Background: an optimization exercise with open tools, aiming at small area and a short achievable clock period. Do not read the settings as production practice. The series may have gaps, and a smaller design here may also do less where the tests do not look. Function was not checked in any run shown here: the RTL went through the layout flow alone. No driver is modelled on the clock port, so clocking that relies on it looks cheaper here than on a real chip.

## config.mk

```make
export PLATFORM = sky130hd
export DESIGN_NAME = Vedic
export DESIGN_NICKNAME = Vedic
export VERILOG_FILES = /design/flow/design.v
export SDC_FILE = /design/flow/constraint.sdc
export NUM_CORES = 4
export LEC_CHECK = 0
export CAP_MARGIN = 20
export CORE_MARGIN = 2
export CORE_UTILIZATION = 40
export SLEW_MARGIN = 20
export SYNTH_HIERARCHICAL = 1
export SYNTH_MINIMUM_KEEP_SIZE = 0
```

## constraint.sdc

```tcl
create_clock -name core_clock -period 14.0 [get_ports {clk}]
set_input_delay 2.8000 -clock core_clock [delete_from_list [all_inputs] [get_ports {clk}]]
set_output_delay 2.8000 -clock core_clock [all_outputs]
set_load 0.01 [all_outputs]
```

## design.v

```verilog
module Vedic(
  input             clk,
  input             rst,
  input      [31:0] A_5,
  input      [31:0] B_5,
  output reg [63:0] Q_REG
);
reg  [31:0] A_5_reg;
reg  [15:0] one_reg, two_reg, neg_reg;
reg         b31_reg;
wire [15:0] one_d, two_d, neg_d;
wire [63:0] Q;
assign one_d[0] = B_5[0] ^ 1'b0;
assign two_d[0] = (B_5[1] & ~B_5[0] & ~1'b0) | (~B_5[1] & B_5[0] & 1'b0);
assign neg_d[0] = B_5[1];
assign one_d[1] = B_5[2] ^ B_5[1];
assign two_d[1] = (B_5[3] & ~B_5[2] & ~B_5[1]) | (~B_5[3] & B_5[2] & B_5[1]);
assign neg_d[1] = B_5[3];
assign one_d[2] = B_5[4] ^ B_5[3];
assign two_d[2] = (B_5[5] & ~B_5[4] & ~B_5[3]) | (~B_5[5] & B_5[4] & B_5[3]);
assign neg_d[2] = B_5[5];
assign one_d[3] = B_5[6] ^ B_5[5];
assign two_d[3] = (B_5[7] & ~B_5[6] & ~B_5[5]) | (~B_5[7] & B_5[6] & B_5[5]);
assign neg_d[3] = B_5[7];
assign one_d[4] = B_5[8] ^ B_5[7];
assign two_d[4] = (B_5[9] & ~B_5[8] & ~B_5[7]) | (~B_5[9] & B_5[8] & B_5[7]);
assign neg_d[4] = B_5[9];
assign one_d[5] = B_5[10] ^ B_5[9];
assign two_d[5] = (B_5[11] & ~B_5[10] & ~B_5[9]) | (~B_5[11] & B_5[10] & B_5[9]);
assign neg_d[5] = B_5[11];
assign one_d[6] = B_5[12] ^ B_5[11];
assign two_d[6] = (B_5[13] & ~B_5[12] & ~B_5[11]) | (~B_5[13] & B_5[12] & B_5[11]);
assign neg_d[6] = B_5[13];
assign one_d[7] = B_5[14] ^ B_5[13];
assign two_d[7] = (B_5[15] & ~B_5[14] & ~B_5[13]) | (~B_5[15] & B_5[14] & B_5[13]);
assign neg_d[7] = B_5[15];
assign one_d[8] = B_5[16] ^ B_5[15];
assign two_d[8] = (B_5[17] & ~B_5[16] & ~B_5[15]) | (~B_5[17] & B_5[16] & B_5[15]);
assign neg_d[8] = B_5[17];
assign one_d[9] = B_5[18] ^ B_5[17];
assign two_d[9] = (B_5[19] & ~B_5[18] & ~B_5[17]) | (~B_5[19] & B_5[18] & B_5[17]);
assign neg_d[9] = B_5[19];
assign one_d[10] = B_5[20] ^ B_5[19];
assign two_d[10] = (B_5[21] & ~B_5[20] & ~B_5[19]) | (~B_5[21] & B_5[20] & B_5[19]);
assign neg_d[10] = B_5[21];
assign one_d[11] = B_5[22] ^ B_5[21];
assign two_d[11] = (B_5[23] & ~B_5[22] & ~B_5[21]) | (~B_5[23] & B_5[22] & B_5[21]);
assign neg_d[11] = B_5[23];
assign one_d[12] = B_5[24] ^ B_5[23];
assign two_d[12] = (B_5[25] & ~B_5[24] & ~B_5[23]) | (~B_5[25] & B_5[24] & B_5[23]);
assign neg_d[12] = B_5[25];
assign one_d[13] = B_5[26] ^ B_5[25];
assign two_d[13] = (B_5[27] & ~B_5[26] & ~B_5[25]) | (~B_5[27] & B_5[26] & B_5[25]);
assign neg_d[13] = B_5[27];
assign one_d[14] = B_5[28] ^ B_5[27];
assign two_d[14] = (B_5[29] & ~B_5[28] & ~B_5[27]) | (~B_5[29] & B_5[28] & B_5[27]);
assign neg_d[14] = B_5[29];
assign one_d[15] = B_5[30] ^ B_5[29];
assign two_d[15] = (B_5[31] & ~B_5[30] & ~B_5[29]) | (~B_5[31] & B_5[30] & B_5[29]);
assign neg_d[15] = B_5[31];
always @(posedge clk or negedge rst)
begin
  if (~rst) begin
    Q_REG   <= 0;
    A_5_reg <= 0;
    one_reg <= 0;
    two_reg <= 0;
    neg_reg <= 0;
    b31_reg <= 0;
  end else begin
    Q_REG   <= Q;
    A_5_reg <= A_5;
    one_reg <= one_d;
    two_reg <= two_d;
    neg_reg <= neg_d;
    b31_reg <= B_5[31];
  end
end
mul32 u_mul (.a(A_5_reg), .one(one_reg), .two(two_reg), .neg(neg_reg), .b31(b31_reg), .Q(Q));
endmodule
module mul32(
  input  [31:0] a,
  input  [15:0] one,
  input  [15:0] two,
  input  [15:0] neg,
  input         b31,
  output [63:0] Q
);
wire [63:0] X, Y, xt, yt, g, pr;
wire bp1;
wire bp2;
wire bp4;
wire bp6;
wire bp8;
wire bp10;
wire bp12;
wire bp14;
wire bp16;
wire bp18;
wire bp20;
wire bp22;
wire bp24;
wire bp26;
wire bp28;
wire bp30;
wire bp32;
wire bp34;
wire bp36;
wire bp38;
wire bp40;
wire bp42;
wire bp44;
wire bp46;
wire bp48;
wire bp50;
wire bp52;
wire bp54;
wire bp56;
wire bp58;
wire bp60;
wire bp62;
wire bp64;
wire sn65;
wire bp66;
wire bp67;
wire bp69;
wire bp71;
wire bp73;
wire bp75;
wire bp77;
wire bp79;
wire bp81;
wire bp83;
wire bp85;
wire bp87;
wire bp89;
wire bp91;
wire bp93;
wire bp95;
wire bp97;
wire bp99;
wire bp101;
wire bp103;
wire bp105;
wire bp107;
wire bp109;
wire bp111;
wire bp113;
wire bp115;
wire bp117;
wire bp119;
wire bp121;
wire bp123;
wire bp125;
wire bp127;
wire bp129;
wire sn130;
wire bp131;
wire bp132;
wire bp134;
wire bp136;
wire bp138;
wire bp140;
wire bp142;
wire bp144;
wire bp146;
wire bp148;
wire bp150;
wire bp152;
wire bp154;
wire bp156;
wire bp158;
wire bp160;
wire bp162;
wire bp164;
wire bp166;
wire bp168;
wire bp170;
wire bp172;
wire bp174;
wire bp176;
wire bp178;
wire bp180;
wire bp182;
wire bp184;
wire bp186;
wire bp188;
wire bp190;
wire bp192;
wire bp194;
wire sn195;
wire bp196;
wire bp197;
wire bp199;
wire bp201;
wire bp203;
wire bp205;
wire bp207;
wire bp209;
wire bp211;
wire bp213;
wire bp215;
wire bp217;
wire bp219;
wire bp221;
wire bp223;
wire bp225;
wire bp227;
wire bp229;
wire bp231;
wire bp233;
wire bp235;
wire bp237;
wire bp239;
wire bp241;
wire bp243;
wire bp245;
wire bp247;
wire bp249;
wire bp251;
wire bp253;
wire bp255;
wire bp257;
wire bp259;
wire sn260;
wire bp261;
wire bp262;
wire bp264;
wire bp266;
wire bp268;
wire bp270;
wire bp272;
wire bp274;
wire bp276;
wire bp278;
wire bp280;
wire bp282;
wire bp284;
wire bp286;
wire bp288;
wire bp290;
wire bp292;
wire bp294;
wire bp296;
wire bp298;
wire bp300;
wire bp302;
wire bp304;
wire bp306;
wire bp308;
wire bp310;
wire bp312;
wire bp314;
wire bp316;
wire bp318;
wire bp320;
wire bp322;
wire bp324;
wire sn325;
wire bp326;
wire bp327;
wire bp329;
wire bp331;
wire bp333;
wire bp335;
wire bp337;
wire bp339;
wire bp341;
wire bp343;
wire bp345;
wire bp347;
wire bp349;
wire bp351;
wire bp353;
wire bp355;
wire bp357;
wire bp359;
wire bp361;
wire bp363;
wire bp365;
wire bp367;
wire bp369;
wire bp371;
wire bp373;
wire bp375;
wire bp377;
wire bp379;
wire bp381;
wire bp383;
wire bp385;
wire bp387;
wire bp389;
wire sn390;
wire bp391;
wire bp392;
wire bp394;
wire bp396;
wire bp398;
wire bp400;
wire bp402;
wire bp404;
wire bp406;
wire bp408;
wire bp410;
wire bp412;
wire bp414;
wire bp416;
wire bp418;
wire bp420;
wire bp422;
wire bp424;
wire bp426;
wire bp428;
wire bp430;
wire bp432;
wire bp434;
wire bp436;
wire bp438;
wire bp440;
wire bp442;
wire bp444;
wire bp446;
wire bp448;
wire bp450;
wire bp452;
wire bp454;
wire sn455;
wire bp456;
wire bp457;
wire bp459;
wire bp461;
wire bp463;
wire bp465;
wire bp467;
wire bp469;
wire bp471;
wire bp473;
wire bp475;
wire bp477;
wire bp479;
wire bp481;
wire bp483;
wire bp485;
wire bp487;
wire bp489;
wire bp491;
wire bp493;
wire bp495;
wire bp497;
wire bp499;
wire bp501;
wire bp503;
wire bp505;
wire bp507;
wire bp509;
wire bp511;
wire bp513;
wire bp515;
wire bp517;
wire bp519;
wire sn520;
wire bp521;
wire bp522;
wire bp524;
wire bp526;
wire bp528;
wire bp530;
wire bp532;
wire bp534;
wire bp536;
wire bp538;
wire bp540;
wire bp542;
wire bp544;
wire bp546;
wire bp548;
wire bp550;
wire bp552;
wire bp554;
wire bp556;
wire bp558;
wire bp560;
wire bp562;
wire bp564;
wire bp566;
wire bp568;
wire bp570;
wire bp572;
wire bp574;
wire bp576;
wire bp578;
wire bp580;
wire bp582;
wire bp584;
wire sn585;
wire bp586;
wire bp587;
wire bp589;
wire bp591;
wire bp593;
wire bp595;
wire bp597;
wire bp599;
wire bp601;
wire bp603;
wire bp605;
wire bp607;
wire bp609;
wire bp611;
wire bp613;
wire bp615;
wire bp617;
wire bp619;
wire bp621;
wire bp623;
wire bp625;
wire bp627;
wire bp629;
wire bp631;
wire bp633;
wire bp635;
wire bp637;
wire bp639;
wire bp641;
wire bp643;
wire bp645;
wire bp647;
wire bp649;
wire sn650;
wire bp651;
wire bp652;
wire bp654;
wire bp656;
wire bp658;
wire bp660;
wire bp662;
wire bp664;
wire bp666;
wire bp668;
wire bp670;
wire bp672;
wire bp674;
wire bp676;
wire bp678;
wire bp680;
wire bp682;
wire bp684;
wire bp686;
wire bp688;
wire bp690;
wire bp692;
wire bp694;
wire bp696;
wire bp698;
wire bp700;
wire bp702;
wire bp704;
wire bp706;
wire bp708;
wire bp710;
wire bp712;
wire bp714;
wire sn715;
wire bp716;
wire bp717;
wire bp719;
wire bp721;
wire bp723;
wire bp725;
wire bp727;
wire bp729;
wire bp731;
wire bp733;
wire bp735;
wire bp737;
wire bp739;
wire bp741;
wire bp743;
wire bp745;
wire bp747;
wire bp749;
wire bp751;
wire bp753;
wire bp755;
wire bp757;
wire bp759;
wire bp761;
wire bp763;
wire bp765;
wire bp767;
wire bp769;
wire bp771;
wire bp773;
wire bp775;
wire bp777;
wire bp779;
wire sn780;
wire bp781;
wire bp782;
wire bp784;
wire bp786;
wire bp788;
wire bp790;
wire bp792;
wire bp794;
wire bp796;
wire bp798;
wire bp800;
wire bp802;
wire bp804;
wire bp806;
wire bp808;
wire bp810;
wire bp812;
wire bp814;
wire bp816;
wire bp818;
wire bp820;
wire bp822;
wire bp824;
wire bp826;
wire bp828;
wire bp830;
wire bp832;
wire bp834;
wire bp836;
wire bp838;
wire bp840;
wire bp842;
wire bp844;
wire sn845;
wire bp846;
wire bp847;
wire bp849;
wire bp851;
wire bp853;
wire bp855;
wire bp857;
wire bp859;
wire bp861;
wire bp863;
wire bp865;
wire bp867;
wire bp869;
wire bp871;
wire bp873;
wire bp875;
wire bp877;
wire bp879;
wire bp881;
wire bp883;
wire bp885;
wire bp887;
wire bp889;
wire bp891;
wire bp893;
wire bp895;
wire bp897;
wire bp899;
wire bp901;
wire bp903;
wire bp905;
wire bp907;
wire bp909;
wire sn910;
wire bp911;
wire bp912;
wire bp914;
wire bp916;
wire bp918;
wire bp920;
wire bp922;
wire bp924;
wire bp926;
wire bp928;
wire bp930;
wire bp932;
wire bp934;
wire bp936;
wire bp938;
wire bp940;
wire bp942;
wire bp944;
wire bp946;
wire bp948;
wire bp950;
wire bp952;
wire bp954;
wire bp956;
wire bp958;
wire bp960;
wire bp962;
wire bp964;
wire bp966;
wire bp968;
wire bp970;
wire bp972;
wire bp974;
wire sn975;
wire bp976;
wire bp977;
wire bp979;
wire bp981;
wire bp983;
wire bp985;
wire bp987;
wire bp989;
wire bp991;
wire bp993;
wire bp995;
wire bp997;
wire bp999;
wire bp1001;
wire bp1003;
wire bp1005;
wire bp1007;
wire bp1009;
wire bp1011;
wire bp1013;
wire bp1015;
wire bp1017;
wire bp1019;
wire bp1021;
wire bp1023;
wire bp1025;
wire bp1027;
wire bp1029;
wire bp1031;
wire bp1033;
wire bp1035;
wire bp1037;
wire bp1039;
wire sn1040;
wire pp1041;
wire pp1042;
wire pp1043;
wire pp1044;
wire pp1045;
wire pp1046;
wire pp1047;
wire pp1048;
wire pp1049;
wire pp1050;
wire pp1051;
wire pp1052;
wire pp1053;
wire pp1054;
wire pp1055;
wire pp1056;
wire pp1057;
wire pp1058;
wire pp1059;
wire pp1060;
wire pp1061;
wire pp1062;
wire pp1063;
wire pp1064;
wire pp1065;
wire pp1066;
wire pp1067;
wire pp1068;
wire pp1069;
wire pp1070;
wire pp1071;
wire pp1072;
wire nx1073;
wire nx1074;
wire s1075;
wire c1076;
wire s1078;
wire c1079;
wire s1081;
wire c1082;
wire s1084;
wire c1085;
wire s1087;
wire c1088;
wire s1090;
wire c1091;
wire s1093;
wire c1094;
wire s1096;
wire c1097;
wire s1099;
wire c1100;
wire s1102;
wire c1103;
wire s1105;
wire c1106;
wire s1108;
wire c1109;
wire s1111;
wire c1112;
wire s1114;
wire c1115;
wire s1117;
wire c1118;
wire s1120;
wire c1121;
wire s1123;
wire c1124;
wire s1126;
wire c1127;
wire s1129;
wire c1130;
wire s1132;
wire c1133;
wire s1135;
wire c1136;
wire s1138;
wire c1139;
wire s1141;
wire c1142;
wire s1144;
wire c1145;
wire s1147;
wire c1148;
wire s1150;
wire c1151;
wire s1153;
wire c1154;
wire s1156;
wire c1157;
wire s1159;
wire c1160;
wire s1162;
wire c1163;
wire s1165;
wire c1166;
wire s1168;
wire c1169;
wire s1171;
wire c1172;
wire s1174;
wire c1175;
wire s1177;
wire c1178;
wire s1180;
wire c1181;
wire s1183;
wire c1184;
wire s1186;
wire c1187;
wire s1189;
wire c1190;
wire s1192;
wire c1193;
wire s1195;
wire c1196;
wire s1198;
wire c1199;
wire s1201;
wire c1202;
wire s1204;
wire c1205;
wire s1207;
wire c1208;
wire s1210;
wire c1211;
wire s1213;
wire c1214;
wire s1216;
wire c1217;
wire s1219;
wire c1220;
wire s1222;
wire c1223;
wire s1225;
wire c1226;
wire s1228;
wire c1229;
wire s1231;
wire c1232;
wire s1234;
wire c1235;
wire s1237;
wire c1238;
wire s1240;
wire c1241;
wire s1243;
wire c1244;
wire s1246;
wire c1247;
wire s1249;
wire c1250;
wire s1252;
wire c1253;
wire s1255;
wire c1256;
wire s1258;
wire c1259;
wire s1261;
wire c1262;
wire s1264;
wire c1265;
wire s1267;
wire c1268;
wire s1270;
wire c1271;
wire s1273;
wire c1274;
wire s1276;
wire c1277;
wire s1279;
wire c1280;
wire s1282;
wire c1283;
wire s1285;
wire c1286;
wire s1288;
wire c1289;
wire s1291;
wire c1292;
wire s1294;
wire c1295;
wire s1297;
wire c1298;
wire s1300;
wire c1301;
wire s1303;
wire c1304;
wire s1306;
wire c1307;
wire s1309;
wire c1310;
wire s1312;
wire c1313;
wire s1315;
wire c1316;
wire s1318;
wire c1319;
wire s1321;
wire c1322;
wire s1324;
wire c1325;
wire s1327;
wire c1328;
wire s1330;
wire c1331;
wire s1333;
wire c1334;
wire s1336;
wire c1337;
wire s1339;
wire c1340;
wire s1342;
wire c1343;
wire s1345;
wire c1346;
wire s1348;
wire c1349;
wire s1351;
wire c1352;
wire s1354;
wire c1355;
wire s1357;
wire c1358;
wire s1360;
wire c1361;
wire s1363;
wire c1364;
wire s1366;
wire c1367;
wire s1369;
wire c1370;
wire s1372;
wire c1373;
wire s1375;
wire c1376;
wire s1378;
wire c1379;
wire s1381;
wire c1382;
wire s1384;
wire c1385;
wire s1387;
wire c1388;
wire s1390;
wire c1391;
wire s1393;
wire c1394;
wire s1396;
wire c1397;
wire s1399;
wire c1400;
wire s1402;
wire c1403;
wire s1405;
wire c1406;
wire s1408;
wire c1409;
wire s1411;
wire c1412;
wire s1414;
wire c1415;
wire s1417;
wire c1418;
wire s1420;
wire c1421;
wire s1423;
wire c1424;
wire s1426;
wire c1427;
wire s1429;
wire c1430;
wire s1432;
wire c1433;
wire s1435;
wire c1436;
wire s1438;
wire c1439;
wire s1441;
wire c1442;
wire s1444;
wire c1445;
wire s1447;
wire c1448;
wire s1450;
wire c1451;
wire s1453;
wire c1454;
wire s1456;
wire c1457;
wire s1459;
wire c1460;
wire s1462;
wire c1463;
wire s1465;
wire c1466;
wire s1468;
wire c1469;
wire s1471;
wire c1472;
wire s1474;
wire c1475;
wire s1477;
wire c1478;
wire s1480;
wire c1481;
wire s1483;
wire c1484;
wire s1486;
wire c1487;
wire s1489;
wire c1490;
wire s1492;
wire c1493;
wire s1495;
wire c1496;
wire s1498;
wire c1499;
wire s1501;
wire c1502;
wire s1504;
wire c1505;
wire s1507;
wire c1508;
wire s1510;
wire c1511;
wire s1513;
wire c1514;
wire s1516;
wire c1517;
wire s1519;
wire c1520;
wire s1522;
wire c1523;
wire s1525;
wire c1526;
wire s1528;
wire c1529;
wire s1531;
wire c1532;
wire s1534;
wire c1535;
wire s1537;
wire c1538;
wire s1540;
wire c1541;
wire s1543;
wire c1544;
wire s1546;
wire c1547;
wire s1549;
wire c1550;
wire s1552;
wire c1553;
wire s1555;
wire c1556;
wire s1558;
wire c1559;
wire s1561;
wire c1562;
wire s1564;
wire c1565;
wire s1567;
wire c1568;
wire s1570;
wire c1571;
wire s1573;
wire c1574;
wire s1576;
wire c1577;
wire s1579;
wire c1580;
wire s1582;
wire c1583;
wire s1585;
wire c1586;
wire s1588;
wire c1589;
wire s1591;
wire c1592;
wire s1594;
wire c1595;
wire s1597;
wire c1598;
wire s1600;
wire c1601;
wire s1603;
wire c1604;
wire s1606;
wire c1607;
wire s1609;
wire c1610;
wire s1612;
wire c1613;
wire s1615;
wire c1616;
wire s1618;
wire c1619;
wire s1621;
wire c1622;
wire s1624;
wire c1625;
wire s1627;
wire c1628;
wire s1630;
wire c1631;
wire s1633;
wire c1634;
wire s1636;
wire c1637;
wire s1639;
wire c1640;
wire s1642;
wire c1643;
wire s1645;
wire c1646;
wire s1648;
wire c1649;
wire s1651;
wire c1652;
wire s1654;
wire c1655;
wire s1657;
wire c1658;
wire s1660;
wire c1661;
wire s1663;
wire c1664;
wire s1666;
wire c1667;
wire s1669;
wire c1670;
wire s1672;
wire c1673;
wire s1675;
wire c1676;
wire s1678;
wire c1679;
wire s1681;
wire c1682;
wire s1684;
wire c1685;
wire s1687;
wire c1688;
wire s1690;
wire c1691;
wire s1693;
wire c1694;
wire s1696;
wire c1697;
wire s1699;
wire c1700;
wire s1702;
wire c1703;
wire s1705;
wire c1706;
wire s1708;
wire c1709;
wire s1711;
wire c1712;
wire s1714;
wire c1715;
wire s1717;
wire c1718;
wire s1720;
wire c1721;
wire s1723;
wire c1724;
wire s1726;
wire c1727;
wire s1729;
wire c1730;
wire s1732;
wire c1733;
wire s1735;
wire c1736;
wire s1738;
wire c1739;
wire s1741;
wire c1742;
wire s1744;
wire c1745;
wire s1747;
wire c1748;
wire s1750;
wire c1751;
wire s1753;
wire c1754;
wire s1756;
wire c1757;
wire s1759;
wire c1760;
wire s1762;
wire c1763;
wire s1765;
wire c1766;
wire s1768;
wire c1769;
wire s1771;
wire c1772;
wire s1774;
wire c1775;
wire s1777;
wire c1778;
wire s1780;
wire c1781;
wire s1783;
wire c1784;
wire s1786;
wire c1787;
wire s1789;
wire c1790;
wire s1792;
wire c1793;
wire s1795;
wire c1796;
wire s1798;
wire c1799;
wire s1801;
wire c1802;
wire s1804;
wire c1805;
wire s1807;
wire c1808;
wire s1810;
wire c1811;
wire s1813;
wire c1814;
wire s1816;
wire c1817;
wire s1819;
wire c1820;
wire s1822;
wire c1823;
wire s1825;
wire c1826;
wire s1828;
wire c1829;
wire s1831;
wire c1832;
wire s1834;
wire c1835;
wire s1837;
wire c1838;
wire s1840;
wire c1841;
wire s1843;
wire c1844;
wire s1846;
wire c1847;
wire s1849;
wire c1850;
wire s1852;
wire c1853;
wire s1855;
wire c1856;
wire s1858;
wire c1859;
wire s1861;
wire c1862;
wire s1864;
wire c1865;
wire s1867;
wire c1868;
wire s1870;
wire c1871;
wire s1873;
wire c1874;
wire s1876;
wire c1877;
wire s1879;
wire c1880;
wire s1882;
wire c1883;
wire s1885;
wire c1886;
wire s1888;
wire c1889;
wire s1891;
wire c1892;
wire s1894;
wire c1895;
wire s1897;
wire c1898;
wire s1900;
wire c1901;
wire s1903;
wire c1904;
wire s1906;
wire c1907;
wire s1909;
wire c1910;
wire s1912;
wire c1913;
wire s1915;
wire c1916;
wire s1918;
wire c1919;
wire s1921;
wire c1922;
wire s1924;
wire c1925;
wire s1927;
wire c1928;
wire s1930;
wire c1931;
wire s1933;
wire c1934;
wire s1936;
wire c1937;
wire s1939;
wire c1940;
wire s1942;
wire c1943;
wire s1945;
wire c1946;
wire s1948;
wire c1949;
wire s1951;
wire c1952;
wire s1954;
wire c1955;
wire s1957;
wire c1958;
wire s1960;
wire c1961;
wire s1963;
wire c1964;
wire s1966;
wire c1967;
wire s1969;
wire c1970;
wire s1972;
wire c1973;
wire s1975;
wire c1976;
wire s1978;
wire c1979;
wire s1981;
wire c1982;
wire s1984;
wire c1985;
wire s1987;
wire c1988;
wire s1990;
wire c1991;
wire s1993;
wire c1994;
wire s1996;
wire c1997;
wire s1999;
wire c2000;
wire s2002;
wire c2003;
wire s2005;
wire c2006;
wire s2008;
wire c2009;
wire s2011;
wire c2012;
wire s2014;
wire c2015;
wire s2017;
wire c2018;
wire s2020;
wire c2021;
wire s2023;
wire c2024;
wire s2026;
wire c2027;
wire s2029;
wire c2030;
wire s2032;
wire c2033;
wire s2035;
wire c2036;
wire s2038;
wire c2039;
wire s2041;
wire c2042;
wire s2044;
wire c2045;
wire s2047;
wire c2048;
wire s2050;
wire c2051;
wire s2053;
wire c2054;
wire s2056;
wire c2057;
wire s2059;
wire c2060;
wire s2062;
wire c2063;
wire s2065;
wire c2066;
wire s2068;
wire c2069;
wire s2071;
wire c2072;
wire s2074;
wire c2075;
wire s2077;
wire c2078;
wire s2080;
wire c2081;
wire s2083;
wire c2084;
wire s2086;
wire c2087;
wire s2089;
wire c2090;
wire s2092;
wire c2093;
wire s2095;
wire c2096;
wire s2098;
wire c2099;
wire s2101;
wire c2102;
wire s2104;
wire c2105;
wire s2107;
wire c2108;
wire s2110;
wire c2111;
wire s2113;
wire c2114;
wire s2116;
wire c2117;
wire s2119;
wire c2120;
wire s2122;
wire c2123;
wire s2125;
wire c2126;
wire s2128;
wire c2129;
wire s2131;
wire c2132;
wire s2134;
wire c2135;
wire s2137;
wire c2138;
wire s2140;
wire c2141;
wire s2143;
wire c2144;
wire s2146;
wire c2147;
wire s2149;
wire c2150;
wire s2152;
wire c2153;
wire s2155;
wire c2156;
wire s2158;
wire c2159;
wire s2161;
wire c2162;
wire s2164;
wire c2165;
wire s2167;
wire c2168;
wire s2170;
wire c2171;
wire s2173;
wire c2174;
wire s2176;
wire c2177;
wire s2179;
wire c2180;
wire s2182;
wire c2183;
wire s2185;
wire c2186;
wire s2188;
wire c2189;
wire s2191;
wire c2192;
wire s2194;
wire c2195;
wire s2197;
wire c2198;
wire s2200;
wire c2201;
wire s2203;
wire c2204;
wire s2206;
wire c2207;
wire s2209;
wire c2210;
wire s2212;
wire c2213;
wire s2215;
wire c2216;
wire s2218;
wire c2219;
wire s2221;
wire c2222;
wire s2224;
wire c2225;
wire s2227;
wire c2228;
wire s2230;
wire c2231;
wire s2233;
wire c2234;
wire s2236;
wire c2237;
wire s2239;
wire c2240;
wire s2242;
wire c2243;
wire s2245;
wire c2246;
wire s2248;
wire c2249;
wire s2251;
wire c2252;
wire s2254;
wire c2255;
wire s2257;
wire c2258;
wire s2260;
wire c2261;
wire s2263;
wire c2264;
wire s2266;
wire c2267;
wire s2269;
wire c2270;
wire s2272;
wire c2273;
wire s2275;
wire c2276;
wire s2278;
wire c2279;
wire s2281;
wire c2282;
wire s2284;
wire c2285;
wire s2287;
wire c2288;
wire s2290;
wire c2291;
wire s2293;
wire c2294;
wire s2296;
wire c2297;
wire s2299;
wire c2300;
wire s2302;
wire c2303;
wire s2305;
wire c2306;
wire s2308;
wire c2309;
wire s2311;
wire c2312;
wire s2314;
wire c2315;
wire s2317;
wire c2318;
wire s2320;
wire c2321;
wire s2323;
wire c2324;
wire s2326;
wire c2327;
wire s2329;
wire c2330;
wire s2332;
wire c2333;
wire s2335;
wire c2336;
wire s2338;
wire c2339;
wire s2341;
wire c2342;
wire s2344;
wire c2345;
wire s2347;
wire c2348;
wire s2350;
wire c2351;
wire s2353;
wire c2354;
wire s2356;
wire c2357;
wire s2359;
wire c2360;
wire s2362;
wire c2363;
wire s2365;
wire c2366;
wire s2368;
wire c2369;
wire s2371;
wire c2372;
wire s2374;
wire c2375;
wire s2377;
wire c2378;
wire s2380;
wire c2381;
wire s2383;
wire c2384;
wire s2386;
wire c2387;
wire s2389;
wire c2390;
wire s2392;
wire c2393;
wire s2395;
wire c2396;
wire s2398;
wire c2399;
wire s2401;
wire c2402;
wire s2404;
wire c2405;
wire s2407;
wire c2408;
wire s2410;
wire c2411;
wire s2413;
wire c2414;
wire s2416;
wire c2417;
wire s2419;
wire c2420;
wire s2422;
wire c2423;
wire s2425;
wire c2426;
wire s2428;
wire c2429;
wire s2431;
wire c2432;
wire s2434;
wire c2435;
wire s2437;
wire c2438;
wire s2440;
wire c2441;
wire s2443;
wire c2444;
wire s2446;
wire c2447;
wire s2449;
wire c2450;
wire s2452;
wire c2453;
wire s2455;
wire c2456;
wire s2458;
wire c2459;
wire s2461;
wire c2462;
wire s2464;
wire c2465;
wire s2467;
wire c2468;
wire s2470;
wire c2471;
wire s2473;
wire c2474;
wire s2476;
wire c2477;
wire s2479;
wire c2480;
wire s2482;
wire c2483;
wire s2485;
wire c2486;
wire s2488;
wire c2489;
wire s2491;
wire c2492;
wire s2494;
wire c2495;
wire s2497;
wire c2498;
wire s2500;
wire c2501;
wire s2503;
wire c2504;
wire s2506;
wire c2507;
wire s2509;
wire c2510;
wire s2512;
wire c2513;
wire s2515;
wire c2516;
wire s2518;
wire c2519;
wire s2521;
wire c2522;
wire s2524;
wire c2525;
wire s2527;
wire c2528;
wire s2530;
wire c2531;
wire s2533;
wire c2534;
wire s2536;
wire c2537;
wire s2539;
wire c2540;
wire s2542;
wire c2543;
wire s2545;
wire c2546;
wire s2548;
wire c2549;
wire s2551;
wire c2552;
wire s2554;
wire c2555;
wire s2557;
wire c2558;
wire s2560;
wire c2561;
wire s2563;
wire c2564;
wire s2566;
wire c2567;
wire s2569;
wire c2570;
wire s2572;
wire c2573;
wire s2575;
wire c2576;
wire s2578;
wire c2579;
wire s2581;
wire c2582;
wire s2584;
wire c2585;
wire s2587;
wire c2588;
wire s2590;
wire c2591;
wire s2593;
wire c2594;
wire s2596;
wire c2597;
wire s2599;
wire c2600;
wire s2602;
wire c2603;
wire s2605;
wire c2606;
wire s2608;
wire c2609;
wire s2611;
wire c2612;
wire s2614;
wire c2615;
wire s2617;
wire c2618;
wire s2620;
wire c2621;
wire s2623;
wire c2624;
wire s2626;
wire c2627;
wire s2629;
wire c2630;
wire s2632;
wire c2633;
wire s2635;
wire c2636;
wire s2638;
wire c2639;
wire s2641;
wire c2642;
wire s2644;
wire c2645;
wire G2647;
wire G2648;
wire P2649;
wire G2650;
wire P2651;
wire G2652;
wire P2653;
wire G2654;
wire P2655;
wire G2656;
wire P2657;
wire G2658;
wire P2659;
wire G2660;
wire P2661;
wire G2662;
wire P2663;
wire G2664;
wire P2665;
wire G2666;
wire P2667;
wire G2668;
wire P2669;
wire G2670;
wire P2671;
wire G2672;
wire P2673;
wire G2674;
wire P2675;
wire G2676;
wire P2677;
wire G2678;
wire P2679;
wire G2680;
wire P2681;
wire G2682;
wire P2683;
wire G2684;
wire P2685;
wire G2686;
wire P2687;
wire G2688;
wire P2689;
wire G2690;
wire P2691;
wire G2692;
wire P2693;
wire G2694;
wire P2695;
wire G2696;
wire P2697;
wire G2698;
wire P2699;
wire G2700;
wire P2701;
wire G2702;
wire P2703;
wire G2704;
wire P2705;
wire G2706;
wire P2707;
wire G2708;
wire P2709;
wire G2710;
wire G2711;
wire P2712;
wire G2713;
wire P2714;
wire G2715;
wire P2716;
wire G2717;
wire P2718;
wire G2719;
wire P2720;
wire G2721;
wire P2722;
wire G2723;
wire P2724;
wire G2725;
wire P2726;
wire G2727;
wire P2728;
wire G2729;
wire P2730;
wire G2731;
wire P2732;
wire G2733;
wire P2734;
wire G2735;
wire P2736;
wire G2737;
wire P2738;
wire G2739;
wire P2740;
wire G2741;
wire G2742;
wire P2743;
wire G2744;
wire P2745;
wire G2746;
wire P2747;
wire G2748;
wire P2749;
wire G2750;
wire P2751;
wire G2752;
wire P2753;
wire G2754;
wire P2755;
wire G2756;
wire G2757;
wire P2758;
wire G2759;
wire P2760;
wire G2761;
wire P2762;
wire G2763;
wire G2764;
wire P2765;
wire G2766;
wire G2767;
wire G2768;
wire G2769;
wire G2770;
wire G2771;
wire G2772;
wire G2773;
wire G2774;
wire G2775;
wire G2776;
wire G2777;
wire G2778;
wire G2779;
wire G2780;
wire G2781;
wire G2782;
wire G2783;
wire G2784;
wire G2785;
wire G2786;
wire G2787;
wire G2788;
wire G2789;
wire G2790;
wire G2791;
wire G2792;
wire G2793;
wire G2794;
wire G2795;
wire G2796;
wire G2797;
wire G2798;
wire G2799;
wire G2800;
wire G2801;
wire G2802;
wire G2803;
wire G2804;
wire G2805;
wire G2806;
wire G2807;
wire G2808;
wire G2809;
wire G2810;
wire G2811;
wire G2812;
wire G2813;
wire G2814;
wire G2815;
wire G2816;
wire G2817;
wire G2818;
wire G2819;
wire G2820;
wire G2821;
wire G2822;
wire G2823;
assign bp1 = ((one[0] & a[0])) ^ neg[0];
bsel u3 (.one(one[0]), .two(two[0]), .neg(neg[0]), .x1(a[1]), .x0(a[0]), .p(bp2));
bsel u5 (.one(one[0]), .two(two[0]), .neg(neg[0]), .x1(a[2]), .x0(a[1]), .p(bp4));
bsel u7 (.one(one[0]), .two(two[0]), .neg(neg[0]), .x1(a[3]), .x0(a[2]), .p(bp6));
bsel u9 (.one(one[0]), .two(two[0]), .neg(neg[0]), .x1(a[4]), .x0(a[3]), .p(bp8));
bsel u11 (.one(one[0]), .two(two[0]), .neg(neg[0]), .x1(a[5]), .x0(a[4]), .p(bp10));
bsel u13 (.one(one[0]), .two(two[0]), .neg(neg[0]), .x1(a[6]), .x0(a[5]), .p(bp12));
bsel u15 (.one(one[0]), .two(two[0]), .neg(neg[0]), .x1(a[7]), .x0(a[6]), .p(bp14));
bsel u17 (.one(one[0]), .two(two[0]), .neg(neg[0]), .x1(a[8]), .x0(a[7]), .p(bp16));
bsel u19 (.one(one[0]), .two(two[0]), .neg(neg[0]), .x1(a[9]), .x0(a[8]), .p(bp18));
bsel u21 (.one(one[0]), .two(two[0]), .neg(neg[0]), .x1(a[10]), .x0(a[9]), .p(bp20));
bsel u23 (.one(one[0]), .two(two[0]), .neg(neg[0]), .x1(a[11]), .x0(a[10]), .p(bp22));
bsel u25 (.one(one[0]), .two(two[0]), .neg(neg[0]), .x1(a[12]), .x0(a[11]), .p(bp24));
bsel u27 (.one(one[0]), .two(two[0]), .neg(neg[0]), .x1(a[13]), .x0(a[12]), .p(bp26));
bsel u29 (.one(one[0]), .two(two[0]), .neg(neg[0]), .x1(a[14]), .x0(a[13]), .p(bp28));
bsel u31 (.one(one[0]), .two(two[0]), .neg(neg[0]), .x1(a[15]), .x0(a[14]), .p(bp30));
bsel u33 (.one(one[0]), .two(two[0]), .neg(neg[0]), .x1(a[16]), .x0(a[15]), .p(bp32));
bsel u35 (.one(one[0]), .two(two[0]), .neg(neg[0]), .x1(a[17]), .x0(a[16]), .p(bp34));
bsel u37 (.one(one[0]), .two(two[0]), .neg(neg[0]), .x1(a[18]), .x0(a[17]), .p(bp36));
bsel u39 (.one(one[0]), .two(two[0]), .neg(neg[0]), .x1(a[19]), .x0(a[18]), .p(bp38));
bsel u41 (.one(one[0]), .two(two[0]), .neg(neg[0]), .x1(a[20]), .x0(a[19]), .p(bp40));
bsel u43 (.one(one[0]), .two(two[0]), .neg(neg[0]), .x1(a[21]), .x0(a[20]), .p(bp42));
bsel u45 (.one(one[0]), .two(two[0]), .neg(neg[0]), .x1(a[22]), .x0(a[21]), .p(bp44));
bsel u47 (.one(one[0]), .two(two[0]), .neg(neg[0]), .x1(a[23]), .x0(a[22]), .p(bp46));
bsel u49 (.one(one[0]), .two(two[0]), .neg(neg[0]), .x1(a[24]), .x0(a[23]), .p(bp48));
bsel u51 (.one(one[0]), .two(two[0]), .neg(neg[0]), .x1(a[25]), .x0(a[24]), .p(bp50));
bsel u53 (.one(one[0]), .two(two[0]), .neg(neg[0]), .x1(a[26]), .x0(a[25]), .p(bp52));
bsel u55 (.one(one[0]), .two(two[0]), .neg(neg[0]), .x1(a[27]), .x0(a[26]), .p(bp54));
bsel u57 (.one(one[0]), .two(two[0]), .neg(neg[0]), .x1(a[28]), .x0(a[27]), .p(bp56));
bsel u59 (.one(one[0]), .two(two[0]), .neg(neg[0]), .x1(a[29]), .x0(a[28]), .p(bp58));
bsel u61 (.one(one[0]), .two(two[0]), .neg(neg[0]), .x1(a[30]), .x0(a[29]), .p(bp60));
bsel u63 (.one(one[0]), .two(two[0]), .neg(neg[0]), .x1(a[31]), .x0(a[30]), .p(bp62));
assign bp64 = ((two[0] & a[31])) ^ neg[0];
assign sn65 = ~neg[0];
assign bp66 = ((one[1] & a[0])) ^ neg[1];
bsel u68 (.one(one[1]), .two(two[1]), .neg(neg[1]), .x1(a[1]), .x0(a[0]), .p(bp67));
bsel u70 (.one(one[1]), .two(two[1]), .neg(neg[1]), .x1(a[2]), .x0(a[1]), .p(bp69));
bsel u72 (.one(one[1]), .two(two[1]), .neg(neg[1]), .x1(a[3]), .x0(a[2]), .p(bp71));
bsel u74 (.one(one[1]), .two(two[1]), .neg(neg[1]), .x1(a[4]), .x0(a[3]), .p(bp73));
bsel u76 (.one(one[1]), .two(two[1]), .neg(neg[1]), .x1(a[5]), .x0(a[4]), .p(bp75));
bsel u78 (.one(one[1]), .two(two[1]), .neg(neg[1]), .x1(a[6]), .x0(a[5]), .p(bp77));
bsel u80 (.one(one[1]), .two(two[1]), .neg(neg[1]), .x1(a[7]), .x0(a[6]), .p(bp79));
bsel u82 (.one(one[1]), .two(two[1]), .neg(neg[1]), .x1(a[8]), .x0(a[7]), .p(bp81));
bsel u84 (.one(one[1]), .two(two[1]), .neg(neg[1]), .x1(a[9]), .x0(a[8]), .p(bp83));
bsel u86 (.one(one[1]), .two(two[1]), .neg(neg[1]), .x1(a[10]), .x0(a[9]), .p(bp85));
bsel u88 (.one(one[1]), .two(two[1]), .neg(neg[1]), .x1(a[11]), .x0(a[10]), .p(bp87));
bsel u90 (.one(one[1]), .two(two[1]), .neg(neg[1]), .x1(a[12]), .x0(a[11]), .p(bp89));
bsel u92 (.one(one[1]), .two(two[1]), .neg(neg[1]), .x1(a[13]), .x0(a[12]), .p(bp91));
bsel u94 (.one(one[1]), .two(two[1]), .neg(neg[1]), .x1(a[14]), .x0(a[13]), .p(bp93));
bsel u96 (.one(one[1]), .two(two[1]), .neg(neg[1]), .x1(a[15]), .x0(a[14]), .p(bp95));
bsel u98 (.one(one[1]), .two(two[1]), .neg(neg[1]), .x1(a[16]), .x0(a[15]), .p(bp97));
bsel u100 (.one(one[1]), .two(two[1]), .neg(neg[1]), .x1(a[17]), .x0(a[16]), .p(bp99));
bsel u102 (.one(one[1]), .two(two[1]), .neg(neg[1]), .x1(a[18]), .x0(a[17]), .p(bp101));
bsel u104 (.one(one[1]), .two(two[1]), .neg(neg[1]), .x1(a[19]), .x0(a[18]), .p(bp103));
bsel u106 (.one(one[1]), .two(two[1]), .neg(neg[1]), .x1(a[20]), .x0(a[19]), .p(bp105));
bsel u108 (.one(one[1]), .two(two[1]), .neg(neg[1]), .x1(a[21]), .x0(a[20]), .p(bp107));
bsel u110 (.one(one[1]), .two(two[1]), .neg(neg[1]), .x1(a[22]), .x0(a[21]), .p(bp109));
bsel u112 (.one(one[1]), .two(two[1]), .neg(neg[1]), .x1(a[23]), .x0(a[22]), .p(bp111));
bsel u114 (.one(one[1]), .two(two[1]), .neg(neg[1]), .x1(a[24]), .x0(a[23]), .p(bp113));
bsel u116 (.one(one[1]), .two(two[1]), .neg(neg[1]), .x1(a[25]), .x0(a[24]), .p(bp115));
bsel u118 (.one(one[1]), .two(two[1]), .neg(neg[1]), .x1(a[26]), .x0(a[25]), .p(bp117));
bsel u120 (.one(one[1]), .two(two[1]), .neg(neg[1]), .x1(a[27]), .x0(a[26]), .p(bp119));
bsel u122 (.one(one[1]), .two(two[1]), .neg(neg[1]), .x1(a[28]), .x0(a[27]), .p(bp121));
bsel u124 (.one(one[1]), .two(two[1]), .neg(neg[1]), .x1(a[29]), .x0(a[28]), .p(bp123));
bsel u126 (.one(one[1]), .two(two[1]), .neg(neg[1]), .x1(a[30]), .x0(a[29]), .p(bp125));
bsel u128 (.one(one[1]), .two(two[1]), .neg(neg[1]), .x1(a[31]), .x0(a[30]), .p(bp127));
assign bp129 = ((two[1] & a[31])) ^ neg[1];
assign sn130 = ~neg[1];
assign bp131 = ((one[2] & a[0])) ^ neg[2];
bsel u133 (.one(one[2]), .two(two[2]), .neg(neg[2]), .x1(a[1]), .x0(a[0]), .p(bp132));
bsel u135 (.one(one[2]), .two(two[2]), .neg(neg[2]), .x1(a[2]), .x0(a[1]), .p(bp134));
bsel u137 (.one(one[2]), .two(two[2]), .neg(neg[2]), .x1(a[3]), .x0(a[2]), .p(bp136));
bsel u139 (.one(one[2]), .two(two[2]), .neg(neg[2]), .x1(a[4]), .x0(a[3]), .p(bp138));
bsel u141 (.one(one[2]), .two(two[2]), .neg(neg[2]), .x1(a[5]), .x0(a[4]), .p(bp140));
bsel u143 (.one(one[2]), .two(two[2]), .neg(neg[2]), .x1(a[6]), .x0(a[5]), .p(bp142));
bsel u145 (.one(one[2]), .two(two[2]), .neg(neg[2]), .x1(a[7]), .x0(a[6]), .p(bp144));
bsel u147 (.one(one[2]), .two(two[2]), .neg(neg[2]), .x1(a[8]), .x0(a[7]), .p(bp146));
bsel u149 (.one(one[2]), .two(two[2]), .neg(neg[2]), .x1(a[9]), .x0(a[8]), .p(bp148));
bsel u151 (.one(one[2]), .two(two[2]), .neg(neg[2]), .x1(a[10]), .x0(a[9]), .p(bp150));
bsel u153 (.one(one[2]), .two(two[2]), .neg(neg[2]), .x1(a[11]), .x0(a[10]), .p(bp152));
bsel u155 (.one(one[2]), .two(two[2]), .neg(neg[2]), .x1(a[12]), .x0(a[11]), .p(bp154));
bsel u157 (.one(one[2]), .two(two[2]), .neg(neg[2]), .x1(a[13]), .x0(a[12]), .p(bp156));
bsel u159 (.one(one[2]), .two(two[2]), .neg(neg[2]), .x1(a[14]), .x0(a[13]), .p(bp158));
bsel u161 (.one(one[2]), .two(two[2]), .neg(neg[2]), .x1(a[15]), .x0(a[14]), .p(bp160));
bsel u163 (.one(one[2]), .two(two[2]), .neg(neg[2]), .x1(a[16]), .x0(a[15]), .p(bp162));
bsel u165 (.one(one[2]), .two(two[2]), .neg(neg[2]), .x1(a[17]), .x0(a[16]), .p(bp164));
bsel u167 (.one(one[2]), .two(two[2]), .neg(neg[2]), .x1(a[18]), .x0(a[17]), .p(bp166));
bsel u169 (.one(one[2]), .two(two[2]), .neg(neg[2]), .x1(a[19]), .x0(a[18]), .p(bp168));
bsel u171 (.one(one[2]), .two(two[2]), .neg(neg[2]), .x1(a[20]), .x0(a[19]), .p(bp170));
bsel u173 (.one(one[2]), .two(two[2]), .neg(neg[2]), .x1(a[21]), .x0(a[20]), .p(bp172));
bsel u175 (.one(one[2]), .two(two[2]), .neg(neg[2]), .x1(a[22]), .x0(a[21]), .p(bp174));
bsel u177 (.one(one[2]), .two(two[2]), .neg(neg[2]), .x1(a[23]), .x0(a[22]), .p(bp176));
bsel u179 (.one(one[2]), .two(two[2]), .neg(neg[2]), .x1(a[24]), .x0(a[23]), .p(bp178));
bsel u181 (.one(one[2]), .two(two[2]), .neg(neg[2]), .x1(a[25]), .x0(a[24]), .p(bp180));
bsel u183 (.one(one[2]), .two(two[2]), .neg(neg[2]), .x1(a[26]), .x0(a[25]), .p(bp182));
bsel u185 (.one(one[2]), .two(two[2]), .neg(neg[2]), .x1(a[27]), .x0(a[26]), .p(bp184));
bsel u187 (.one(one[2]), .two(two[2]), .neg(neg[2]), .x1(a[28]), .x0(a[27]), .p(bp186));
bsel u189 (.one(one[2]), .two(two[2]), .neg(neg[2]), .x1(a[29]), .x0(a[28]), .p(bp188));
bsel u191 (.one(one[2]), .two(two[2]), .neg(neg[2]), .x1(a[30]), .x0(a[29]), .p(bp190));
bsel u193 (.one(one[2]), .two(two[2]), .neg(neg[2]), .x1(a[31]), .x0(a[30]), .p(bp192));
assign bp194 = ((two[2] & a[31])) ^ neg[2];
assign sn195 = ~neg[2];
assign bp196 = ((one[3] & a[0])) ^ neg[3];
bsel u198 (.one(one[3]), .two(two[3]), .neg(neg[3]), .x1(a[1]), .x0(a[0]), .p(bp197));
bsel u200 (.one(one[3]), .two(two[3]), .neg(neg[3]), .x1(a[2]), .x0(a[1]), .p(bp199));
bsel u202 (.one(one[3]), .two(two[3]), .neg(neg[3]), .x1(a[3]), .x0(a[2]), .p(bp201));
bsel u204 (.one(one[3]), .two(two[3]), .neg(neg[3]), .x1(a[4]), .x0(a[3]), .p(bp203));
bsel u206 (.one(one[3]), .two(two[3]), .neg(neg[3]), .x1(a[5]), .x0(a[4]), .p(bp205));
bsel u208 (.one(one[3]), .two(two[3]), .neg(neg[3]), .x1(a[6]), .x0(a[5]), .p(bp207));
bsel u210 (.one(one[3]), .two(two[3]), .neg(neg[3]), .x1(a[7]), .x0(a[6]), .p(bp209));
bsel u212 (.one(one[3]), .two(two[3]), .neg(neg[3]), .x1(a[8]), .x0(a[7]), .p(bp211));
bsel u214 (.one(one[3]), .two(two[3]), .neg(neg[3]), .x1(a[9]), .x0(a[8]), .p(bp213));
bsel u216 (.one(one[3]), .two(two[3]), .neg(neg[3]), .x1(a[10]), .x0(a[9]), .p(bp215));
bsel u218 (.one(one[3]), .two(two[3]), .neg(neg[3]), .x1(a[11]), .x0(a[10]), .p(bp217));
bsel u220 (.one(one[3]), .two(two[3]), .neg(neg[3]), .x1(a[12]), .x0(a[11]), .p(bp219));
bsel u222 (.one(one[3]), .two(two[3]), .neg(neg[3]), .x1(a[13]), .x0(a[12]), .p(bp221));
bsel u224 (.one(one[3]), .two(two[3]), .neg(neg[3]), .x1(a[14]), .x0(a[13]), .p(bp223));
bsel u226 (.one(one[3]), .two(two[3]), .neg(neg[3]), .x1(a[15]), .x0(a[14]), .p(bp225));
bsel u228 (.one(one[3]), .two(two[3]), .neg(neg[3]), .x1(a[16]), .x0(a[15]), .p(bp227));
bsel u230 (.one(one[3]), .two(two[3]), .neg(neg[3]), .x1(a[17]), .x0(a[16]), .p(bp229));
bsel u232 (.one(one[3]), .two(two[3]), .neg(neg[3]), .x1(a[18]), .x0(a[17]), .p(bp231));
bsel u234 (.one(one[3]), .two(two[3]), .neg(neg[3]), .x1(a[19]), .x0(a[18]), .p(bp233));
bsel u236 (.one(one[3]), .two(two[3]), .neg(neg[3]), .x1(a[20]), .x0(a[19]), .p(bp235));
bsel u238 (.one(one[3]), .two(two[3]), .neg(neg[3]), .x1(a[21]), .x0(a[20]), .p(bp237));
bsel u240 (.one(one[3]), .two(two[3]), .neg(neg[3]), .x1(a[22]), .x0(a[21]), .p(bp239));
bsel u242 (.one(one[3]), .two(two[3]), .neg(neg[3]), .x1(a[23]), .x0(a[22]), .p(bp241));
bsel u244 (.one(one[3]), .two(two[3]), .neg(neg[3]), .x1(a[24]), .x0(a[23]), .p(bp243));
bsel u246 (.one(one[3]), .two(two[3]), .neg(neg[3]), .x1(a[25]), .x0(a[24]), .p(bp245));
bsel u248 (.one(one[3]), .two(two[3]), .neg(neg[3]), .x1(a[26]), .x0(a[25]), .p(bp247));
bsel u250 (.one(one[3]), .two(two[3]), .neg(neg[3]), .x1(a[27]), .x0(a[26]), .p(bp249));
bsel u252 (.one(one[3]), .two(two[3]), .neg(neg[3]), .x1(a[28]), .x0(a[27]), .p(bp251));
bsel u254 (.one(one[3]), .two(two[3]), .neg(neg[3]), .x1(a[29]), .x0(a[28]), .p(bp253));
bsel u256 (.one(one[3]), .two(two[3]), .neg(neg[3]), .x1(a[30]), .x0(a[29]), .p(bp255));
bsel u258 (.one(one[3]), .two(two[3]), .neg(neg[3]), .x1(a[31]), .x0(a[30]), .p(bp257));
assign bp259 = ((two[3] & a[31])) ^ neg[3];
assign sn260 = ~neg[3];
assign bp261 = ((one[4] & a[0])) ^ neg[4];
bsel u263 (.one(one[4]), .two(two[4]), .neg(neg[4]), .x1(a[1]), .x0(a[0]), .p(bp262));
bsel u265 (.one(one[4]), .two(two[4]), .neg(neg[4]), .x1(a[2]), .x0(a[1]), .p(bp264));
bsel u267 (.one(one[4]), .two(two[4]), .neg(neg[4]), .x1(a[3]), .x0(a[2]), .p(bp266));
bsel u269 (.one(one[4]), .two(two[4]), .neg(neg[4]), .x1(a[4]), .x0(a[3]), .p(bp268));
bsel u271 (.one(one[4]), .two(two[4]), .neg(neg[4]), .x1(a[5]), .x0(a[4]), .p(bp270));
bsel u273 (.one(one[4]), .two(two[4]), .neg(neg[4]), .x1(a[6]), .x0(a[5]), .p(bp272));
bsel u275 (.one(one[4]), .two(two[4]), .neg(neg[4]), .x1(a[7]), .x0(a[6]), .p(bp274));
bsel u277 (.one(one[4]), .two(two[4]), .neg(neg[4]), .x1(a[8]), .x0(a[7]), .p(bp276));
bsel u279 (.one(one[4]), .two(two[4]), .neg(neg[4]), .x1(a[9]), .x0(a[8]), .p(bp278));
bsel u281 (.one(one[4]), .two(two[4]), .neg(neg[4]), .x1(a[10]), .x0(a[9]), .p(bp280));
bsel u283 (.one(one[4]), .two(two[4]), .neg(neg[4]), .x1(a[11]), .x0(a[10]), .p(bp282));
bsel u285 (.one(one[4]), .two(two[4]), .neg(neg[4]), .x1(a[12]), .x0(a[11]), .p(bp284));
bsel u287 (.one(one[4]), .two(two[4]), .neg(neg[4]), .x1(a[13]), .x0(a[12]), .p(bp286));
bsel u289 (.one(one[4]), .two(two[4]), .neg(neg[4]), .x1(a[14]), .x0(a[13]), .p(bp288));
bsel u291 (.one(one[4]), .two(two[4]), .neg(neg[4]), .x1(a[15]), .x0(a[14]), .p(bp290));
bsel u293 (.one(one[4]), .two(two[4]), .neg(neg[4]), .x1(a[16]), .x0(a[15]), .p(bp292));
bsel u295 (.one(one[4]), .two(two[4]), .neg(neg[4]), .x1(a[17]), .x0(a[16]), .p(bp294));
bsel u297 (.one(one[4]), .two(two[4]), .neg(neg[4]), .x1(a[18]), .x0(a[17]), .p(bp296));
bsel u299 (.one(one[4]), .two(two[4]), .neg(neg[4]), .x1(a[19]), .x0(a[18]), .p(bp298));
bsel u301 (.one(one[4]), .two(two[4]), .neg(neg[4]), .x1(a[20]), .x0(a[19]), .p(bp300));
bsel u303 (.one(one[4]), .two(two[4]), .neg(neg[4]), .x1(a[21]), .x0(a[20]), .p(bp302));
bsel u305 (.one(one[4]), .two(two[4]), .neg(neg[4]), .x1(a[22]), .x0(a[21]), .p(bp304));
bsel u307 (.one(one[4]), .two(two[4]), .neg(neg[4]), .x1(a[23]), .x0(a[22]), .p(bp306));
bsel u309 (.one(one[4]), .two(two[4]), .neg(neg[4]), .x1(a[24]), .x0(a[23]), .p(bp308));
bsel u311 (.one(one[4]), .two(two[4]), .neg(neg[4]), .x1(a[25]), .x0(a[24]), .p(bp310));
bsel u313 (.one(one[4]), .two(two[4]), .neg(neg[4]), .x1(a[26]), .x0(a[25]), .p(bp312));
bsel u315 (.one(one[4]), .two(two[4]), .neg(neg[4]), .x1(a[27]), .x0(a[26]), .p(bp314));
bsel u317 (.one(one[4]), .two(two[4]), .neg(neg[4]), .x1(a[28]), .x0(a[27]), .p(bp316));
bsel u319 (.one(one[4]), .two(two[4]), .neg(neg[4]), .x1(a[29]), .x0(a[28]), .p(bp318));
bsel u321 (.one(one[4]), .two(two[4]), .neg(neg[4]), .x1(a[30]), .x0(a[29]), .p(bp320));
bsel u323 (.one(one[4]), .two(two[4]), .neg(neg[4]), .x1(a[31]), .x0(a[30]), .p(bp322));
assign bp324 = ((two[4] & a[31])) ^ neg[4];
assign sn325 = ~neg[4];
assign bp326 = ((one[5] & a[0])) ^ neg[5];
bsel u328 (.one(one[5]), .two(two[5]), .neg(neg[5]), .x1(a[1]), .x0(a[0]), .p(bp327));
bsel u330 (.one(one[5]), .two(two[5]), .neg(neg[5]), .x1(a[2]), .x0(a[1]), .p(bp329));
bsel u332 (.one(one[5]), .two(two[5]), .neg(neg[5]), .x1(a[3]), .x0(a[2]), .p(bp331));
bsel u334 (.one(one[5]), .two(two[5]), .neg(neg[5]), .x1(a[4]), .x0(a[3]), .p(bp333));
bsel u336 (.one(one[5]), .two(two[5]), .neg(neg[5]), .x1(a[5]), .x0(a[4]), .p(bp335));
bsel u338 (.one(one[5]), .two(two[5]), .neg(neg[5]), .x1(a[6]), .x0(a[5]), .p(bp337));
bsel u340 (.one(one[5]), .two(two[5]), .neg(neg[5]), .x1(a[7]), .x0(a[6]), .p(bp339));
bsel u342 (.one(one[5]), .two(two[5]), .neg(neg[5]), .x1(a[8]), .x0(a[7]), .p(bp341));
bsel u344 (.one(one[5]), .two(two[5]), .neg(neg[5]), .x1(a[9]), .x0(a[8]), .p(bp343));
bsel u346 (.one(one[5]), .two(two[5]), .neg(neg[5]), .x1(a[10]), .x0(a[9]), .p(bp345));
bsel u348 (.one(one[5]), .two(two[5]), .neg(neg[5]), .x1(a[11]), .x0(a[10]), .p(bp347));
bsel u350 (.one(one[5]), .two(two[5]), .neg(neg[5]), .x1(a[12]), .x0(a[11]), .p(bp349));
bsel u352 (.one(one[5]), .two(two[5]), .neg(neg[5]), .x1(a[13]), .x0(a[12]), .p(bp351));
bsel u354 (.one(one[5]), .two(two[5]), .neg(neg[5]), .x1(a[14]), .x0(a[13]), .p(bp353));
bsel u356 (.one(one[5]), .two(two[5]), .neg(neg[5]), .x1(a[15]), .x0(a[14]), .p(bp355));
bsel u358 (.one(one[5]), .two(two[5]), .neg(neg[5]), .x1(a[16]), .x0(a[15]), .p(bp357));
bsel u360 (.one(one[5]), .two(two[5]), .neg(neg[5]), .x1(a[17]), .x0(a[16]), .p(bp359));
bsel u362 (.one(one[5]), .two(two[5]), .neg(neg[5]), .x1(a[18]), .x0(a[17]), .p(bp361));
bsel u364 (.one(one[5]), .two(two[5]), .neg(neg[5]), .x1(a[19]), .x0(a[18]), .p(bp363));
bsel u366 (.one(one[5]), .two(two[5]), .neg(neg[5]), .x1(a[20]), .x0(a[19]), .p(bp365));
bsel u368 (.one(one[5]), .two(two[5]), .neg(neg[5]), .x1(a[21]), .x0(a[20]), .p(bp367));
bsel u370 (.one(one[5]), .two(two[5]), .neg(neg[5]), .x1(a[22]), .x0(a[21]), .p(bp369));
bsel u372 (.one(one[5]), .two(two[5]), .neg(neg[5]), .x1(a[23]), .x0(a[22]), .p(bp371));
bsel u374 (.one(one[5]), .two(two[5]), .neg(neg[5]), .x1(a[24]), .x0(a[23]), .p(bp373));
bsel u376 (.one(one[5]), .two(two[5]), .neg(neg[5]), .x1(a[25]), .x0(a[24]), .p(bp375));
bsel u378 (.one(one[5]), .two(two[5]), .neg(neg[5]), .x1(a[26]), .x0(a[25]), .p(bp377));
bsel u380 (.one(one[5]), .two(two[5]), .neg(neg[5]), .x1(a[27]), .x0(a[26]), .p(bp379));
bsel u382 (.one(one[5]), .two(two[5]), .neg(neg[5]), .x1(a[28]), .x0(a[27]), .p(bp381));
bsel u384 (.one(one[5]), .two(two[5]), .neg(neg[5]), .x1(a[29]), .x0(a[28]), .p(bp383));
bsel u386 (.one(one[5]), .two(two[5]), .neg(neg[5]), .x1(a[30]), .x0(a[29]), .p(bp385));
bsel u388 (.one(one[5]), .two(two[5]), .neg(neg[5]), .x1(a[31]), .x0(a[30]), .p(bp387));
assign bp389 = ((two[5] & a[31])) ^ neg[5];
assign sn390 = ~neg[5];
assign bp391 = ((one[6] & a[0])) ^ neg[6];
bsel u393 (.one(one[6]), .two(two[6]), .neg(neg[6]), .x1(a[1]), .x0(a[0]), .p(bp392));
bsel u395 (.one(one[6]), .two(two[6]), .neg(neg[6]), .x1(a[2]), .x0(a[1]), .p(bp394));
bsel u397 (.one(one[6]), .two(two[6]), .neg(neg[6]), .x1(a[3]), .x0(a[2]), .p(bp396));
bsel u399 (.one(one[6]), .two(two[6]), .neg(neg[6]), .x1(a[4]), .x0(a[3]), .p(bp398));
bsel u401 (.one(one[6]), .two(two[6]), .neg(neg[6]), .x1(a[5]), .x0(a[4]), .p(bp400));
bsel u403 (.one(one[6]), .two(two[6]), .neg(neg[6]), .x1(a[6]), .x0(a[5]), .p(bp402));
bsel u405 (.one(one[6]), .two(two[6]), .neg(neg[6]), .x1(a[7]), .x0(a[6]), .p(bp404));
bsel u407 (.one(one[6]), .two(two[6]), .neg(neg[6]), .x1(a[8]), .x0(a[7]), .p(bp406));
bsel u409 (.one(one[6]), .two(two[6]), .neg(neg[6]), .x1(a[9]), .x0(a[8]), .p(bp408));
bsel u411 (.one(one[6]), .two(two[6]), .neg(neg[6]), .x1(a[10]), .x0(a[9]), .p(bp410));
bsel u413 (.one(one[6]), .two(two[6]), .neg(neg[6]), .x1(a[11]), .x0(a[10]), .p(bp412));
bsel u415 (.one(one[6]), .two(two[6]), .neg(neg[6]), .x1(a[12]), .x0(a[11]), .p(bp414));
bsel u417 (.one(one[6]), .two(two[6]), .neg(neg[6]), .x1(a[13]), .x0(a[12]), .p(bp416));
bsel u419 (.one(one[6]), .two(two[6]), .neg(neg[6]), .x1(a[14]), .x0(a[13]), .p(bp418));
bsel u421 (.one(one[6]), .two(two[6]), .neg(neg[6]), .x1(a[15]), .x0(a[14]), .p(bp420));
bsel u423 (.one(one[6]), .two(two[6]), .neg(neg[6]), .x1(a[16]), .x0(a[15]), .p(bp422));
bsel u425 (.one(one[6]), .two(two[6]), .neg(neg[6]), .x1(a[17]), .x0(a[16]), .p(bp424));
bsel u427 (.one(one[6]), .two(two[6]), .neg(neg[6]), .x1(a[18]), .x0(a[17]), .p(bp426));
bsel u429 (.one(one[6]), .two(two[6]), .neg(neg[6]), .x1(a[19]), .x0(a[18]), .p(bp428));
bsel u431 (.one(one[6]), .two(two[6]), .neg(neg[6]), .x1(a[20]), .x0(a[19]), .p(bp430));
bsel u433 (.one(one[6]), .two(two[6]), .neg(neg[6]), .x1(a[21]), .x0(a[20]), .p(bp432));
bsel u435 (.one(one[6]), .two(two[6]), .neg(neg[6]), .x1(a[22]), .x0(a[21]), .p(bp434));
bsel u437 (.one(one[6]), .two(two[6]), .neg(neg[6]), .x1(a[23]), .x0(a[22]), .p(bp436));
bsel u439 (.one(one[6]), .two(two[6]), .neg(neg[6]), .x1(a[24]), .x0(a[23]), .p(bp438));
bsel u441 (.one(one[6]), .two(two[6]), .neg(neg[6]), .x1(a[25]), .x0(a[24]), .p(bp440));
bsel u443 (.one(one[6]), .two(two[6]), .neg(neg[6]), .x1(a[26]), .x0(a[25]), .p(bp442));
bsel u445 (.one(one[6]), .two(two[6]), .neg(neg[6]), .x1(a[27]), .x0(a[26]), .p(bp444));
bsel u447 (.one(one[6]), .two(two[6]), .neg(neg[6]), .x1(a[28]), .x0(a[27]), .p(bp446));
bsel u449 (.one(one[6]), .two(two[6]), .neg(neg[6]), .x1(a[29]), .x0(a[28]), .p(bp448));
bsel u451 (.one(one[6]), .two(two[6]), .neg(neg[6]), .x1(a[30]), .x0(a[29]), .p(bp450));
bsel u453 (.one(one[6]), .two(two[6]), .neg(neg[6]), .x1(a[31]), .x0(a[30]), .p(bp452));
assign bp454 = ((two[6] & a[31])) ^ neg[6];
assign sn455 = ~neg[6];
assign bp456 = ((one[7] & a[0])) ^ neg[7];
bsel u458 (.one(one[7]), .two(two[7]), .neg(neg[7]), .x1(a[1]), .x0(a[0]), .p(bp457));
bsel u460 (.one(one[7]), .two(two[7]), .neg(neg[7]), .x1(a[2]), .x0(a[1]), .p(bp459));
bsel u462 (.one(one[7]), .two(two[7]), .neg(neg[7]), .x1(a[3]), .x0(a[2]), .p(bp461));
bsel u464 (.one(one[7]), .two(two[7]), .neg(neg[7]), .x1(a[4]), .x0(a[3]), .p(bp463));
bsel u466 (.one(one[7]), .two(two[7]), .neg(neg[7]), .x1(a[5]), .x0(a[4]), .p(bp465));
bsel u468 (.one(one[7]), .two(two[7]), .neg(neg[7]), .x1(a[6]), .x0(a[5]), .p(bp467));
bsel u470 (.one(one[7]), .two(two[7]), .neg(neg[7]), .x1(a[7]), .x0(a[6]), .p(bp469));
bsel u472 (.one(one[7]), .two(two[7]), .neg(neg[7]), .x1(a[8]), .x0(a[7]), .p(bp471));
bsel u474 (.one(one[7]), .two(two[7]), .neg(neg[7]), .x1(a[9]), .x0(a[8]), .p(bp473));
bsel u476 (.one(one[7]), .two(two[7]), .neg(neg[7]), .x1(a[10]), .x0(a[9]), .p(bp475));
bsel u478 (.one(one[7]), .two(two[7]), .neg(neg[7]), .x1(a[11]), .x0(a[10]), .p(bp477));
bsel u480 (.one(one[7]), .two(two[7]), .neg(neg[7]), .x1(a[12]), .x0(a[11]), .p(bp479));
bsel u482 (.one(one[7]), .two(two[7]), .neg(neg[7]), .x1(a[13]), .x0(a[12]), .p(bp481));
bsel u484 (.one(one[7]), .two(two[7]), .neg(neg[7]), .x1(a[14]), .x0(a[13]), .p(bp483));
bsel u486 (.one(one[7]), .two(two[7]), .neg(neg[7]), .x1(a[15]), .x0(a[14]), .p(bp485));
bsel u488 (.one(one[7]), .two(two[7]), .neg(neg[7]), .x1(a[16]), .x0(a[15]), .p(bp487));
bsel u490 (.one(one[7]), .two(two[7]), .neg(neg[7]), .x1(a[17]), .x0(a[16]), .p(bp489));
bsel u492 (.one(one[7]), .two(two[7]), .neg(neg[7]), .x1(a[18]), .x0(a[17]), .p(bp491));
bsel u494 (.one(one[7]), .two(two[7]), .neg(neg[7]), .x1(a[19]), .x0(a[18]), .p(bp493));
bsel u496 (.one(one[7]), .two(two[7]), .neg(neg[7]), .x1(a[20]), .x0(a[19]), .p(bp495));
bsel u498 (.one(one[7]), .two(two[7]), .neg(neg[7]), .x1(a[21]), .x0(a[20]), .p(bp497));
bsel u500 (.one(one[7]), .two(two[7]), .neg(neg[7]), .x1(a[22]), .x0(a[21]), .p(bp499));
bsel u502 (.one(one[7]), .two(two[7]), .neg(neg[7]), .x1(a[23]), .x0(a[22]), .p(bp501));
bsel u504 (.one(one[7]), .two(two[7]), .neg(neg[7]), .x1(a[24]), .x0(a[23]), .p(bp503));
bsel u506 (.one(one[7]), .two(two[7]), .neg(neg[7]), .x1(a[25]), .x0(a[24]), .p(bp505));
bsel u508 (.one(one[7]), .two(two[7]), .neg(neg[7]), .x1(a[26]), .x0(a[25]), .p(bp507));
bsel u510 (.one(one[7]), .two(two[7]), .neg(neg[7]), .x1(a[27]), .x0(a[26]), .p(bp509));
bsel u512 (.one(one[7]), .two(two[7]), .neg(neg[7]), .x1(a[28]), .x0(a[27]), .p(bp511));
bsel u514 (.one(one[7]), .two(two[7]), .neg(neg[7]), .x1(a[29]), .x0(a[28]), .p(bp513));
bsel u516 (.one(one[7]), .two(two[7]), .neg(neg[7]), .x1(a[30]), .x0(a[29]), .p(bp515));
bsel u518 (.one(one[7]), .two(two[7]), .neg(neg[7]), .x1(a[31]), .x0(a[30]), .p(bp517));
assign bp519 = ((two[7] & a[31])) ^ neg[7];
assign sn520 = ~neg[7];
assign bp521 = ((one[8] & a[0])) ^ neg[8];
bsel u523 (.one(one[8]), .two(two[8]), .neg(neg[8]), .x1(a[1]), .x0(a[0]), .p(bp522));
bsel u525 (.one(one[8]), .two(two[8]), .neg(neg[8]), .x1(a[2]), .x0(a[1]), .p(bp524));
bsel u527 (.one(one[8]), .two(two[8]), .neg(neg[8]), .x1(a[3]), .x0(a[2]), .p(bp526));
bsel u529 (.one(one[8]), .two(two[8]), .neg(neg[8]), .x1(a[4]), .x0(a[3]), .p(bp528));
bsel u531 (.one(one[8]), .two(two[8]), .neg(neg[8]), .x1(a[5]), .x0(a[4]), .p(bp530));
bsel u533 (.one(one[8]), .two(two[8]), .neg(neg[8]), .x1(a[6]), .x0(a[5]), .p(bp532));
bsel u535 (.one(one[8]), .two(two[8]), .neg(neg[8]), .x1(a[7]), .x0(a[6]), .p(bp534));
bsel u537 (.one(one[8]), .two(two[8]), .neg(neg[8]), .x1(a[8]), .x0(a[7]), .p(bp536));
bsel u539 (.one(one[8]), .two(two[8]), .neg(neg[8]), .x1(a[9]), .x0(a[8]), .p(bp538));
bsel u541 (.one(one[8]), .two(two[8]), .neg(neg[8]), .x1(a[10]), .x0(a[9]), .p(bp540));
bsel u543 (.one(one[8]), .two(two[8]), .neg(neg[8]), .x1(a[11]), .x0(a[10]), .p(bp542));
bsel u545 (.one(one[8]), .two(two[8]), .neg(neg[8]), .x1(a[12]), .x0(a[11]), .p(bp544));
bsel u547 (.one(one[8]), .two(two[8]), .neg(neg[8]), .x1(a[13]), .x0(a[12]), .p(bp546));
bsel u549 (.one(one[8]), .two(two[8]), .neg(neg[8]), .x1(a[14]), .x0(a[13]), .p(bp548));
bsel u551 (.one(one[8]), .two(two[8]), .neg(neg[8]), .x1(a[15]), .x0(a[14]), .p(bp550));
bsel u553 (.one(one[8]), .two(two[8]), .neg(neg[8]), .x1(a[16]), .x0(a[15]), .p(bp552));
bsel u555 (.one(one[8]), .two(two[8]), .neg(neg[8]), .x1(a[17]), .x0(a[16]), .p(bp554));
bsel u557 (.one(one[8]), .two(two[8]), .neg(neg[8]), .x1(a[18]), .x0(a[17]), .p(bp556));
bsel u559 (.one(one[8]), .two(two[8]), .neg(neg[8]), .x1(a[19]), .x0(a[18]), .p(bp558));
bsel u561 (.one(one[8]), .two(two[8]), .neg(neg[8]), .x1(a[20]), .x0(a[19]), .p(bp560));
bsel u563 (.one(one[8]), .two(two[8]), .neg(neg[8]), .x1(a[21]), .x0(a[20]), .p(bp562));
bsel u565 (.one(one[8]), .two(two[8]), .neg(neg[8]), .x1(a[22]), .x0(a[21]), .p(bp564));
bsel u567 (.one(one[8]), .two(two[8]), .neg(neg[8]), .x1(a[23]), .x0(a[22]), .p(bp566));
bsel u569 (.one(one[8]), .two(two[8]), .neg(neg[8]), .x1(a[24]), .x0(a[23]), .p(bp568));
bsel u571 (.one(one[8]), .two(two[8]), .neg(neg[8]), .x1(a[25]), .x0(a[24]), .p(bp570));
bsel u573 (.one(one[8]), .two(two[8]), .neg(neg[8]), .x1(a[26]), .x0(a[25]), .p(bp572));
bsel u575 (.one(one[8]), .two(two[8]), .neg(neg[8]), .x1(a[27]), .x0(a[26]), .p(bp574));
bsel u577 (.one(one[8]), .two(two[8]), .neg(neg[8]), .x1(a[28]), .x0(a[27]), .p(bp576));
bsel u579 (.one(one[8]), .two(two[8]), .neg(neg[8]), .x1(a[29]), .x0(a[28]), .p(bp578));
bsel u581 (.one(one[8]), .two(two[8]), .neg(neg[8]), .x1(a[30]), .x0(a[29]), .p(bp580));
bsel u583 (.one(one[8]), .two(two[8]), .neg(neg[8]), .x1(a[31]), .x0(a[30]), .p(bp582));
assign bp584 = ((two[8] & a[31])) ^ neg[8];
assign sn585 = ~neg[8];
assign bp586 = ((one[9] & a[0])) ^ neg[9];
bsel u588 (.one(one[9]), .two(two[9]), .neg(neg[9]), .x1(a[1]), .x0(a[0]), .p(bp587));
bsel u590 (.one(one[9]), .two(two[9]), .neg(neg[9]), .x1(a[2]), .x0(a[1]), .p(bp589));
bsel u592 (.one(one[9]), .two(two[9]), .neg(neg[9]), .x1(a[3]), .x0(a[2]), .p(bp591));
bsel u594 (.one(one[9]), .two(two[9]), .neg(neg[9]), .x1(a[4]), .x0(a[3]), .p(bp593));
bsel u596 (.one(one[9]), .two(two[9]), .neg(neg[9]), .x1(a[5]), .x0(a[4]), .p(bp595));
bsel u598 (.one(one[9]), .two(two[9]), .neg(neg[9]), .x1(a[6]), .x0(a[5]), .p(bp597));
bsel u600 (.one(one[9]), .two(two[9]), .neg(neg[9]), .x1(a[7]), .x0(a[6]), .p(bp599));
bsel u602 (.one(one[9]), .two(two[9]), .neg(neg[9]), .x1(a[8]), .x0(a[7]), .p(bp601));
bsel u604 (.one(one[9]), .two(two[9]), .neg(neg[9]), .x1(a[9]), .x0(a[8]), .p(bp603));
bsel u606 (.one(one[9]), .two(two[9]), .neg(neg[9]), .x1(a[10]), .x0(a[9]), .p(bp605));
bsel u608 (.one(one[9]), .two(two[9]), .neg(neg[9]), .x1(a[11]), .x0(a[10]), .p(bp607));
bsel u610 (.one(one[9]), .two(two[9]), .neg(neg[9]), .x1(a[12]), .x0(a[11]), .p(bp609));
bsel u612 (.one(one[9]), .two(two[9]), .neg(neg[9]), .x1(a[13]), .x0(a[12]), .p(bp611));
bsel u614 (.one(one[9]), .two(two[9]), .neg(neg[9]), .x1(a[14]), .x0(a[13]), .p(bp613));
bsel u616 (.one(one[9]), .two(two[9]), .neg(neg[9]), .x1(a[15]), .x0(a[14]), .p(bp615));
bsel u618 (.one(one[9]), .two(two[9]), .neg(neg[9]), .x1(a[16]), .x0(a[15]), .p(bp617));
bsel u620 (.one(one[9]), .two(two[9]), .neg(neg[9]), .x1(a[17]), .x0(a[16]), .p(bp619));
bsel u622 (.one(one[9]), .two(two[9]), .neg(neg[9]), .x1(a[18]), .x0(a[17]), .p(bp621));
bsel u624 (.one(one[9]), .two(two[9]), .neg(neg[9]), .x1(a[19]), .x0(a[18]), .p(bp623));
bsel u626 (.one(one[9]), .two(two[9]), .neg(neg[9]), .x1(a[20]), .x0(a[19]), .p(bp625));
bsel u628 (.one(one[9]), .two(two[9]), .neg(neg[9]), .x1(a[21]), .x0(a[20]), .p(bp627));
bsel u630 (.one(one[9]), .two(two[9]), .neg(neg[9]), .x1(a[22]), .x0(a[21]), .p(bp629));
bsel u632 (.one(one[9]), .two(two[9]), .neg(neg[9]), .x1(a[23]), .x0(a[22]), .p(bp631));
bsel u634 (.one(one[9]), .two(two[9]), .neg(neg[9]), .x1(a[24]), .x0(a[23]), .p(bp633));
bsel u636 (.one(one[9]), .two(two[9]), .neg(neg[9]), .x1(a[25]), .x0(a[24]), .p(bp635));
bsel u638 (.one(one[9]), .two(two[9]), .neg(neg[9]), .x1(a[26]), .x0(a[25]), .p(bp637));
bsel u640 (.one(one[9]), .two(two[9]), .neg(neg[9]), .x1(a[27]), .x0(a[26]), .p(bp639));
bsel u642 (.one(one[9]), .two(two[9]), .neg(neg[9]), .x1(a[28]), .x0(a[27]), .p(bp641));
bsel u644 (.one(one[9]), .two(two[9]), .neg(neg[9]), .x1(a[29]), .x0(a[28]), .p(bp643));
bsel u646 (.one(one[9]), .two(two[9]), .neg(neg[9]), .x1(a[30]), .x0(a[29]), .p(bp645));
bsel u648 (.one(one[9]), .two(two[9]), .neg(neg[9]), .x1(a[31]), .x0(a[30]), .p(bp647));
assign bp649 = ((two[9] & a[31])) ^ neg[9];
assign sn650 = ~neg[9];
assign bp651 = ((one[10] & a[0])) ^ neg[10];
bsel u653 (.one(one[10]), .two(two[10]), .neg(neg[10]), .x1(a[1]), .x0(a[0]), .p(bp652));
bsel u655 (.one(one[10]), .two(two[10]), .neg(neg[10]), .x1(a[2]), .x0(a[1]), .p(bp654));
bsel u657 (.one(one[10]), .two(two[10]), .neg(neg[10]), .x1(a[3]), .x0(a[2]), .p(bp656));
bsel u659 (.one(one[10]), .two(two[10]), .neg(neg[10]), .x1(a[4]), .x0(a[3]), .p(bp658));
bsel u661 (.one(one[10]), .two(two[10]), .neg(neg[10]), .x1(a[5]), .x0(a[4]), .p(bp660));
bsel u663 (.one(one[10]), .two(two[10]), .neg(neg[10]), .x1(a[6]), .x0(a[5]), .p(bp662));
bsel u665 (.one(one[10]), .two(two[10]), .neg(neg[10]), .x1(a[7]), .x0(a[6]), .p(bp664));
bsel u667 (.one(one[10]), .two(two[10]), .neg(neg[10]), .x1(a[8]), .x0(a[7]), .p(bp666));
bsel u669 (.one(one[10]), .two(two[10]), .neg(neg[10]), .x1(a[9]), .x0(a[8]), .p(bp668));
bsel u671 (.one(one[10]), .two(two[10]), .neg(neg[10]), .x1(a[10]), .x0(a[9]), .p(bp670));
bsel u673 (.one(one[10]), .two(two[10]), .neg(neg[10]), .x1(a[11]), .x0(a[10]), .p(bp672));
bsel u675 (.one(one[10]), .two(two[10]), .neg(neg[10]), .x1(a[12]), .x0(a[11]), .p(bp674));
bsel u677 (.one(one[10]), .two(two[10]), .neg(neg[10]), .x1(a[13]), .x0(a[12]), .p(bp676));
bsel u679 (.one(one[10]), .two(two[10]), .neg(neg[10]), .x1(a[14]), .x0(a[13]), .p(bp678));
bsel u681 (.one(one[10]), .two(two[10]), .neg(neg[10]), .x1(a[15]), .x0(a[14]), .p(bp680));
bsel u683 (.one(one[10]), .two(two[10]), .neg(neg[10]), .x1(a[16]), .x0(a[15]), .p(bp682));
bsel u685 (.one(one[10]), .two(two[10]), .neg(neg[10]), .x1(a[17]), .x0(a[16]), .p(bp684));
bsel u687 (.one(one[10]), .two(two[10]), .neg(neg[10]), .x1(a[18]), .x0(a[17]), .p(bp686));
bsel u689 (.one(one[10]), .two(two[10]), .neg(neg[10]), .x1(a[19]), .x0(a[18]), .p(bp688));
bsel u691 (.one(one[10]), .two(two[10]), .neg(neg[10]), .x1(a[20]), .x0(a[19]), .p(bp690));
bsel u693 (.one(one[10]), .two(two[10]), .neg(neg[10]), .x1(a[21]), .x0(a[20]), .p(bp692));
bsel u695 (.one(one[10]), .two(two[10]), .neg(neg[10]), .x1(a[22]), .x0(a[21]), .p(bp694));
bsel u697 (.one(one[10]), .two(two[10]), .neg(neg[10]), .x1(a[23]), .x0(a[22]), .p(bp696));
bsel u699 (.one(one[10]), .two(two[10]), .neg(neg[10]), .x1(a[24]), .x0(a[23]), .p(bp698));
bsel u701 (.one(one[10]), .two(two[10]), .neg(neg[10]), .x1(a[25]), .x0(a[24]), .p(bp700));
bsel u703 (.one(one[10]), .two(two[10]), .neg(neg[10]), .x1(a[26]), .x0(a[25]), .p(bp702));
bsel u705 (.one(one[10]), .two(two[10]), .neg(neg[10]), .x1(a[27]), .x0(a[26]), .p(bp704));
bsel u707 (.one(one[10]), .two(two[10]), .neg(neg[10]), .x1(a[28]), .x0(a[27]), .p(bp706));
bsel u709 (.one(one[10]), .two(two[10]), .neg(neg[10]), .x1(a[29]), .x0(a[28]), .p(bp708));
bsel u711 (.one(one[10]), .two(two[10]), .neg(neg[10]), .x1(a[30]), .x0(a[29]), .p(bp710));
bsel u713 (.one(one[10]), .two(two[10]), .neg(neg[10]), .x1(a[31]), .x0(a[30]), .p(bp712));
assign bp714 = ((two[10] & a[31])) ^ neg[10];
assign sn715 = ~neg[10];
assign bp716 = ((one[11] & a[0])) ^ neg[11];
bsel u718 (.one(one[11]), .two(two[11]), .neg(neg[11]), .x1(a[1]), .x0(a[0]), .p(bp717));
bsel u720 (.one(one[11]), .two(two[11]), .neg(neg[11]), .x1(a[2]), .x0(a[1]), .p(bp719));
bsel u722 (.one(one[11]), .two(two[11]), .neg(neg[11]), .x1(a[3]), .x0(a[2]), .p(bp721));
bsel u724 (.one(one[11]), .two(two[11]), .neg(neg[11]), .x1(a[4]), .x0(a[3]), .p(bp723));
bsel u726 (.one(one[11]), .two(two[11]), .neg(neg[11]), .x1(a[5]), .x0(a[4]), .p(bp725));
bsel u728 (.one(one[11]), .two(two[11]), .neg(neg[11]), .x1(a[6]), .x0(a[5]), .p(bp727));
bsel u730 (.one(one[11]), .two(two[11]), .neg(neg[11]), .x1(a[7]), .x0(a[6]), .p(bp729));
bsel u732 (.one(one[11]), .two(two[11]), .neg(neg[11]), .x1(a[8]), .x0(a[7]), .p(bp731));
bsel u734 (.one(one[11]), .two(two[11]), .neg(neg[11]), .x1(a[9]), .x0(a[8]), .p(bp733));
bsel u736 (.one(one[11]), .two(two[11]), .neg(neg[11]), .x1(a[10]), .x0(a[9]), .p(bp735));
bsel u738 (.one(one[11]), .two(two[11]), .neg(neg[11]), .x1(a[11]), .x0(a[10]), .p(bp737));
bsel u740 (.one(one[11]), .two(two[11]), .neg(neg[11]), .x1(a[12]), .x0(a[11]), .p(bp739));
bsel u742 (.one(one[11]), .two(two[11]), .neg(neg[11]), .x1(a[13]), .x0(a[12]), .p(bp741));
bsel u744 (.one(one[11]), .two(two[11]), .neg(neg[11]), .x1(a[14]), .x0(a[13]), .p(bp743));
bsel u746 (.one(one[11]), .two(two[11]), .neg(neg[11]), .x1(a[15]), .x0(a[14]), .p(bp745));
bsel u748 (.one(one[11]), .two(two[11]), .neg(neg[11]), .x1(a[16]), .x0(a[15]), .p(bp747));
bsel u750 (.one(one[11]), .two(two[11]), .neg(neg[11]), .x1(a[17]), .x0(a[16]), .p(bp749));
bsel u752 (.one(one[11]), .two(two[11]), .neg(neg[11]), .x1(a[18]), .x0(a[17]), .p(bp751));
bsel u754 (.one(one[11]), .two(two[11]), .neg(neg[11]), .x1(a[19]), .x0(a[18]), .p(bp753));
bsel u756 (.one(one[11]), .two(two[11]), .neg(neg[11]), .x1(a[20]), .x0(a[19]), .p(bp755));
bsel u758 (.one(one[11]), .two(two[11]), .neg(neg[11]), .x1(a[21]), .x0(a[20]), .p(bp757));
bsel u760 (.one(one[11]), .two(two[11]), .neg(neg[11]), .x1(a[22]), .x0(a[21]), .p(bp759));
bsel u762 (.one(one[11]), .two(two[11]), .neg(neg[11]), .x1(a[23]), .x0(a[22]), .p(bp761));
bsel u764 (.one(one[11]), .two(two[11]), .neg(neg[11]), .x1(a[24]), .x0(a[23]), .p(bp763));
bsel u766 (.one(one[11]), .two(two[11]), .neg(neg[11]), .x1(a[25]), .x0(a[24]), .p(bp765));
bsel u768 (.one(one[11]), .two(two[11]), .neg(neg[11]), .x1(a[26]), .x0(a[25]), .p(bp767));
bsel u770 (.one(one[11]), .two(two[11]), .neg(neg[11]), .x1(a[27]), .x0(a[26]), .p(bp769));
bsel u772 (.one(one[11]), .two(two[11]), .neg(neg[11]), .x1(a[28]), .x0(a[27]), .p(bp771));
bsel u774 (.one(one[11]), .two(two[11]), .neg(neg[11]), .x1(a[29]), .x0(a[28]), .p(bp773));
bsel u776 (.one(one[11]), .two(two[11]), .neg(neg[11]), .x1(a[30]), .x0(a[29]), .p(bp775));
bsel u778 (.one(one[11]), .two(two[11]), .neg(neg[11]), .x1(a[31]), .x0(a[30]), .p(bp777));
assign bp779 = ((two[11] & a[31])) ^ neg[11];
assign sn780 = ~neg[11];
assign bp781 = ((one[12] & a[0])) ^ neg[12];
bsel u783 (.one(one[12]), .two(two[12]), .neg(neg[12]), .x1(a[1]), .x0(a[0]), .p(bp782));
bsel u785 (.one(one[12]), .two(two[12]), .neg(neg[12]), .x1(a[2]), .x0(a[1]), .p(bp784));
bsel u787 (.one(one[12]), .two(two[12]), .neg(neg[12]), .x1(a[3]), .x0(a[2]), .p(bp786));
bsel u789 (.one(one[12]), .two(two[12]), .neg(neg[12]), .x1(a[4]), .x0(a[3]), .p(bp788));
bsel u791 (.one(one[12]), .two(two[12]), .neg(neg[12]), .x1(a[5]), .x0(a[4]), .p(bp790));
bsel u793 (.one(one[12]), .two(two[12]), .neg(neg[12]), .x1(a[6]), .x0(a[5]), .p(bp792));
bsel u795 (.one(one[12]), .two(two[12]), .neg(neg[12]), .x1(a[7]), .x0(a[6]), .p(bp794));
bsel u797 (.one(one[12]), .two(two[12]), .neg(neg[12]), .x1(a[8]), .x0(a[7]), .p(bp796));
bsel u799 (.one(one[12]), .two(two[12]), .neg(neg[12]), .x1(a[9]), .x0(a[8]), .p(bp798));
bsel u801 (.one(one[12]), .two(two[12]), .neg(neg[12]), .x1(a[10]), .x0(a[9]), .p(bp800));
bsel u803 (.one(one[12]), .two(two[12]), .neg(neg[12]), .x1(a[11]), .x0(a[10]), .p(bp802));
bsel u805 (.one(one[12]), .two(two[12]), .neg(neg[12]), .x1(a[12]), .x0(a[11]), .p(bp804));
bsel u807 (.one(one[12]), .two(two[12]), .neg(neg[12]), .x1(a[13]), .x0(a[12]), .p(bp806));
bsel u809 (.one(one[12]), .two(two[12]), .neg(neg[12]), .x1(a[14]), .x0(a[13]), .p(bp808));
bsel u811 (.one(one[12]), .two(two[12]), .neg(neg[12]), .x1(a[15]), .x0(a[14]), .p(bp810));
bsel u813 (.one(one[12]), .two(two[12]), .neg(neg[12]), .x1(a[16]), .x0(a[15]), .p(bp812));
bsel u815 (.one(one[12]), .two(two[12]), .neg(neg[12]), .x1(a[17]), .x0(a[16]), .p(bp814));
bsel u817 (.one(one[12]), .two(two[12]), .neg(neg[12]), .x1(a[18]), .x0(a[17]), .p(bp816));
bsel u819 (.one(one[12]), .two(two[12]), .neg(neg[12]), .x1(a[19]), .x0(a[18]), .p(bp818));
bsel u821 (.one(one[12]), .two(two[12]), .neg(neg[12]), .x1(a[20]), .x0(a[19]), .p(bp820));
bsel u823 (.one(one[12]), .two(two[12]), .neg(neg[12]), .x1(a[21]), .x0(a[20]), .p(bp822));
bsel u825 (.one(one[12]), .two(two[12]), .neg(neg[12]), .x1(a[22]), .x0(a[21]), .p(bp824));
bsel u827 (.one(one[12]), .two(two[12]), .neg(neg[12]), .x1(a[23]), .x0(a[22]), .p(bp826));
bsel u829 (.one(one[12]), .two(two[12]), .neg(neg[12]), .x1(a[24]), .x0(a[23]), .p(bp828));
bsel u831 (.one(one[12]), .two(two[12]), .neg(neg[12]), .x1(a[25]), .x0(a[24]), .p(bp830));
bsel u833 (.one(one[12]), .two(two[12]), .neg(neg[12]), .x1(a[26]), .x0(a[25]), .p(bp832));
bsel u835 (.one(one[12]), .two(two[12]), .neg(neg[12]), .x1(a[27]), .x0(a[26]), .p(bp834));
bsel u837 (.one(one[12]), .two(two[12]), .neg(neg[12]), .x1(a[28]), .x0(a[27]), .p(bp836));
bsel u839 (.one(one[12]), .two(two[12]), .neg(neg[12]), .x1(a[29]), .x0(a[28]), .p(bp838));
bsel u841 (.one(one[12]), .two(two[12]), .neg(neg[12]), .x1(a[30]), .x0(a[29]), .p(bp840));
bsel u843 (.one(one[12]), .two(two[12]), .neg(neg[12]), .x1(a[31]), .x0(a[30]), .p(bp842));
assign bp844 = ((two[12] & a[31])) ^ neg[12];
assign sn845 = ~neg[12];
assign bp846 = ((one[13] & a[0])) ^ neg[13];
bsel u848 (.one(one[13]), .two(two[13]), .neg(neg[13]), .x1(a[1]), .x0(a[0]), .p(bp847));
bsel u850 (.one(one[13]), .two(two[13]), .neg(neg[13]), .x1(a[2]), .x0(a[1]), .p(bp849));
bsel u852 (.one(one[13]), .two(two[13]), .neg(neg[13]), .x1(a[3]), .x0(a[2]), .p(bp851));
bsel u854 (.one(one[13]), .two(two[13]), .neg(neg[13]), .x1(a[4]), .x0(a[3]), .p(bp853));
bsel u856 (.one(one[13]), .two(two[13]), .neg(neg[13]), .x1(a[5]), .x0(a[4]), .p(bp855));
bsel u858 (.one(one[13]), .two(two[13]), .neg(neg[13]), .x1(a[6]), .x0(a[5]), .p(bp857));
bsel u860 (.one(one[13]), .two(two[13]), .neg(neg[13]), .x1(a[7]), .x0(a[6]), .p(bp859));
bsel u862 (.one(one[13]), .two(two[13]), .neg(neg[13]), .x1(a[8]), .x0(a[7]), .p(bp861));
bsel u864 (.one(one[13]), .two(two[13]), .neg(neg[13]), .x1(a[9]), .x0(a[8]), .p(bp863));
bsel u866 (.one(one[13]), .two(two[13]), .neg(neg[13]), .x1(a[10]), .x0(a[9]), .p(bp865));
bsel u868 (.one(one[13]), .two(two[13]), .neg(neg[13]), .x1(a[11]), .x0(a[10]), .p(bp867));
bsel u870 (.one(one[13]), .two(two[13]), .neg(neg[13]), .x1(a[12]), .x0(a[11]), .p(bp869));
bsel u872 (.one(one[13]), .two(two[13]), .neg(neg[13]), .x1(a[13]), .x0(a[12]), .p(bp871));
bsel u874 (.one(one[13]), .two(two[13]), .neg(neg[13]), .x1(a[14]), .x0(a[13]), .p(bp873));
bsel u876 (.one(one[13]), .two(two[13]), .neg(neg[13]), .x1(a[15]), .x0(a[14]), .p(bp875));
bsel u878 (.one(one[13]), .two(two[13]), .neg(neg[13]), .x1(a[16]), .x0(a[15]), .p(bp877));
bsel u880 (.one(one[13]), .two(two[13]), .neg(neg[13]), .x1(a[17]), .x0(a[16]), .p(bp879));
bsel u882 (.one(one[13]), .two(two[13]), .neg(neg[13]), .x1(a[18]), .x0(a[17]), .p(bp881));
bsel u884 (.one(one[13]), .two(two[13]), .neg(neg[13]), .x1(a[19]), .x0(a[18]), .p(bp883));
bsel u886 (.one(one[13]), .two(two[13]), .neg(neg[13]), .x1(a[20]), .x0(a[19]), .p(bp885));
bsel u888 (.one(one[13]), .two(two[13]), .neg(neg[13]), .x1(a[21]), .x0(a[20]), .p(bp887));
bsel u890 (.one(one[13]), .two(two[13]), .neg(neg[13]), .x1(a[22]), .x0(a[21]), .p(bp889));
bsel u892 (.one(one[13]), .two(two[13]), .neg(neg[13]), .x1(a[23]), .x0(a[22]), .p(bp891));
bsel u894 (.one(one[13]), .two(two[13]), .neg(neg[13]), .x1(a[24]), .x0(a[23]), .p(bp893));
bsel u896 (.one(one[13]), .two(two[13]), .neg(neg[13]), .x1(a[25]), .x0(a[24]), .p(bp895));
bsel u898 (.one(one[13]), .two(two[13]), .neg(neg[13]), .x1(a[26]), .x0(a[25]), .p(bp897));
bsel u900 (.one(one[13]), .two(two[13]), .neg(neg[13]), .x1(a[27]), .x0(a[26]), .p(bp899));
bsel u902 (.one(one[13]), .two(two[13]), .neg(neg[13]), .x1(a[28]), .x0(a[27]), .p(bp901));
bsel u904 (.one(one[13]), .two(two[13]), .neg(neg[13]), .x1(a[29]), .x0(a[28]), .p(bp903));
bsel u906 (.one(one[13]), .two(two[13]), .neg(neg[13]), .x1(a[30]), .x0(a[29]), .p(bp905));
bsel u908 (.one(one[13]), .two(two[13]), .neg(neg[13]), .x1(a[31]), .x0(a[30]), .p(bp907));
assign bp909 = ((two[13] & a[31])) ^ neg[13];
assign sn910 = ~neg[13];
assign bp911 = ((one[14] & a[0])) ^ neg[14];
bsel u913 (.one(one[14]), .two(two[14]), .neg(neg[14]), .x1(a[1]), .x0(a[0]), .p(bp912));
bsel u915 (.one(one[14]), .two(two[14]), .neg(neg[14]), .x1(a[2]), .x0(a[1]), .p(bp914));
bsel u917 (.one(one[14]), .two(two[14]), .neg(neg[14]), .x1(a[3]), .x0(a[2]), .p(bp916));
bsel u919 (.one(one[14]), .two(two[14]), .neg(neg[14]), .x1(a[4]), .x0(a[3]), .p(bp918));
bsel u921 (.one(one[14]), .two(two[14]), .neg(neg[14]), .x1(a[5]), .x0(a[4]), .p(bp920));
bsel u923 (.one(one[14]), .two(two[14]), .neg(neg[14]), .x1(a[6]), .x0(a[5]), .p(bp922));
bsel u925 (.one(one[14]), .two(two[14]), .neg(neg[14]), .x1(a[7]), .x0(a[6]), .p(bp924));
bsel u927 (.one(one[14]), .two(two[14]), .neg(neg[14]), .x1(a[8]), .x0(a[7]), .p(bp926));
bsel u929 (.one(one[14]), .two(two[14]), .neg(neg[14]), .x1(a[9]), .x0(a[8]), .p(bp928));
bsel u931 (.one(one[14]), .two(two[14]), .neg(neg[14]), .x1(a[10]), .x0(a[9]), .p(bp930));
bsel u933 (.one(one[14]), .two(two[14]), .neg(neg[14]), .x1(a[11]), .x0(a[10]), .p(bp932));
bsel u935 (.one(one[14]), .two(two[14]), .neg(neg[14]), .x1(a[12]), .x0(a[11]), .p(bp934));
bsel u937 (.one(one[14]), .two(two[14]), .neg(neg[14]), .x1(a[13]), .x0(a[12]), .p(bp936));
bsel u939 (.one(one[14]), .two(two[14]), .neg(neg[14]), .x1(a[14]), .x0(a[13]), .p(bp938));
bsel u941 (.one(one[14]), .two(two[14]), .neg(neg[14]), .x1(a[15]), .x0(a[14]), .p(bp940));
bsel u943 (.one(one[14]), .two(two[14]), .neg(neg[14]), .x1(a[16]), .x0(a[15]), .p(bp942));
bsel u945 (.one(one[14]), .two(two[14]), .neg(neg[14]), .x1(a[17]), .x0(a[16]), .p(bp944));
bsel u947 (.one(one[14]), .two(two[14]), .neg(neg[14]), .x1(a[18]), .x0(a[17]), .p(bp946));
bsel u949 (.one(one[14]), .two(two[14]), .neg(neg[14]), .x1(a[19]), .x0(a[18]), .p(bp948));
bsel u951 (.one(one[14]), .two(two[14]), .neg(neg[14]), .x1(a[20]), .x0(a[19]), .p(bp950));
bsel u953 (.one(one[14]), .two(two[14]), .neg(neg[14]), .x1(a[21]), .x0(a[20]), .p(bp952));
bsel u955 (.one(one[14]), .two(two[14]), .neg(neg[14]), .x1(a[22]), .x0(a[21]), .p(bp954));
bsel u957 (.one(one[14]), .two(two[14]), .neg(neg[14]), .x1(a[23]), .x0(a[22]), .p(bp956));
bsel u959 (.one(one[14]), .two(two[14]), .neg(neg[14]), .x1(a[24]), .x0(a[23]), .p(bp958));
bsel u961 (.one(one[14]), .two(two[14]), .neg(neg[14]), .x1(a[25]), .x0(a[24]), .p(bp960));
bsel u963 (.one(one[14]), .two(two[14]), .neg(neg[14]), .x1(a[26]), .x0(a[25]), .p(bp962));
bsel u965 (.one(one[14]), .two(two[14]), .neg(neg[14]), .x1(a[27]), .x0(a[26]), .p(bp964));
bsel u967 (.one(one[14]), .two(two[14]), .neg(neg[14]), .x1(a[28]), .x0(a[27]), .p(bp966));
bsel u969 (.one(one[14]), .two(two[14]), .neg(neg[14]), .x1(a[29]), .x0(a[28]), .p(bp968));
bsel u971 (.one(one[14]), .two(two[14]), .neg(neg[14]), .x1(a[30]), .x0(a[29]), .p(bp970));
bsel u973 (.one(one[14]), .two(two[14]), .neg(neg[14]), .x1(a[31]), .x0(a[30]), .p(bp972));
assign bp974 = ((two[14] & a[31])) ^ neg[14];
assign sn975 = ~neg[14];
assign bp976 = ((one[15] & a[0])) ^ neg[15];
bsel u978 (.one(one[15]), .two(two[15]), .neg(neg[15]), .x1(a[1]), .x0(a[0]), .p(bp977));
bsel u980 (.one(one[15]), .two(two[15]), .neg(neg[15]), .x1(a[2]), .x0(a[1]), .p(bp979));
bsel u982 (.one(one[15]), .two(two[15]), .neg(neg[15]), .x1(a[3]), .x0(a[2]), .p(bp981));
bsel u984 (.one(one[15]), .two(two[15]), .neg(neg[15]), .x1(a[4]), .x0(a[3]), .p(bp983));
bsel u986 (.one(one[15]), .two(two[15]), .neg(neg[15]), .x1(a[5]), .x0(a[4]), .p(bp985));
bsel u988 (.one(one[15]), .two(two[15]), .neg(neg[15]), .x1(a[6]), .x0(a[5]), .p(bp987));
bsel u990 (.one(one[15]), .two(two[15]), .neg(neg[15]), .x1(a[7]), .x0(a[6]), .p(bp989));
bsel u992 (.one(one[15]), .two(two[15]), .neg(neg[15]), .x1(a[8]), .x0(a[7]), .p(bp991));
bsel u994 (.one(one[15]), .two(two[15]), .neg(neg[15]), .x1(a[9]), .x0(a[8]), .p(bp993));
bsel u996 (.one(one[15]), .two(two[15]), .neg(neg[15]), .x1(a[10]), .x0(a[9]), .p(bp995));
bsel u998 (.one(one[15]), .two(two[15]), .neg(neg[15]), .x1(a[11]), .x0(a[10]), .p(bp997));
bsel u1000 (.one(one[15]), .two(two[15]), .neg(neg[15]), .x1(a[12]), .x0(a[11]), .p(bp999));
bsel u1002 (.one(one[15]), .two(two[15]), .neg(neg[15]), .x1(a[13]), .x0(a[12]), .p(bp1001));
bsel u1004 (.one(one[15]), .two(two[15]), .neg(neg[15]), .x1(a[14]), .x0(a[13]), .p(bp1003));
bsel u1006 (.one(one[15]), .two(two[15]), .neg(neg[15]), .x1(a[15]), .x0(a[14]), .p(bp1005));
bsel u1008 (.one(one[15]), .two(two[15]), .neg(neg[15]), .x1(a[16]), .x0(a[15]), .p(bp1007));
bsel u1010 (.one(one[15]), .two(two[15]), .neg(neg[15]), .x1(a[17]), .x0(a[16]), .p(bp1009));
bsel u1012 (.one(one[15]), .two(two[15]), .neg(neg[15]), .x1(a[18]), .x0(a[17]), .p(bp1011));
bsel u1014 (.one(one[15]), .two(two[15]), .neg(neg[15]), .x1(a[19]), .x0(a[18]), .p(bp1013));
bsel u1016 (.one(one[15]), .two(two[15]), .neg(neg[15]), .x1(a[20]), .x0(a[19]), .p(bp1015));
bsel u1018 (.one(one[15]), .two(two[15]), .neg(neg[15]), .x1(a[21]), .x0(a[20]), .p(bp1017));
bsel u1020 (.one(one[15]), .two(two[15]), .neg(neg[15]), .x1(a[22]), .x0(a[21]), .p(bp1019));
bsel u1022 (.one(one[15]), .two(two[15]), .neg(neg[15]), .x1(a[23]), .x0(a[22]), .p(bp1021));
bsel u1024 (.one(one[15]), .two(two[15]), .neg(neg[15]), .x1(a[24]), .x0(a[23]), .p(bp1023));
bsel u1026 (.one(one[15]), .two(two[15]), .neg(neg[15]), .x1(a[25]), .x0(a[24]), .p(bp1025));
bsel u1028 (.one(one[15]), .two(two[15]), .neg(neg[15]), .x1(a[26]), .x0(a[25]), .p(bp1027));
bsel u1030 (.one(one[15]), .two(two[15]), .neg(neg[15]), .x1(a[27]), .x0(a[26]), .p(bp1029));
bsel u1032 (.one(one[15]), .two(two[15]), .neg(neg[15]), .x1(a[28]), .x0(a[27]), .p(bp1031));
bsel u1034 (.one(one[15]), .two(two[15]), .neg(neg[15]), .x1(a[29]), .x0(a[28]), .p(bp1033));
bsel u1036 (.one(one[15]), .two(two[15]), .neg(neg[15]), .x1(a[30]), .x0(a[29]), .p(bp1035));
bsel u1038 (.one(one[15]), .two(two[15]), .neg(neg[15]), .x1(a[31]), .x0(a[30]), .p(bp1037));
assign bp1039 = ((two[15] & a[31])) ^ neg[15];
assign sn1040 = ~neg[15];
assign pp1041 = a[0] & b31;
assign pp1042 = a[1] & b31;
assign pp1043 = a[2] & b31;
assign pp1044 = a[3] & b31;
assign pp1045 = a[4] & b31;
assign pp1046 = a[5] & b31;
assign pp1047 = a[6] & b31;
assign pp1048 = a[7] & b31;
assign pp1049 = a[8] & b31;
assign pp1050 = a[9] & b31;
assign pp1051 = a[10] & b31;
assign pp1052 = a[11] & b31;
assign pp1053 = a[12] & b31;
assign pp1054 = a[13] & b31;
assign pp1055 = a[14] & b31;
assign pp1056 = a[15] & b31;
assign pp1057 = a[16] & b31;
assign pp1058 = a[17] & b31;
assign pp1059 = a[18] & b31;
assign pp1060 = a[19] & b31;
assign pp1061 = a[20] & b31;
assign pp1062 = a[21] & b31;
assign pp1063 = a[22] & b31;
assign pp1064 = a[23] & b31;
assign pp1065 = a[24] & b31;
assign pp1066 = a[25] & b31;
assign pp1067 = a[26] & b31;
assign pp1068 = a[27] & b31;
assign pp1069 = a[28] & b31;
assign pp1070 = a[29] & b31;
assign pp1071 = a[30] & b31;
assign pp1072 = a[31] & b31;
assign nx1073 = ~sn65;
assign nx1074 = ~sn65;
ha1 u1077 (.a(neg[12]), .b(bp48), .s(s1075), .co(c1076));
ha1 u1080 (.a(bp50), .b(bp111), .s(s1078), .co(c1079));
fa1 u1083 (.a(neg[13]), .b(bp52), .ci(bp113), .s(s1081), .co(c1082));
ha1 u1086 (.a(bp174), .b(bp235), .s(s1084), .co(c1085));
fa1 u1089 (.a(bp54), .b(bp115), .ci(bp176), .s(s1087), .co(c1088));
ha1 u1092 (.a(bp237), .b(bp298), .s(s1090), .co(c1091));
fa1 u1095 (.a(neg[14]), .b(bp56), .ci(bp117), .s(s1093), .co(c1094));
fa1 u1098 (.a(bp178), .b(bp239), .ci(bp300), .s(s1096), .co(c1097));
ha1 u1101 (.a(bp361), .b(bp422), .s(s1099), .co(c1100));
fa1 u1104 (.a(bp58), .b(bp119), .ci(bp180), .s(s1102), .co(c1103));
fa1 u1107 (.a(bp241), .b(bp302), .ci(bp363), .s(s1105), .co(c1106));
ha1 u1110 (.a(bp424), .b(bp485), .s(s1108), .co(c1109));
fa1 u1113 (.a(neg[15]), .b(bp60), .ci(bp121), .s(s1111), .co(c1112));
fa1 u1116 (.a(bp182), .b(bp243), .ci(bp304), .s(s1114), .co(c1115));
fa1 u1119 (.a(bp365), .b(bp426), .ci(bp487), .s(s1117), .co(c1118));
ha1 u1122 (.a(bp548), .b(bp609), .s(s1120), .co(c1121));
fa1 u1125 (.a(bp62), .b(bp123), .ci(bp184), .s(s1123), .co(c1124));
fa1 u1128 (.a(bp245), .b(bp306), .ci(bp367), .s(s1126), .co(c1127));
fa1 u1131 (.a(bp428), .b(bp489), .ci(bp550), .s(s1129), .co(c1130));
ha1 u1134 (.a(bp611), .b(bp672), .s(s1132), .co(c1133));
fa1 u1137 (.a(pp1041), .b(bp64), .ci(bp125), .s(s1135), .co(c1136));
fa1 u1140 (.a(bp186), .b(bp247), .ci(bp308), .s(s1138), .co(c1139));
fa1 u1143 (.a(bp369), .b(bp430), .ci(bp491), .s(s1141), .co(c1142));
fa1 u1146 (.a(bp552), .b(bp613), .ci(bp674), .s(s1144), .co(c1145));
fa1 u1149 (.a(pp1042), .b(nx1073), .ci(bp127), .s(s1147), .co(c1148));
fa1 u1152 (.a(bp188), .b(bp249), .ci(bp310), .s(s1150), .co(c1151));
fa1 u1155 (.a(bp371), .b(bp432), .ci(bp493), .s(s1153), .co(c1154));
fa1 u1158 (.a(bp554), .b(bp615), .ci(bp676), .s(s1156), .co(c1157));
fa1 u1161 (.a(pp1043), .b(nx1074), .ci(bp129), .s(s1159), .co(c1160));
fa1 u1164 (.a(bp190), .b(bp251), .ci(bp312), .s(s1162), .co(c1163));
fa1 u1167 (.a(bp373), .b(bp434), .ci(bp495), .s(s1165), .co(c1166));
fa1 u1170 (.a(bp556), .b(bp617), .ci(bp678), .s(s1168), .co(c1169));
fa1 u1173 (.a(sn130), .b(pp1044), .ci(sn65), .s(s1171), .co(c1172));
fa1 u1176 (.a(bp192), .b(bp253), .ci(bp314), .s(s1174), .co(c1175));
fa1 u1179 (.a(bp375), .b(bp436), .ci(bp497), .s(s1177), .co(c1178));
fa1 u1182 (.a(bp558), .b(bp619), .ci(bp680), .s(s1180), .co(c1181));
fa1 u1185 (.a(1'b1), .b(pp1045), .ci(bp194), .s(s1183), .co(c1184));
fa1 u1188 (.a(bp255), .b(bp316), .ci(bp377), .s(s1186), .co(c1187));
fa1 u1191 (.a(bp438), .b(bp499), .ci(bp560), .s(s1189), .co(c1190));
ha1 u1194 (.a(bp621), .b(bp682), .s(s1192), .co(c1193));
fa1 u1197 (.a(sn195), .b(pp1046), .ci(bp257), .s(s1195), .co(c1196));
fa1 u1200 (.a(bp318), .b(bp379), .ci(bp440), .s(s1198), .co(c1199));
fa1 u1203 (.a(bp501), .b(bp562), .ci(bp623), .s(s1201), .co(c1202));
fa1 u1206 (.a(1'b1), .b(pp1047), .ci(bp259), .s(s1204), .co(c1205));
fa1 u1209 (.a(bp320), .b(bp381), .ci(bp442), .s(s1207), .co(c1208));
ha1 u1212 (.a(bp503), .b(bp564), .s(s1210), .co(c1211));
fa1 u1215 (.a(sn260), .b(pp1048), .ci(bp322), .s(s1213), .co(c1214));
fa1 u1218 (.a(bp383), .b(bp444), .ci(bp505), .s(s1216), .co(c1217));
fa1 u1221 (.a(1'b1), .b(pp1049), .ci(bp324), .s(s1219), .co(c1220));
ha1 u1224 (.a(bp385), .b(bp446), .s(s1222), .co(c1223));
fa1 u1227 (.a(sn325), .b(pp1050), .ci(bp387), .s(s1225), .co(c1226));
ha1 u1230 (.a(1'b1), .b(pp1051), .s(s1228), .co(c1229));
ha1 u1233 (.a(neg[8]), .b(bp32), .s(s1231), .co(c1232));
ha1 u1236 (.a(bp34), .b(bp95), .s(s1234), .co(c1235));
fa1 u1239 (.a(neg[9]), .b(bp36), .ci(bp97), .s(s1237), .co(c1238));
ha1 u1242 (.a(bp158), .b(bp219), .s(s1240), .co(c1241));
fa1 u1245 (.a(bp38), .b(bp99), .ci(bp160), .s(s1243), .co(c1244));
ha1 u1248 (.a(bp221), .b(bp282), .s(s1246), .co(c1247));
fa1 u1251 (.a(neg[10]), .b(bp40), .ci(bp101), .s(s1249), .co(c1250));
fa1 u1254 (.a(bp162), .b(bp223), .ci(bp284), .s(s1252), .co(c1253));
ha1 u1257 (.a(bp345), .b(bp406), .s(s1255), .co(c1256));
fa1 u1260 (.a(bp42), .b(bp103), .ci(bp164), .s(s1258), .co(c1259));
fa1 u1263 (.a(bp225), .b(bp286), .ci(bp347), .s(s1261), .co(c1262));
ha1 u1266 (.a(bp408), .b(bp469), .s(s1264), .co(c1265));
fa1 u1269 (.a(neg[11]), .b(bp44), .ci(bp105), .s(s1267), .co(c1268));
fa1 u1272 (.a(bp166), .b(bp227), .ci(bp288), .s(s1270), .co(c1271));
fa1 u1275 (.a(bp349), .b(bp410), .ci(bp471), .s(s1273), .co(c1274));
ha1 u1278 (.a(bp532), .b(bp593), .s(s1276), .co(c1277));
fa1 u1281 (.a(bp46), .b(bp107), .ci(bp168), .s(s1279), .co(c1280));
fa1 u1284 (.a(bp229), .b(bp290), .ci(bp351), .s(s1282), .co(c1283));
fa1 u1287 (.a(bp412), .b(bp473), .ci(bp534), .s(s1285), .co(c1286));
ha1 u1290 (.a(bp595), .b(bp656), .s(s1288), .co(c1289));
fa1 u1293 (.a(bp109), .b(bp170), .ci(bp231), .s(s1291), .co(c1292));
fa1 u1296 (.a(bp292), .b(bp353), .ci(bp414), .s(s1294), .co(c1295));
fa1 u1299 (.a(bp475), .b(bp536), .ci(bp597), .s(s1297), .co(c1298));
fa1 u1302 (.a(bp658), .b(bp719), .ci(bp781), .s(s1300), .co(c1301));
fa1 u1305 (.a(bp172), .b(bp233), .ci(bp294), .s(s1303), .co(c1304));
fa1 u1308 (.a(bp355), .b(bp416), .ci(bp477), .s(s1306), .co(c1307));
fa1 u1311 (.a(bp538), .b(bp599), .ci(bp660), .s(s1309), .co(c1310));
fa1 u1314 (.a(bp721), .b(bp782), .ci(c1076), .s(s1312), .co(c1313));
fa1 u1317 (.a(bp296), .b(bp357), .ci(bp418), .s(s1315), .co(c1316));
fa1 u1320 (.a(bp479), .b(bp540), .ci(bp601), .s(s1318), .co(c1319));
fa1 u1323 (.a(bp662), .b(bp723), .ci(bp784), .s(s1321), .co(c1322));
fa1 u1326 (.a(bp846), .b(c1079), .ci(s1084), .s(s1324), .co(c1325));
fa1 u1329 (.a(bp359), .b(bp420), .ci(bp481), .s(s1327), .co(c1328));
fa1 u1332 (.a(bp542), .b(bp603), .ci(bp664), .s(s1330), .co(c1331));
fa1 u1335 (.a(bp725), .b(bp786), .ci(bp847), .s(s1333), .co(c1334));
fa1 u1338 (.a(c1085), .b(s1090), .ci(c1082), .s(s1336), .co(c1337));
fa1 u1341 (.a(bp483), .b(bp544), .ci(bp605), .s(s1339), .co(c1340));
fa1 u1344 (.a(bp666), .b(bp727), .ci(bp788), .s(s1342), .co(c1343));
fa1 u1347 (.a(bp849), .b(bp911), .ci(c1091), .s(s1345), .co(c1346));
fa1 u1350 (.a(s1099), .b(c1088), .ci(s1093), .s(s1348), .co(c1349));
fa1 u1353 (.a(bp546), .b(bp607), .ci(bp668), .s(s1351), .co(c1352));
fa1 u1356 (.a(bp729), .b(bp790), .ci(bp851), .s(s1354), .co(c1355));
fa1 u1359 (.a(bp912), .b(c1100), .ci(s1108), .s(s1357), .co(c1358));
fa1 u1362 (.a(c1094), .b(c1097), .ci(s1102), .s(s1360), .co(c1361));
fa1 u1365 (.a(bp670), .b(bp731), .ci(bp792), .s(s1363), .co(c1364));
fa1 u1368 (.a(bp853), .b(bp914), .ci(bp976), .s(s1366), .co(c1367));
fa1 u1371 (.a(c1109), .b(s1120), .ci(c1103), .s(s1369), .co(c1370));
fa1 u1374 (.a(c1106), .b(s1111), .ci(s1114), .s(s1372), .co(c1373));
fa1 u1377 (.a(bp733), .b(bp794), .ci(bp855), .s(s1375), .co(c1376));
fa1 u1380 (.a(bp916), .b(bp977), .ci(c1121), .s(s1378), .co(c1379));
fa1 u1383 (.a(s1132), .b(c1112), .ci(c1115), .s(s1381), .co(c1382));
fa1 u1386 (.a(c1118), .b(s1123), .ci(s1126), .s(s1384), .co(c1385));
fa1 u1389 (.a(bp735), .b(bp796), .ci(bp857), .s(s1387), .co(c1388));
fa1 u1392 (.a(bp918), .b(bp979), .ci(c1133), .s(s1390), .co(c1391));
fa1 u1395 (.a(c1124), .b(c1127), .ci(c1130), .s(s1393), .co(c1394));
fa1 u1398 (.a(s1135), .b(s1138), .ci(s1141), .s(s1396), .co(c1397));
fa1 u1401 (.a(bp737), .b(bp798), .ci(bp859), .s(s1399), .co(c1400));
fa1 u1404 (.a(bp920), .b(bp981), .ci(c1136), .s(s1402), .co(c1403));
fa1 u1407 (.a(c1139), .b(c1142), .ci(c1145), .s(s1405), .co(c1406));
fa1 u1410 (.a(s1147), .b(s1150), .ci(s1153), .s(s1408), .co(c1409));
fa1 u1413 (.a(bp739), .b(bp800), .ci(bp861), .s(s1411), .co(c1412));
fa1 u1416 (.a(bp922), .b(bp983), .ci(c1148), .s(s1414), .co(c1415));
fa1 u1419 (.a(c1151), .b(c1154), .ci(c1157), .s(s1417), .co(c1418));
fa1 u1422 (.a(s1159), .b(s1162), .ci(s1165), .s(s1420), .co(c1421));
fa1 u1425 (.a(s1171), .b(bp741), .ci(bp802), .s(s1423), .co(c1424));
fa1 u1428 (.a(bp863), .b(bp924), .ci(bp985), .s(s1426), .co(c1427));
fa1 u1431 (.a(c1160), .b(c1163), .ci(c1166), .s(s1429), .co(c1430));
fa1 u1434 (.a(c1169), .b(s1174), .ci(s1177), .s(s1432), .co(c1433));
fa1 u1437 (.a(c1172), .b(bp743), .ci(bp804), .s(s1435), .co(c1436));
fa1 u1440 (.a(bp865), .b(bp926), .ci(bp987), .s(s1438), .co(c1439));
fa1 u1443 (.a(s1192), .b(c1175), .ci(c1178), .s(s1441), .co(c1442));
fa1 u1446 (.a(c1181), .b(s1183), .ci(s1186), .s(s1444), .co(c1445));
fa1 u1449 (.a(bp684), .b(bp745), .ci(bp806), .s(s1447), .co(c1448));
fa1 u1452 (.a(bp867), .b(bp928), .ci(bp989), .s(s1450), .co(c1451));
fa1 u1455 (.a(c1193), .b(c1184), .ci(c1187), .s(s1453), .co(c1454));
fa1 u1458 (.a(c1190), .b(s1195), .ci(s1198), .s(s1456), .co(c1457));
fa1 u1461 (.a(bp625), .b(bp686), .ci(bp747), .s(s1459), .co(c1460));
fa1 u1464 (.a(bp808), .b(bp869), .ci(bp930), .s(s1462), .co(c1463));
fa1 u1467 (.a(bp991), .b(s1210), .ci(c1196), .s(s1465), .co(c1466));
fa1 u1470 (.a(c1199), .b(c1202), .ci(s1204), .s(s1468), .co(c1469));
fa1 u1473 (.a(bp566), .b(bp627), .ci(bp688), .s(s1471), .co(c1472));
fa1 u1476 (.a(bp749), .b(bp810), .ci(bp871), .s(s1474), .co(c1475));
fa1 u1479 (.a(bp932), .b(bp993), .ci(c1211), .s(s1477), .co(c1478));
fa1 u1482 (.a(c1205), .b(c1208), .ci(s1213), .s(s1480), .co(c1481));
fa1 u1485 (.a(bp507), .b(bp568), .ci(bp629), .s(s1483), .co(c1484));
fa1 u1488 (.a(bp690), .b(bp751), .ci(bp812), .s(s1486), .co(c1487));
fa1 u1491 (.a(bp873), .b(bp934), .ci(bp995), .s(s1489), .co(c1490));
fa1 u1494 (.a(s1222), .b(c1214), .ci(c1217), .s(s1492), .co(c1493));
fa1 u1497 (.a(bp448), .b(bp509), .ci(bp570), .s(s1495), .co(c1496));
fa1 u1500 (.a(bp631), .b(bp692), .ci(bp753), .s(s1498), .co(c1499));
fa1 u1503 (.a(bp814), .b(bp875), .ci(bp936), .s(s1501), .co(c1502));
fa1 u1506 (.a(bp997), .b(c1223), .ci(c1220), .s(s1504), .co(c1505));
fa1 u1509 (.a(s1228), .b(bp389), .ci(bp450), .s(s1507), .co(c1508));
fa1 u1512 (.a(bp511), .b(bp572), .ci(bp633), .s(s1510), .co(c1511));
fa1 u1515 (.a(bp694), .b(bp755), .ci(bp816), .s(s1513), .co(c1514));
fa1 u1518 (.a(bp877), .b(bp938), .ci(bp999), .s(s1516), .co(c1517));
fa1 u1521 (.a(sn390), .b(pp1052), .ci(c1229), .s(s1519), .co(c1520));
fa1 u1524 (.a(bp452), .b(bp513), .ci(bp574), .s(s1522), .co(c1523));
fa1 u1527 (.a(bp635), .b(bp696), .ci(bp757), .s(s1525), .co(c1526));
fa1 u1530 (.a(bp818), .b(bp879), .ci(bp940), .s(s1528), .co(c1529));
fa1 u1533 (.a(1'b1), .b(pp1053), .ci(bp454), .s(s1531), .co(c1532));
fa1 u1536 (.a(bp515), .b(bp576), .ci(bp637), .s(s1534), .co(c1535));
fa1 u1539 (.a(bp698), .b(bp759), .ci(bp820), .s(s1537), .co(c1538));
ha1 u1542 (.a(bp881), .b(bp942), .s(s1540), .co(c1541));
fa1 u1545 (.a(sn455), .b(pp1054), .ci(bp517), .s(s1543), .co(c1544));
fa1 u1548 (.a(bp578), .b(bp639), .ci(bp700), .s(s1546), .co(c1547));
fa1 u1551 (.a(bp761), .b(bp822), .ci(bp883), .s(s1549), .co(c1550));
fa1 u1554 (.a(1'b1), .b(pp1055), .ci(bp519), .s(s1552), .co(c1553));
fa1 u1557 (.a(bp580), .b(bp641), .ci(bp702), .s(s1555), .co(c1556));
ha1 u1560 (.a(bp763), .b(bp824), .s(s1558), .co(c1559));
fa1 u1563 (.a(sn520), .b(pp1056), .ci(bp582), .s(s1561), .co(c1562));
fa1 u1566 (.a(bp643), .b(bp704), .ci(bp765), .s(s1564), .co(c1565));
fa1 u1569 (.a(1'b1), .b(pp1057), .ci(bp584), .s(s1567), .co(c1568));
ha1 u1572 (.a(bp645), .b(bp706), .s(s1570), .co(c1571));
fa1 u1575 (.a(sn585), .b(pp1058), .ci(bp647), .s(s1573), .co(c1574));
ha1 u1578 (.a(1'b1), .b(pp1059), .s(s1576), .co(c1577));
ha1 u1581 (.a(neg[5]), .b(bp20), .s(s1579), .co(c1580));
ha1 u1584 (.a(bp22), .b(bp83), .s(s1582), .co(c1583));
fa1 u1587 (.a(neg[6]), .b(bp24), .ci(bp85), .s(s1585), .co(c1586));
ha1 u1590 (.a(bp146), .b(bp207), .s(s1588), .co(c1589));
fa1 u1593 (.a(bp26), .b(bp87), .ci(bp148), .s(s1591), .co(c1592));
ha1 u1596 (.a(bp209), .b(bp270), .s(s1594), .co(c1595));
fa1 u1599 (.a(neg[7]), .b(bp28), .ci(bp89), .s(s1597), .co(c1598));
fa1 u1602 (.a(bp150), .b(bp211), .ci(bp272), .s(s1600), .co(c1601));
ha1 u1605 (.a(bp333), .b(bp394), .s(s1603), .co(c1604));
fa1 u1608 (.a(bp30), .b(bp91), .ci(bp152), .s(s1606), .co(c1607));
fa1 u1611 (.a(bp213), .b(bp274), .ci(bp335), .s(s1609), .co(c1610));
ha1 u1614 (.a(bp396), .b(bp457), .s(s1612), .co(c1613));
fa1 u1617 (.a(bp93), .b(bp154), .ci(bp215), .s(s1615), .co(c1616));
fa1 u1620 (.a(bp276), .b(bp337), .ci(bp398), .s(s1618), .co(c1619));
fa1 u1623 (.a(bp459), .b(bp521), .ci(s1231), .s(s1621), .co(c1622));
fa1 u1626 (.a(bp156), .b(bp217), .ci(bp278), .s(s1624), .co(c1625));
fa1 u1629 (.a(bp339), .b(bp400), .ci(bp461), .s(s1627), .co(c1628));
fa1 u1632 (.a(bp522), .b(c1232), .ci(s1234), .s(s1630), .co(c1631));
fa1 u1635 (.a(bp280), .b(bp341), .ci(bp402), .s(s1633), .co(c1634));
fa1 u1638 (.a(bp463), .b(bp524), .ci(bp586), .s(s1636), .co(c1637));
fa1 u1641 (.a(c1235), .b(s1240), .ci(s1237), .s(s1639), .co(c1640));
fa1 u1644 (.a(bp343), .b(bp404), .ci(bp465), .s(s1642), .co(c1643));
fa1 u1647 (.a(bp526), .b(bp587), .ci(c1241), .s(s1645), .co(c1646));
fa1 u1650 (.a(s1246), .b(c1238), .ci(s1243), .s(s1648), .co(c1649));
fa1 u1653 (.a(bp467), .b(bp528), .ci(bp589), .s(s1651), .co(c1652));
fa1 u1656 (.a(bp651), .b(c1247), .ci(s1255), .s(s1654), .co(c1655));
fa1 u1659 (.a(c1244), .b(s1249), .ci(s1252), .s(s1657), .co(c1658));
fa1 u1662 (.a(bp530), .b(bp591), .ci(bp652), .s(s1660), .co(c1661));
fa1 u1665 (.a(c1256), .b(s1264), .ci(c1250), .s(s1663), .co(c1664));
fa1 u1668 (.a(c1253), .b(s1258), .ci(s1261), .s(s1666), .co(c1667));
fa1 u1671 (.a(bp654), .b(bp716), .ci(c1265), .s(s1669), .co(c1670));
fa1 u1674 (.a(s1276), .b(c1259), .ci(c1262), .s(s1672), .co(c1673));
fa1 u1677 (.a(s1267), .b(s1270), .ci(s1273), .s(s1675), .co(c1676));
fa1 u1680 (.a(bp717), .b(c1277), .ci(s1288), .s(s1678), .co(c1679));
fa1 u1683 (.a(c1268), .b(c1271), .ci(c1274), .s(s1681), .co(c1682));
fa1 u1686 (.a(s1279), .b(s1282), .ci(s1285), .s(s1684), .co(c1685));
fa1 u1689 (.a(c1289), .b(s1075), .ci(c1280), .s(s1687), .co(c1688));
fa1 u1692 (.a(c1283), .b(c1286), .ci(s1291), .s(s1690), .co(c1691));
fa1 u1695 (.a(s1294), .b(s1297), .ci(s1300), .s(s1693), .co(c1694));
fa1 u1698 (.a(s1078), .b(c1292), .ci(c1295), .s(s1696), .co(c1697));
fa1 u1701 (.a(c1298), .b(c1301), .ci(s1303), .s(s1699), .co(c1700));
fa1 u1704 (.a(s1306), .b(s1309), .ci(s1312), .s(s1702), .co(c1703));
fa1 u1707 (.a(c1304), .b(c1307), .ci(c1310), .s(s1705), .co(c1706));
fa1 u1710 (.a(s1315), .b(s1318), .ci(s1321), .s(s1708), .co(c1709));
fa1 u1713 (.a(s1081), .b(c1313), .ci(s1324), .s(s1711), .co(c1712));
fa1 u1716 (.a(c1316), .b(c1319), .ci(c1322), .s(s1714), .co(c1715));
fa1 u1719 (.a(s1327), .b(s1330), .ci(s1333), .s(s1717), .co(c1718));
fa1 u1722 (.a(s1087), .b(c1325), .ci(s1336), .s(s1720), .co(c1721));
fa1 u1725 (.a(c1328), .b(c1331), .ci(c1334), .s(s1723), .co(c1724));
fa1 u1728 (.a(s1339), .b(s1342), .ci(s1096), .s(s1726), .co(c1727));
fa1 u1731 (.a(s1345), .b(c1337), .ci(s1348), .s(s1729), .co(c1730));
fa1 u1734 (.a(c1340), .b(c1343), .ci(s1351), .s(s1732), .co(c1733));
fa1 u1737 (.a(s1354), .b(s1105), .ci(c1346), .s(s1735), .co(c1736));
fa1 u1740 (.a(s1357), .b(c1349), .ci(s1360), .s(s1738), .co(c1739));
fa1 u1743 (.a(c1352), .b(c1355), .ci(s1363), .s(s1741), .co(c1742));
fa1 u1746 (.a(s1366), .b(s1117), .ci(c1358), .s(s1744), .co(c1745));
fa1 u1749 (.a(c1361), .b(s1369), .ci(s1372), .s(s1747), .co(c1748));
fa1 u1752 (.a(c1364), .b(c1367), .ci(s1375), .s(s1750), .co(c1751));
fa1 u1755 (.a(s1129), .b(s1378), .ci(c1370), .s(s1753), .co(c1754));
fa1 u1758 (.a(c1373), .b(s1381), .ci(s1384), .s(s1756), .co(c1757));
fa1 u1761 (.a(c1376), .b(s1387), .ci(s1144), .s(s1759), .co(c1760));
fa1 u1764 (.a(c1379), .b(s1390), .ci(c1382), .s(s1762), .co(c1763));
fa1 u1767 (.a(c1385), .b(s1393), .ci(s1396), .s(s1765), .co(c1766));
fa1 u1770 (.a(c1388), .b(s1399), .ci(s1156), .s(s1768), .co(c1769));
fa1 u1773 (.a(c1391), .b(c1394), .ci(c1397), .s(s1771), .co(c1772));
fa1 u1776 (.a(s1402), .b(s1405), .ci(s1408), .s(s1774), .co(c1775));
fa1 u1779 (.a(c1400), .b(s1411), .ci(s1168), .s(s1777), .co(c1778));
fa1 u1782 (.a(c1403), .b(c1406), .ci(c1409), .s(s1780), .co(c1781));
fa1 u1785 (.a(s1414), .b(s1417), .ci(s1420), .s(s1783), .co(c1784));
fa1 u1788 (.a(c1412), .b(s1423), .ci(s1426), .s(s1786), .co(c1787));
fa1 u1791 (.a(s1180), .b(c1415), .ci(c1418), .s(s1789), .co(c1790));
fa1 u1794 (.a(c1421), .b(s1429), .ci(s1432), .s(s1792), .co(c1793));
fa1 u1797 (.a(c1424), .b(c1427), .ci(s1435), .s(s1795), .co(c1796));
fa1 u1800 (.a(s1438), .b(s1189), .ci(c1430), .s(s1798), .co(c1799));
fa1 u1803 (.a(c1433), .b(s1441), .ci(s1444), .s(s1801), .co(c1802));
fa1 u1806 (.a(c1436), .b(c1439), .ci(s1447), .s(s1804), .co(c1805));
fa1 u1809 (.a(s1450), .b(s1201), .ci(c1442), .s(s1807), .co(c1808));
fa1 u1812 (.a(c1445), .b(s1453), .ci(s1456), .s(s1810), .co(c1811));
fa1 u1815 (.a(c1448), .b(c1451), .ci(s1459), .s(s1813), .co(c1814));
fa1 u1818 (.a(s1462), .b(s1207), .ci(c1454), .s(s1816), .co(c1817));
fa1 u1821 (.a(c1457), .b(s1465), .ci(s1468), .s(s1819), .co(c1820));
fa1 u1824 (.a(c1460), .b(c1463), .ci(s1471), .s(s1822), .co(c1823));
fa1 u1827 (.a(s1474), .b(s1216), .ci(s1477), .s(s1825), .co(c1826));
fa1 u1830 (.a(c1466), .b(c1469), .ci(s1480), .s(s1828), .co(c1829));
fa1 u1833 (.a(c1472), .b(c1475), .ci(s1483), .s(s1831), .co(c1832));
fa1 u1836 (.a(s1486), .b(s1489), .ci(s1219), .s(s1834), .co(c1835));
fa1 u1839 (.a(c1478), .b(c1481), .ci(s1492), .s(s1837), .co(c1838));
fa1 u1842 (.a(c1484), .b(c1487), .ci(c1490), .s(s1840), .co(c1841));
fa1 u1845 (.a(s1495), .b(s1498), .ci(s1501), .s(s1843), .co(c1844));
fa1 u1848 (.a(s1225), .b(c1493), .ci(s1504), .s(s1846), .co(c1847));
fa1 u1851 (.a(c1496), .b(c1499), .ci(c1502), .s(s1849), .co(c1850));
fa1 u1854 (.a(c1226), .b(s1507), .ci(s1510), .s(s1852), .co(c1853));
fa1 u1857 (.a(s1513), .b(s1516), .ci(c1505), .s(s1855), .co(c1856));
fa1 u1860 (.a(bp1001), .b(s1519), .ci(c1508), .s(s1858), .co(c1859));
fa1 u1863 (.a(c1511), .b(c1514), .ci(c1517), .s(s1861), .co(c1862));
fa1 u1866 (.a(s1522), .b(s1525), .ci(s1528), .s(s1864), .co(c1865));
fa1 u1869 (.a(bp1003), .b(c1520), .ci(s1540), .s(s1867), .co(c1868));
fa1 u1872 (.a(c1523), .b(c1526), .ci(c1529), .s(s1870), .co(c1871));
fa1 u1875 (.a(s1531), .b(s1534), .ci(s1537), .s(s1873), .co(c1874));
fa1 u1878 (.a(bp944), .b(bp1005), .ci(c1541), .s(s1876), .co(c1877));
fa1 u1881 (.a(c1532), .b(c1535), .ci(c1538), .s(s1879), .co(c1880));
fa1 u1884 (.a(s1543), .b(s1546), .ci(s1549), .s(s1882), .co(c1883));
fa1 u1887 (.a(bp885), .b(bp946), .ci(bp1007), .s(s1885), .co(c1886));
fa1 u1890 (.a(s1558), .b(c1544), .ci(c1547), .s(s1888), .co(c1889));
fa1 u1893 (.a(c1550), .b(s1552), .ci(s1555), .s(s1891), .co(c1892));
fa1 u1896 (.a(bp826), .b(bp887), .ci(bp948), .s(s1894), .co(c1895));
fa1 u1899 (.a(bp1009), .b(c1559), .ci(c1553), .s(s1897), .co(c1898));
fa1 u1902 (.a(c1556), .b(s1561), .ci(s1564), .s(s1900), .co(c1901));
fa1 u1905 (.a(bp767), .b(bp828), .ci(bp889), .s(s1903), .co(c1904));
fa1 u1908 (.a(bp950), .b(bp1011), .ci(s1570), .s(s1906), .co(c1907));
fa1 u1911 (.a(c1562), .b(c1565), .ci(s1567), .s(s1909), .co(c1910));
fa1 u1914 (.a(bp708), .b(bp769), .ci(bp830), .s(s1912), .co(c1913));
fa1 u1917 (.a(bp891), .b(bp952), .ci(bp1013), .s(s1915), .co(c1916));
fa1 u1920 (.a(c1571), .b(c1568), .ci(s1573), .s(s1918), .co(c1919));
fa1 u1923 (.a(s1576), .b(bp649), .ci(bp710), .s(s1921), .co(c1922));
fa1 u1926 (.a(bp771), .b(bp832), .ci(bp893), .s(s1924), .co(c1925));
fa1 u1929 (.a(bp954), .b(bp1015), .ci(c1574), .s(s1927), .co(c1928));
fa1 u1932 (.a(sn650), .b(pp1060), .ci(c1577), .s(s1930), .co(c1931));
fa1 u1935 (.a(bp712), .b(bp773), .ci(bp834), .s(s1933), .co(c1934));
fa1 u1938 (.a(bp895), .b(bp956), .ci(bp1017), .s(s1936), .co(c1937));
fa1 u1941 (.a(1'b1), .b(pp1061), .ci(bp714), .s(s1939), .co(c1940));
fa1 u1944 (.a(bp775), .b(bp836), .ci(bp897), .s(s1942), .co(c1943));
ha1 u1947 (.a(bp958), .b(bp1019), .s(s1945), .co(c1946));
fa1 u1950 (.a(sn715), .b(pp1062), .ci(bp777), .s(s1948), .co(c1949));
fa1 u1953 (.a(bp838), .b(bp899), .ci(bp960), .s(s1951), .co(c1952));
fa1 u1956 (.a(1'b1), .b(pp1063), .ci(bp779), .s(s1954), .co(c1955));
ha1 u1959 (.a(bp840), .b(bp901), .s(s1957), .co(c1958));
fa1 u1962 (.a(sn780), .b(pp1064), .ci(bp842), .s(s1960), .co(c1961));
ha1 u1965 (.a(1'b1), .b(pp1065), .s(s1963), .co(c1964));
ha1 u1968 (.a(neg[3]), .b(bp12), .s(s1966), .co(c1967));
ha1 u1971 (.a(bp14), .b(bp75), .s(s1969), .co(c1970));
fa1 u1974 (.a(neg[4]), .b(bp16), .ci(bp77), .s(s1972), .co(c1973));
ha1 u1977 (.a(bp138), .b(bp199), .s(s1975), .co(c1976));
fa1 u1980 (.a(bp18), .b(bp79), .ci(bp140), .s(s1978), .co(c1979));
ha1 u1983 (.a(bp201), .b(bp262), .s(s1981), .co(c1982));
fa1 u1986 (.a(bp81), .b(bp142), .ci(bp203), .s(s1984), .co(c1985));
fa1 u1989 (.a(bp264), .b(bp326), .ci(s1579), .s(s1987), .co(c1988));
fa1 u1992 (.a(bp144), .b(bp205), .ci(bp266), .s(s1990), .co(c1991));
fa1 u1995 (.a(bp327), .b(c1580), .ci(s1582), .s(s1993), .co(c1994));
fa1 u1998 (.a(bp268), .b(bp329), .ci(bp391), .s(s1996), .co(c1997));
fa1 u2001 (.a(c1583), .b(s1588), .ci(s1585), .s(s1999), .co(c2000));
fa1 u2004 (.a(bp331), .b(bp392), .ci(c1589), .s(s2002), .co(c2003));
fa1 u2007 (.a(s1594), .b(c1586), .ci(s1591), .s(s2005), .co(c2006));
fa1 u2010 (.a(bp456), .b(c1595), .ci(s1603), .s(s2008), .co(c2009));
fa1 u2013 (.a(c1592), .b(s1597), .ci(s1600), .s(s2011), .co(c2012));
fa1 u2016 (.a(c1604), .b(s1612), .ci(c1598), .s(s2014), .co(c2015));
fa1 u2019 (.a(c1601), .b(s1606), .ci(s1609), .s(s2017), .co(c2018));
fa1 u2022 (.a(c1613), .b(c1607), .ci(c1610), .s(s2020), .co(c2021));
fa1 u2025 (.a(s1615), .b(s1618), .ci(s1621), .s(s2023), .co(c2024));
fa1 u2028 (.a(c1616), .b(c1619), .ci(s1624), .s(s2026), .co(c2027));
fa1 u2031 (.a(s1627), .b(c1622), .ci(s1630), .s(s2029), .co(c2030));
fa1 u2034 (.a(c1625), .b(c1628), .ci(s1633), .s(s2032), .co(c2033));
fa1 u2037 (.a(s1636), .b(c1631), .ci(s1639), .s(s2035), .co(c2036));
fa1 u2040 (.a(c1634), .b(c1637), .ci(s1642), .s(s2038), .co(c2039));
fa1 u2043 (.a(s1645), .b(c1640), .ci(s1648), .s(s2041), .co(c2042));
fa1 u2046 (.a(c1643), .b(s1651), .ci(c1646), .s(s2044), .co(c2045));
fa1 u2049 (.a(s1654), .b(c1649), .ci(s1657), .s(s2047), .co(c2048));
fa1 u2052 (.a(c1652), .b(s1660), .ci(c1655), .s(s2050), .co(c2051));
fa1 u2055 (.a(c1658), .b(s1663), .ci(s1666), .s(s2053), .co(c2054));
fa1 u2058 (.a(c1661), .b(s1669), .ci(c1664), .s(s2056), .co(c2057));
fa1 u2061 (.a(c1667), .b(s1672), .ci(s1675), .s(s2059), .co(c2060));
fa1 u2064 (.a(c1670), .b(c1673), .ci(s1678), .s(s2062), .co(c2063));
fa1 u2067 (.a(c1676), .b(s1681), .ci(s1684), .s(s2065), .co(c2066));
fa1 u2070 (.a(c1679), .b(c1682), .ci(c1685), .s(s2068), .co(c2069));
fa1 u2073 (.a(s1687), .b(s1690), .ci(s1693), .s(s2071), .co(c2072));
fa1 u2076 (.a(c1688), .b(c1691), .ci(c1694), .s(s2074), .co(c2075));
fa1 u2079 (.a(s1696), .b(s1699), .ci(s1702), .s(s2077), .co(c2078));
fa1 u2082 (.a(c1697), .b(c1700), .ci(s1705), .s(s2080), .co(c2081));
fa1 u2085 (.a(s1708), .b(c1703), .ci(s1711), .s(s2083), .co(c2084));
fa1 u2088 (.a(c1706), .b(c1709), .ci(s1714), .s(s2086), .co(c2087));
fa1 u2091 (.a(s1717), .b(c1712), .ci(s1720), .s(s2089), .co(c2090));
fa1 u2094 (.a(c1715), .b(c1718), .ci(s1723), .s(s2092), .co(c2093));
fa1 u2097 (.a(s1726), .b(c1721), .ci(s1729), .s(s2095), .co(c2096));
fa1 u2100 (.a(c1724), .b(c1727), .ci(s1732), .s(s2098), .co(c2099));
fa1 u2103 (.a(s1735), .b(c1730), .ci(s1738), .s(s2101), .co(c2102));
fa1 u2106 (.a(c1733), .b(s1741), .ci(c1736), .s(s2104), .co(c2105));
fa1 u2109 (.a(s1744), .b(c1739), .ci(s1747), .s(s2107), .co(c2108));
fa1 u2112 (.a(c1742), .b(s1750), .ci(c1745), .s(s2110), .co(c2111));
fa1 u2115 (.a(s1753), .b(c1748), .ci(s1756), .s(s2113), .co(c2114));
fa1 u2118 (.a(c1751), .b(s1759), .ci(c1754), .s(s2116), .co(c2117));
fa1 u2121 (.a(s1762), .b(c1757), .ci(s1765), .s(s2119), .co(c2120));
fa1 u2124 (.a(c1760), .b(s1768), .ci(c1763), .s(s2122), .co(c2123));
fa1 u2127 (.a(c1766), .b(s1771), .ci(s1774), .s(s2125), .co(c2126));
fa1 u2130 (.a(c1769), .b(s1777), .ci(c1772), .s(s2128), .co(c2129));
fa1 u2133 (.a(c1775), .b(s1780), .ci(s1783), .s(s2131), .co(c2132));
fa1 u2136 (.a(c1778), .b(s1786), .ci(s1789), .s(s2134), .co(c2135));
fa1 u2139 (.a(c1781), .b(c1784), .ci(s1792), .s(s2137), .co(c2138));
fa1 u2142 (.a(c1787), .b(s1795), .ci(c1790), .s(s2140), .co(c2141));
fa1 u2145 (.a(s1798), .b(c1793), .ci(s1801), .s(s2143), .co(c2144));
fa1 u2148 (.a(c1796), .b(s1804), .ci(c1799), .s(s2146), .co(c2147));
fa1 u2151 (.a(s1807), .b(c1802), .ci(s1810), .s(s2149), .co(c2150));
fa1 u2154 (.a(c1805), .b(s1813), .ci(c1808), .s(s2152), .co(c2153));
fa1 u2157 (.a(s1816), .b(c1811), .ci(s1819), .s(s2155), .co(c2156));
fa1 u2160 (.a(c1814), .b(s1822), .ci(s1825), .s(s2158), .co(c2159));
fa1 u2163 (.a(c1817), .b(c1820), .ci(s1828), .s(s2161), .co(c2162));
fa1 u2166 (.a(c1823), .b(s1831), .ci(s1834), .s(s2164), .co(c2165));
fa1 u2169 (.a(c1826), .b(c1829), .ci(s1837), .s(s2167), .co(c2168));
fa1 u2172 (.a(c1832), .b(c1835), .ci(s1840), .s(s2170), .co(c2171));
fa1 u2175 (.a(s1843), .b(c1838), .ci(s1846), .s(s2173), .co(c2174));
fa1 u2178 (.a(c1841), .b(c1844), .ci(s1849), .s(s2176), .co(c2177));
fa1 u2181 (.a(s1852), .b(s1855), .ci(c1847), .s(s2179), .co(c2180));
fa1 u2184 (.a(c1850), .b(c1853), .ci(s1858), .s(s2182), .co(c2183));
fa1 u2187 (.a(s1861), .b(s1864), .ci(c1856), .s(s2185), .co(c2186));
fa1 u2190 (.a(c1859), .b(c1862), .ci(s1867), .s(s2188), .co(c2189));
fa1 u2193 (.a(c1865), .b(s1870), .ci(s1873), .s(s2191), .co(c2192));
fa1 u2196 (.a(s1876), .b(c1868), .ci(c1871), .s(s2194), .co(c2195));
fa1 u2199 (.a(c1874), .b(s1879), .ci(s1882), .s(s2197), .co(c2198));
fa1 u2202 (.a(s1885), .b(c1877), .ci(c1880), .s(s2200), .co(c2201));
fa1 u2205 (.a(c1883), .b(s1888), .ci(s1891), .s(s2203), .co(c2204));
fa1 u2208 (.a(c1886), .b(s1894), .ci(c1889), .s(s2206), .co(c2207));
fa1 u2211 (.a(c1892), .b(s1897), .ci(s1900), .s(s2209), .co(c2210));
fa1 u2214 (.a(c1895), .b(s1903), .ci(c1898), .s(s2212), .co(c2213));
fa1 u2217 (.a(s1906), .b(c1901), .ci(s1909), .s(s2215), .co(c2216));
fa1 u2220 (.a(c1904), .b(s1912), .ci(s1915), .s(s2218), .co(c2219));
fa1 u2223 (.a(c1907), .b(c1910), .ci(s1918), .s(s2221), .co(c2222));
fa1 u2226 (.a(c1913), .b(c1916), .ci(s1921), .s(s2224), .co(c2225));
fa1 u2229 (.a(s1924), .b(c1919), .ci(s1927), .s(s2227), .co(c2228));
fa1 u2232 (.a(s1930), .b(c1922), .ci(c1925), .s(s2230), .co(c2231));
fa1 u2235 (.a(s1933), .b(s1936), .ci(c1928), .s(s2233), .co(c2234));
fa1 u2238 (.a(c1931), .b(s1945), .ci(c1934), .s(s2236), .co(c2237));
fa1 u2241 (.a(c1937), .b(s1939), .ci(s1942), .s(s2239), .co(c2240));
fa1 u2244 (.a(bp1021), .b(c1946), .ci(c1940), .s(s2242), .co(c2243));
fa1 u2247 (.a(c1943), .b(s1948), .ci(s1951), .s(s2245), .co(c2246));
fa1 u2250 (.a(bp962), .b(bp1023), .ci(s1957), .s(s2248), .co(c2249));
fa1 u2253 (.a(c1949), .b(c1952), .ci(s1954), .s(s2251), .co(c2252));
fa1 u2256 (.a(bp903), .b(bp964), .ci(bp1025), .s(s2254), .co(c2255));
fa1 u2259 (.a(c1958), .b(c1955), .ci(s1960), .s(s2257), .co(c2258));
fa1 u2262 (.a(s1963), .b(bp844), .ci(bp905), .s(s2260), .co(c2261));
fa1 u2265 (.a(bp966), .b(bp1027), .ci(c1961), .s(s2263), .co(c2264));
fa1 u2268 (.a(sn845), .b(pp1066), .ci(c1964), .s(s2266), .co(c2267));
fa1 u2271 (.a(bp907), .b(bp968), .ci(bp1029), .s(s2269), .co(c2270));
fa1 u2274 (.a(1'b1), .b(pp1067), .ci(bp909), .s(s2272), .co(c2273));
ha1 u2277 (.a(bp970), .b(bp1031), .s(s2275), .co(c2276));
fa1 u2280 (.a(sn910), .b(pp1068), .ci(bp972), .s(s2278), .co(c2279));
ha1 u2283 (.a(1'b1), .b(pp1069), .s(s2281), .co(c2282));
ha1 u2286 (.a(neg[2]), .b(bp8), .s(s2284), .co(c2285));
ha1 u2289 (.a(bp10), .b(bp71), .s(s2287), .co(c2288));
fa1 u2292 (.a(bp73), .b(bp134), .ci(bp196), .s(s2290), .co(c2291));
fa1 u2295 (.a(bp136), .b(bp197), .ci(c1967), .s(s2293), .co(c2294));
fa1 u2298 (.a(bp261), .b(c1970), .ci(s1975), .s(s2296), .co(c2297));
fa1 u2301 (.a(c1976), .b(s1981), .ci(c1973), .s(s2299), .co(c2300));
fa1 u2304 (.a(c1982), .b(c1979), .ci(s1984), .s(s2302), .co(c2303));
fa1 u2307 (.a(c1985), .b(s1990), .ci(c1988), .s(s2305), .co(c2306));
fa1 u2310 (.a(c1991), .b(s1996), .ci(c1994), .s(s2308), .co(c2309));
fa1 u2313 (.a(c1997), .b(s2002), .ci(c2000), .s(s2311), .co(c2312));
fa1 u2316 (.a(c2003), .b(s2008), .ci(c2006), .s(s2314), .co(c2315));
fa1 u2319 (.a(c2009), .b(c2012), .ci(s2014), .s(s2317), .co(c2318));
fa1 u2322 (.a(c2015), .b(c2018), .ci(s2020), .s(s2320), .co(c2321));
fa1 u2325 (.a(c2021), .b(s2026), .ci(c2024), .s(s2323), .co(c2324));
fa1 u2328 (.a(c2027), .b(s2032), .ci(c2030), .s(s2326), .co(c2327));
fa1 u2331 (.a(c2033), .b(s2038), .ci(c2036), .s(s2329), .co(c2330));
fa1 u2334 (.a(c2039), .b(s2044), .ci(c2042), .s(s2332), .co(c2333));
fa1 u2337 (.a(c2045), .b(s2050), .ci(c2048), .s(s2335), .co(c2336));
fa1 u2340 (.a(c2051), .b(s2056), .ci(c2054), .s(s2338), .co(c2339));
fa1 u2343 (.a(c2057), .b(s2062), .ci(c2060), .s(s2341), .co(c2342));
fa1 u2346 (.a(c2063), .b(c2066), .ci(s2068), .s(s2344), .co(c2345));
fa1 u2349 (.a(c2069), .b(c2072), .ci(s2074), .s(s2347), .co(c2348));
fa1 u2352 (.a(c2075), .b(s2080), .ci(c2078), .s(s2350), .co(c2351));
fa1 u2355 (.a(c2081), .b(s2086), .ci(c2084), .s(s2353), .co(c2354));
fa1 u2358 (.a(c2087), .b(s2092), .ci(c2090), .s(s2356), .co(c2357));
fa1 u2361 (.a(c2093), .b(s2098), .ci(c2096), .s(s2359), .co(c2360));
fa1 u2364 (.a(c2099), .b(s2104), .ci(c2102), .s(s2362), .co(c2363));
fa1 u2367 (.a(c2105), .b(s2110), .ci(c2108), .s(s2365), .co(c2366));
fa1 u2370 (.a(c2111), .b(s2116), .ci(c2114), .s(s2368), .co(c2369));
fa1 u2373 (.a(c2117), .b(s2122), .ci(c2120), .s(s2371), .co(c2372));
fa1 u2376 (.a(c2123), .b(s2128), .ci(c2126), .s(s2374), .co(c2375));
fa1 u2379 (.a(c2129), .b(s2134), .ci(c2132), .s(s2377), .co(c2378));
fa1 u2382 (.a(c2135), .b(s2140), .ci(c2138), .s(s2380), .co(c2381));
fa1 u2385 (.a(c2141), .b(s2146), .ci(c2144), .s(s2383), .co(c2384));
fa1 u2388 (.a(c2147), .b(s2152), .ci(c2150), .s(s2386), .co(c2387));
fa1 u2391 (.a(c2153), .b(s2158), .ci(c2156), .s(s2389), .co(c2390));
fa1 u2394 (.a(s2164), .b(c2159), .ci(c2162), .s(s2392), .co(c2393));
fa1 u2397 (.a(c2165), .b(s2170), .ci(c2168), .s(s2395), .co(c2396));
fa1 u2400 (.a(c2171), .b(s2176), .ci(c2174), .s(s2398), .co(c2399));
fa1 u2403 (.a(c2177), .b(s2182), .ci(s2185), .s(s2401), .co(c2402));
fa1 u2406 (.a(c2183), .b(s2188), .ci(s2191), .s(s2404), .co(c2405));
fa1 u2409 (.a(c2189), .b(s2194), .ci(c2192), .s(s2407), .co(c2408));
fa1 u2412 (.a(c2195), .b(s2200), .ci(c2198), .s(s2410), .co(c2411));
fa1 u2415 (.a(c2201), .b(s2206), .ci(c2204), .s(s2413), .co(c2414));
fa1 u2418 (.a(c2207), .b(s2212), .ci(c2210), .s(s2416), .co(c2417));
fa1 u2421 (.a(s2218), .b(c2213), .ci(c2216), .s(s2419), .co(c2420));
fa1 u2424 (.a(c2219), .b(s2224), .ci(c2222), .s(s2422), .co(c2423));
fa1 u2427 (.a(c2225), .b(s2230), .ci(s2233), .s(s2425), .co(c2426));
fa1 u2430 (.a(c2231), .b(s2236), .ci(s2239), .s(s2428), .co(c2429));
fa1 u2433 (.a(c2237), .b(c2240), .ci(s2242), .s(s2431), .co(c2432));
fa1 u2436 (.a(c2243), .b(s2248), .ci(c2246), .s(s2434), .co(c2435));
fa1 u2439 (.a(s2254), .b(c2249), .ci(c2252), .s(s2437), .co(c2438));
fa1 u2442 (.a(c2255), .b(s2260), .ci(c2258), .s(s2440), .co(c2441));
fa1 u2445 (.a(s2266), .b(c2261), .ci(s2269), .s(s2443), .co(c2444));
fa1 u2448 (.a(c2267), .b(s2275), .ci(c2270), .s(s2446), .co(c2447));
fa1 u2451 (.a(bp1033), .b(c2276), .ci(c2273), .s(s2449), .co(c2450));
fa1 u2454 (.a(s2281), .b(bp974), .ci(bp1035), .s(s2452), .co(c2453));
fa1 u2457 (.a(sn975), .b(pp1070), .ci(c2282), .s(s2455), .co(c2456));
ha1 u2460 (.a(1'b1), .b(pp1071), .s(s2458), .co(c2459));
ha1 u2463 (.a(neg[1]), .b(bp4), .s(s2461), .co(c2462));
ha1 u2466 (.a(bp6), .b(bp67), .s(s2464), .co(c2465));
fa1 u2469 (.a(bp69), .b(bp131), .ci(s2284), .s(s2467), .co(c2468));
fa1 u2472 (.a(bp132), .b(c2285), .ci(s2287), .s(s2470), .co(c2471));
fa1 u2475 (.a(c2288), .b(s1966), .ci(s2290), .s(s2473), .co(c2474));
fa1 u2478 (.a(s1969), .b(c2291), .ci(s2293), .s(s2476), .co(c2477));
fa1 u2481 (.a(s1972), .b(c2294), .ci(s2296), .s(s2479), .co(c2480));
fa1 u2484 (.a(s1978), .b(c2297), .ci(s2299), .s(s2482), .co(c2483));
fa1 u2487 (.a(c2300), .b(s1987), .ci(s2302), .s(s2485), .co(c2486));
fa1 u2490 (.a(s1993), .b(c2303), .ci(s2305), .s(s2488), .co(c2489));
fa1 u2493 (.a(s1999), .b(c2306), .ci(s2308), .s(s2491), .co(c2492));
fa1 u2496 (.a(s2005), .b(c2309), .ci(s2311), .s(s2494), .co(c2495));
fa1 u2499 (.a(s2011), .b(c2312), .ci(s2314), .s(s2497), .co(c2498));
fa1 u2502 (.a(s2017), .b(c2315), .ci(s2317), .s(s2500), .co(c2501));
fa1 u2505 (.a(c2318), .b(s2023), .ci(s2320), .s(s2503), .co(c2504));
fa1 u2508 (.a(c2321), .b(s2029), .ci(s2323), .s(s2506), .co(c2507));
fa1 u2511 (.a(s2035), .b(c2324), .ci(s2326), .s(s2509), .co(c2510));
fa1 u2514 (.a(s2041), .b(c2327), .ci(s2329), .s(s2512), .co(c2513));
fa1 u2517 (.a(s2047), .b(c2330), .ci(s2332), .s(s2515), .co(c2516));
fa1 u2520 (.a(s2053), .b(c2333), .ci(s2335), .s(s2518), .co(c2519));
fa1 u2523 (.a(s2059), .b(c2336), .ci(s2338), .s(s2521), .co(c2522));
fa1 u2526 (.a(s2065), .b(c2339), .ci(s2341), .s(s2524), .co(c2525));
fa1 u2529 (.a(s2071), .b(c2342), .ci(s2344), .s(s2527), .co(c2528));
fa1 u2532 (.a(s2077), .b(c2345), .ci(s2347), .s(s2530), .co(c2531));
fa1 u2535 (.a(c2348), .b(s2083), .ci(s2350), .s(s2533), .co(c2534));
fa1 u2538 (.a(s2089), .b(c2351), .ci(s2353), .s(s2536), .co(c2537));
fa1 u2541 (.a(s2095), .b(c2354), .ci(s2356), .s(s2539), .co(c2540));
fa1 u2544 (.a(s2101), .b(c2357), .ci(s2359), .s(s2542), .co(c2543));
fa1 u2547 (.a(s2107), .b(c2360), .ci(s2362), .s(s2545), .co(c2546));
fa1 u2550 (.a(s2113), .b(c2363), .ci(s2365), .s(s2548), .co(c2549));
fa1 u2553 (.a(s2119), .b(c2366), .ci(s2368), .s(s2551), .co(c2552));
fa1 u2556 (.a(s2125), .b(c2369), .ci(s2371), .s(s2554), .co(c2555));
fa1 u2559 (.a(s2131), .b(c2372), .ci(s2374), .s(s2557), .co(c2558));
fa1 u2562 (.a(s2137), .b(c2375), .ci(s2377), .s(s2560), .co(c2561));
fa1 u2565 (.a(s2143), .b(c2378), .ci(s2380), .s(s2563), .co(c2564));
fa1 u2568 (.a(s2149), .b(c2381), .ci(s2383), .s(s2566), .co(c2567));
fa1 u2571 (.a(s2155), .b(c2384), .ci(s2386), .s(s2569), .co(c2570));
fa1 u2574 (.a(s2161), .b(c2387), .ci(s2389), .s(s2572), .co(c2573));
fa1 u2577 (.a(s2167), .b(c2390), .ci(s2392), .s(s2575), .co(c2576));
fa1 u2580 (.a(s2173), .b(c2393), .ci(s2395), .s(s2578), .co(c2579));
fa1 u2583 (.a(s2179), .b(c2396), .ci(s2398), .s(s2581), .co(c2582));
fa1 u2586 (.a(c2180), .b(s2401), .ci(c2399), .s(s2584), .co(c2585));
fa1 u2589 (.a(c2186), .b(s2404), .ci(c2402), .s(s2587), .co(c2588));
fa1 u2592 (.a(s2197), .b(c2405), .ci(s2407), .s(s2590), .co(c2591));
fa1 u2595 (.a(s2203), .b(c2408), .ci(s2410), .s(s2593), .co(c2594));
fa1 u2598 (.a(s2209), .b(c2411), .ci(s2413), .s(s2596), .co(c2597));
fa1 u2601 (.a(s2215), .b(c2414), .ci(s2416), .s(s2599), .co(c2600));
fa1 u2604 (.a(s2221), .b(c2417), .ci(s2419), .s(s2602), .co(c2603));
fa1 u2607 (.a(s2227), .b(c2420), .ci(s2422), .s(s2605), .co(c2606));
fa1 u2610 (.a(c2228), .b(s2425), .ci(c2423), .s(s2608), .co(c2609));
fa1 u2613 (.a(c2234), .b(s2428), .ci(c2426), .s(s2611), .co(c2612));
fa1 u2616 (.a(s2245), .b(c2429), .ci(s2431), .s(s2614), .co(c2615));
fa1 u2619 (.a(s2251), .b(c2432), .ci(s2434), .s(s2617), .co(c2618));
fa1 u2622 (.a(s2257), .b(c2435), .ci(s2437), .s(s2620), .co(c2621));
fa1 u2625 (.a(s2263), .b(c2438), .ci(s2440), .s(s2623), .co(c2624));
fa1 u2628 (.a(c2264), .b(s2443), .ci(c2441), .s(s2626), .co(c2627));
fa1 u2631 (.a(s2272), .b(c2444), .ci(s2446), .s(s2629), .co(c2630));
fa1 u2634 (.a(s2278), .b(c2447), .ci(s2449), .s(s2632), .co(c2633));
fa1 u2637 (.a(c2279), .b(s2452), .ci(c2450), .s(s2635), .co(c2636));
fa1 u2640 (.a(bp1037), .b(s2455), .ci(c2453), .s(s2638), .co(c2639));
fa1 u2643 (.a(s2458), .b(bp1039), .ci(c2456), .s(s2641), .co(c2642));
fa1 u2646 (.a(sn1040), .b(pp1072), .ci(c2459), .s(s2644), .co(c2645));
assign X = {s2644, s2641, s2638, s2635, c2630, s2629, c2624, c2621, c2618, c2615, s2614, s2611, c2606, c2603, c2600, c2597, c2594, c2591, s2590, s2587, c2582, c2579, c2576, c2573, c2570, c2567, c2564, c2561, c2558, c2555, c2552, c2549, c2546, c2543, c2540, c2537, c2534, c2531, c2528, c2525, c2522, c2519, c2516, c2513, c2510, c2507, c2504, c2501, c2498, c2495, c2492, c2489, c2486, c2483, c2480, c2477, c2474, c2471, c2468, c2465, c2462, bp66, bp2, neg[0]};
assign Y = {c2642, c2639, c2636, c2633, s2632, c2627, s2626, s2623, s2620, s2617, c2612, c2609, s2608, s2605, s2602, s2599, s2596, s2593, c2588, c2585, s2584, s2581, s2578, s2575, s2572, s2569, s2566, s2563, s2560, s2557, s2554, s2551, s2548, s2545, s2542, s2539, s2536, s2533, s2530, s2527, s2524, s2521, s2518, s2515, s2512, s2509, s2506, s2503, s2500, s2497, s2494, s2491, s2488, s2485, s2482, s2479, s2476, s2473, s2470, s2467, s2464, s2461, 1'b0, bp1};
assign xt = X;
assign yt = Y;
assign g = xt & yt;
assign pr = xt ^ yt;
assign G2647 = g[1] | (pr[1] & g[0]);
assign G2648 = g[3] | (pr[3] & g[2]);
assign P2649 = pr[3] & pr[2];
assign G2650 = g[5] | (pr[5] & g[4]);
assign P2651 = pr[5] & pr[4];
assign G2652 = g[7] | (pr[7] & g[6]);
assign P2653 = pr[7] & pr[6];
assign G2654 = g[9] | (pr[9] & g[8]);
assign P2655 = pr[9] & pr[8];
assign G2656 = g[11] | (pr[11] & g[10]);
assign P2657 = pr[11] & pr[10];
assign G2658 = g[13] | (pr[13] & g[12]);
assign P2659 = pr[13] & pr[12];
assign G2660 = g[15] | (pr[15] & g[14]);
assign P2661 = pr[15] & pr[14];
assign G2662 = g[17] | (pr[17] & g[16]);
assign P2663 = pr[17] & pr[16];
assign G2664 = g[19] | (pr[19] & g[18]);
assign P2665 = pr[19] & pr[18];
assign G2666 = g[21] | (pr[21] & g[20]);
assign P2667 = pr[21] & pr[20];
assign G2668 = g[23] | (pr[23] & g[22]);
assign P2669 = pr[23] & pr[22];
assign G2670 = g[25] | (pr[25] & g[24]);
assign P2671 = pr[25] & pr[24];
assign G2672 = g[27] | (pr[27] & g[26]);
assign P2673 = pr[27] & pr[26];
assign G2674 = g[29] | (pr[29] & g[28]);
assign P2675 = pr[29] & pr[28];
assign G2676 = g[31] | (pr[31] & g[30]);
assign P2677 = pr[31] & pr[30];
assign G2678 = g[33] | (pr[33] & g[32]);
assign P2679 = pr[33] & pr[32];
assign G2680 = g[35] | (pr[35] & g[34]);
assign P2681 = pr[35] & pr[34];
assign G2682 = g[37] | (pr[37] & g[36]);
assign P2683 = pr[37] & pr[36];
assign G2684 = g[39] | (pr[39] & g[38]);
assign P2685 = pr[39] & pr[38];
assign G2686 = g[41] | (pr[41] & g[40]);
assign P2687 = pr[41] & pr[40];
assign G2688 = g[43] | (pr[43] & g[42]);
assign P2689 = pr[43] & pr[42];
assign G2690 = g[45] | (pr[45] & g[44]);
assign P2691 = pr[45] & pr[44];
assign G2692 = g[47] | (pr[47] & g[46]);
assign P2693 = pr[47] & pr[46];
assign G2694 = g[49] | (pr[49] & g[48]);
assign P2695 = pr[49] & pr[48];
assign G2696 = g[51] | (pr[51] & g[50]);
assign P2697 = pr[51] & pr[50];
assign G2698 = g[53] | (pr[53] & g[52]);
assign P2699 = pr[53] & pr[52];
assign G2700 = g[55] | (pr[55] & g[54]);
assign P2701 = pr[55] & pr[54];
assign G2702 = g[57] | (pr[57] & g[56]);
assign P2703 = pr[57] & pr[56];
assign G2704 = g[59] | (pr[59] & g[58]);
assign P2705 = pr[59] & pr[58];
assign G2706 = g[61] | (pr[61] & g[60]);
assign P2707 = pr[61] & pr[60];
assign G2708 = g[63] | (pr[63] & g[62]);
assign P2709 = pr[63] & pr[62];
assign G2710 = G2648 | (P2649 & G2647);
assign G2711 = G2652 | (P2653 & G2650);
assign P2712 = P2653 & P2651;
assign G2713 = G2656 | (P2657 & G2654);
assign P2714 = P2657 & P2655;
assign G2715 = G2660 | (P2661 & G2658);
assign P2716 = P2661 & P2659;
assign G2717 = G2664 | (P2665 & G2662);
assign P2718 = P2665 & P2663;
assign G2719 = G2668 | (P2669 & G2666);
assign P2720 = P2669 & P2667;
assign G2721 = G2672 | (P2673 & G2670);
assign P2722 = P2673 & P2671;
assign G2723 = G2676 | (P2677 & G2674);
assign P2724 = P2677 & P2675;
assign G2725 = G2680 | (P2681 & G2678);
assign P2726 = P2681 & P2679;
assign G2727 = G2684 | (P2685 & G2682);
assign P2728 = P2685 & P2683;
assign G2729 = G2688 | (P2689 & G2686);
assign P2730 = P2689 & P2687;
assign G2731 = G2692 | (P2693 & G2690);
assign P2732 = P2693 & P2691;
assign G2733 = G2696 | (P2697 & G2694);
assign P2734 = P2697 & P2695;
assign G2735 = G2700 | (P2701 & G2698);
assign P2736 = P2701 & P2699;
assign G2737 = G2704 | (P2705 & G2702);
assign P2738 = P2705 & P2703;
assign G2739 = G2708 | (P2709 & G2706);
assign P2740 = P2709 & P2707;
assign G2741 = G2711 | (P2712 & G2710);
assign G2742 = G2715 | (P2716 & G2713);
assign P2743 = P2716 & P2714;
assign G2744 = G2719 | (P2720 & G2717);
assign P2745 = P2720 & P2718;
assign G2746 = G2723 | (P2724 & G2721);
assign P2747 = P2724 & P2722;
assign G2748 = G2727 | (P2728 & G2725);
assign P2749 = P2728 & P2726;
assign G2750 = G2731 | (P2732 & G2729);
assign P2751 = P2732 & P2730;
assign G2752 = G2735 | (P2736 & G2733);
assign P2753 = P2736 & P2734;
assign G2754 = G2739 | (P2740 & G2737);
assign P2755 = P2740 & P2738;
assign G2756 = G2742 | (P2743 & G2741);
assign G2757 = G2746 | (P2747 & G2744);
assign P2758 = P2747 & P2745;
assign G2759 = G2750 | (P2751 & G2748);
assign P2760 = P2751 & P2749;
assign G2761 = G2754 | (P2755 & G2752);
assign P2762 = P2755 & P2753;
assign G2763 = G2757 | (P2758 & G2756);
assign G2764 = G2761 | (P2762 & G2759);
assign P2765 = P2762 & P2760;
assign G2766 = G2764 | (P2765 & G2763);
assign G2767 = G2759 | (P2760 & G2763);
assign G2768 = G2744 | (P2745 & G2756);
assign G2769 = G2748 | (P2749 & G2763);
assign G2770 = G2752 | (P2753 & G2767);
assign G2771 = G2713 | (P2714 & G2741);
assign G2772 = G2717 | (P2718 & G2756);
assign G2773 = G2721 | (P2722 & G2768);
assign G2774 = G2725 | (P2726 & G2763);
assign G2775 = G2729 | (P2730 & G2769);
assign G2776 = G2733 | (P2734 & G2767);
assign G2777 = G2737 | (P2738 & G2770);
assign G2778 = G2650 | (P2651 & G2710);
assign G2779 = G2654 | (P2655 & G2741);
assign G2780 = G2658 | (P2659 & G2771);
assign G2781 = G2662 | (P2663 & G2756);
assign G2782 = G2666 | (P2667 & G2772);
assign G2783 = G2670 | (P2671 & G2768);
assign G2784 = G2674 | (P2675 & G2773);
assign G2785 = G2678 | (P2679 & G2763);
assign G2786 = G2682 | (P2683 & G2774);
assign G2787 = G2686 | (P2687 & G2769);
assign G2788 = G2690 | (P2691 & G2775);
assign G2789 = G2694 | (P2695 & G2767);
assign G2790 = G2698 | (P2699 & G2776);
assign G2791 = G2702 | (P2703 & G2770);
assign G2792 = G2706 | (P2707 & G2777);
assign G2793 = g[2] | (pr[2] & G2647);
assign G2794 = g[4] | (pr[4] & G2710);
assign G2795 = g[6] | (pr[6] & G2778);
assign G2796 = g[8] | (pr[8] & G2741);
assign G2797 = g[10] | (pr[10] & G2779);
assign G2798 = g[12] | (pr[12] & G2771);
assign G2799 = g[14] | (pr[14] & G2780);
assign G2800 = g[16] | (pr[16] & G2756);
assign G2801 = g[18] | (pr[18] & G2781);
assign G2802 = g[20] | (pr[20] & G2772);
assign G2803 = g[22] | (pr[22] & G2782);
assign G2804 = g[24] | (pr[24] & G2768);
assign G2805 = g[26] | (pr[26] & G2783);
assign G2806 = g[28] | (pr[28] & G2773);
assign G2807 = g[30] | (pr[30] & G2784);
assign G2808 = g[32] | (pr[32] & G2763);
assign G2809 = g[34] | (pr[34] & G2785);
assign G2810 = g[36] | (pr[36] & G2774);
assign G2811 = g[38] | (pr[38] & G2786);
assign G2812 = g[40] | (pr[40] & G2769);
assign G2813 = g[42] | (pr[42] & G2787);
assign G2814 = g[44] | (pr[44] & G2775);
assign G2815 = g[46] | (pr[46] & G2788);
assign G2816 = g[48] | (pr[48] & G2767);
assign G2817 = g[50] | (pr[50] & G2789);
assign G2818 = g[52] | (pr[52] & G2776);
assign G2819 = g[54] | (pr[54] & G2790);
assign G2820 = g[56] | (pr[56] & G2770);
assign G2821 = g[58] | (pr[58] & G2791);
assign G2822 = g[60] | (pr[60] & G2777);
assign G2823 = g[62] | (pr[62] & G2792);
assign Q = {(pr[63] ^ G2823), (pr[62] ^ G2792), (pr[61] ^ G2822), (pr[60] ^ G2777), (pr[59] ^ G2821), (pr[58] ^ G2791), (pr[57] ^ G2820), (pr[56] ^ G2770), (pr[55] ^ G2819), (pr[54] ^ G2790), (pr[53] ^ G2818), (pr[52] ^ G2776), (pr[51] ^ G2817), (pr[50] ^ G2789), (pr[49] ^ G2816), (pr[48] ^ G2767), (pr[47] ^ G2815), (pr[46] ^ G2788), (pr[45] ^ G2814), (pr[44] ^ G2775), (pr[43] ^ G2813), (pr[42] ^ G2787), (pr[41] ^ G2812), (pr[40] ^ G2769), (pr[39] ^ G2811), (pr[38] ^ G2786), (pr[37] ^ G2810), (pr[36] ^ G2774), (pr[35] ^ G2809), (pr[34] ^ G2785), (pr[33] ^ G2808), (pr[32] ^ G2763), (pr[31] ^ G2807), (pr[30] ^ G2784), (pr[29] ^ G2806), (pr[28] ^ G2773), (pr[27] ^ G2805), (pr[26] ^ G2783), (pr[25] ^ G2804), (pr[24] ^ G2768), (pr[23] ^ G2803), (pr[22] ^ G2782), (pr[21] ^ G2802), (pr[20] ^ G2772), (pr[19] ^ G2801), (pr[18] ^ G2781), (pr[17] ^ G2800), (pr[16] ^ G2756), (pr[15] ^ G2799), (pr[14] ^ G2780), (pr[13] ^ G2798), (pr[12] ^ G2771), (pr[11] ^ G2797), (pr[10] ^ G2779), (pr[9] ^ G2796), (pr[8] ^ G2741), (pr[7] ^ G2795), (pr[6] ^ G2778), (pr[5] ^ G2794), (pr[4] ^ G2710), (pr[3] ^ G2793), (pr[2] ^ G2647), (pr[1] ^ g[0]), pr[0]};
endmodule
module fa1(input a, input b, input ci, output s, output co);
assign s = a ^ b ^ ci;
assign co = (a & b) | (a & ci) | (b & ci);
endmodule
module ha1(input a, input b, output s, output co);
assign s = a ^ b;
assign co = a & b;
endmodule
module pc_aoi21(input a1, input a2, input b1, output y);
assign y = ~((a1 & a2) | b1);
endmodule
module pc_oai21(input a1, input a2, input b1, output y);
assign y = ~((a1 | a2) & b1);
endmodule
module pc_nand2(input a, input b, output y);
assign y = ~(a & b);
endmodule
module pc_nor2(input a, input b, output y);
assign y = ~(a | b);
endmodule
module pc_inv(input a, output y);
assign y = ~a;
endmodule
module pc_xor2(input a, input b, output y);
assign y = a ^ b;
endmodule
module pc_xnor2(input a, input b, output y);
assign y = ~(a ^ b);
endmodule
module bsel(input one, input two, input neg, input x1, input x0, output p);
assign p = ((one & x1) | (two & x0)) ^ neg;
endmodule
module hai1(input a, input b, output s, output co);
assign s = ~(a ^ b);
assign co = a | b;
endmodule
```

## flow/run.sh

```bash
#!/bin/bash
# The standard layout (standard.sh, unchanged synthesis) with these changes:
#  - the port buffers are buf_1 (ORFS picks a larger delay buffer by default);
#  - after floorplan, ABC's buffers are removed and every combinational cell
#    is set to its smallest size (flow/downsize.tcl);
#  - CTS's setup repair runs after that skew (in flow/skew.tcl), and it and
#    the later repairs aim at 8.6 ns of setup slack on the 14 ns clock,
#    working on the worst paths (TNS_END_PERCENT=0), so they size up only
#    the cells that the critical paths need; the hold repair fixes the short
#    paths into Q_REG that the skew leaves too fast, with 0.1 ns to spare.
# The make output goes to make_finish.log; each ORFS step keeps its own log
# under orfs/logs.
set -euo pipefail
HERE=$(pwd)
export SKEW_CELLS="dlygate4sd3_1 dlygate4sd3_1 clkdlybuf4s25_1"
bash standard.sh \
  "BUFFER_PORTS_ARGS=-buffer_cell sky130_fd_sc_hd__buf_1" \
  REMOVE_ABC_BUFFERS=1 \
  POST_FLOORPLAN_TCL=$HERE/flow/downsize.tcl \
  POST_CTS_TCL=$HERE/flow/skew.tcl \
  SETUP_SLACK_MARGIN=8.6 TNS_END_PERCENT=0 HOLD_SLACK_MARGIN=0.1 SKIP_CTS_REPAIR_TIMING=1 \
  finish > make_finish.log 2>&1
```

## flow/downsize.tcl

```tcl
# Set every combinational cell to the smallest-area cell of the same function
# (same footprint family, e.g. a22oi_2 -> a22oi_1); the timing repair that
# follows sizes up only what the clock period needs.  Registers, clock cells,
# tie cells, tap cells and port buffers are left alone.
set ds_count 0
set ds_saved 0.0
foreach inst [get_cells *] {
  set ref [get_full_name [get_lib_cells -of_objects $inst]]
  set cell [get_property [get_lib_cells -of_objects $inst] name]
  if { ![regexp {^(sky130_fd_sc_hd__)([a-z0-9]+)_([0-9]+)$} $cell -> pre base drive] } { continue }
  if { [regexp {^(df|dl|sdf|edf|clk|conb|tap|fill|decap|diode|buf$|probe|lpflow)} $base] } { continue }
  set name [get_full_name $inst]
  if { [regexp {^(input|output)[0-9]+$} $name] } { continue }
  set best $cell
  set best_area [get_property [get_lib_cells $cell] area]
  foreach d {0 1 2} {
    set cand "${pre}${base}_$d"
    if { $cand eq $cell } { continue }
    set lc [get_lib_cells -quiet $cand]
    if { $lc eq "" } { continue }
    if { [get_property $lc dont_use] } { continue }
    set a [get_property $lc area]
    if { $a < $best_area } { set best $cand; set best_area $a }
  }
  if { $best ne $cell } {
    set ds_saved [expr { $ds_saved + [get_property [get_lib_cells $cell] area] - $best_area }]
    replace_cell $name $best
    incr ds_count
  }
}
puts "downsize: $ds_count cells set to their smallest size, [format %.1f $ds_saved] um2 saved"
```

## flow/skew.tcl

```tcl
set skew_cells [expr { [info exists ::env(SKEW_CELLS)] ? $::env(SKEW_CELLS) : "dlygate4sd3_1 dlygate4sd3_1 clkdlybuf4s25_1" }]
set skew_n [llength $skew_cells]
set skew_buf sky130_fd_sc_hd__clkbuf_4
set block [ord::get_db_block]
set groups [dict create]
foreach inst [$block getInsts] {
  if { ![string match "Q_REG*" [$inst getName]] } { continue }
  set it [$inst findITerm CLK]
  set net [$it getNet]
  dict lappend groups [$net getName] $inst
}
set k 0
dict for {netname insts} $groups {
  # centroid of the group
  set sx 0; set sy 0
  set pins {}
  foreach inst $insts {
    set bb [$inst getBBox]
    set sx [expr { $sx + ([$bb xMin] + [$bb xMax]) / 2 }]
    set sy [expr { $sy + ([$bb yMin] + [$bb yMax]) / 2 }]
    lappend pins [get_pins -of_objects [get_cells [$inst getName]] -filter "name == CLK"]
  }
  set n [llength $insts]
  set dbu [$block getDbUnitsPerMicron]
  set cx [expr { double($sx) / $n / $dbu }]
  set cy [expr { double($sy) / $n / $dbu }]
  set order [lsort -real -index 0 [lmap inst $insts p $pins {
    set bb [$inst getBBox]
    list [expr { ([$bb xMin] + [$bb xMax]) / 2.0 }] $p [expr { ([$bb yMin] + [$bb yMax]) / 2.0 }]
  }]]
  set nchunk [expr { ($n + 3) / 4 }]
  set load {}
  for {set c 0} {$c < $nchunk} {incr c} {
    set lo [expr { $c * $n / $nchunk }]
    set hi [expr { ($c + 1) * $n / $nchunk - 1 }]
    set chunk [lrange $order $lo $hi]
    set cp [lmap e $chunk { lindex $e 1 }]
    set bx [expr { [tcl::mathop::+ {*}[lmap e $chunk { lindex $e 0 }]] / [llength $chunk] / $dbu }]
    set by [expr { [tcl::mathop::+ {*}[lmap e $chunk { lindex $e 2 }]] / [llength $chunk] / $dbu }]
    set b [insert_buffer -buffer_cell $skew_buf -net [get_nets $netname] -load_pins $cp \
             -location [list $bx $by] -buffer_name skewbuf_${k}_$c -net_name skewnet_${k}_0_$c]
    lappend load [get_pins [get_full_name $b]/A]
  }
  for {set i 1} {$i <= $skew_n} {incr i} {
    set d [insert_buffer -buffer_cell sky130_fd_sc_hd__[lindex $skew_cells [expr { $i - 1 }]] -net [get_nets $netname] -load_pins $load \
             -location [list $cx $cy] -buffer_name skewdly_${k}_$i -net_name skewnet_${k}_$i]
    set load [get_pins [get_full_name $d]/A]
  }
  incr k
}
puts "skew: delayed the clock of [dict size $groups] Q_REG groups by $skew_cells"
foreach net [$block getNets] {
  if { [string match "skewnet_*" [$net getName]] } { $net setSigType CLOCK }
}
detailed_placement
estimate_parasitics -placement

# With SKIP_CTS_REPAIR_TIMING set, the setup repair that CTS would have run
# before this hook runs here instead, after the skew, so that it sees the
# clock the layout will have.
if { [info exists ::env(SKIP_CTS_REPAIR_TIMING)] && $::env(SKIP_CTS_REPAIR_TIMING) } {
  repair_timing_helper -setup
  detailed_placement
  check_placement -verbose
  estimate_parasitics -placement
}
```

## standard.sh

```bash
#!/bin/bash
# synth_recipe.tcl (not shown) runs the flow's synth.tcl, then flattens the netlist and writes it again
# the make line also repeats each setting of config.mk as NAME=value (left out here)
make -C /OpenROAD-flow-scripts/flow DESIGN_CONFIG=/design/flow/config.mk WORK_HOME=/design/flow/orfs CLKGATE_MAP_FILE= SYNTH_SCRIPT=/design/flow/synth_recipe.tcl "${@:-finish}"
```

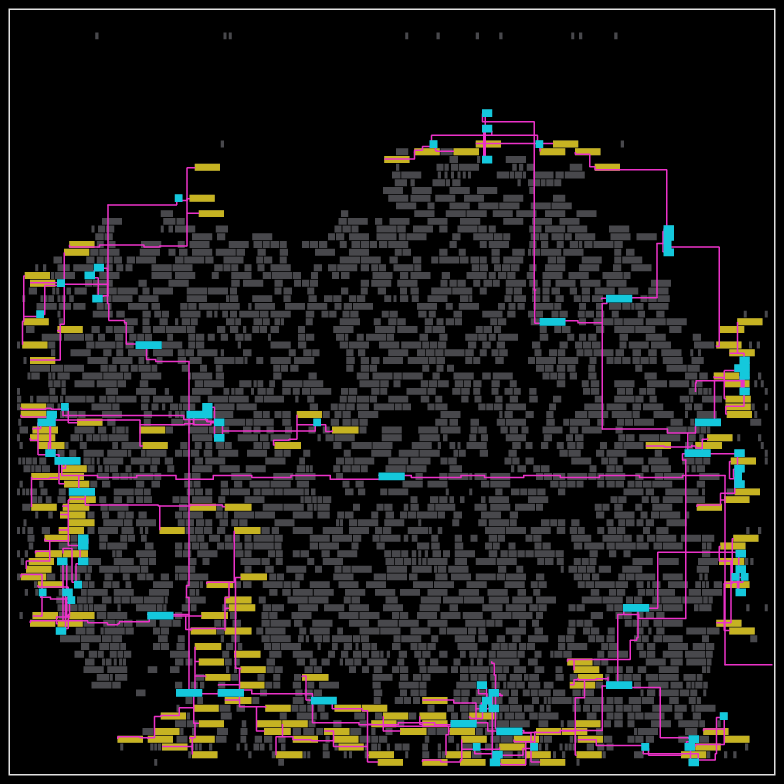
**Above:** run 1 (clock network drawn from the DEF).
[clock wires] magenta | length: 3770 um
[cells driving clock nets] cyan | count: 78
[flip-flops] yellow | count: 144
routed clock nets: 79

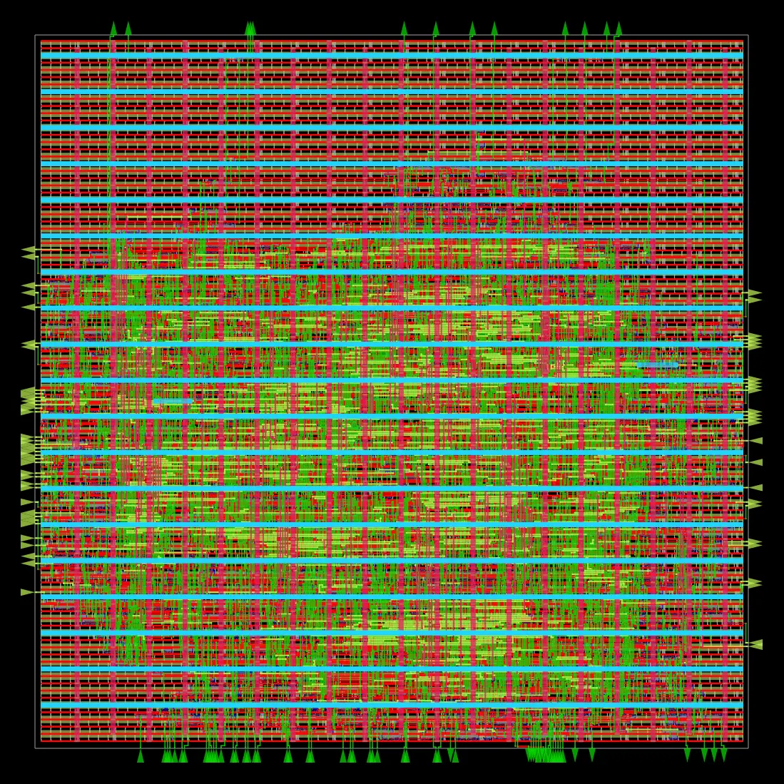
**Above:** run 1 (top view of the die).
final wirelength: 95000 um
die span in x: 269 um
Die ar.: 72300 um^2
# IOs: 130

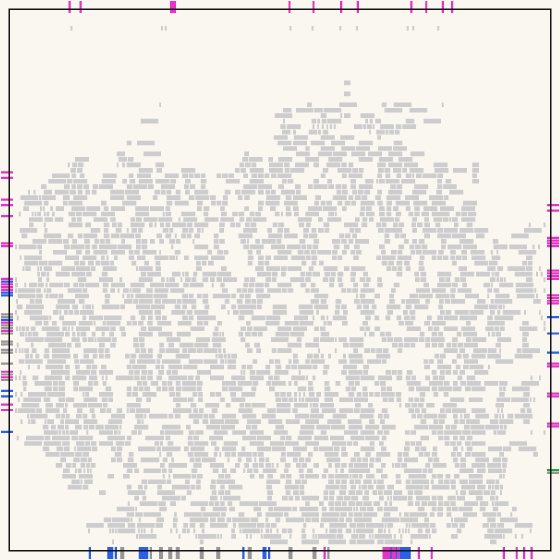
**Above:** run 1 (I/O pins on the die edge).
Pins as bars across the die edge, other pins in gray.
| port | color | pins | direction | edge |
|---|---|---|---|---|
| rst | green | 1 | input | east |
| A_5 | blue | 32 | input | 22 south, 7 west, 3 east |
| Q_REG | magenta | 64 | output | 20 east, 17 west, 14 south, 13 north |
IO Port Bufs: 129
Die Y-Extent: 269 um

==> flow_metrics.py, run 1 <==
metrics = {
    "status": {
        "outcome": "no timing/DRC/antenna violations",
    },
    "timing": {
        "slew_violations": 0,
        "timing.hold.ws_ns": 0.0674,
        "setup_violations": 0,
        "layout_min_cycle_time_ns": 5.68,
        "rsz0062_at_grt": "yes",
        "tns_ns": 0,
        "fmaxAchievable_mhz": 176,
        "fin_skew_ns": 1.70,
        "hold_violations": 0,
        "worst_pin_slew_ns": 0.974,
        "slew_headroom_pct": 35.0,
        "min_period_over_period_pct": 40.5,
    },
    "setup_path": {
        "rr_startpoint": "one_reg[7]$_DFF_PN0_",
        "critPathMaxStageDelay_ns": 0.93,
        "r2r_setup_slack_ns": 8.32,
        "cp.required_ns": 15.91,
        "timing_worst_setup_path_type": "flip-flop to flip-flop",
        "path_cells": "a22oi_1 -> xnor2_1 -> fa_1 -> fa_1 -> fa_1 -> fa_1 -> fa_1 -> fa_1 -> ha_1 -> a21oi_1 -> o21ai_0 -> a21oi_1 -> o21ai_0 -> a311oi_1 -> a21oi_1 -> a31oi_1 -> nand2b_1 -> fa_1 -> xor2_1",
        "crit_top_cell": "fa_1",
        "r2r_end": "Q_REG[61]$_DFF_PN0_",
        "worstRegToRegCells": 19,
        "critPathLaunchType": "flip-flop",
        "crit_slowest_cell": "dfrtp_2",
        "cp_num_buf_inv": 0,
        "cp_max_fo": 32,
        "worst_setup_path_end_kind": "flip-flop",
        "critPathTopFamily": "adder cells",
        "arrival_ns": 7.58,
    },
    "drt": {
        "first_pass_iters": 9,
        "wire_per_inst_um": 27.8,
        "routed.top_layer": "met5",
        "drc_errors": 0,
        "viasPerCell": 6.14,
        "vias": 21000,
        "wl_met3_um": 10300,
        "drtIter0Drc": 2602,
        "m1WireLength_um": 35900,
        "drtAntennaViolNets": 0,
        "wl_met2_um": 44100,
    },
    "finish": {
        "final_common_cell": "xnor2_1",
        "final_util_pct": 42.1,
        "diodes": 0,
        "syn_to_final_growth_pct": 4.81,
        "finalInstanceArea_um2": 29400,
        "drive_gt1_share_pct": 6.49,
        "layout_common_cells": "xnor2_1, fa_1, a22oi_1, buf_1, dfrtp_1",
        "largest_reg_flops": 64,
        "nets": 3153,
    },
    "logic_synthesis": {
        "synth_ff_type": "dfrtp_1",
        "synth_edf_count": 0,
        "syn_inst": 2137,
        "syn_area_um2": 28100,
        "ys_ff_latch": 144,
        "ys_types": 41,
        "syn_avg_cell_area_um2": 13.1,
        "ys_seq_area_share_pct": 12.8,
        "async_reset_ff_share_pct": 100,
        "yosys_warnings": 7,
    },
    "global_routing": {
        "grt.met2_usage_pct": 42.7,
        "grt_overflow": 0,
        "globalRouteTotalUtil_pct": 26.7,
        "gr-usage-met3_pct": 6.51,
        "grt_pass1_vias": 23700,
        "grt_pass1_wl_um": 144000,
        "grt_max_degree": 75,
        "antenna_found_initial": 5,
        "grt-busiest-layer": "met2",
        "grt_use_met1_pct": 33.6,
    },
    "clocking": {
        "insertion_delay_ns": 2.17,
        "clock_sinks": 144,
        "cts_tree": "done",
        "path_clk_slew_ns": 0.06,
    },
    "min_path": {
        "holdPathEnd": "Q_REG[7]$_DFF_PN0_",
        "min_delay_path_depth": 6,
        "hold_class": "flip-flop to flip-flop",
        "hp-start": "neg_reg[2]$_DFF_PN0_",
    },
    "place": {
        "place_area_um2": 27800,
        "gp_congestion": 0.938,
        "dp_hpwl_um": 58300,
    },
    "run": {
        "maxCapViolCount": 0,
    },
    "die": {
        "fp.coreArea_um2": 69800,
        "initial_core_util_pct": 40.2,
        "num_rows": 97,
    },
}
-- run 1: kinds of logic (layout without fill, tap and decap cells) --
group,Yosys count,count (layout),share of synthesized area [%]
xor gates and xnor gates,575,575,17.9
AOI/OAI and AO/OA,598,598,24.5
DFF,144,144,12.8
and+or+nand+nor,151,151,2.85
buffers and inverters,51,383,0.682
adders and majority gates,617,617,41.2
other,1,14,0.0134
-- run 1: Yosys stat by module, one instance, submodules excluded --
| module | flip-flops and latches | cells inside |
|---|---|---|
| bsel | 0 | 2 |
| fa1 | 0 | 1 |
| mul32 | 0 | 416 |
| ha1 | 0 | 1 |
| Vedic | 144 | 205 |
-- run 1: worst max path at each step --
stage	startpoint	to	slack, ns	cells past startpoint
after floorplan	neg_reg[15]$_DFF_PN0_	Q_REG[59]$_DFF_PN0_	7.15	17
after global placement	A_5_reg[12]$_DFF_PN0_	Q_REG[55]$_DFF_PN0_	6.57	19
after global routing	A_5_reg[23]$_DFF_PN0_	Q_REG[55]$_DFF_PN0_	8.33	20
after detailed placement	A_5_reg[12]$_DFF_PN0_	Q_REG[55]$_DFF_PN0_	6.57	19
final	one_reg[7]$_DFF_PN0_	Q_REG[61]$_DFF_PN0_	8.32	19
-- run 1: per-stage QoR --
step | instances | setup slack, ns
final | 3422 | 8.32
after global routing | 3422 | 8.33
after detailed placement | 3288 | 6.57
after global placement | 3288 | 6.57
after floorplan | 2143 | 7.15
-- run 1: cell type report, clock buffers not listed --
class	count	area (um^2)
Multi-Input combinational cell	1955	21800
Timing Repair Buffer	247	1560
Sequential cell	144	3640
Inverter	44	165
Tap cell	940	1180
Clock inverter	11	110
Fill cell	6561	40400
-- run 1: Yosys cell counts (2+ instances only) --
library cell	count	area share [%]
xnor2_1	536	17
fa_1	511	36
a22oi_2	496	22
dfrtp_1	144	13
ha_1	106	4.7
nand2_1	57	0.76
inv_1	44	0.59
xor2_1	39	1.2
and2_1	32	0.71
a21oi_1	30	0.54
o21ai_1	19	0.34
o21ai_0	17	0.30
nand2b_1	16	0.36
nand3b_1	16	0.43
a21o_1	11	0.29
nor2_1	10	0.13
clkbuf_1	7	0.094
nand4_1	5	0.11
a31oi_1	4	0.089
nand3_1	4	0.071
o21bai_1	4	0.11
a21oi_2	3	0.094
nor3_1	3	0.053
o211ai_1	3	0.080
a21oi_4	2	0.12
nor2b_1	2	0.045
o21bai_4	2	0.13
**Run 1: routed metal, one color a layer**

Two of the layers only.
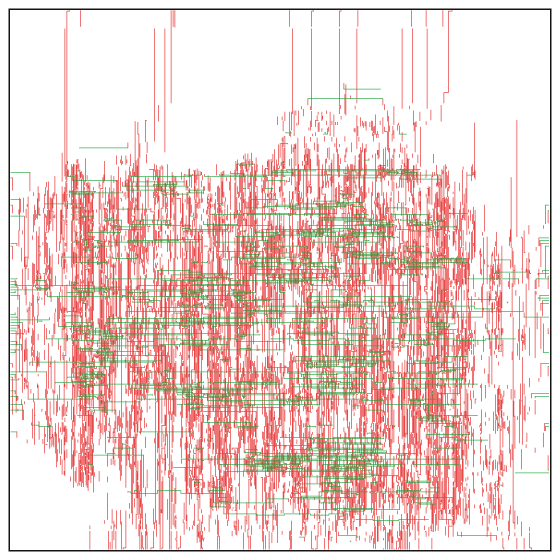

## Run 2: large edit since run 1, in outline
design.v: 3215 -> 3661 lines; modules unchanged: 12
  mul32: edited, 3099 -> 3545 lines
--- a/flow/run.sh
+++ b/flow/run.sh
@@ -5,5 +5,5 @@
 #    is set to its smallest size (flow/downsize.tcl);
 #  - CTS's setup repair runs after that skew (in flow/skew.tcl), and it and
-#    the later repairs aim at 8.6 ns of setup slack on the 14 ns clock,
+#    the later repairs aim at 8.75 ns of setup slack on the 14 ns clock,
 #    working on the worst paths (TNS_END_PERCENT=0), so they size up only
 #    the cells that the critical paths need; the hold repair fixes the short
@@ -13,5 +13,5 @@
 set -euo pipefail
 HERE=$(pwd)
-export SKEW_CELLS="dlygate4sd3_1 dlygate4sd3_1 clkdlybuf4s25_1"
+export SKEW_CELLS="dlygate4sd3_1 dlygate4sd3_1"
 bash standard.sh \
   "BUFFER_PORTS_ARGS=-buffer_cell sky130_fd_sc_hd__buf_1" \
@@ -19,4 +19,4 @@
   POST_FLOORPLAN_TCL=$HERE/flow/downsize.tcl \
   POST_CTS_TCL=$HERE/flow/skew.tcl \
-  SETUP_SLACK_MARGIN=8.6 TNS_END_PERCENT=0 HOLD_SLACK_MARGIN=0.1 SKIP_CTS_REPAIR_TIMING=1 \
+  SETUP_SLACK_MARGIN=8.75 TNS_END_PERCENT=0 HOLD_SLACK_MARGIN=0.1 SKIP_CTS_REPAIR_TIMING=1 \
   finish > make_finish.log 2>&1
--- a/flow/skew.tcl
+++ b/flow/skew.tcl
@@ -1,9 +1,16 @@
-set skew_cells [expr { [info exists ::env(SKEW_CELLS)] ? $::env(SKEW_CELLS) : "dlygate4sd3_1 dlygate4sd3_1 clkdlybuf4s25_1" }]
+set skew_cells [expr { [info exists ::env(SKEW_CELLS)] ? $::env(SKEW_CELLS) : "dlygate4sd3_1 dlygate4sd3_1" }]
 set skew_n [llength $skew_cells]
 set skew_buf sky130_fd_sc_hd__clkbuf_4
 set block [ord::get_db_block]
 set groups [dict create]
+estimate_parasitics -placement
+set skew_thr [expr { [info exists ::env(SETUP_SLACK_MARGIN)] ? $::env(SETUP_SLACK_MARGIN) : 1e9 }]
+set skew_skipped 0
 foreach inst [$block getInsts] {
   if { ![string match "Q_REG*" [$inst getName]] } { continue }
+  if { [get_property [get_pins -of_objects [get_cells [$inst getName]] -filter "name == D"] slack_max] >= $skew_thr } {
+    incr skew_skipped
+    continue
+  }
   set it [$inst findITerm CLK]
   set net [$it getNet]
@@ -49,5 +56,5 @@
   incr k
 }
-puts "skew: delayed the clock of [dict size $groups] Q_REG groups by $skew_cells"
+puts "skew: delayed the clock of [dict size $groups] Q_REG groups by $skew_cells; $skew_skipped Q_REG flip-flops left as they were"
 foreach net [$block getNets] {
   if { [string match "skewnet_*" [$net getName]] } { $net setSigType CLOCK }
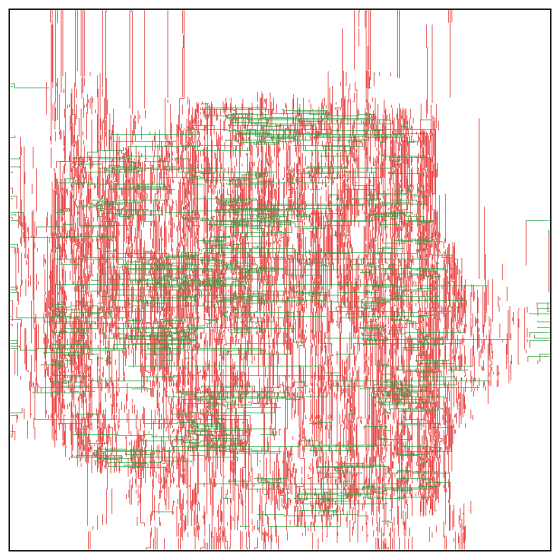
**Above:** run 2 (routed metal, one color a layer).
Two of the layers only.
| layer | color | wire length |
|---|---|---|
| met2 | red | 48.3 mm |
| met3 | green | 12300 um |
final wirelength: 105000 um
DR WL/cell: 29.8 um
gr usage total: 28.1%

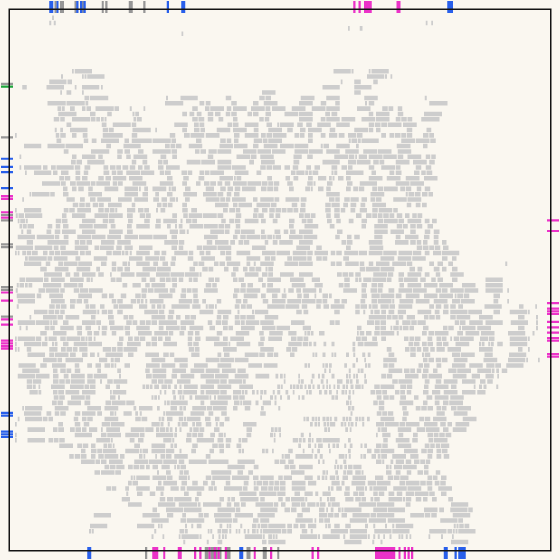
**Above:** run 2 (I/O pins on the die edge).
Pins as bars across the die edge, other pins in gray.
| port | color | pins | direction | edge |
|---|---|---|---|---|
| A_5 | blue | 32 | input | 12 north, 11 south, 9 west |
| Q_REG | magenta | 64 | output | 31 south, 13 east, 12 west, 8 north |
| rst | green | 1 | input | west |
all pins by edge: 56 south, 31 west, 30 north, 13 east
Die Y-Extent: 275 um
die span in x: 275 um

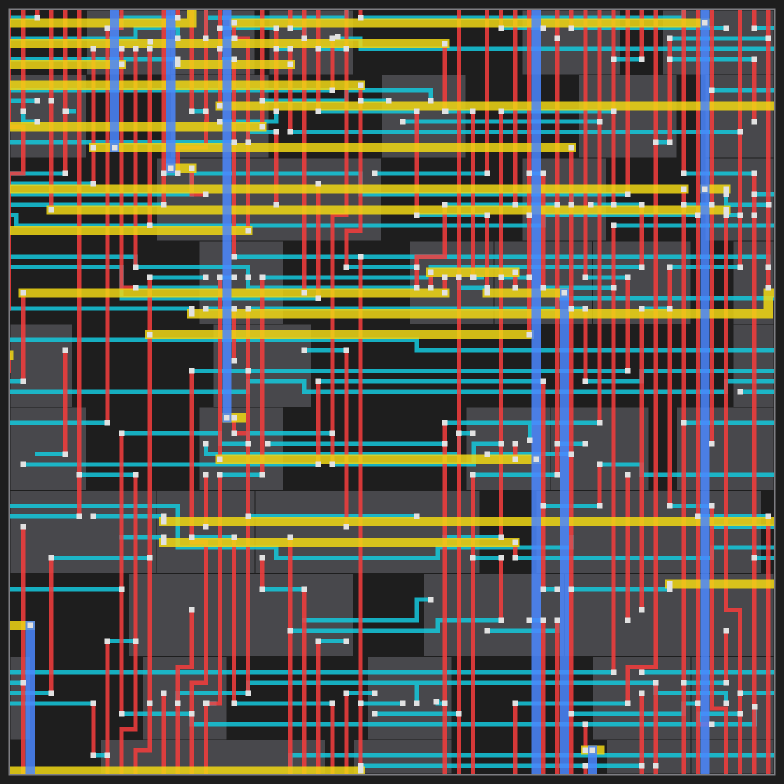
**Above:** run 2 (close-up of the layout).
Region (193, 56) to (218, 81) um. Cells in gray, sequential cells in the stronger gray; small squares are vias.
| layer | color |
|---|---|
| met1 | cyan |
| met2 | red |
| met4 | blue |
| met3 | yellow |
cells with their middle in the window: 32
most frequent: a22oi_1 (14), xnor2_1 (10), fa_1 (6)
sequential cells in the window: 0

==> run 2 against run 1 <==
Against the previous run: routed wire length increased by 11%; global-route usage increased by 1.4 points; synthesized cell count increased by 10%; first-iteration DRC count increased by 10%; design area decreased by 1.5%; setup slack improved by 0.10 ns; still clean on timing, DRC and antenna; utilization decreased by 2.3 points; sequential cell count unchanged; critical path type unchanged; clock skew decreased by 0.12 ns; final cell count increased by 3.1%.
==> flow_metrics.py, run 2 <==
metrics = {
    "drt": {
        "wl_met3_um": 12300,
        "routed.top_layer": "met5",
        "drtAntennaViolNets": 0,
        "m1WireLength_um": 38400,
        "first_pass_iters": 7,
        "vias": 22200,
        "wl_met2_um": 48300,
        "drtIter0Drc": 2864,
        "drc_errors": 0,
        "viasPerCell": 6.28,
    },
    "setup_path": {
        "arrival_ns": 7.18,
        "timing_worst_setup_path_type": "flip-flop to flip-flop",
        "rr_startpoint": "two_reg[8]$_DFF_PN0_",
        "worstRegToRegCells": 17,
        "r2r_setup_slack_ns": 8.42,
        "r2r_end": "Q_REG[45]$_DFF_PN0_",
        "cp_num_buf_inv": 0,
        "worst_setup_path_end_kind": "flip-flop",
        "critPathLaunchType": "flip-flop",
        "crit_top_cell": "fa_1",
        "crit_slowest_cell": "dfrtp_2",
        "critPathMaxStageDelay_ns": 1.03,
        "cp_max_fo": 32,
        "path_cells": "a22oi_1 -> xnor2_1 -> fa_1 -> fa_1 -> fa_1 -> fa_1 -> fa_1 -> fa_1 -> ha_1 -> nand2_1 -> nor2_1 -> nand2_1 -> nor2_1 -> nand2_1 -> o21ai_1 -> a21oi_1 -> xnor2_1",
        "cp.required_ns": 15.60,
        "critPathTopFamily": "adder cells",
    },
    "global_routing": {
        "grt_pass1_vias": 24500,
        "grt_max_degree": 69,
        "grt.met2_usage_pct": 44.2,
        "grt_overflow": 0,
        "grt-busiest-layer": "met2",
        "gr-usage-met3_pct": 8.04,
        "grt_pass1_wl_um": 155000,
        "antenna_found_initial": 1,
        "grt_use_met1_pct": 34.5,
    },
    "timing": {
        "setup_violations": 0,
        "worst_pin_slew_ns": 1.03,
        "timing.hold.ws_ns": 0.0708,
        "fmaxAchievable_mhz": 179,
        "layout_min_cycle_time_ns": 5.58,
        "fin_skew_ns": 1.57,
        "rsz0062_at_grt": "yes",
        "hold_violations": 0,
        "slew_violations": 0,
        "tns_ns": 0,
        "min_period_over_period_pct": 39.8,
        "slew_headroom_pct": 31.2,
    },
    "finish": {
        "diodes": 0,
        "largest_reg_flops": 64,
        "syn_to_final_growth_pct": -1.05,
        "layout_common_cells": "xnor2_1, a22oi_1, fa_1, buf_1, a21oi_1",
        "final_common_cell": "xnor2_1",
        "fill_cells": 7073,
        "final_cell_count_no_fill": 3529,
        "finalInstanceArea_um2": 29000,
        "drive_gt1_share_pct": 6.15,
        "nets": 3209,
        "final_util_pct": 39.8,
    },
    "die": {
        "fp.coreArea_um2": 72700,
        "io-pin-count": 130,
        "initial_core_util_pct": 40.3,
        "die-area_um2": 75400,
        "num_rows": 99,
    },
    "logic_synthesis": {
        "synth.top_cell.area_share_pct": 32.8,
        "synthTopCellsByCount": "xnor2_1, a22oi_2, fa_1",
        "syn_avg_cell_area_um2": 12.4,
        "synth_ff_type": "dfrtp_1",
        "ys_top_cells_by_area": "fa_1, a22oi_2, xnor2_1",
        "ys_seq_area_share_pct": 12.3,
        "syn_inst": 2358,
        "ys_ff_latch": 144,
        "synth_area_leader_cell": "fa_1",
        "async_reset_ff_share_pct": 100,
        "synth_edf_count": 0,
        "synth_most_common_cell": "xnor2_1",
        "yosys_warnings": 7,
        "ys_types": 25,
        "syn_area_um2": 29300,
    },
    "min_path": {
        "min_delay_path_depth": 6,
        "hp-start": "A_5_reg[31]$_DFF_PN0_",
        "hold_class": "flip-flop to flip-flop",
        "holdPathEnd": "Q_REG[62]$_DFF_PN0_",
    },
    "clocking": {
        "cts_tree": "done",
        "path_clk_slew_ns": 0.07,
        "clock_sinks": 144,
        "insertion_delay_ns": 2.05,
    },
    "status": {
        "outcome": "no timing/DRC/antenna violations",
    },
    "place": {
        "placed_cells": 3459,
        "dp_hpwl_um": 66400,
        "place_area_um2": 28000,
        "gp_congestion": 0.979,
        "io_buffers": 129,
    },
    "run": {
        "maxCapViolCount": 0,
    },
}
## run 2: changes by cell type in the layout (fill, tap and decap cells not counted), sizes merged, moves of 13 or more
| cell | change |
|---|---|
| a21oi | +79 |
| clkdlybuf4s25 | -13 |
| dlygate4sd3 | -46 |
| fa | -31 |
| nand2 | +47 |
| nor2 | +42 |
| o21ai | +50 |
| xnor2 | +34 |
## run 2: worst max-delay path by stage
| stage | startpoint | end | slack (ns) | cells after the start |
|---|---|---|---|---|
| finish | two_reg[8]$_DFF_PN0_ | Q_REG[45]$_DFF_PN0_ | 8.42 | 17 |
| global route | two_reg[8]$_DFF_PN0_ | Q_REG[47]$_DFF_PN0_ | 8.40 | 17 |
| detailed placement | one_reg[4]$_DFF_PN0_ | Q_REG[61]$_DFF_PN0_ | 7.23 | 16 |
| global placement | one_reg[4]$_DFF_PN0_ | Q_REG[61]$_DFF_PN0_ | 7.18 | 16 |
| floorplan | neg_reg[15]$_DFF_PN0_ | Q_REG[47]$_DFF_PN0_ | 7.76 | 16 |
## run 2: area by class of cell, clock buffers not listed
| class | count | area (um^2) | area share [%] |
|---|---|---|---|
| repair buffers | 200 | 1020 | 3.53 |
| clock inverters | 14 | 145 | 0.501 |
| well taps | 959 | 1200 | 4.14 |
| flip-flops and latches | 144 | 3660 | 12.6 |
| inverters | 32 | 120 | 0.415 |
| multi-input cells | 2124 | 22000 | 76.1 |
## run 2: worst reg2reg max path: cells and delay by family (launching register included)
kind	cells	cell delay, ns
AO/OA/AOI/OAI	3	0.92
XOR/XNOR	2	0.53
adder cells (fa/ha/maj)	7	3.40
flip-flops	1	1.03
AND/OR/NAND/NOR	5	0.79
## run 2: Yosys stat by module (local to each module, per instance), a selection
| module | cells | area, um^2 |
|---|---|---|
| mul32 | 248 | 2110 |
| ha1 | 1 | 12.5 |
| Vedic | 205 | 4020 |
| pc_nand2 | 1 | 3.75 |
| pc_nor2 | 1 | 3.75 |
| pc_xnor2 | 1 | 8.76 |
| fa1 | 1 | 20.0 |
## run 2: cell families after synthesis
kind of cell    synth area share (%)
simple gates                    3.53
compound gates                  26.1
buf+inv                         2.30
xor+xnor                        18.4
flops                           12.3
other cells                   0.0257
fa+ha+maj                       37.4
## run 2: stage by stage
step	setup WS (ns)
after global routing	8.40
after detailed placement	7.23
after global placement	7.18
after floorplan	7.76
final	8.42
**Run 2: clock network drawn from the DEF**

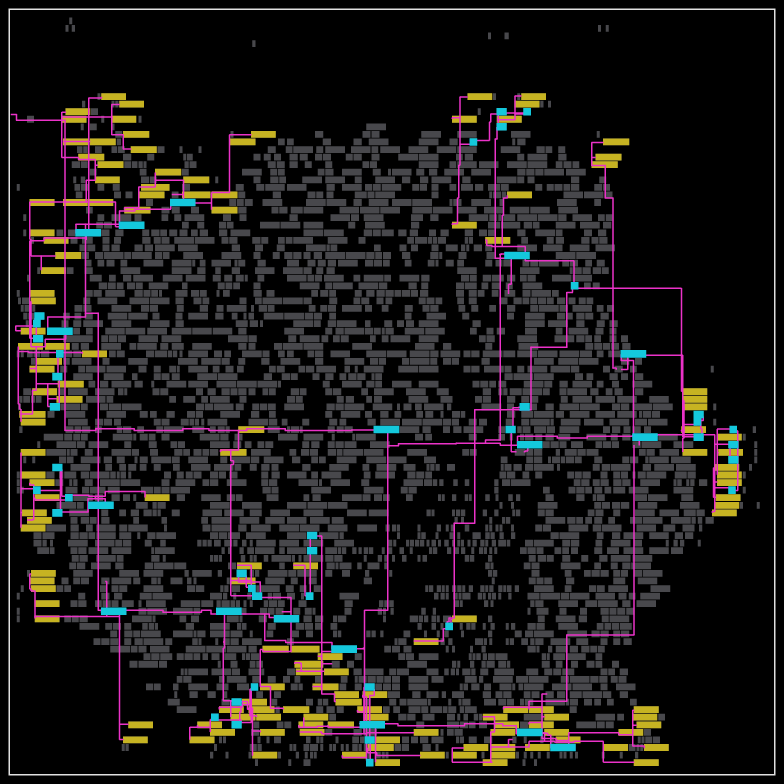

==> run 2 -> run 3 <==
--- a/flow/run.sh
+++ b/flow/run.sh
@@ -6,5 +6,5 @@
 #  - CTS's setup repair runs after that skew (in flow/skew.tcl), and it and
 #    the later repairs aim at 8.75 ns of setup slack on the 14 ns clock,
-#    working on the worst paths (TNS_END_PERCENT=0), so they size up only
+#    working on the worst paths (TNS_END_PERCENT=10), so they size up only
 #    the cells that the critical paths need; the hold repair fixes the short
 #    paths into Q_REG that the skew leaves too fast, with 0.1 ns to spare.
@@ -19,4 +19,4 @@
   POST_FLOORPLAN_TCL=$HERE/flow/downsize.tcl \
   POST_CTS_TCL=$HERE/flow/skew.tcl \
-  SETUP_SLACK_MARGIN=8.75 TNS_END_PERCENT=0 HOLD_SLACK_MARGIN=0.1 SKIP_CTS_REPAIR_TIMING=1 \
+  SETUP_SLACK_MARGIN=8.75 TNS_END_PERCENT=10 HOLD_SLACK_MARGIN=0.1 SKIP_CTS_REPAIR_TIMING=1 \
   finish > make_finish.log 2>&1
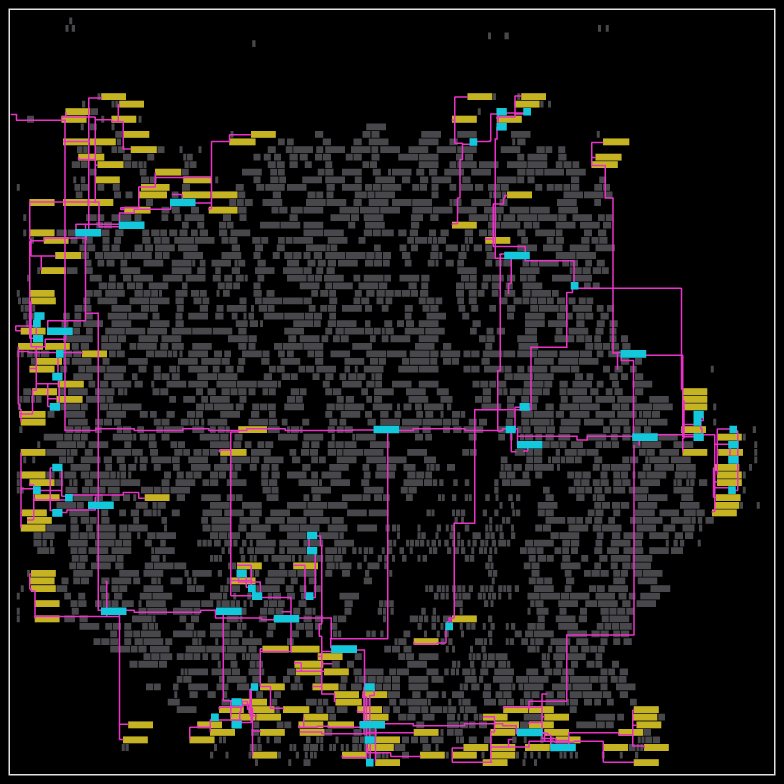
**Above:** run 3 (clock network drawn from the DEF).
[clock wires] magenta | length: 3750 um
[cells driving clock nets] cyan | count: 55
[flip-flops] yellow | count: 144
flops lie: spread over the die
routed clock nets: 56
clock skew: 1.56 ns
worst skew pair latency: 2.04 ns

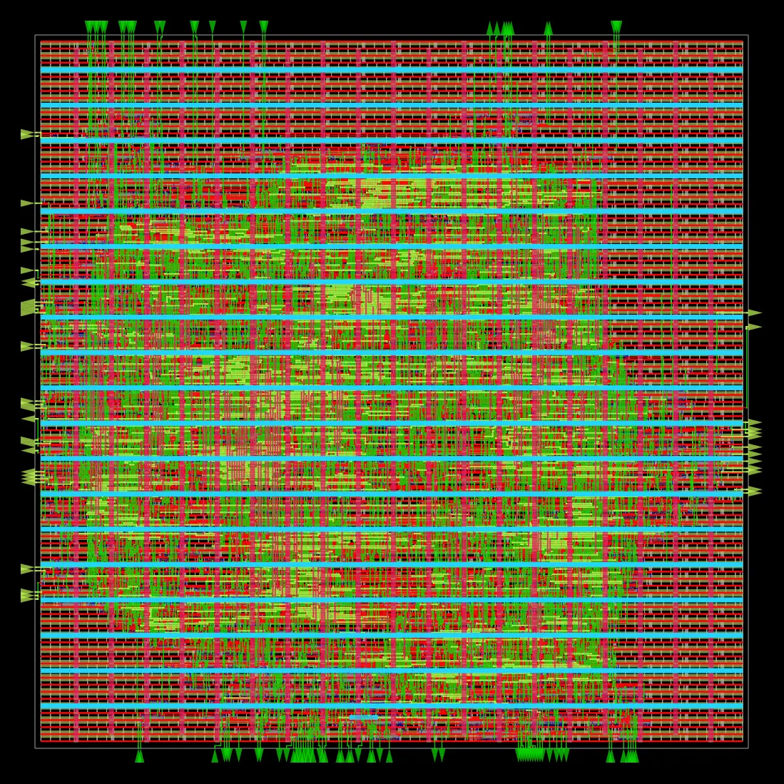
**Above:** run 3 (top view of the die).
fin area: 29000 um^2
Die ar.: 75400 um^2

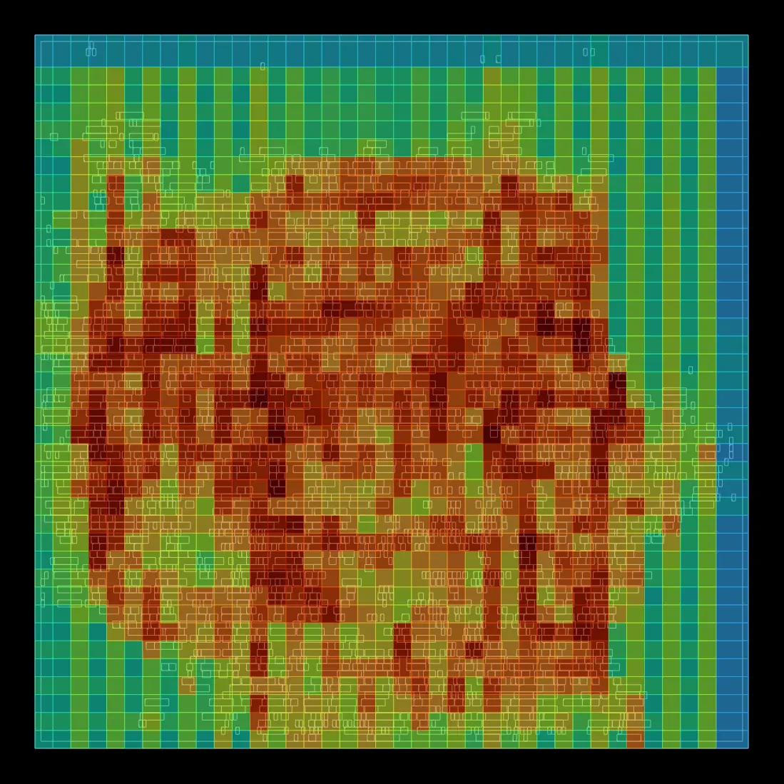
**Above:** run 3 (track usage over the die).
met1 Usage GRT: 34.5%
DR WL/cell: 29.8 um
GR peak layer: met2

==> run 3 against run 2 <==
Against the previous run: sequential cell count unchanged; maximum frequency increased by 2.7%; critical path type is now flip-flop to primary output; clock skew decreased by 0.0096 ns; setup slack improved by 0.14 ns; die area unchanged.
==> flow_metrics.py, run 3 <==
metrics = {
    "die": {
        "die_y_um": 275,
        "fp.coreArea_um2": 72700,
        "die_w_um": 275,
        "initial_core_util_pct": 40.3,
        "num_rows": 99,
        "io-pin-count": 130,
    },
    "finish": {
        "syn_to_final_growth_pct": -0.863,
        "drive_gt1_share_pct": 6.23,
        "diodes": 0,
        "largest_reg_flops": 64,
        "fill_cells": 7075,
        "final_util_pct": 39.9,
        "final_cell_count_no_fill": 3529,
        "layout_common_cells": "xnor2_1, a22oi_1, fa_1, buf_1, a21oi_1",
        "final_common_cell": "xnor2_1",
        "nets": 3209,
    },
    "timing": {
        "min_period_over_period_pct": 38.8,
        "timing.hold.ws_ns": 0.0716,
        "rsz0062_at_grt": "yes",
        "fmaxAchievable_mhz": 184,
        "worst_pin_slew_ns": 1.03,
        "tns_ns": 0,
        "setup_violations": 0,
        "slew_violations": 0,
        "timing.final.ws_setup_ns": 8.57,
        "hold_violations": 0,
        "slew_headroom_pct": 31.6,
        "layout_min_cycle_time_ns": 5.43,
    },
    "run": {
        "maxCapViolCount": 0,
    },
    "clocking": {
        "cts_tree": "done",
        "path_clk_slew_ns": 0.10,
        "clock_sinks": 144,
    },
    "logic_synthesis": {
        "synthTopCellsByCount": "xnor2_1, a22oi_2, fa_1",
        "synth_xor_area_share_pct": 18.4,
        "ys_seq_area_share_pct": 12.3,
        "synth_top_family_by_area": "adder cells",
        "synth_area_leader_cell": "fa_1",
        "async_reset_ff_share_pct": 100,
        "synthSimpleGateAreaFrac_pct": 3.53,
        "synth_edf_count": 0,
        "synth_most_common_cell": "xnor2_1",
        "synth_compound_area_share_pct": 26.1,
        "ys_ff_latch": 144,
        "synth.top_cell.area_share_pct": 32.8,
        "syn_inst": 2358,
        "syn_avg_cell_area_um2": 12.4,
        "synth.mux.area_fraction_pct": 0,
        "yosys_warnings": 7,
        "synth_ff_type": "dfrtp_1",
        "yosys.area_share.adder_pct": 37.4,
        "ys_top_cells_by_area": "fa_1, a22oi_2, xnor2_1",
        "ys_types": 25,
        "syn_area_um2": 29300,
    },
    "drt": {
        "drc_errors": 0,
        "drtIter0Drc": 2648,
        "vias": 22200,
        "drtAntennaViolNets": 0,
        "viasPerCell": 6.28,
        "wirelength_um": 105000,
        "first_pass_iters": 7,
    },
    "setup_path": {
        "worst_setup_path_end_kind": "primary output",
        "critPathLaunchType": "flip-flop",
        "critPathMaxStageDelay_ns": 0.43,
        "cp_max_fo": 1,
        "timing_worst_setup_path_type": "flip-flop to primary output",
        "arrival_ns": 2.63,
        "critPathTopFamily": "flip-flops",
        "path_cells": "buf_2",
        "crit_slowest_cell": "dfrtp_1",
        "cp_num_buf_inv": 1,
        "cp.required_ns": 11.20,
    },
    "global_routing": {
        "antenna_found_initial": 1,
        "grt_overflow": 0,
        "grt_pass1_wl_um": 155000,
        "grt_max_degree": 69,
        "globalRouteTotalUtil_pct": 28.1,
        "grt_pass1_vias": 24500,
    },
    "place": {
        "io_buffers": 129,
        "gp_congestion": 0.979,
        "placed_cells": 3459,
        "post-place-ws_ns": 7.23,
        "dp_hpwl_um": 66400,
        "place_area_um2": 28000,
    },
    "status": {
        "outcome": "no timing/DRC/antenna violations",
    },
    "min_path": {
        "hold_class": "flip-flop to flip-flop",
    },
}
run 3: changes by cell type in the layout (fill, tap and decap cells not counted), moves of 4 or more:
cell,change
buf_4,-10
dfrtp_4,+4
buf_6,+10
dfrtp_2,-4
run 3: final timing paths:
check | end | from | slack [ns] | depth (start not counted)
max in group asynchronous | two_reg[4]$_DFF_PN0_ | rst | 10.28 | 2
min in group asynchronous | Q_REG[49]$_DFF_PN0_ | rst | 1.03 | 1
max reg2reg | Q_REG[45]$_DFF_PN0_ | A_5_reg[16]$_DFF_PN0_ | 8.58 | 18
max | Q_REG[31] | Q_REG[31]$_DFF_PN0_ | 8.57 | 1
min | Q_REG[62]$_DFF_PN0_ | A_5_reg[31]$_DFF_PN0_ | 0.07 | 6
min reg2reg | Q_REG[62]$_DFF_PN0_ | A_5_reg[31]$_DFF_PN0_ | 0.07 | 6
run 3: layer usage:
layer	wire length (um)	global-route usage, %	up-vias
met2	48400	44.2	1733
met4	6030	16.5	2
met3	12100	8.04	396
met1	38800	34.5	11300
li1	-	-	8706
met5	9	0	-
run 3: Yosys stat by module, one instance, submodules excluded, a selection:
module / flip-flops and latches / cell area, um^2 / cells
Vedic: 144 / 4020 / 205
pc_inv: 0 / 3.75 / 1
pc_oai21: 0 / 5.00 / 1
pc_nand2: 0 / 3.75 / 1
bsel: 0 / 21.3 / 2
pc_nor2: 0 / 3.75 / 1
ha1: 0 / 12.5 / 1
fa1: 0 / 20.0 / 1
pc_aoi21: 0 / 8.76 / 1
pc_xnor2: 0 / 8.76 / 1
run 3: kinds of logic (layout without fill, tap and decap cells):
group / after synthesis / count (layout)
XOR/XNOR: 607 / 607
adder cells (fa/ha/maj): 586 / 586
AO/OA/AOI/OAI: 697 / 697
AND/OR/NAND/NOR: 219 / 219
buffers and inverters: 103 / 302
other: 2 / 15
flip-flops: 144 / 144
run 3: area by class of cell, clock buffers not listed:
cell class	count	area [um^2]	share of cell area [%]
Timing Repair Buffer	200	1060	3.65
Tap cell	959	1200	4.13
Clock inverter	14	145	0.500
Inverter	32	120	0.414
Multi-Input combinational cell	2124	22100	76.0
Sequential cell	144	3670	12.6
**Run 3: routed metal, one color a layer**

Two of the layers only.
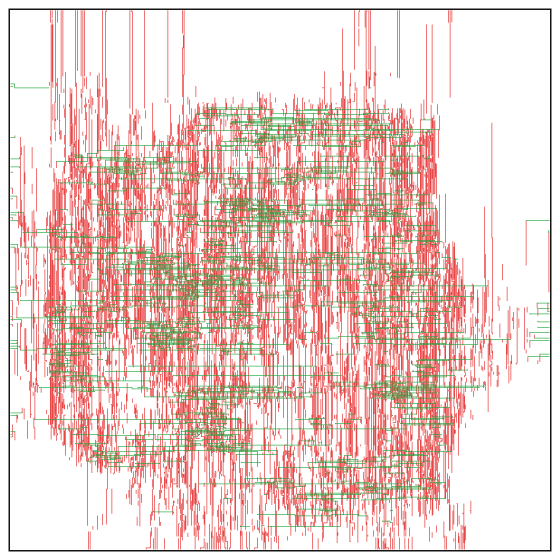

## Run 4: large edit since run 3, in outline
design.v: 3661 -> 3763 lines; modules unchanged: 12
  mul32: edited, 3545 -> 3647 lines
--- a/flow/run.sh
+++ b/flow/run.sh
@@ -6,5 +6,5 @@
 #  - CTS's setup repair runs after that skew (in flow/skew.tcl), and it and
 #    the later repairs aim at 8.75 ns of setup slack on the 14 ns clock,
-#    working on the worst paths (TNS_END_PERCENT=10), so they size up only
+#    working on the worst paths (TNS_END_PERCENT=0), so they size up only
 #    the cells that the critical paths need; the hold repair fixes the short
 #    paths into Q_REG that the skew leaves too fast, with 0.1 ns to spare.
@@ -19,4 +19,4 @@
   POST_FLOORPLAN_TCL=$HERE/flow/downsize.tcl \
   POST_CTS_TCL=$HERE/flow/skew.tcl \
-  SETUP_SLACK_MARGIN=8.75 TNS_END_PERCENT=10 HOLD_SLACK_MARGIN=0.1 SKIP_CTS_REPAIR_TIMING=1 \
+  SETUP_SLACK_MARGIN=8.75 TNS_END_PERCENT=0 HOLD_SLACK_MARGIN=0.1 SKIP_CTS_REPAIR_TIMING=1 \
   finish > make_finish.log 2>&1
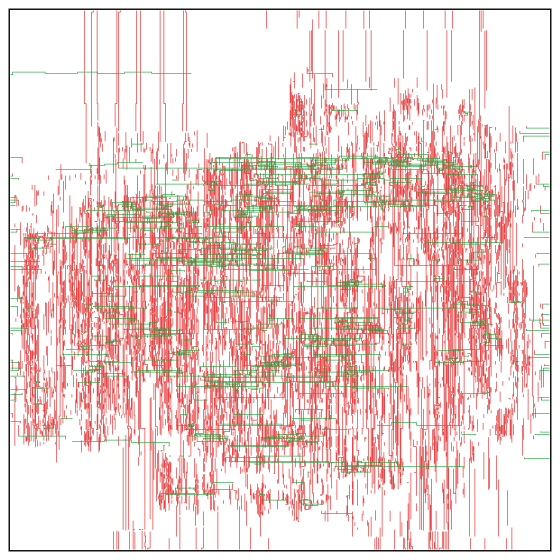
**Above:** run 4 (routed metal, one color a layer).
Two of the layers only.
gr usage total: 24.9%
DR WL/cell: 25.9 um
via count: 21500
final wirelength: 92800 um

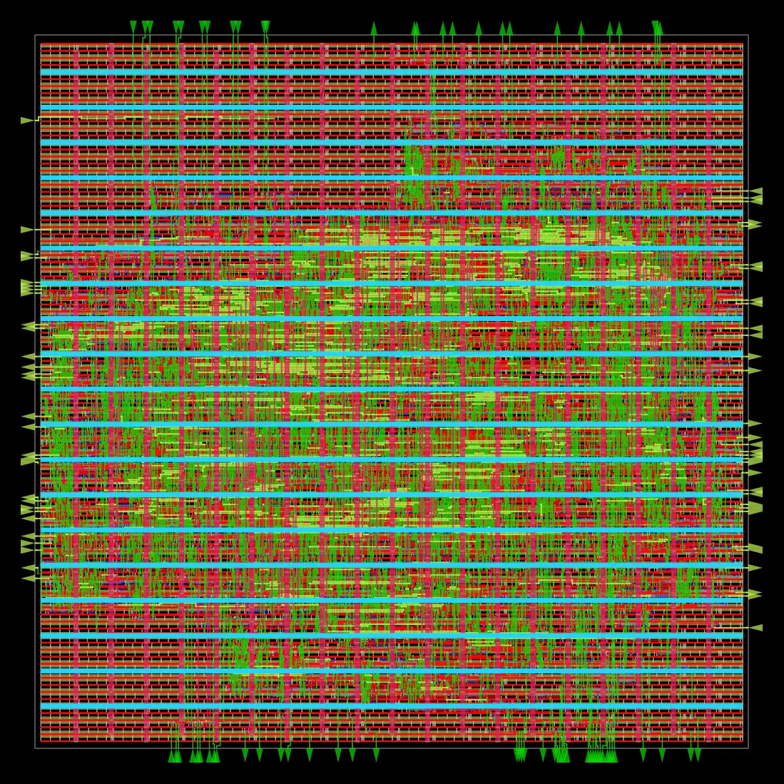
**Above:** run 4 (top view of the die).
num rows: 99
Die ar.: 75900 um^2
Die Y-Extent: 275 um
Util after Layout: 39.9%
fin area: 29100 um^2

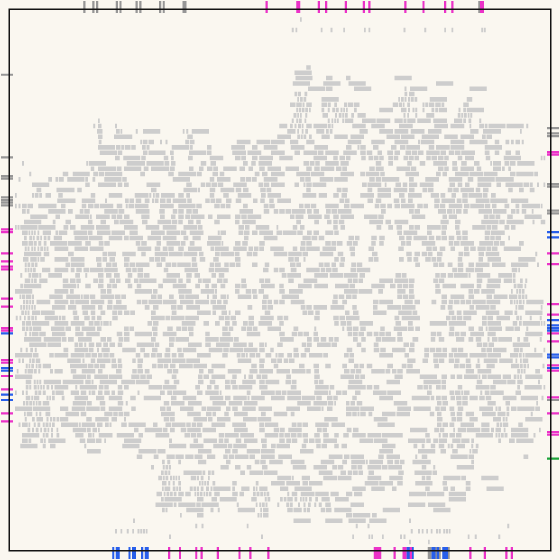
**Above:** run 4 (I/O pins on the die edge).
Pins as bars across the die edge, other pins in gray.
| port | color | pins | direction | edge |
|---|---|---|---|---|
| A_5 | blue | 32 | input | 18 south, 9 east, 5 west |
| Q_REG | magenta | 64 | output | 20 south, 16 west, 14 east, 14 north |
| rst | green | 1 | input | east |
all pins by edge: 43 south, 32 east, 29 west, 26 north
die span in x: 275 um

==> run 4 against run 3 <==
Against the previous run: final cell count grew 1.4%; synthesized cell count increased by 2.2%; register-to-register slack improved by 0.18 ns; first-iteration DRC count decreased by 8.6%; routed wire length shrank 12%; worst hold slack improved by 0.059 ns; die area is 0.66% higher; sequential cell count unchanged; sequential share of layout area shrank 0.17 points; utilization about the same; critical path type unchanged; critical endpoint is now Q_REG[48].
==> flow_metrics.py, run 4 <==
metrics = {
    "status": {
        "outcome": "no timing/DRC/antenna violations",
    },
    "finish": {
        "layout_common_cells": "xnor2_1, a22oi_1, fa_1, buf_1",
        "fill_cells": 7054,
        "largest_reg_flops": 64,
        "nets": 3260,
        "final_cell_count_no_fill": 3580,
        "drive_gt1_share_pct": 5.76,
        "diodes": 0,
        "multi_input_area_um2": 22000,
    },
    "logic_synthesis": {
        "yosys_warnings": 7,
        "syn_avg_cell_area_um2": 12.2,
        "async_reset_ff_share_pct": 100,
        "ys_seq_area_share_pct": 12.2,
        "synth.top_cell.area_share_pct": 32.6,
        "syn_inst": 2409,
        "ys_ff_latch": 144,
        "synth_most_common_cell": "xnor2_1",
        "syn_area_um2": 29500,
        "synth_edf_count": 0,
        "synth_area_leader_cell": "fa_1",
    },
    "place": {
        "dp_hpwl_um": 60100,
        "io_buffers": 129,
        "place_area_um2": 28300,
        "placed_cells": 3524,
        "gp_congestion": 0.902,
    },
    "setup_path": {
        "worstRegToRegCells": 16,
        "cp.depth": 1,
        "cp_max_fo": 1,
        "crit_path_start": "Q_REG[48]$_DFF_PN0_",
        "timing_worst_setup_path_type": "flip-flop to primary output",
        "critPathTopFamily": "flip-flops",
        "cp_num_buf_inv": 1,
        "arrival_ns": 2.45,
        "worst_setup_path_end_kind": "primary output",
        "path_cells": "buf_1",
        "cp.required_ns": 11.20,
        "cp-endpoint": "Q_REG[48]",
        "critPathMaxStageDelay_ns": 0.45,
        "crit_slowest_cell": "dfrtp_2",
    },
    "min_path": {
        "hold_class": "flip-flop to flip-flop",
    },
    "clocking": {
        "cts_tree": "done",
        "clock_sinks": 144,
        "path_clk_slew_ns": 0.06,
        "insertion_delay_ns": 1.86,
    },
    "global_routing": {
        "grt_overflow": 0,
        "gr-usage-met3_pct": 5.38,
        "grt_pass1_wl_um": 142000,
        "grt-busiest-layer": "met2",
        "grt.met2_usage_pct": 40.4,
        "grt_pass1_vias": 23300,
        "grt_use_met1_pct": 31.3,
        "antenna_found_initial": 0,
    },
    "drt": {
        "routed.top_layer": "met4",
        "wl_met3_um": 8110,
        "m1WireLength_um": 35600,
        "drtIter0Drc": 2419,
        "viasPerCell": 6.01,
        "drc_errors": 0,
        "wl_met2_um": 44700,
        "first_pass_iters": 7,
        "drtAntennaViolNets": 0,
    },
    "timing": {
        "hold_violations": 0,
        "rsz0062_at_grt": "yes",
        "layout_min_cycle_time_ns": 5.25,
        "min_period_over_period_pct": 37.5,
        "fin_skew_ns": 1.38,
        "slew_headroom_pct": 36.7,
        "tns_ns": 0,
    },
    "run": {
        "maxCapViolCount": 0,
    },
}
==> run 4: cell types whose count changed in the layout (fill, tap and decap cells not counted), moves of 3 or more <==
cell	before	now
buf_4	61	85
buf_6	10	0
clkbuf_4	17	13
dfrtp_1	109	125
dfrtp_2	27	19
dfrtp_4	8	0
dlygate4sd3_1	22	12
inv_1	32	83
inv_8	3	0
nand2_1	104	125
nor2_1	52	30
xnor2_1	570	550
xor2_1	37	57
==> run 4: Yosys stat by module (local to each module, per instance) <==
module	copies in the design	cells inside	cell area, um^2
pc_nand2	93	1	3.75
pc_inv	67	1	3.75
ha1	44	1	12.5
bsel	496	2	21.3
Vedic	1	205	4020
pc_oai21	71	1	5.00
pc_nor2	31	1	3.75
pc_xor2	41	1	8.76
pc_aoi21	115	1	8.76
fa1	480	1	20.0
mul32	1	248	2110
pc_xnor2	22	1	8.76
==> run 4: logic make-up after synthesis <==
logic type      synth area share, %
fa+ha+maj                      37.1
xor+xnor                       18.3
flops                          12.2
simple gates                   3.50
other cells                  0.0255
compound gates                 25.9
buf+inv                        2.93
==> run 4: how the worst min path moves through the flow <==
stage	startpoint	endpoint	slack (ns)	depth (start not counted)
floorplan	A_5_reg[0]$_DFF_PN0_	Q_REG[0]$_DFF_PN0_	1.12	3
finish	A_5_reg[31]$_DFF_PN0_	Q_REG[63]$_DFF_PN0_	0.13	6
detailed placement	one_reg[0]$_DFF_PN0_	Q_REG[0]$_DFF_PN0_	0.94	4
global route	A_5_reg[31]$_DFF_PN0_	Q_REG[63]$_DFF_PN0_	0.18	5
global placement	one_reg[0]$_DFF_PN0_	Q_REG[0]$_DFF_PN0_	0.92	4
==> run 4: stage by stage <==
| step | setup WS [ns] | hold slack (ns) | utilization, % |
|---|---|---|---|
| 2_1_floorplan | 6.82 | 1.12 | - |
| 3_3_place_gp | 7.34 | 0.923 | 38.8 |
| 3_5_place_dp | 7.32 | 0.943 | 38.8 |
| 5_1_grt | 8.56 | 0.177 | 39.9 |
| 6_report | 8.75 | 0.131 | 39.9 |
==> run 4: layout make-up, clock buffers not listed <==
type,count,area share (%)
multi-input combinational,2124,75.8
sequential,144,12.5
tap,959,4.12
timing repair buffer,214,3.87
inverter,83,1.07
clock inverter,12,0.456

[separate check: timing with driven ports]
How much do the figures lean on ideal ports? The routed layouts below were timed once more, with nothing changed but the port constraints.
Step 1 sets driving cells, clkbuf_16 on the clock port and buf_2 on the other inputs (assumed; they add their load-dependent delay and slew).
Step 2, shift: input delay + t, output delay - t, t = (earliest + latest rising clock arrival at the registers) / 2. This alone moves slack from input paths to output paths.
a / b / c = ideal / step 1 / step 2; a / b = the first two.
| run | shift t [ns] | slack for setup (ns) | worst hold slack (ns) | clock arrival spread, ns | worst data-port slew with drivers (ns) |
|---|---|---|---|---|---|
| run 1 | 1.382 | 8.324 / 8.324 / 8.250 | 0.067 / 0.067 / 0.067 | 1.697 / 1.697 | 0.05 |
| run 2 | 1.335 | 8.425 / 8.425 / 8.425 | 0.071 / 0.071 / 0.071 | 1.574 / 1.573 | 0.06 |
| run 3 | 1.330 | 8.569 / 8.502 / 8.582 | 0.072 / 0.072 / 0.072 | 1.564 / 1.564 | 0.07 |
| run 4 | 1.227 | 8.746 / 8.684 / 8.758 | 0.131 / 0.131 / 0.131 | 1.382 / 1.382 | 0.06 |
Clock arrivals are far apart in every run listed, so t is only a midpoint there and step 2 fits no single register. The setup slack of run 1, which loses most, moves by 0.000 ns with the drivers and by -0.074 ns with both steps. The worst setup slack also covers recovery checks on asynchronous resets.
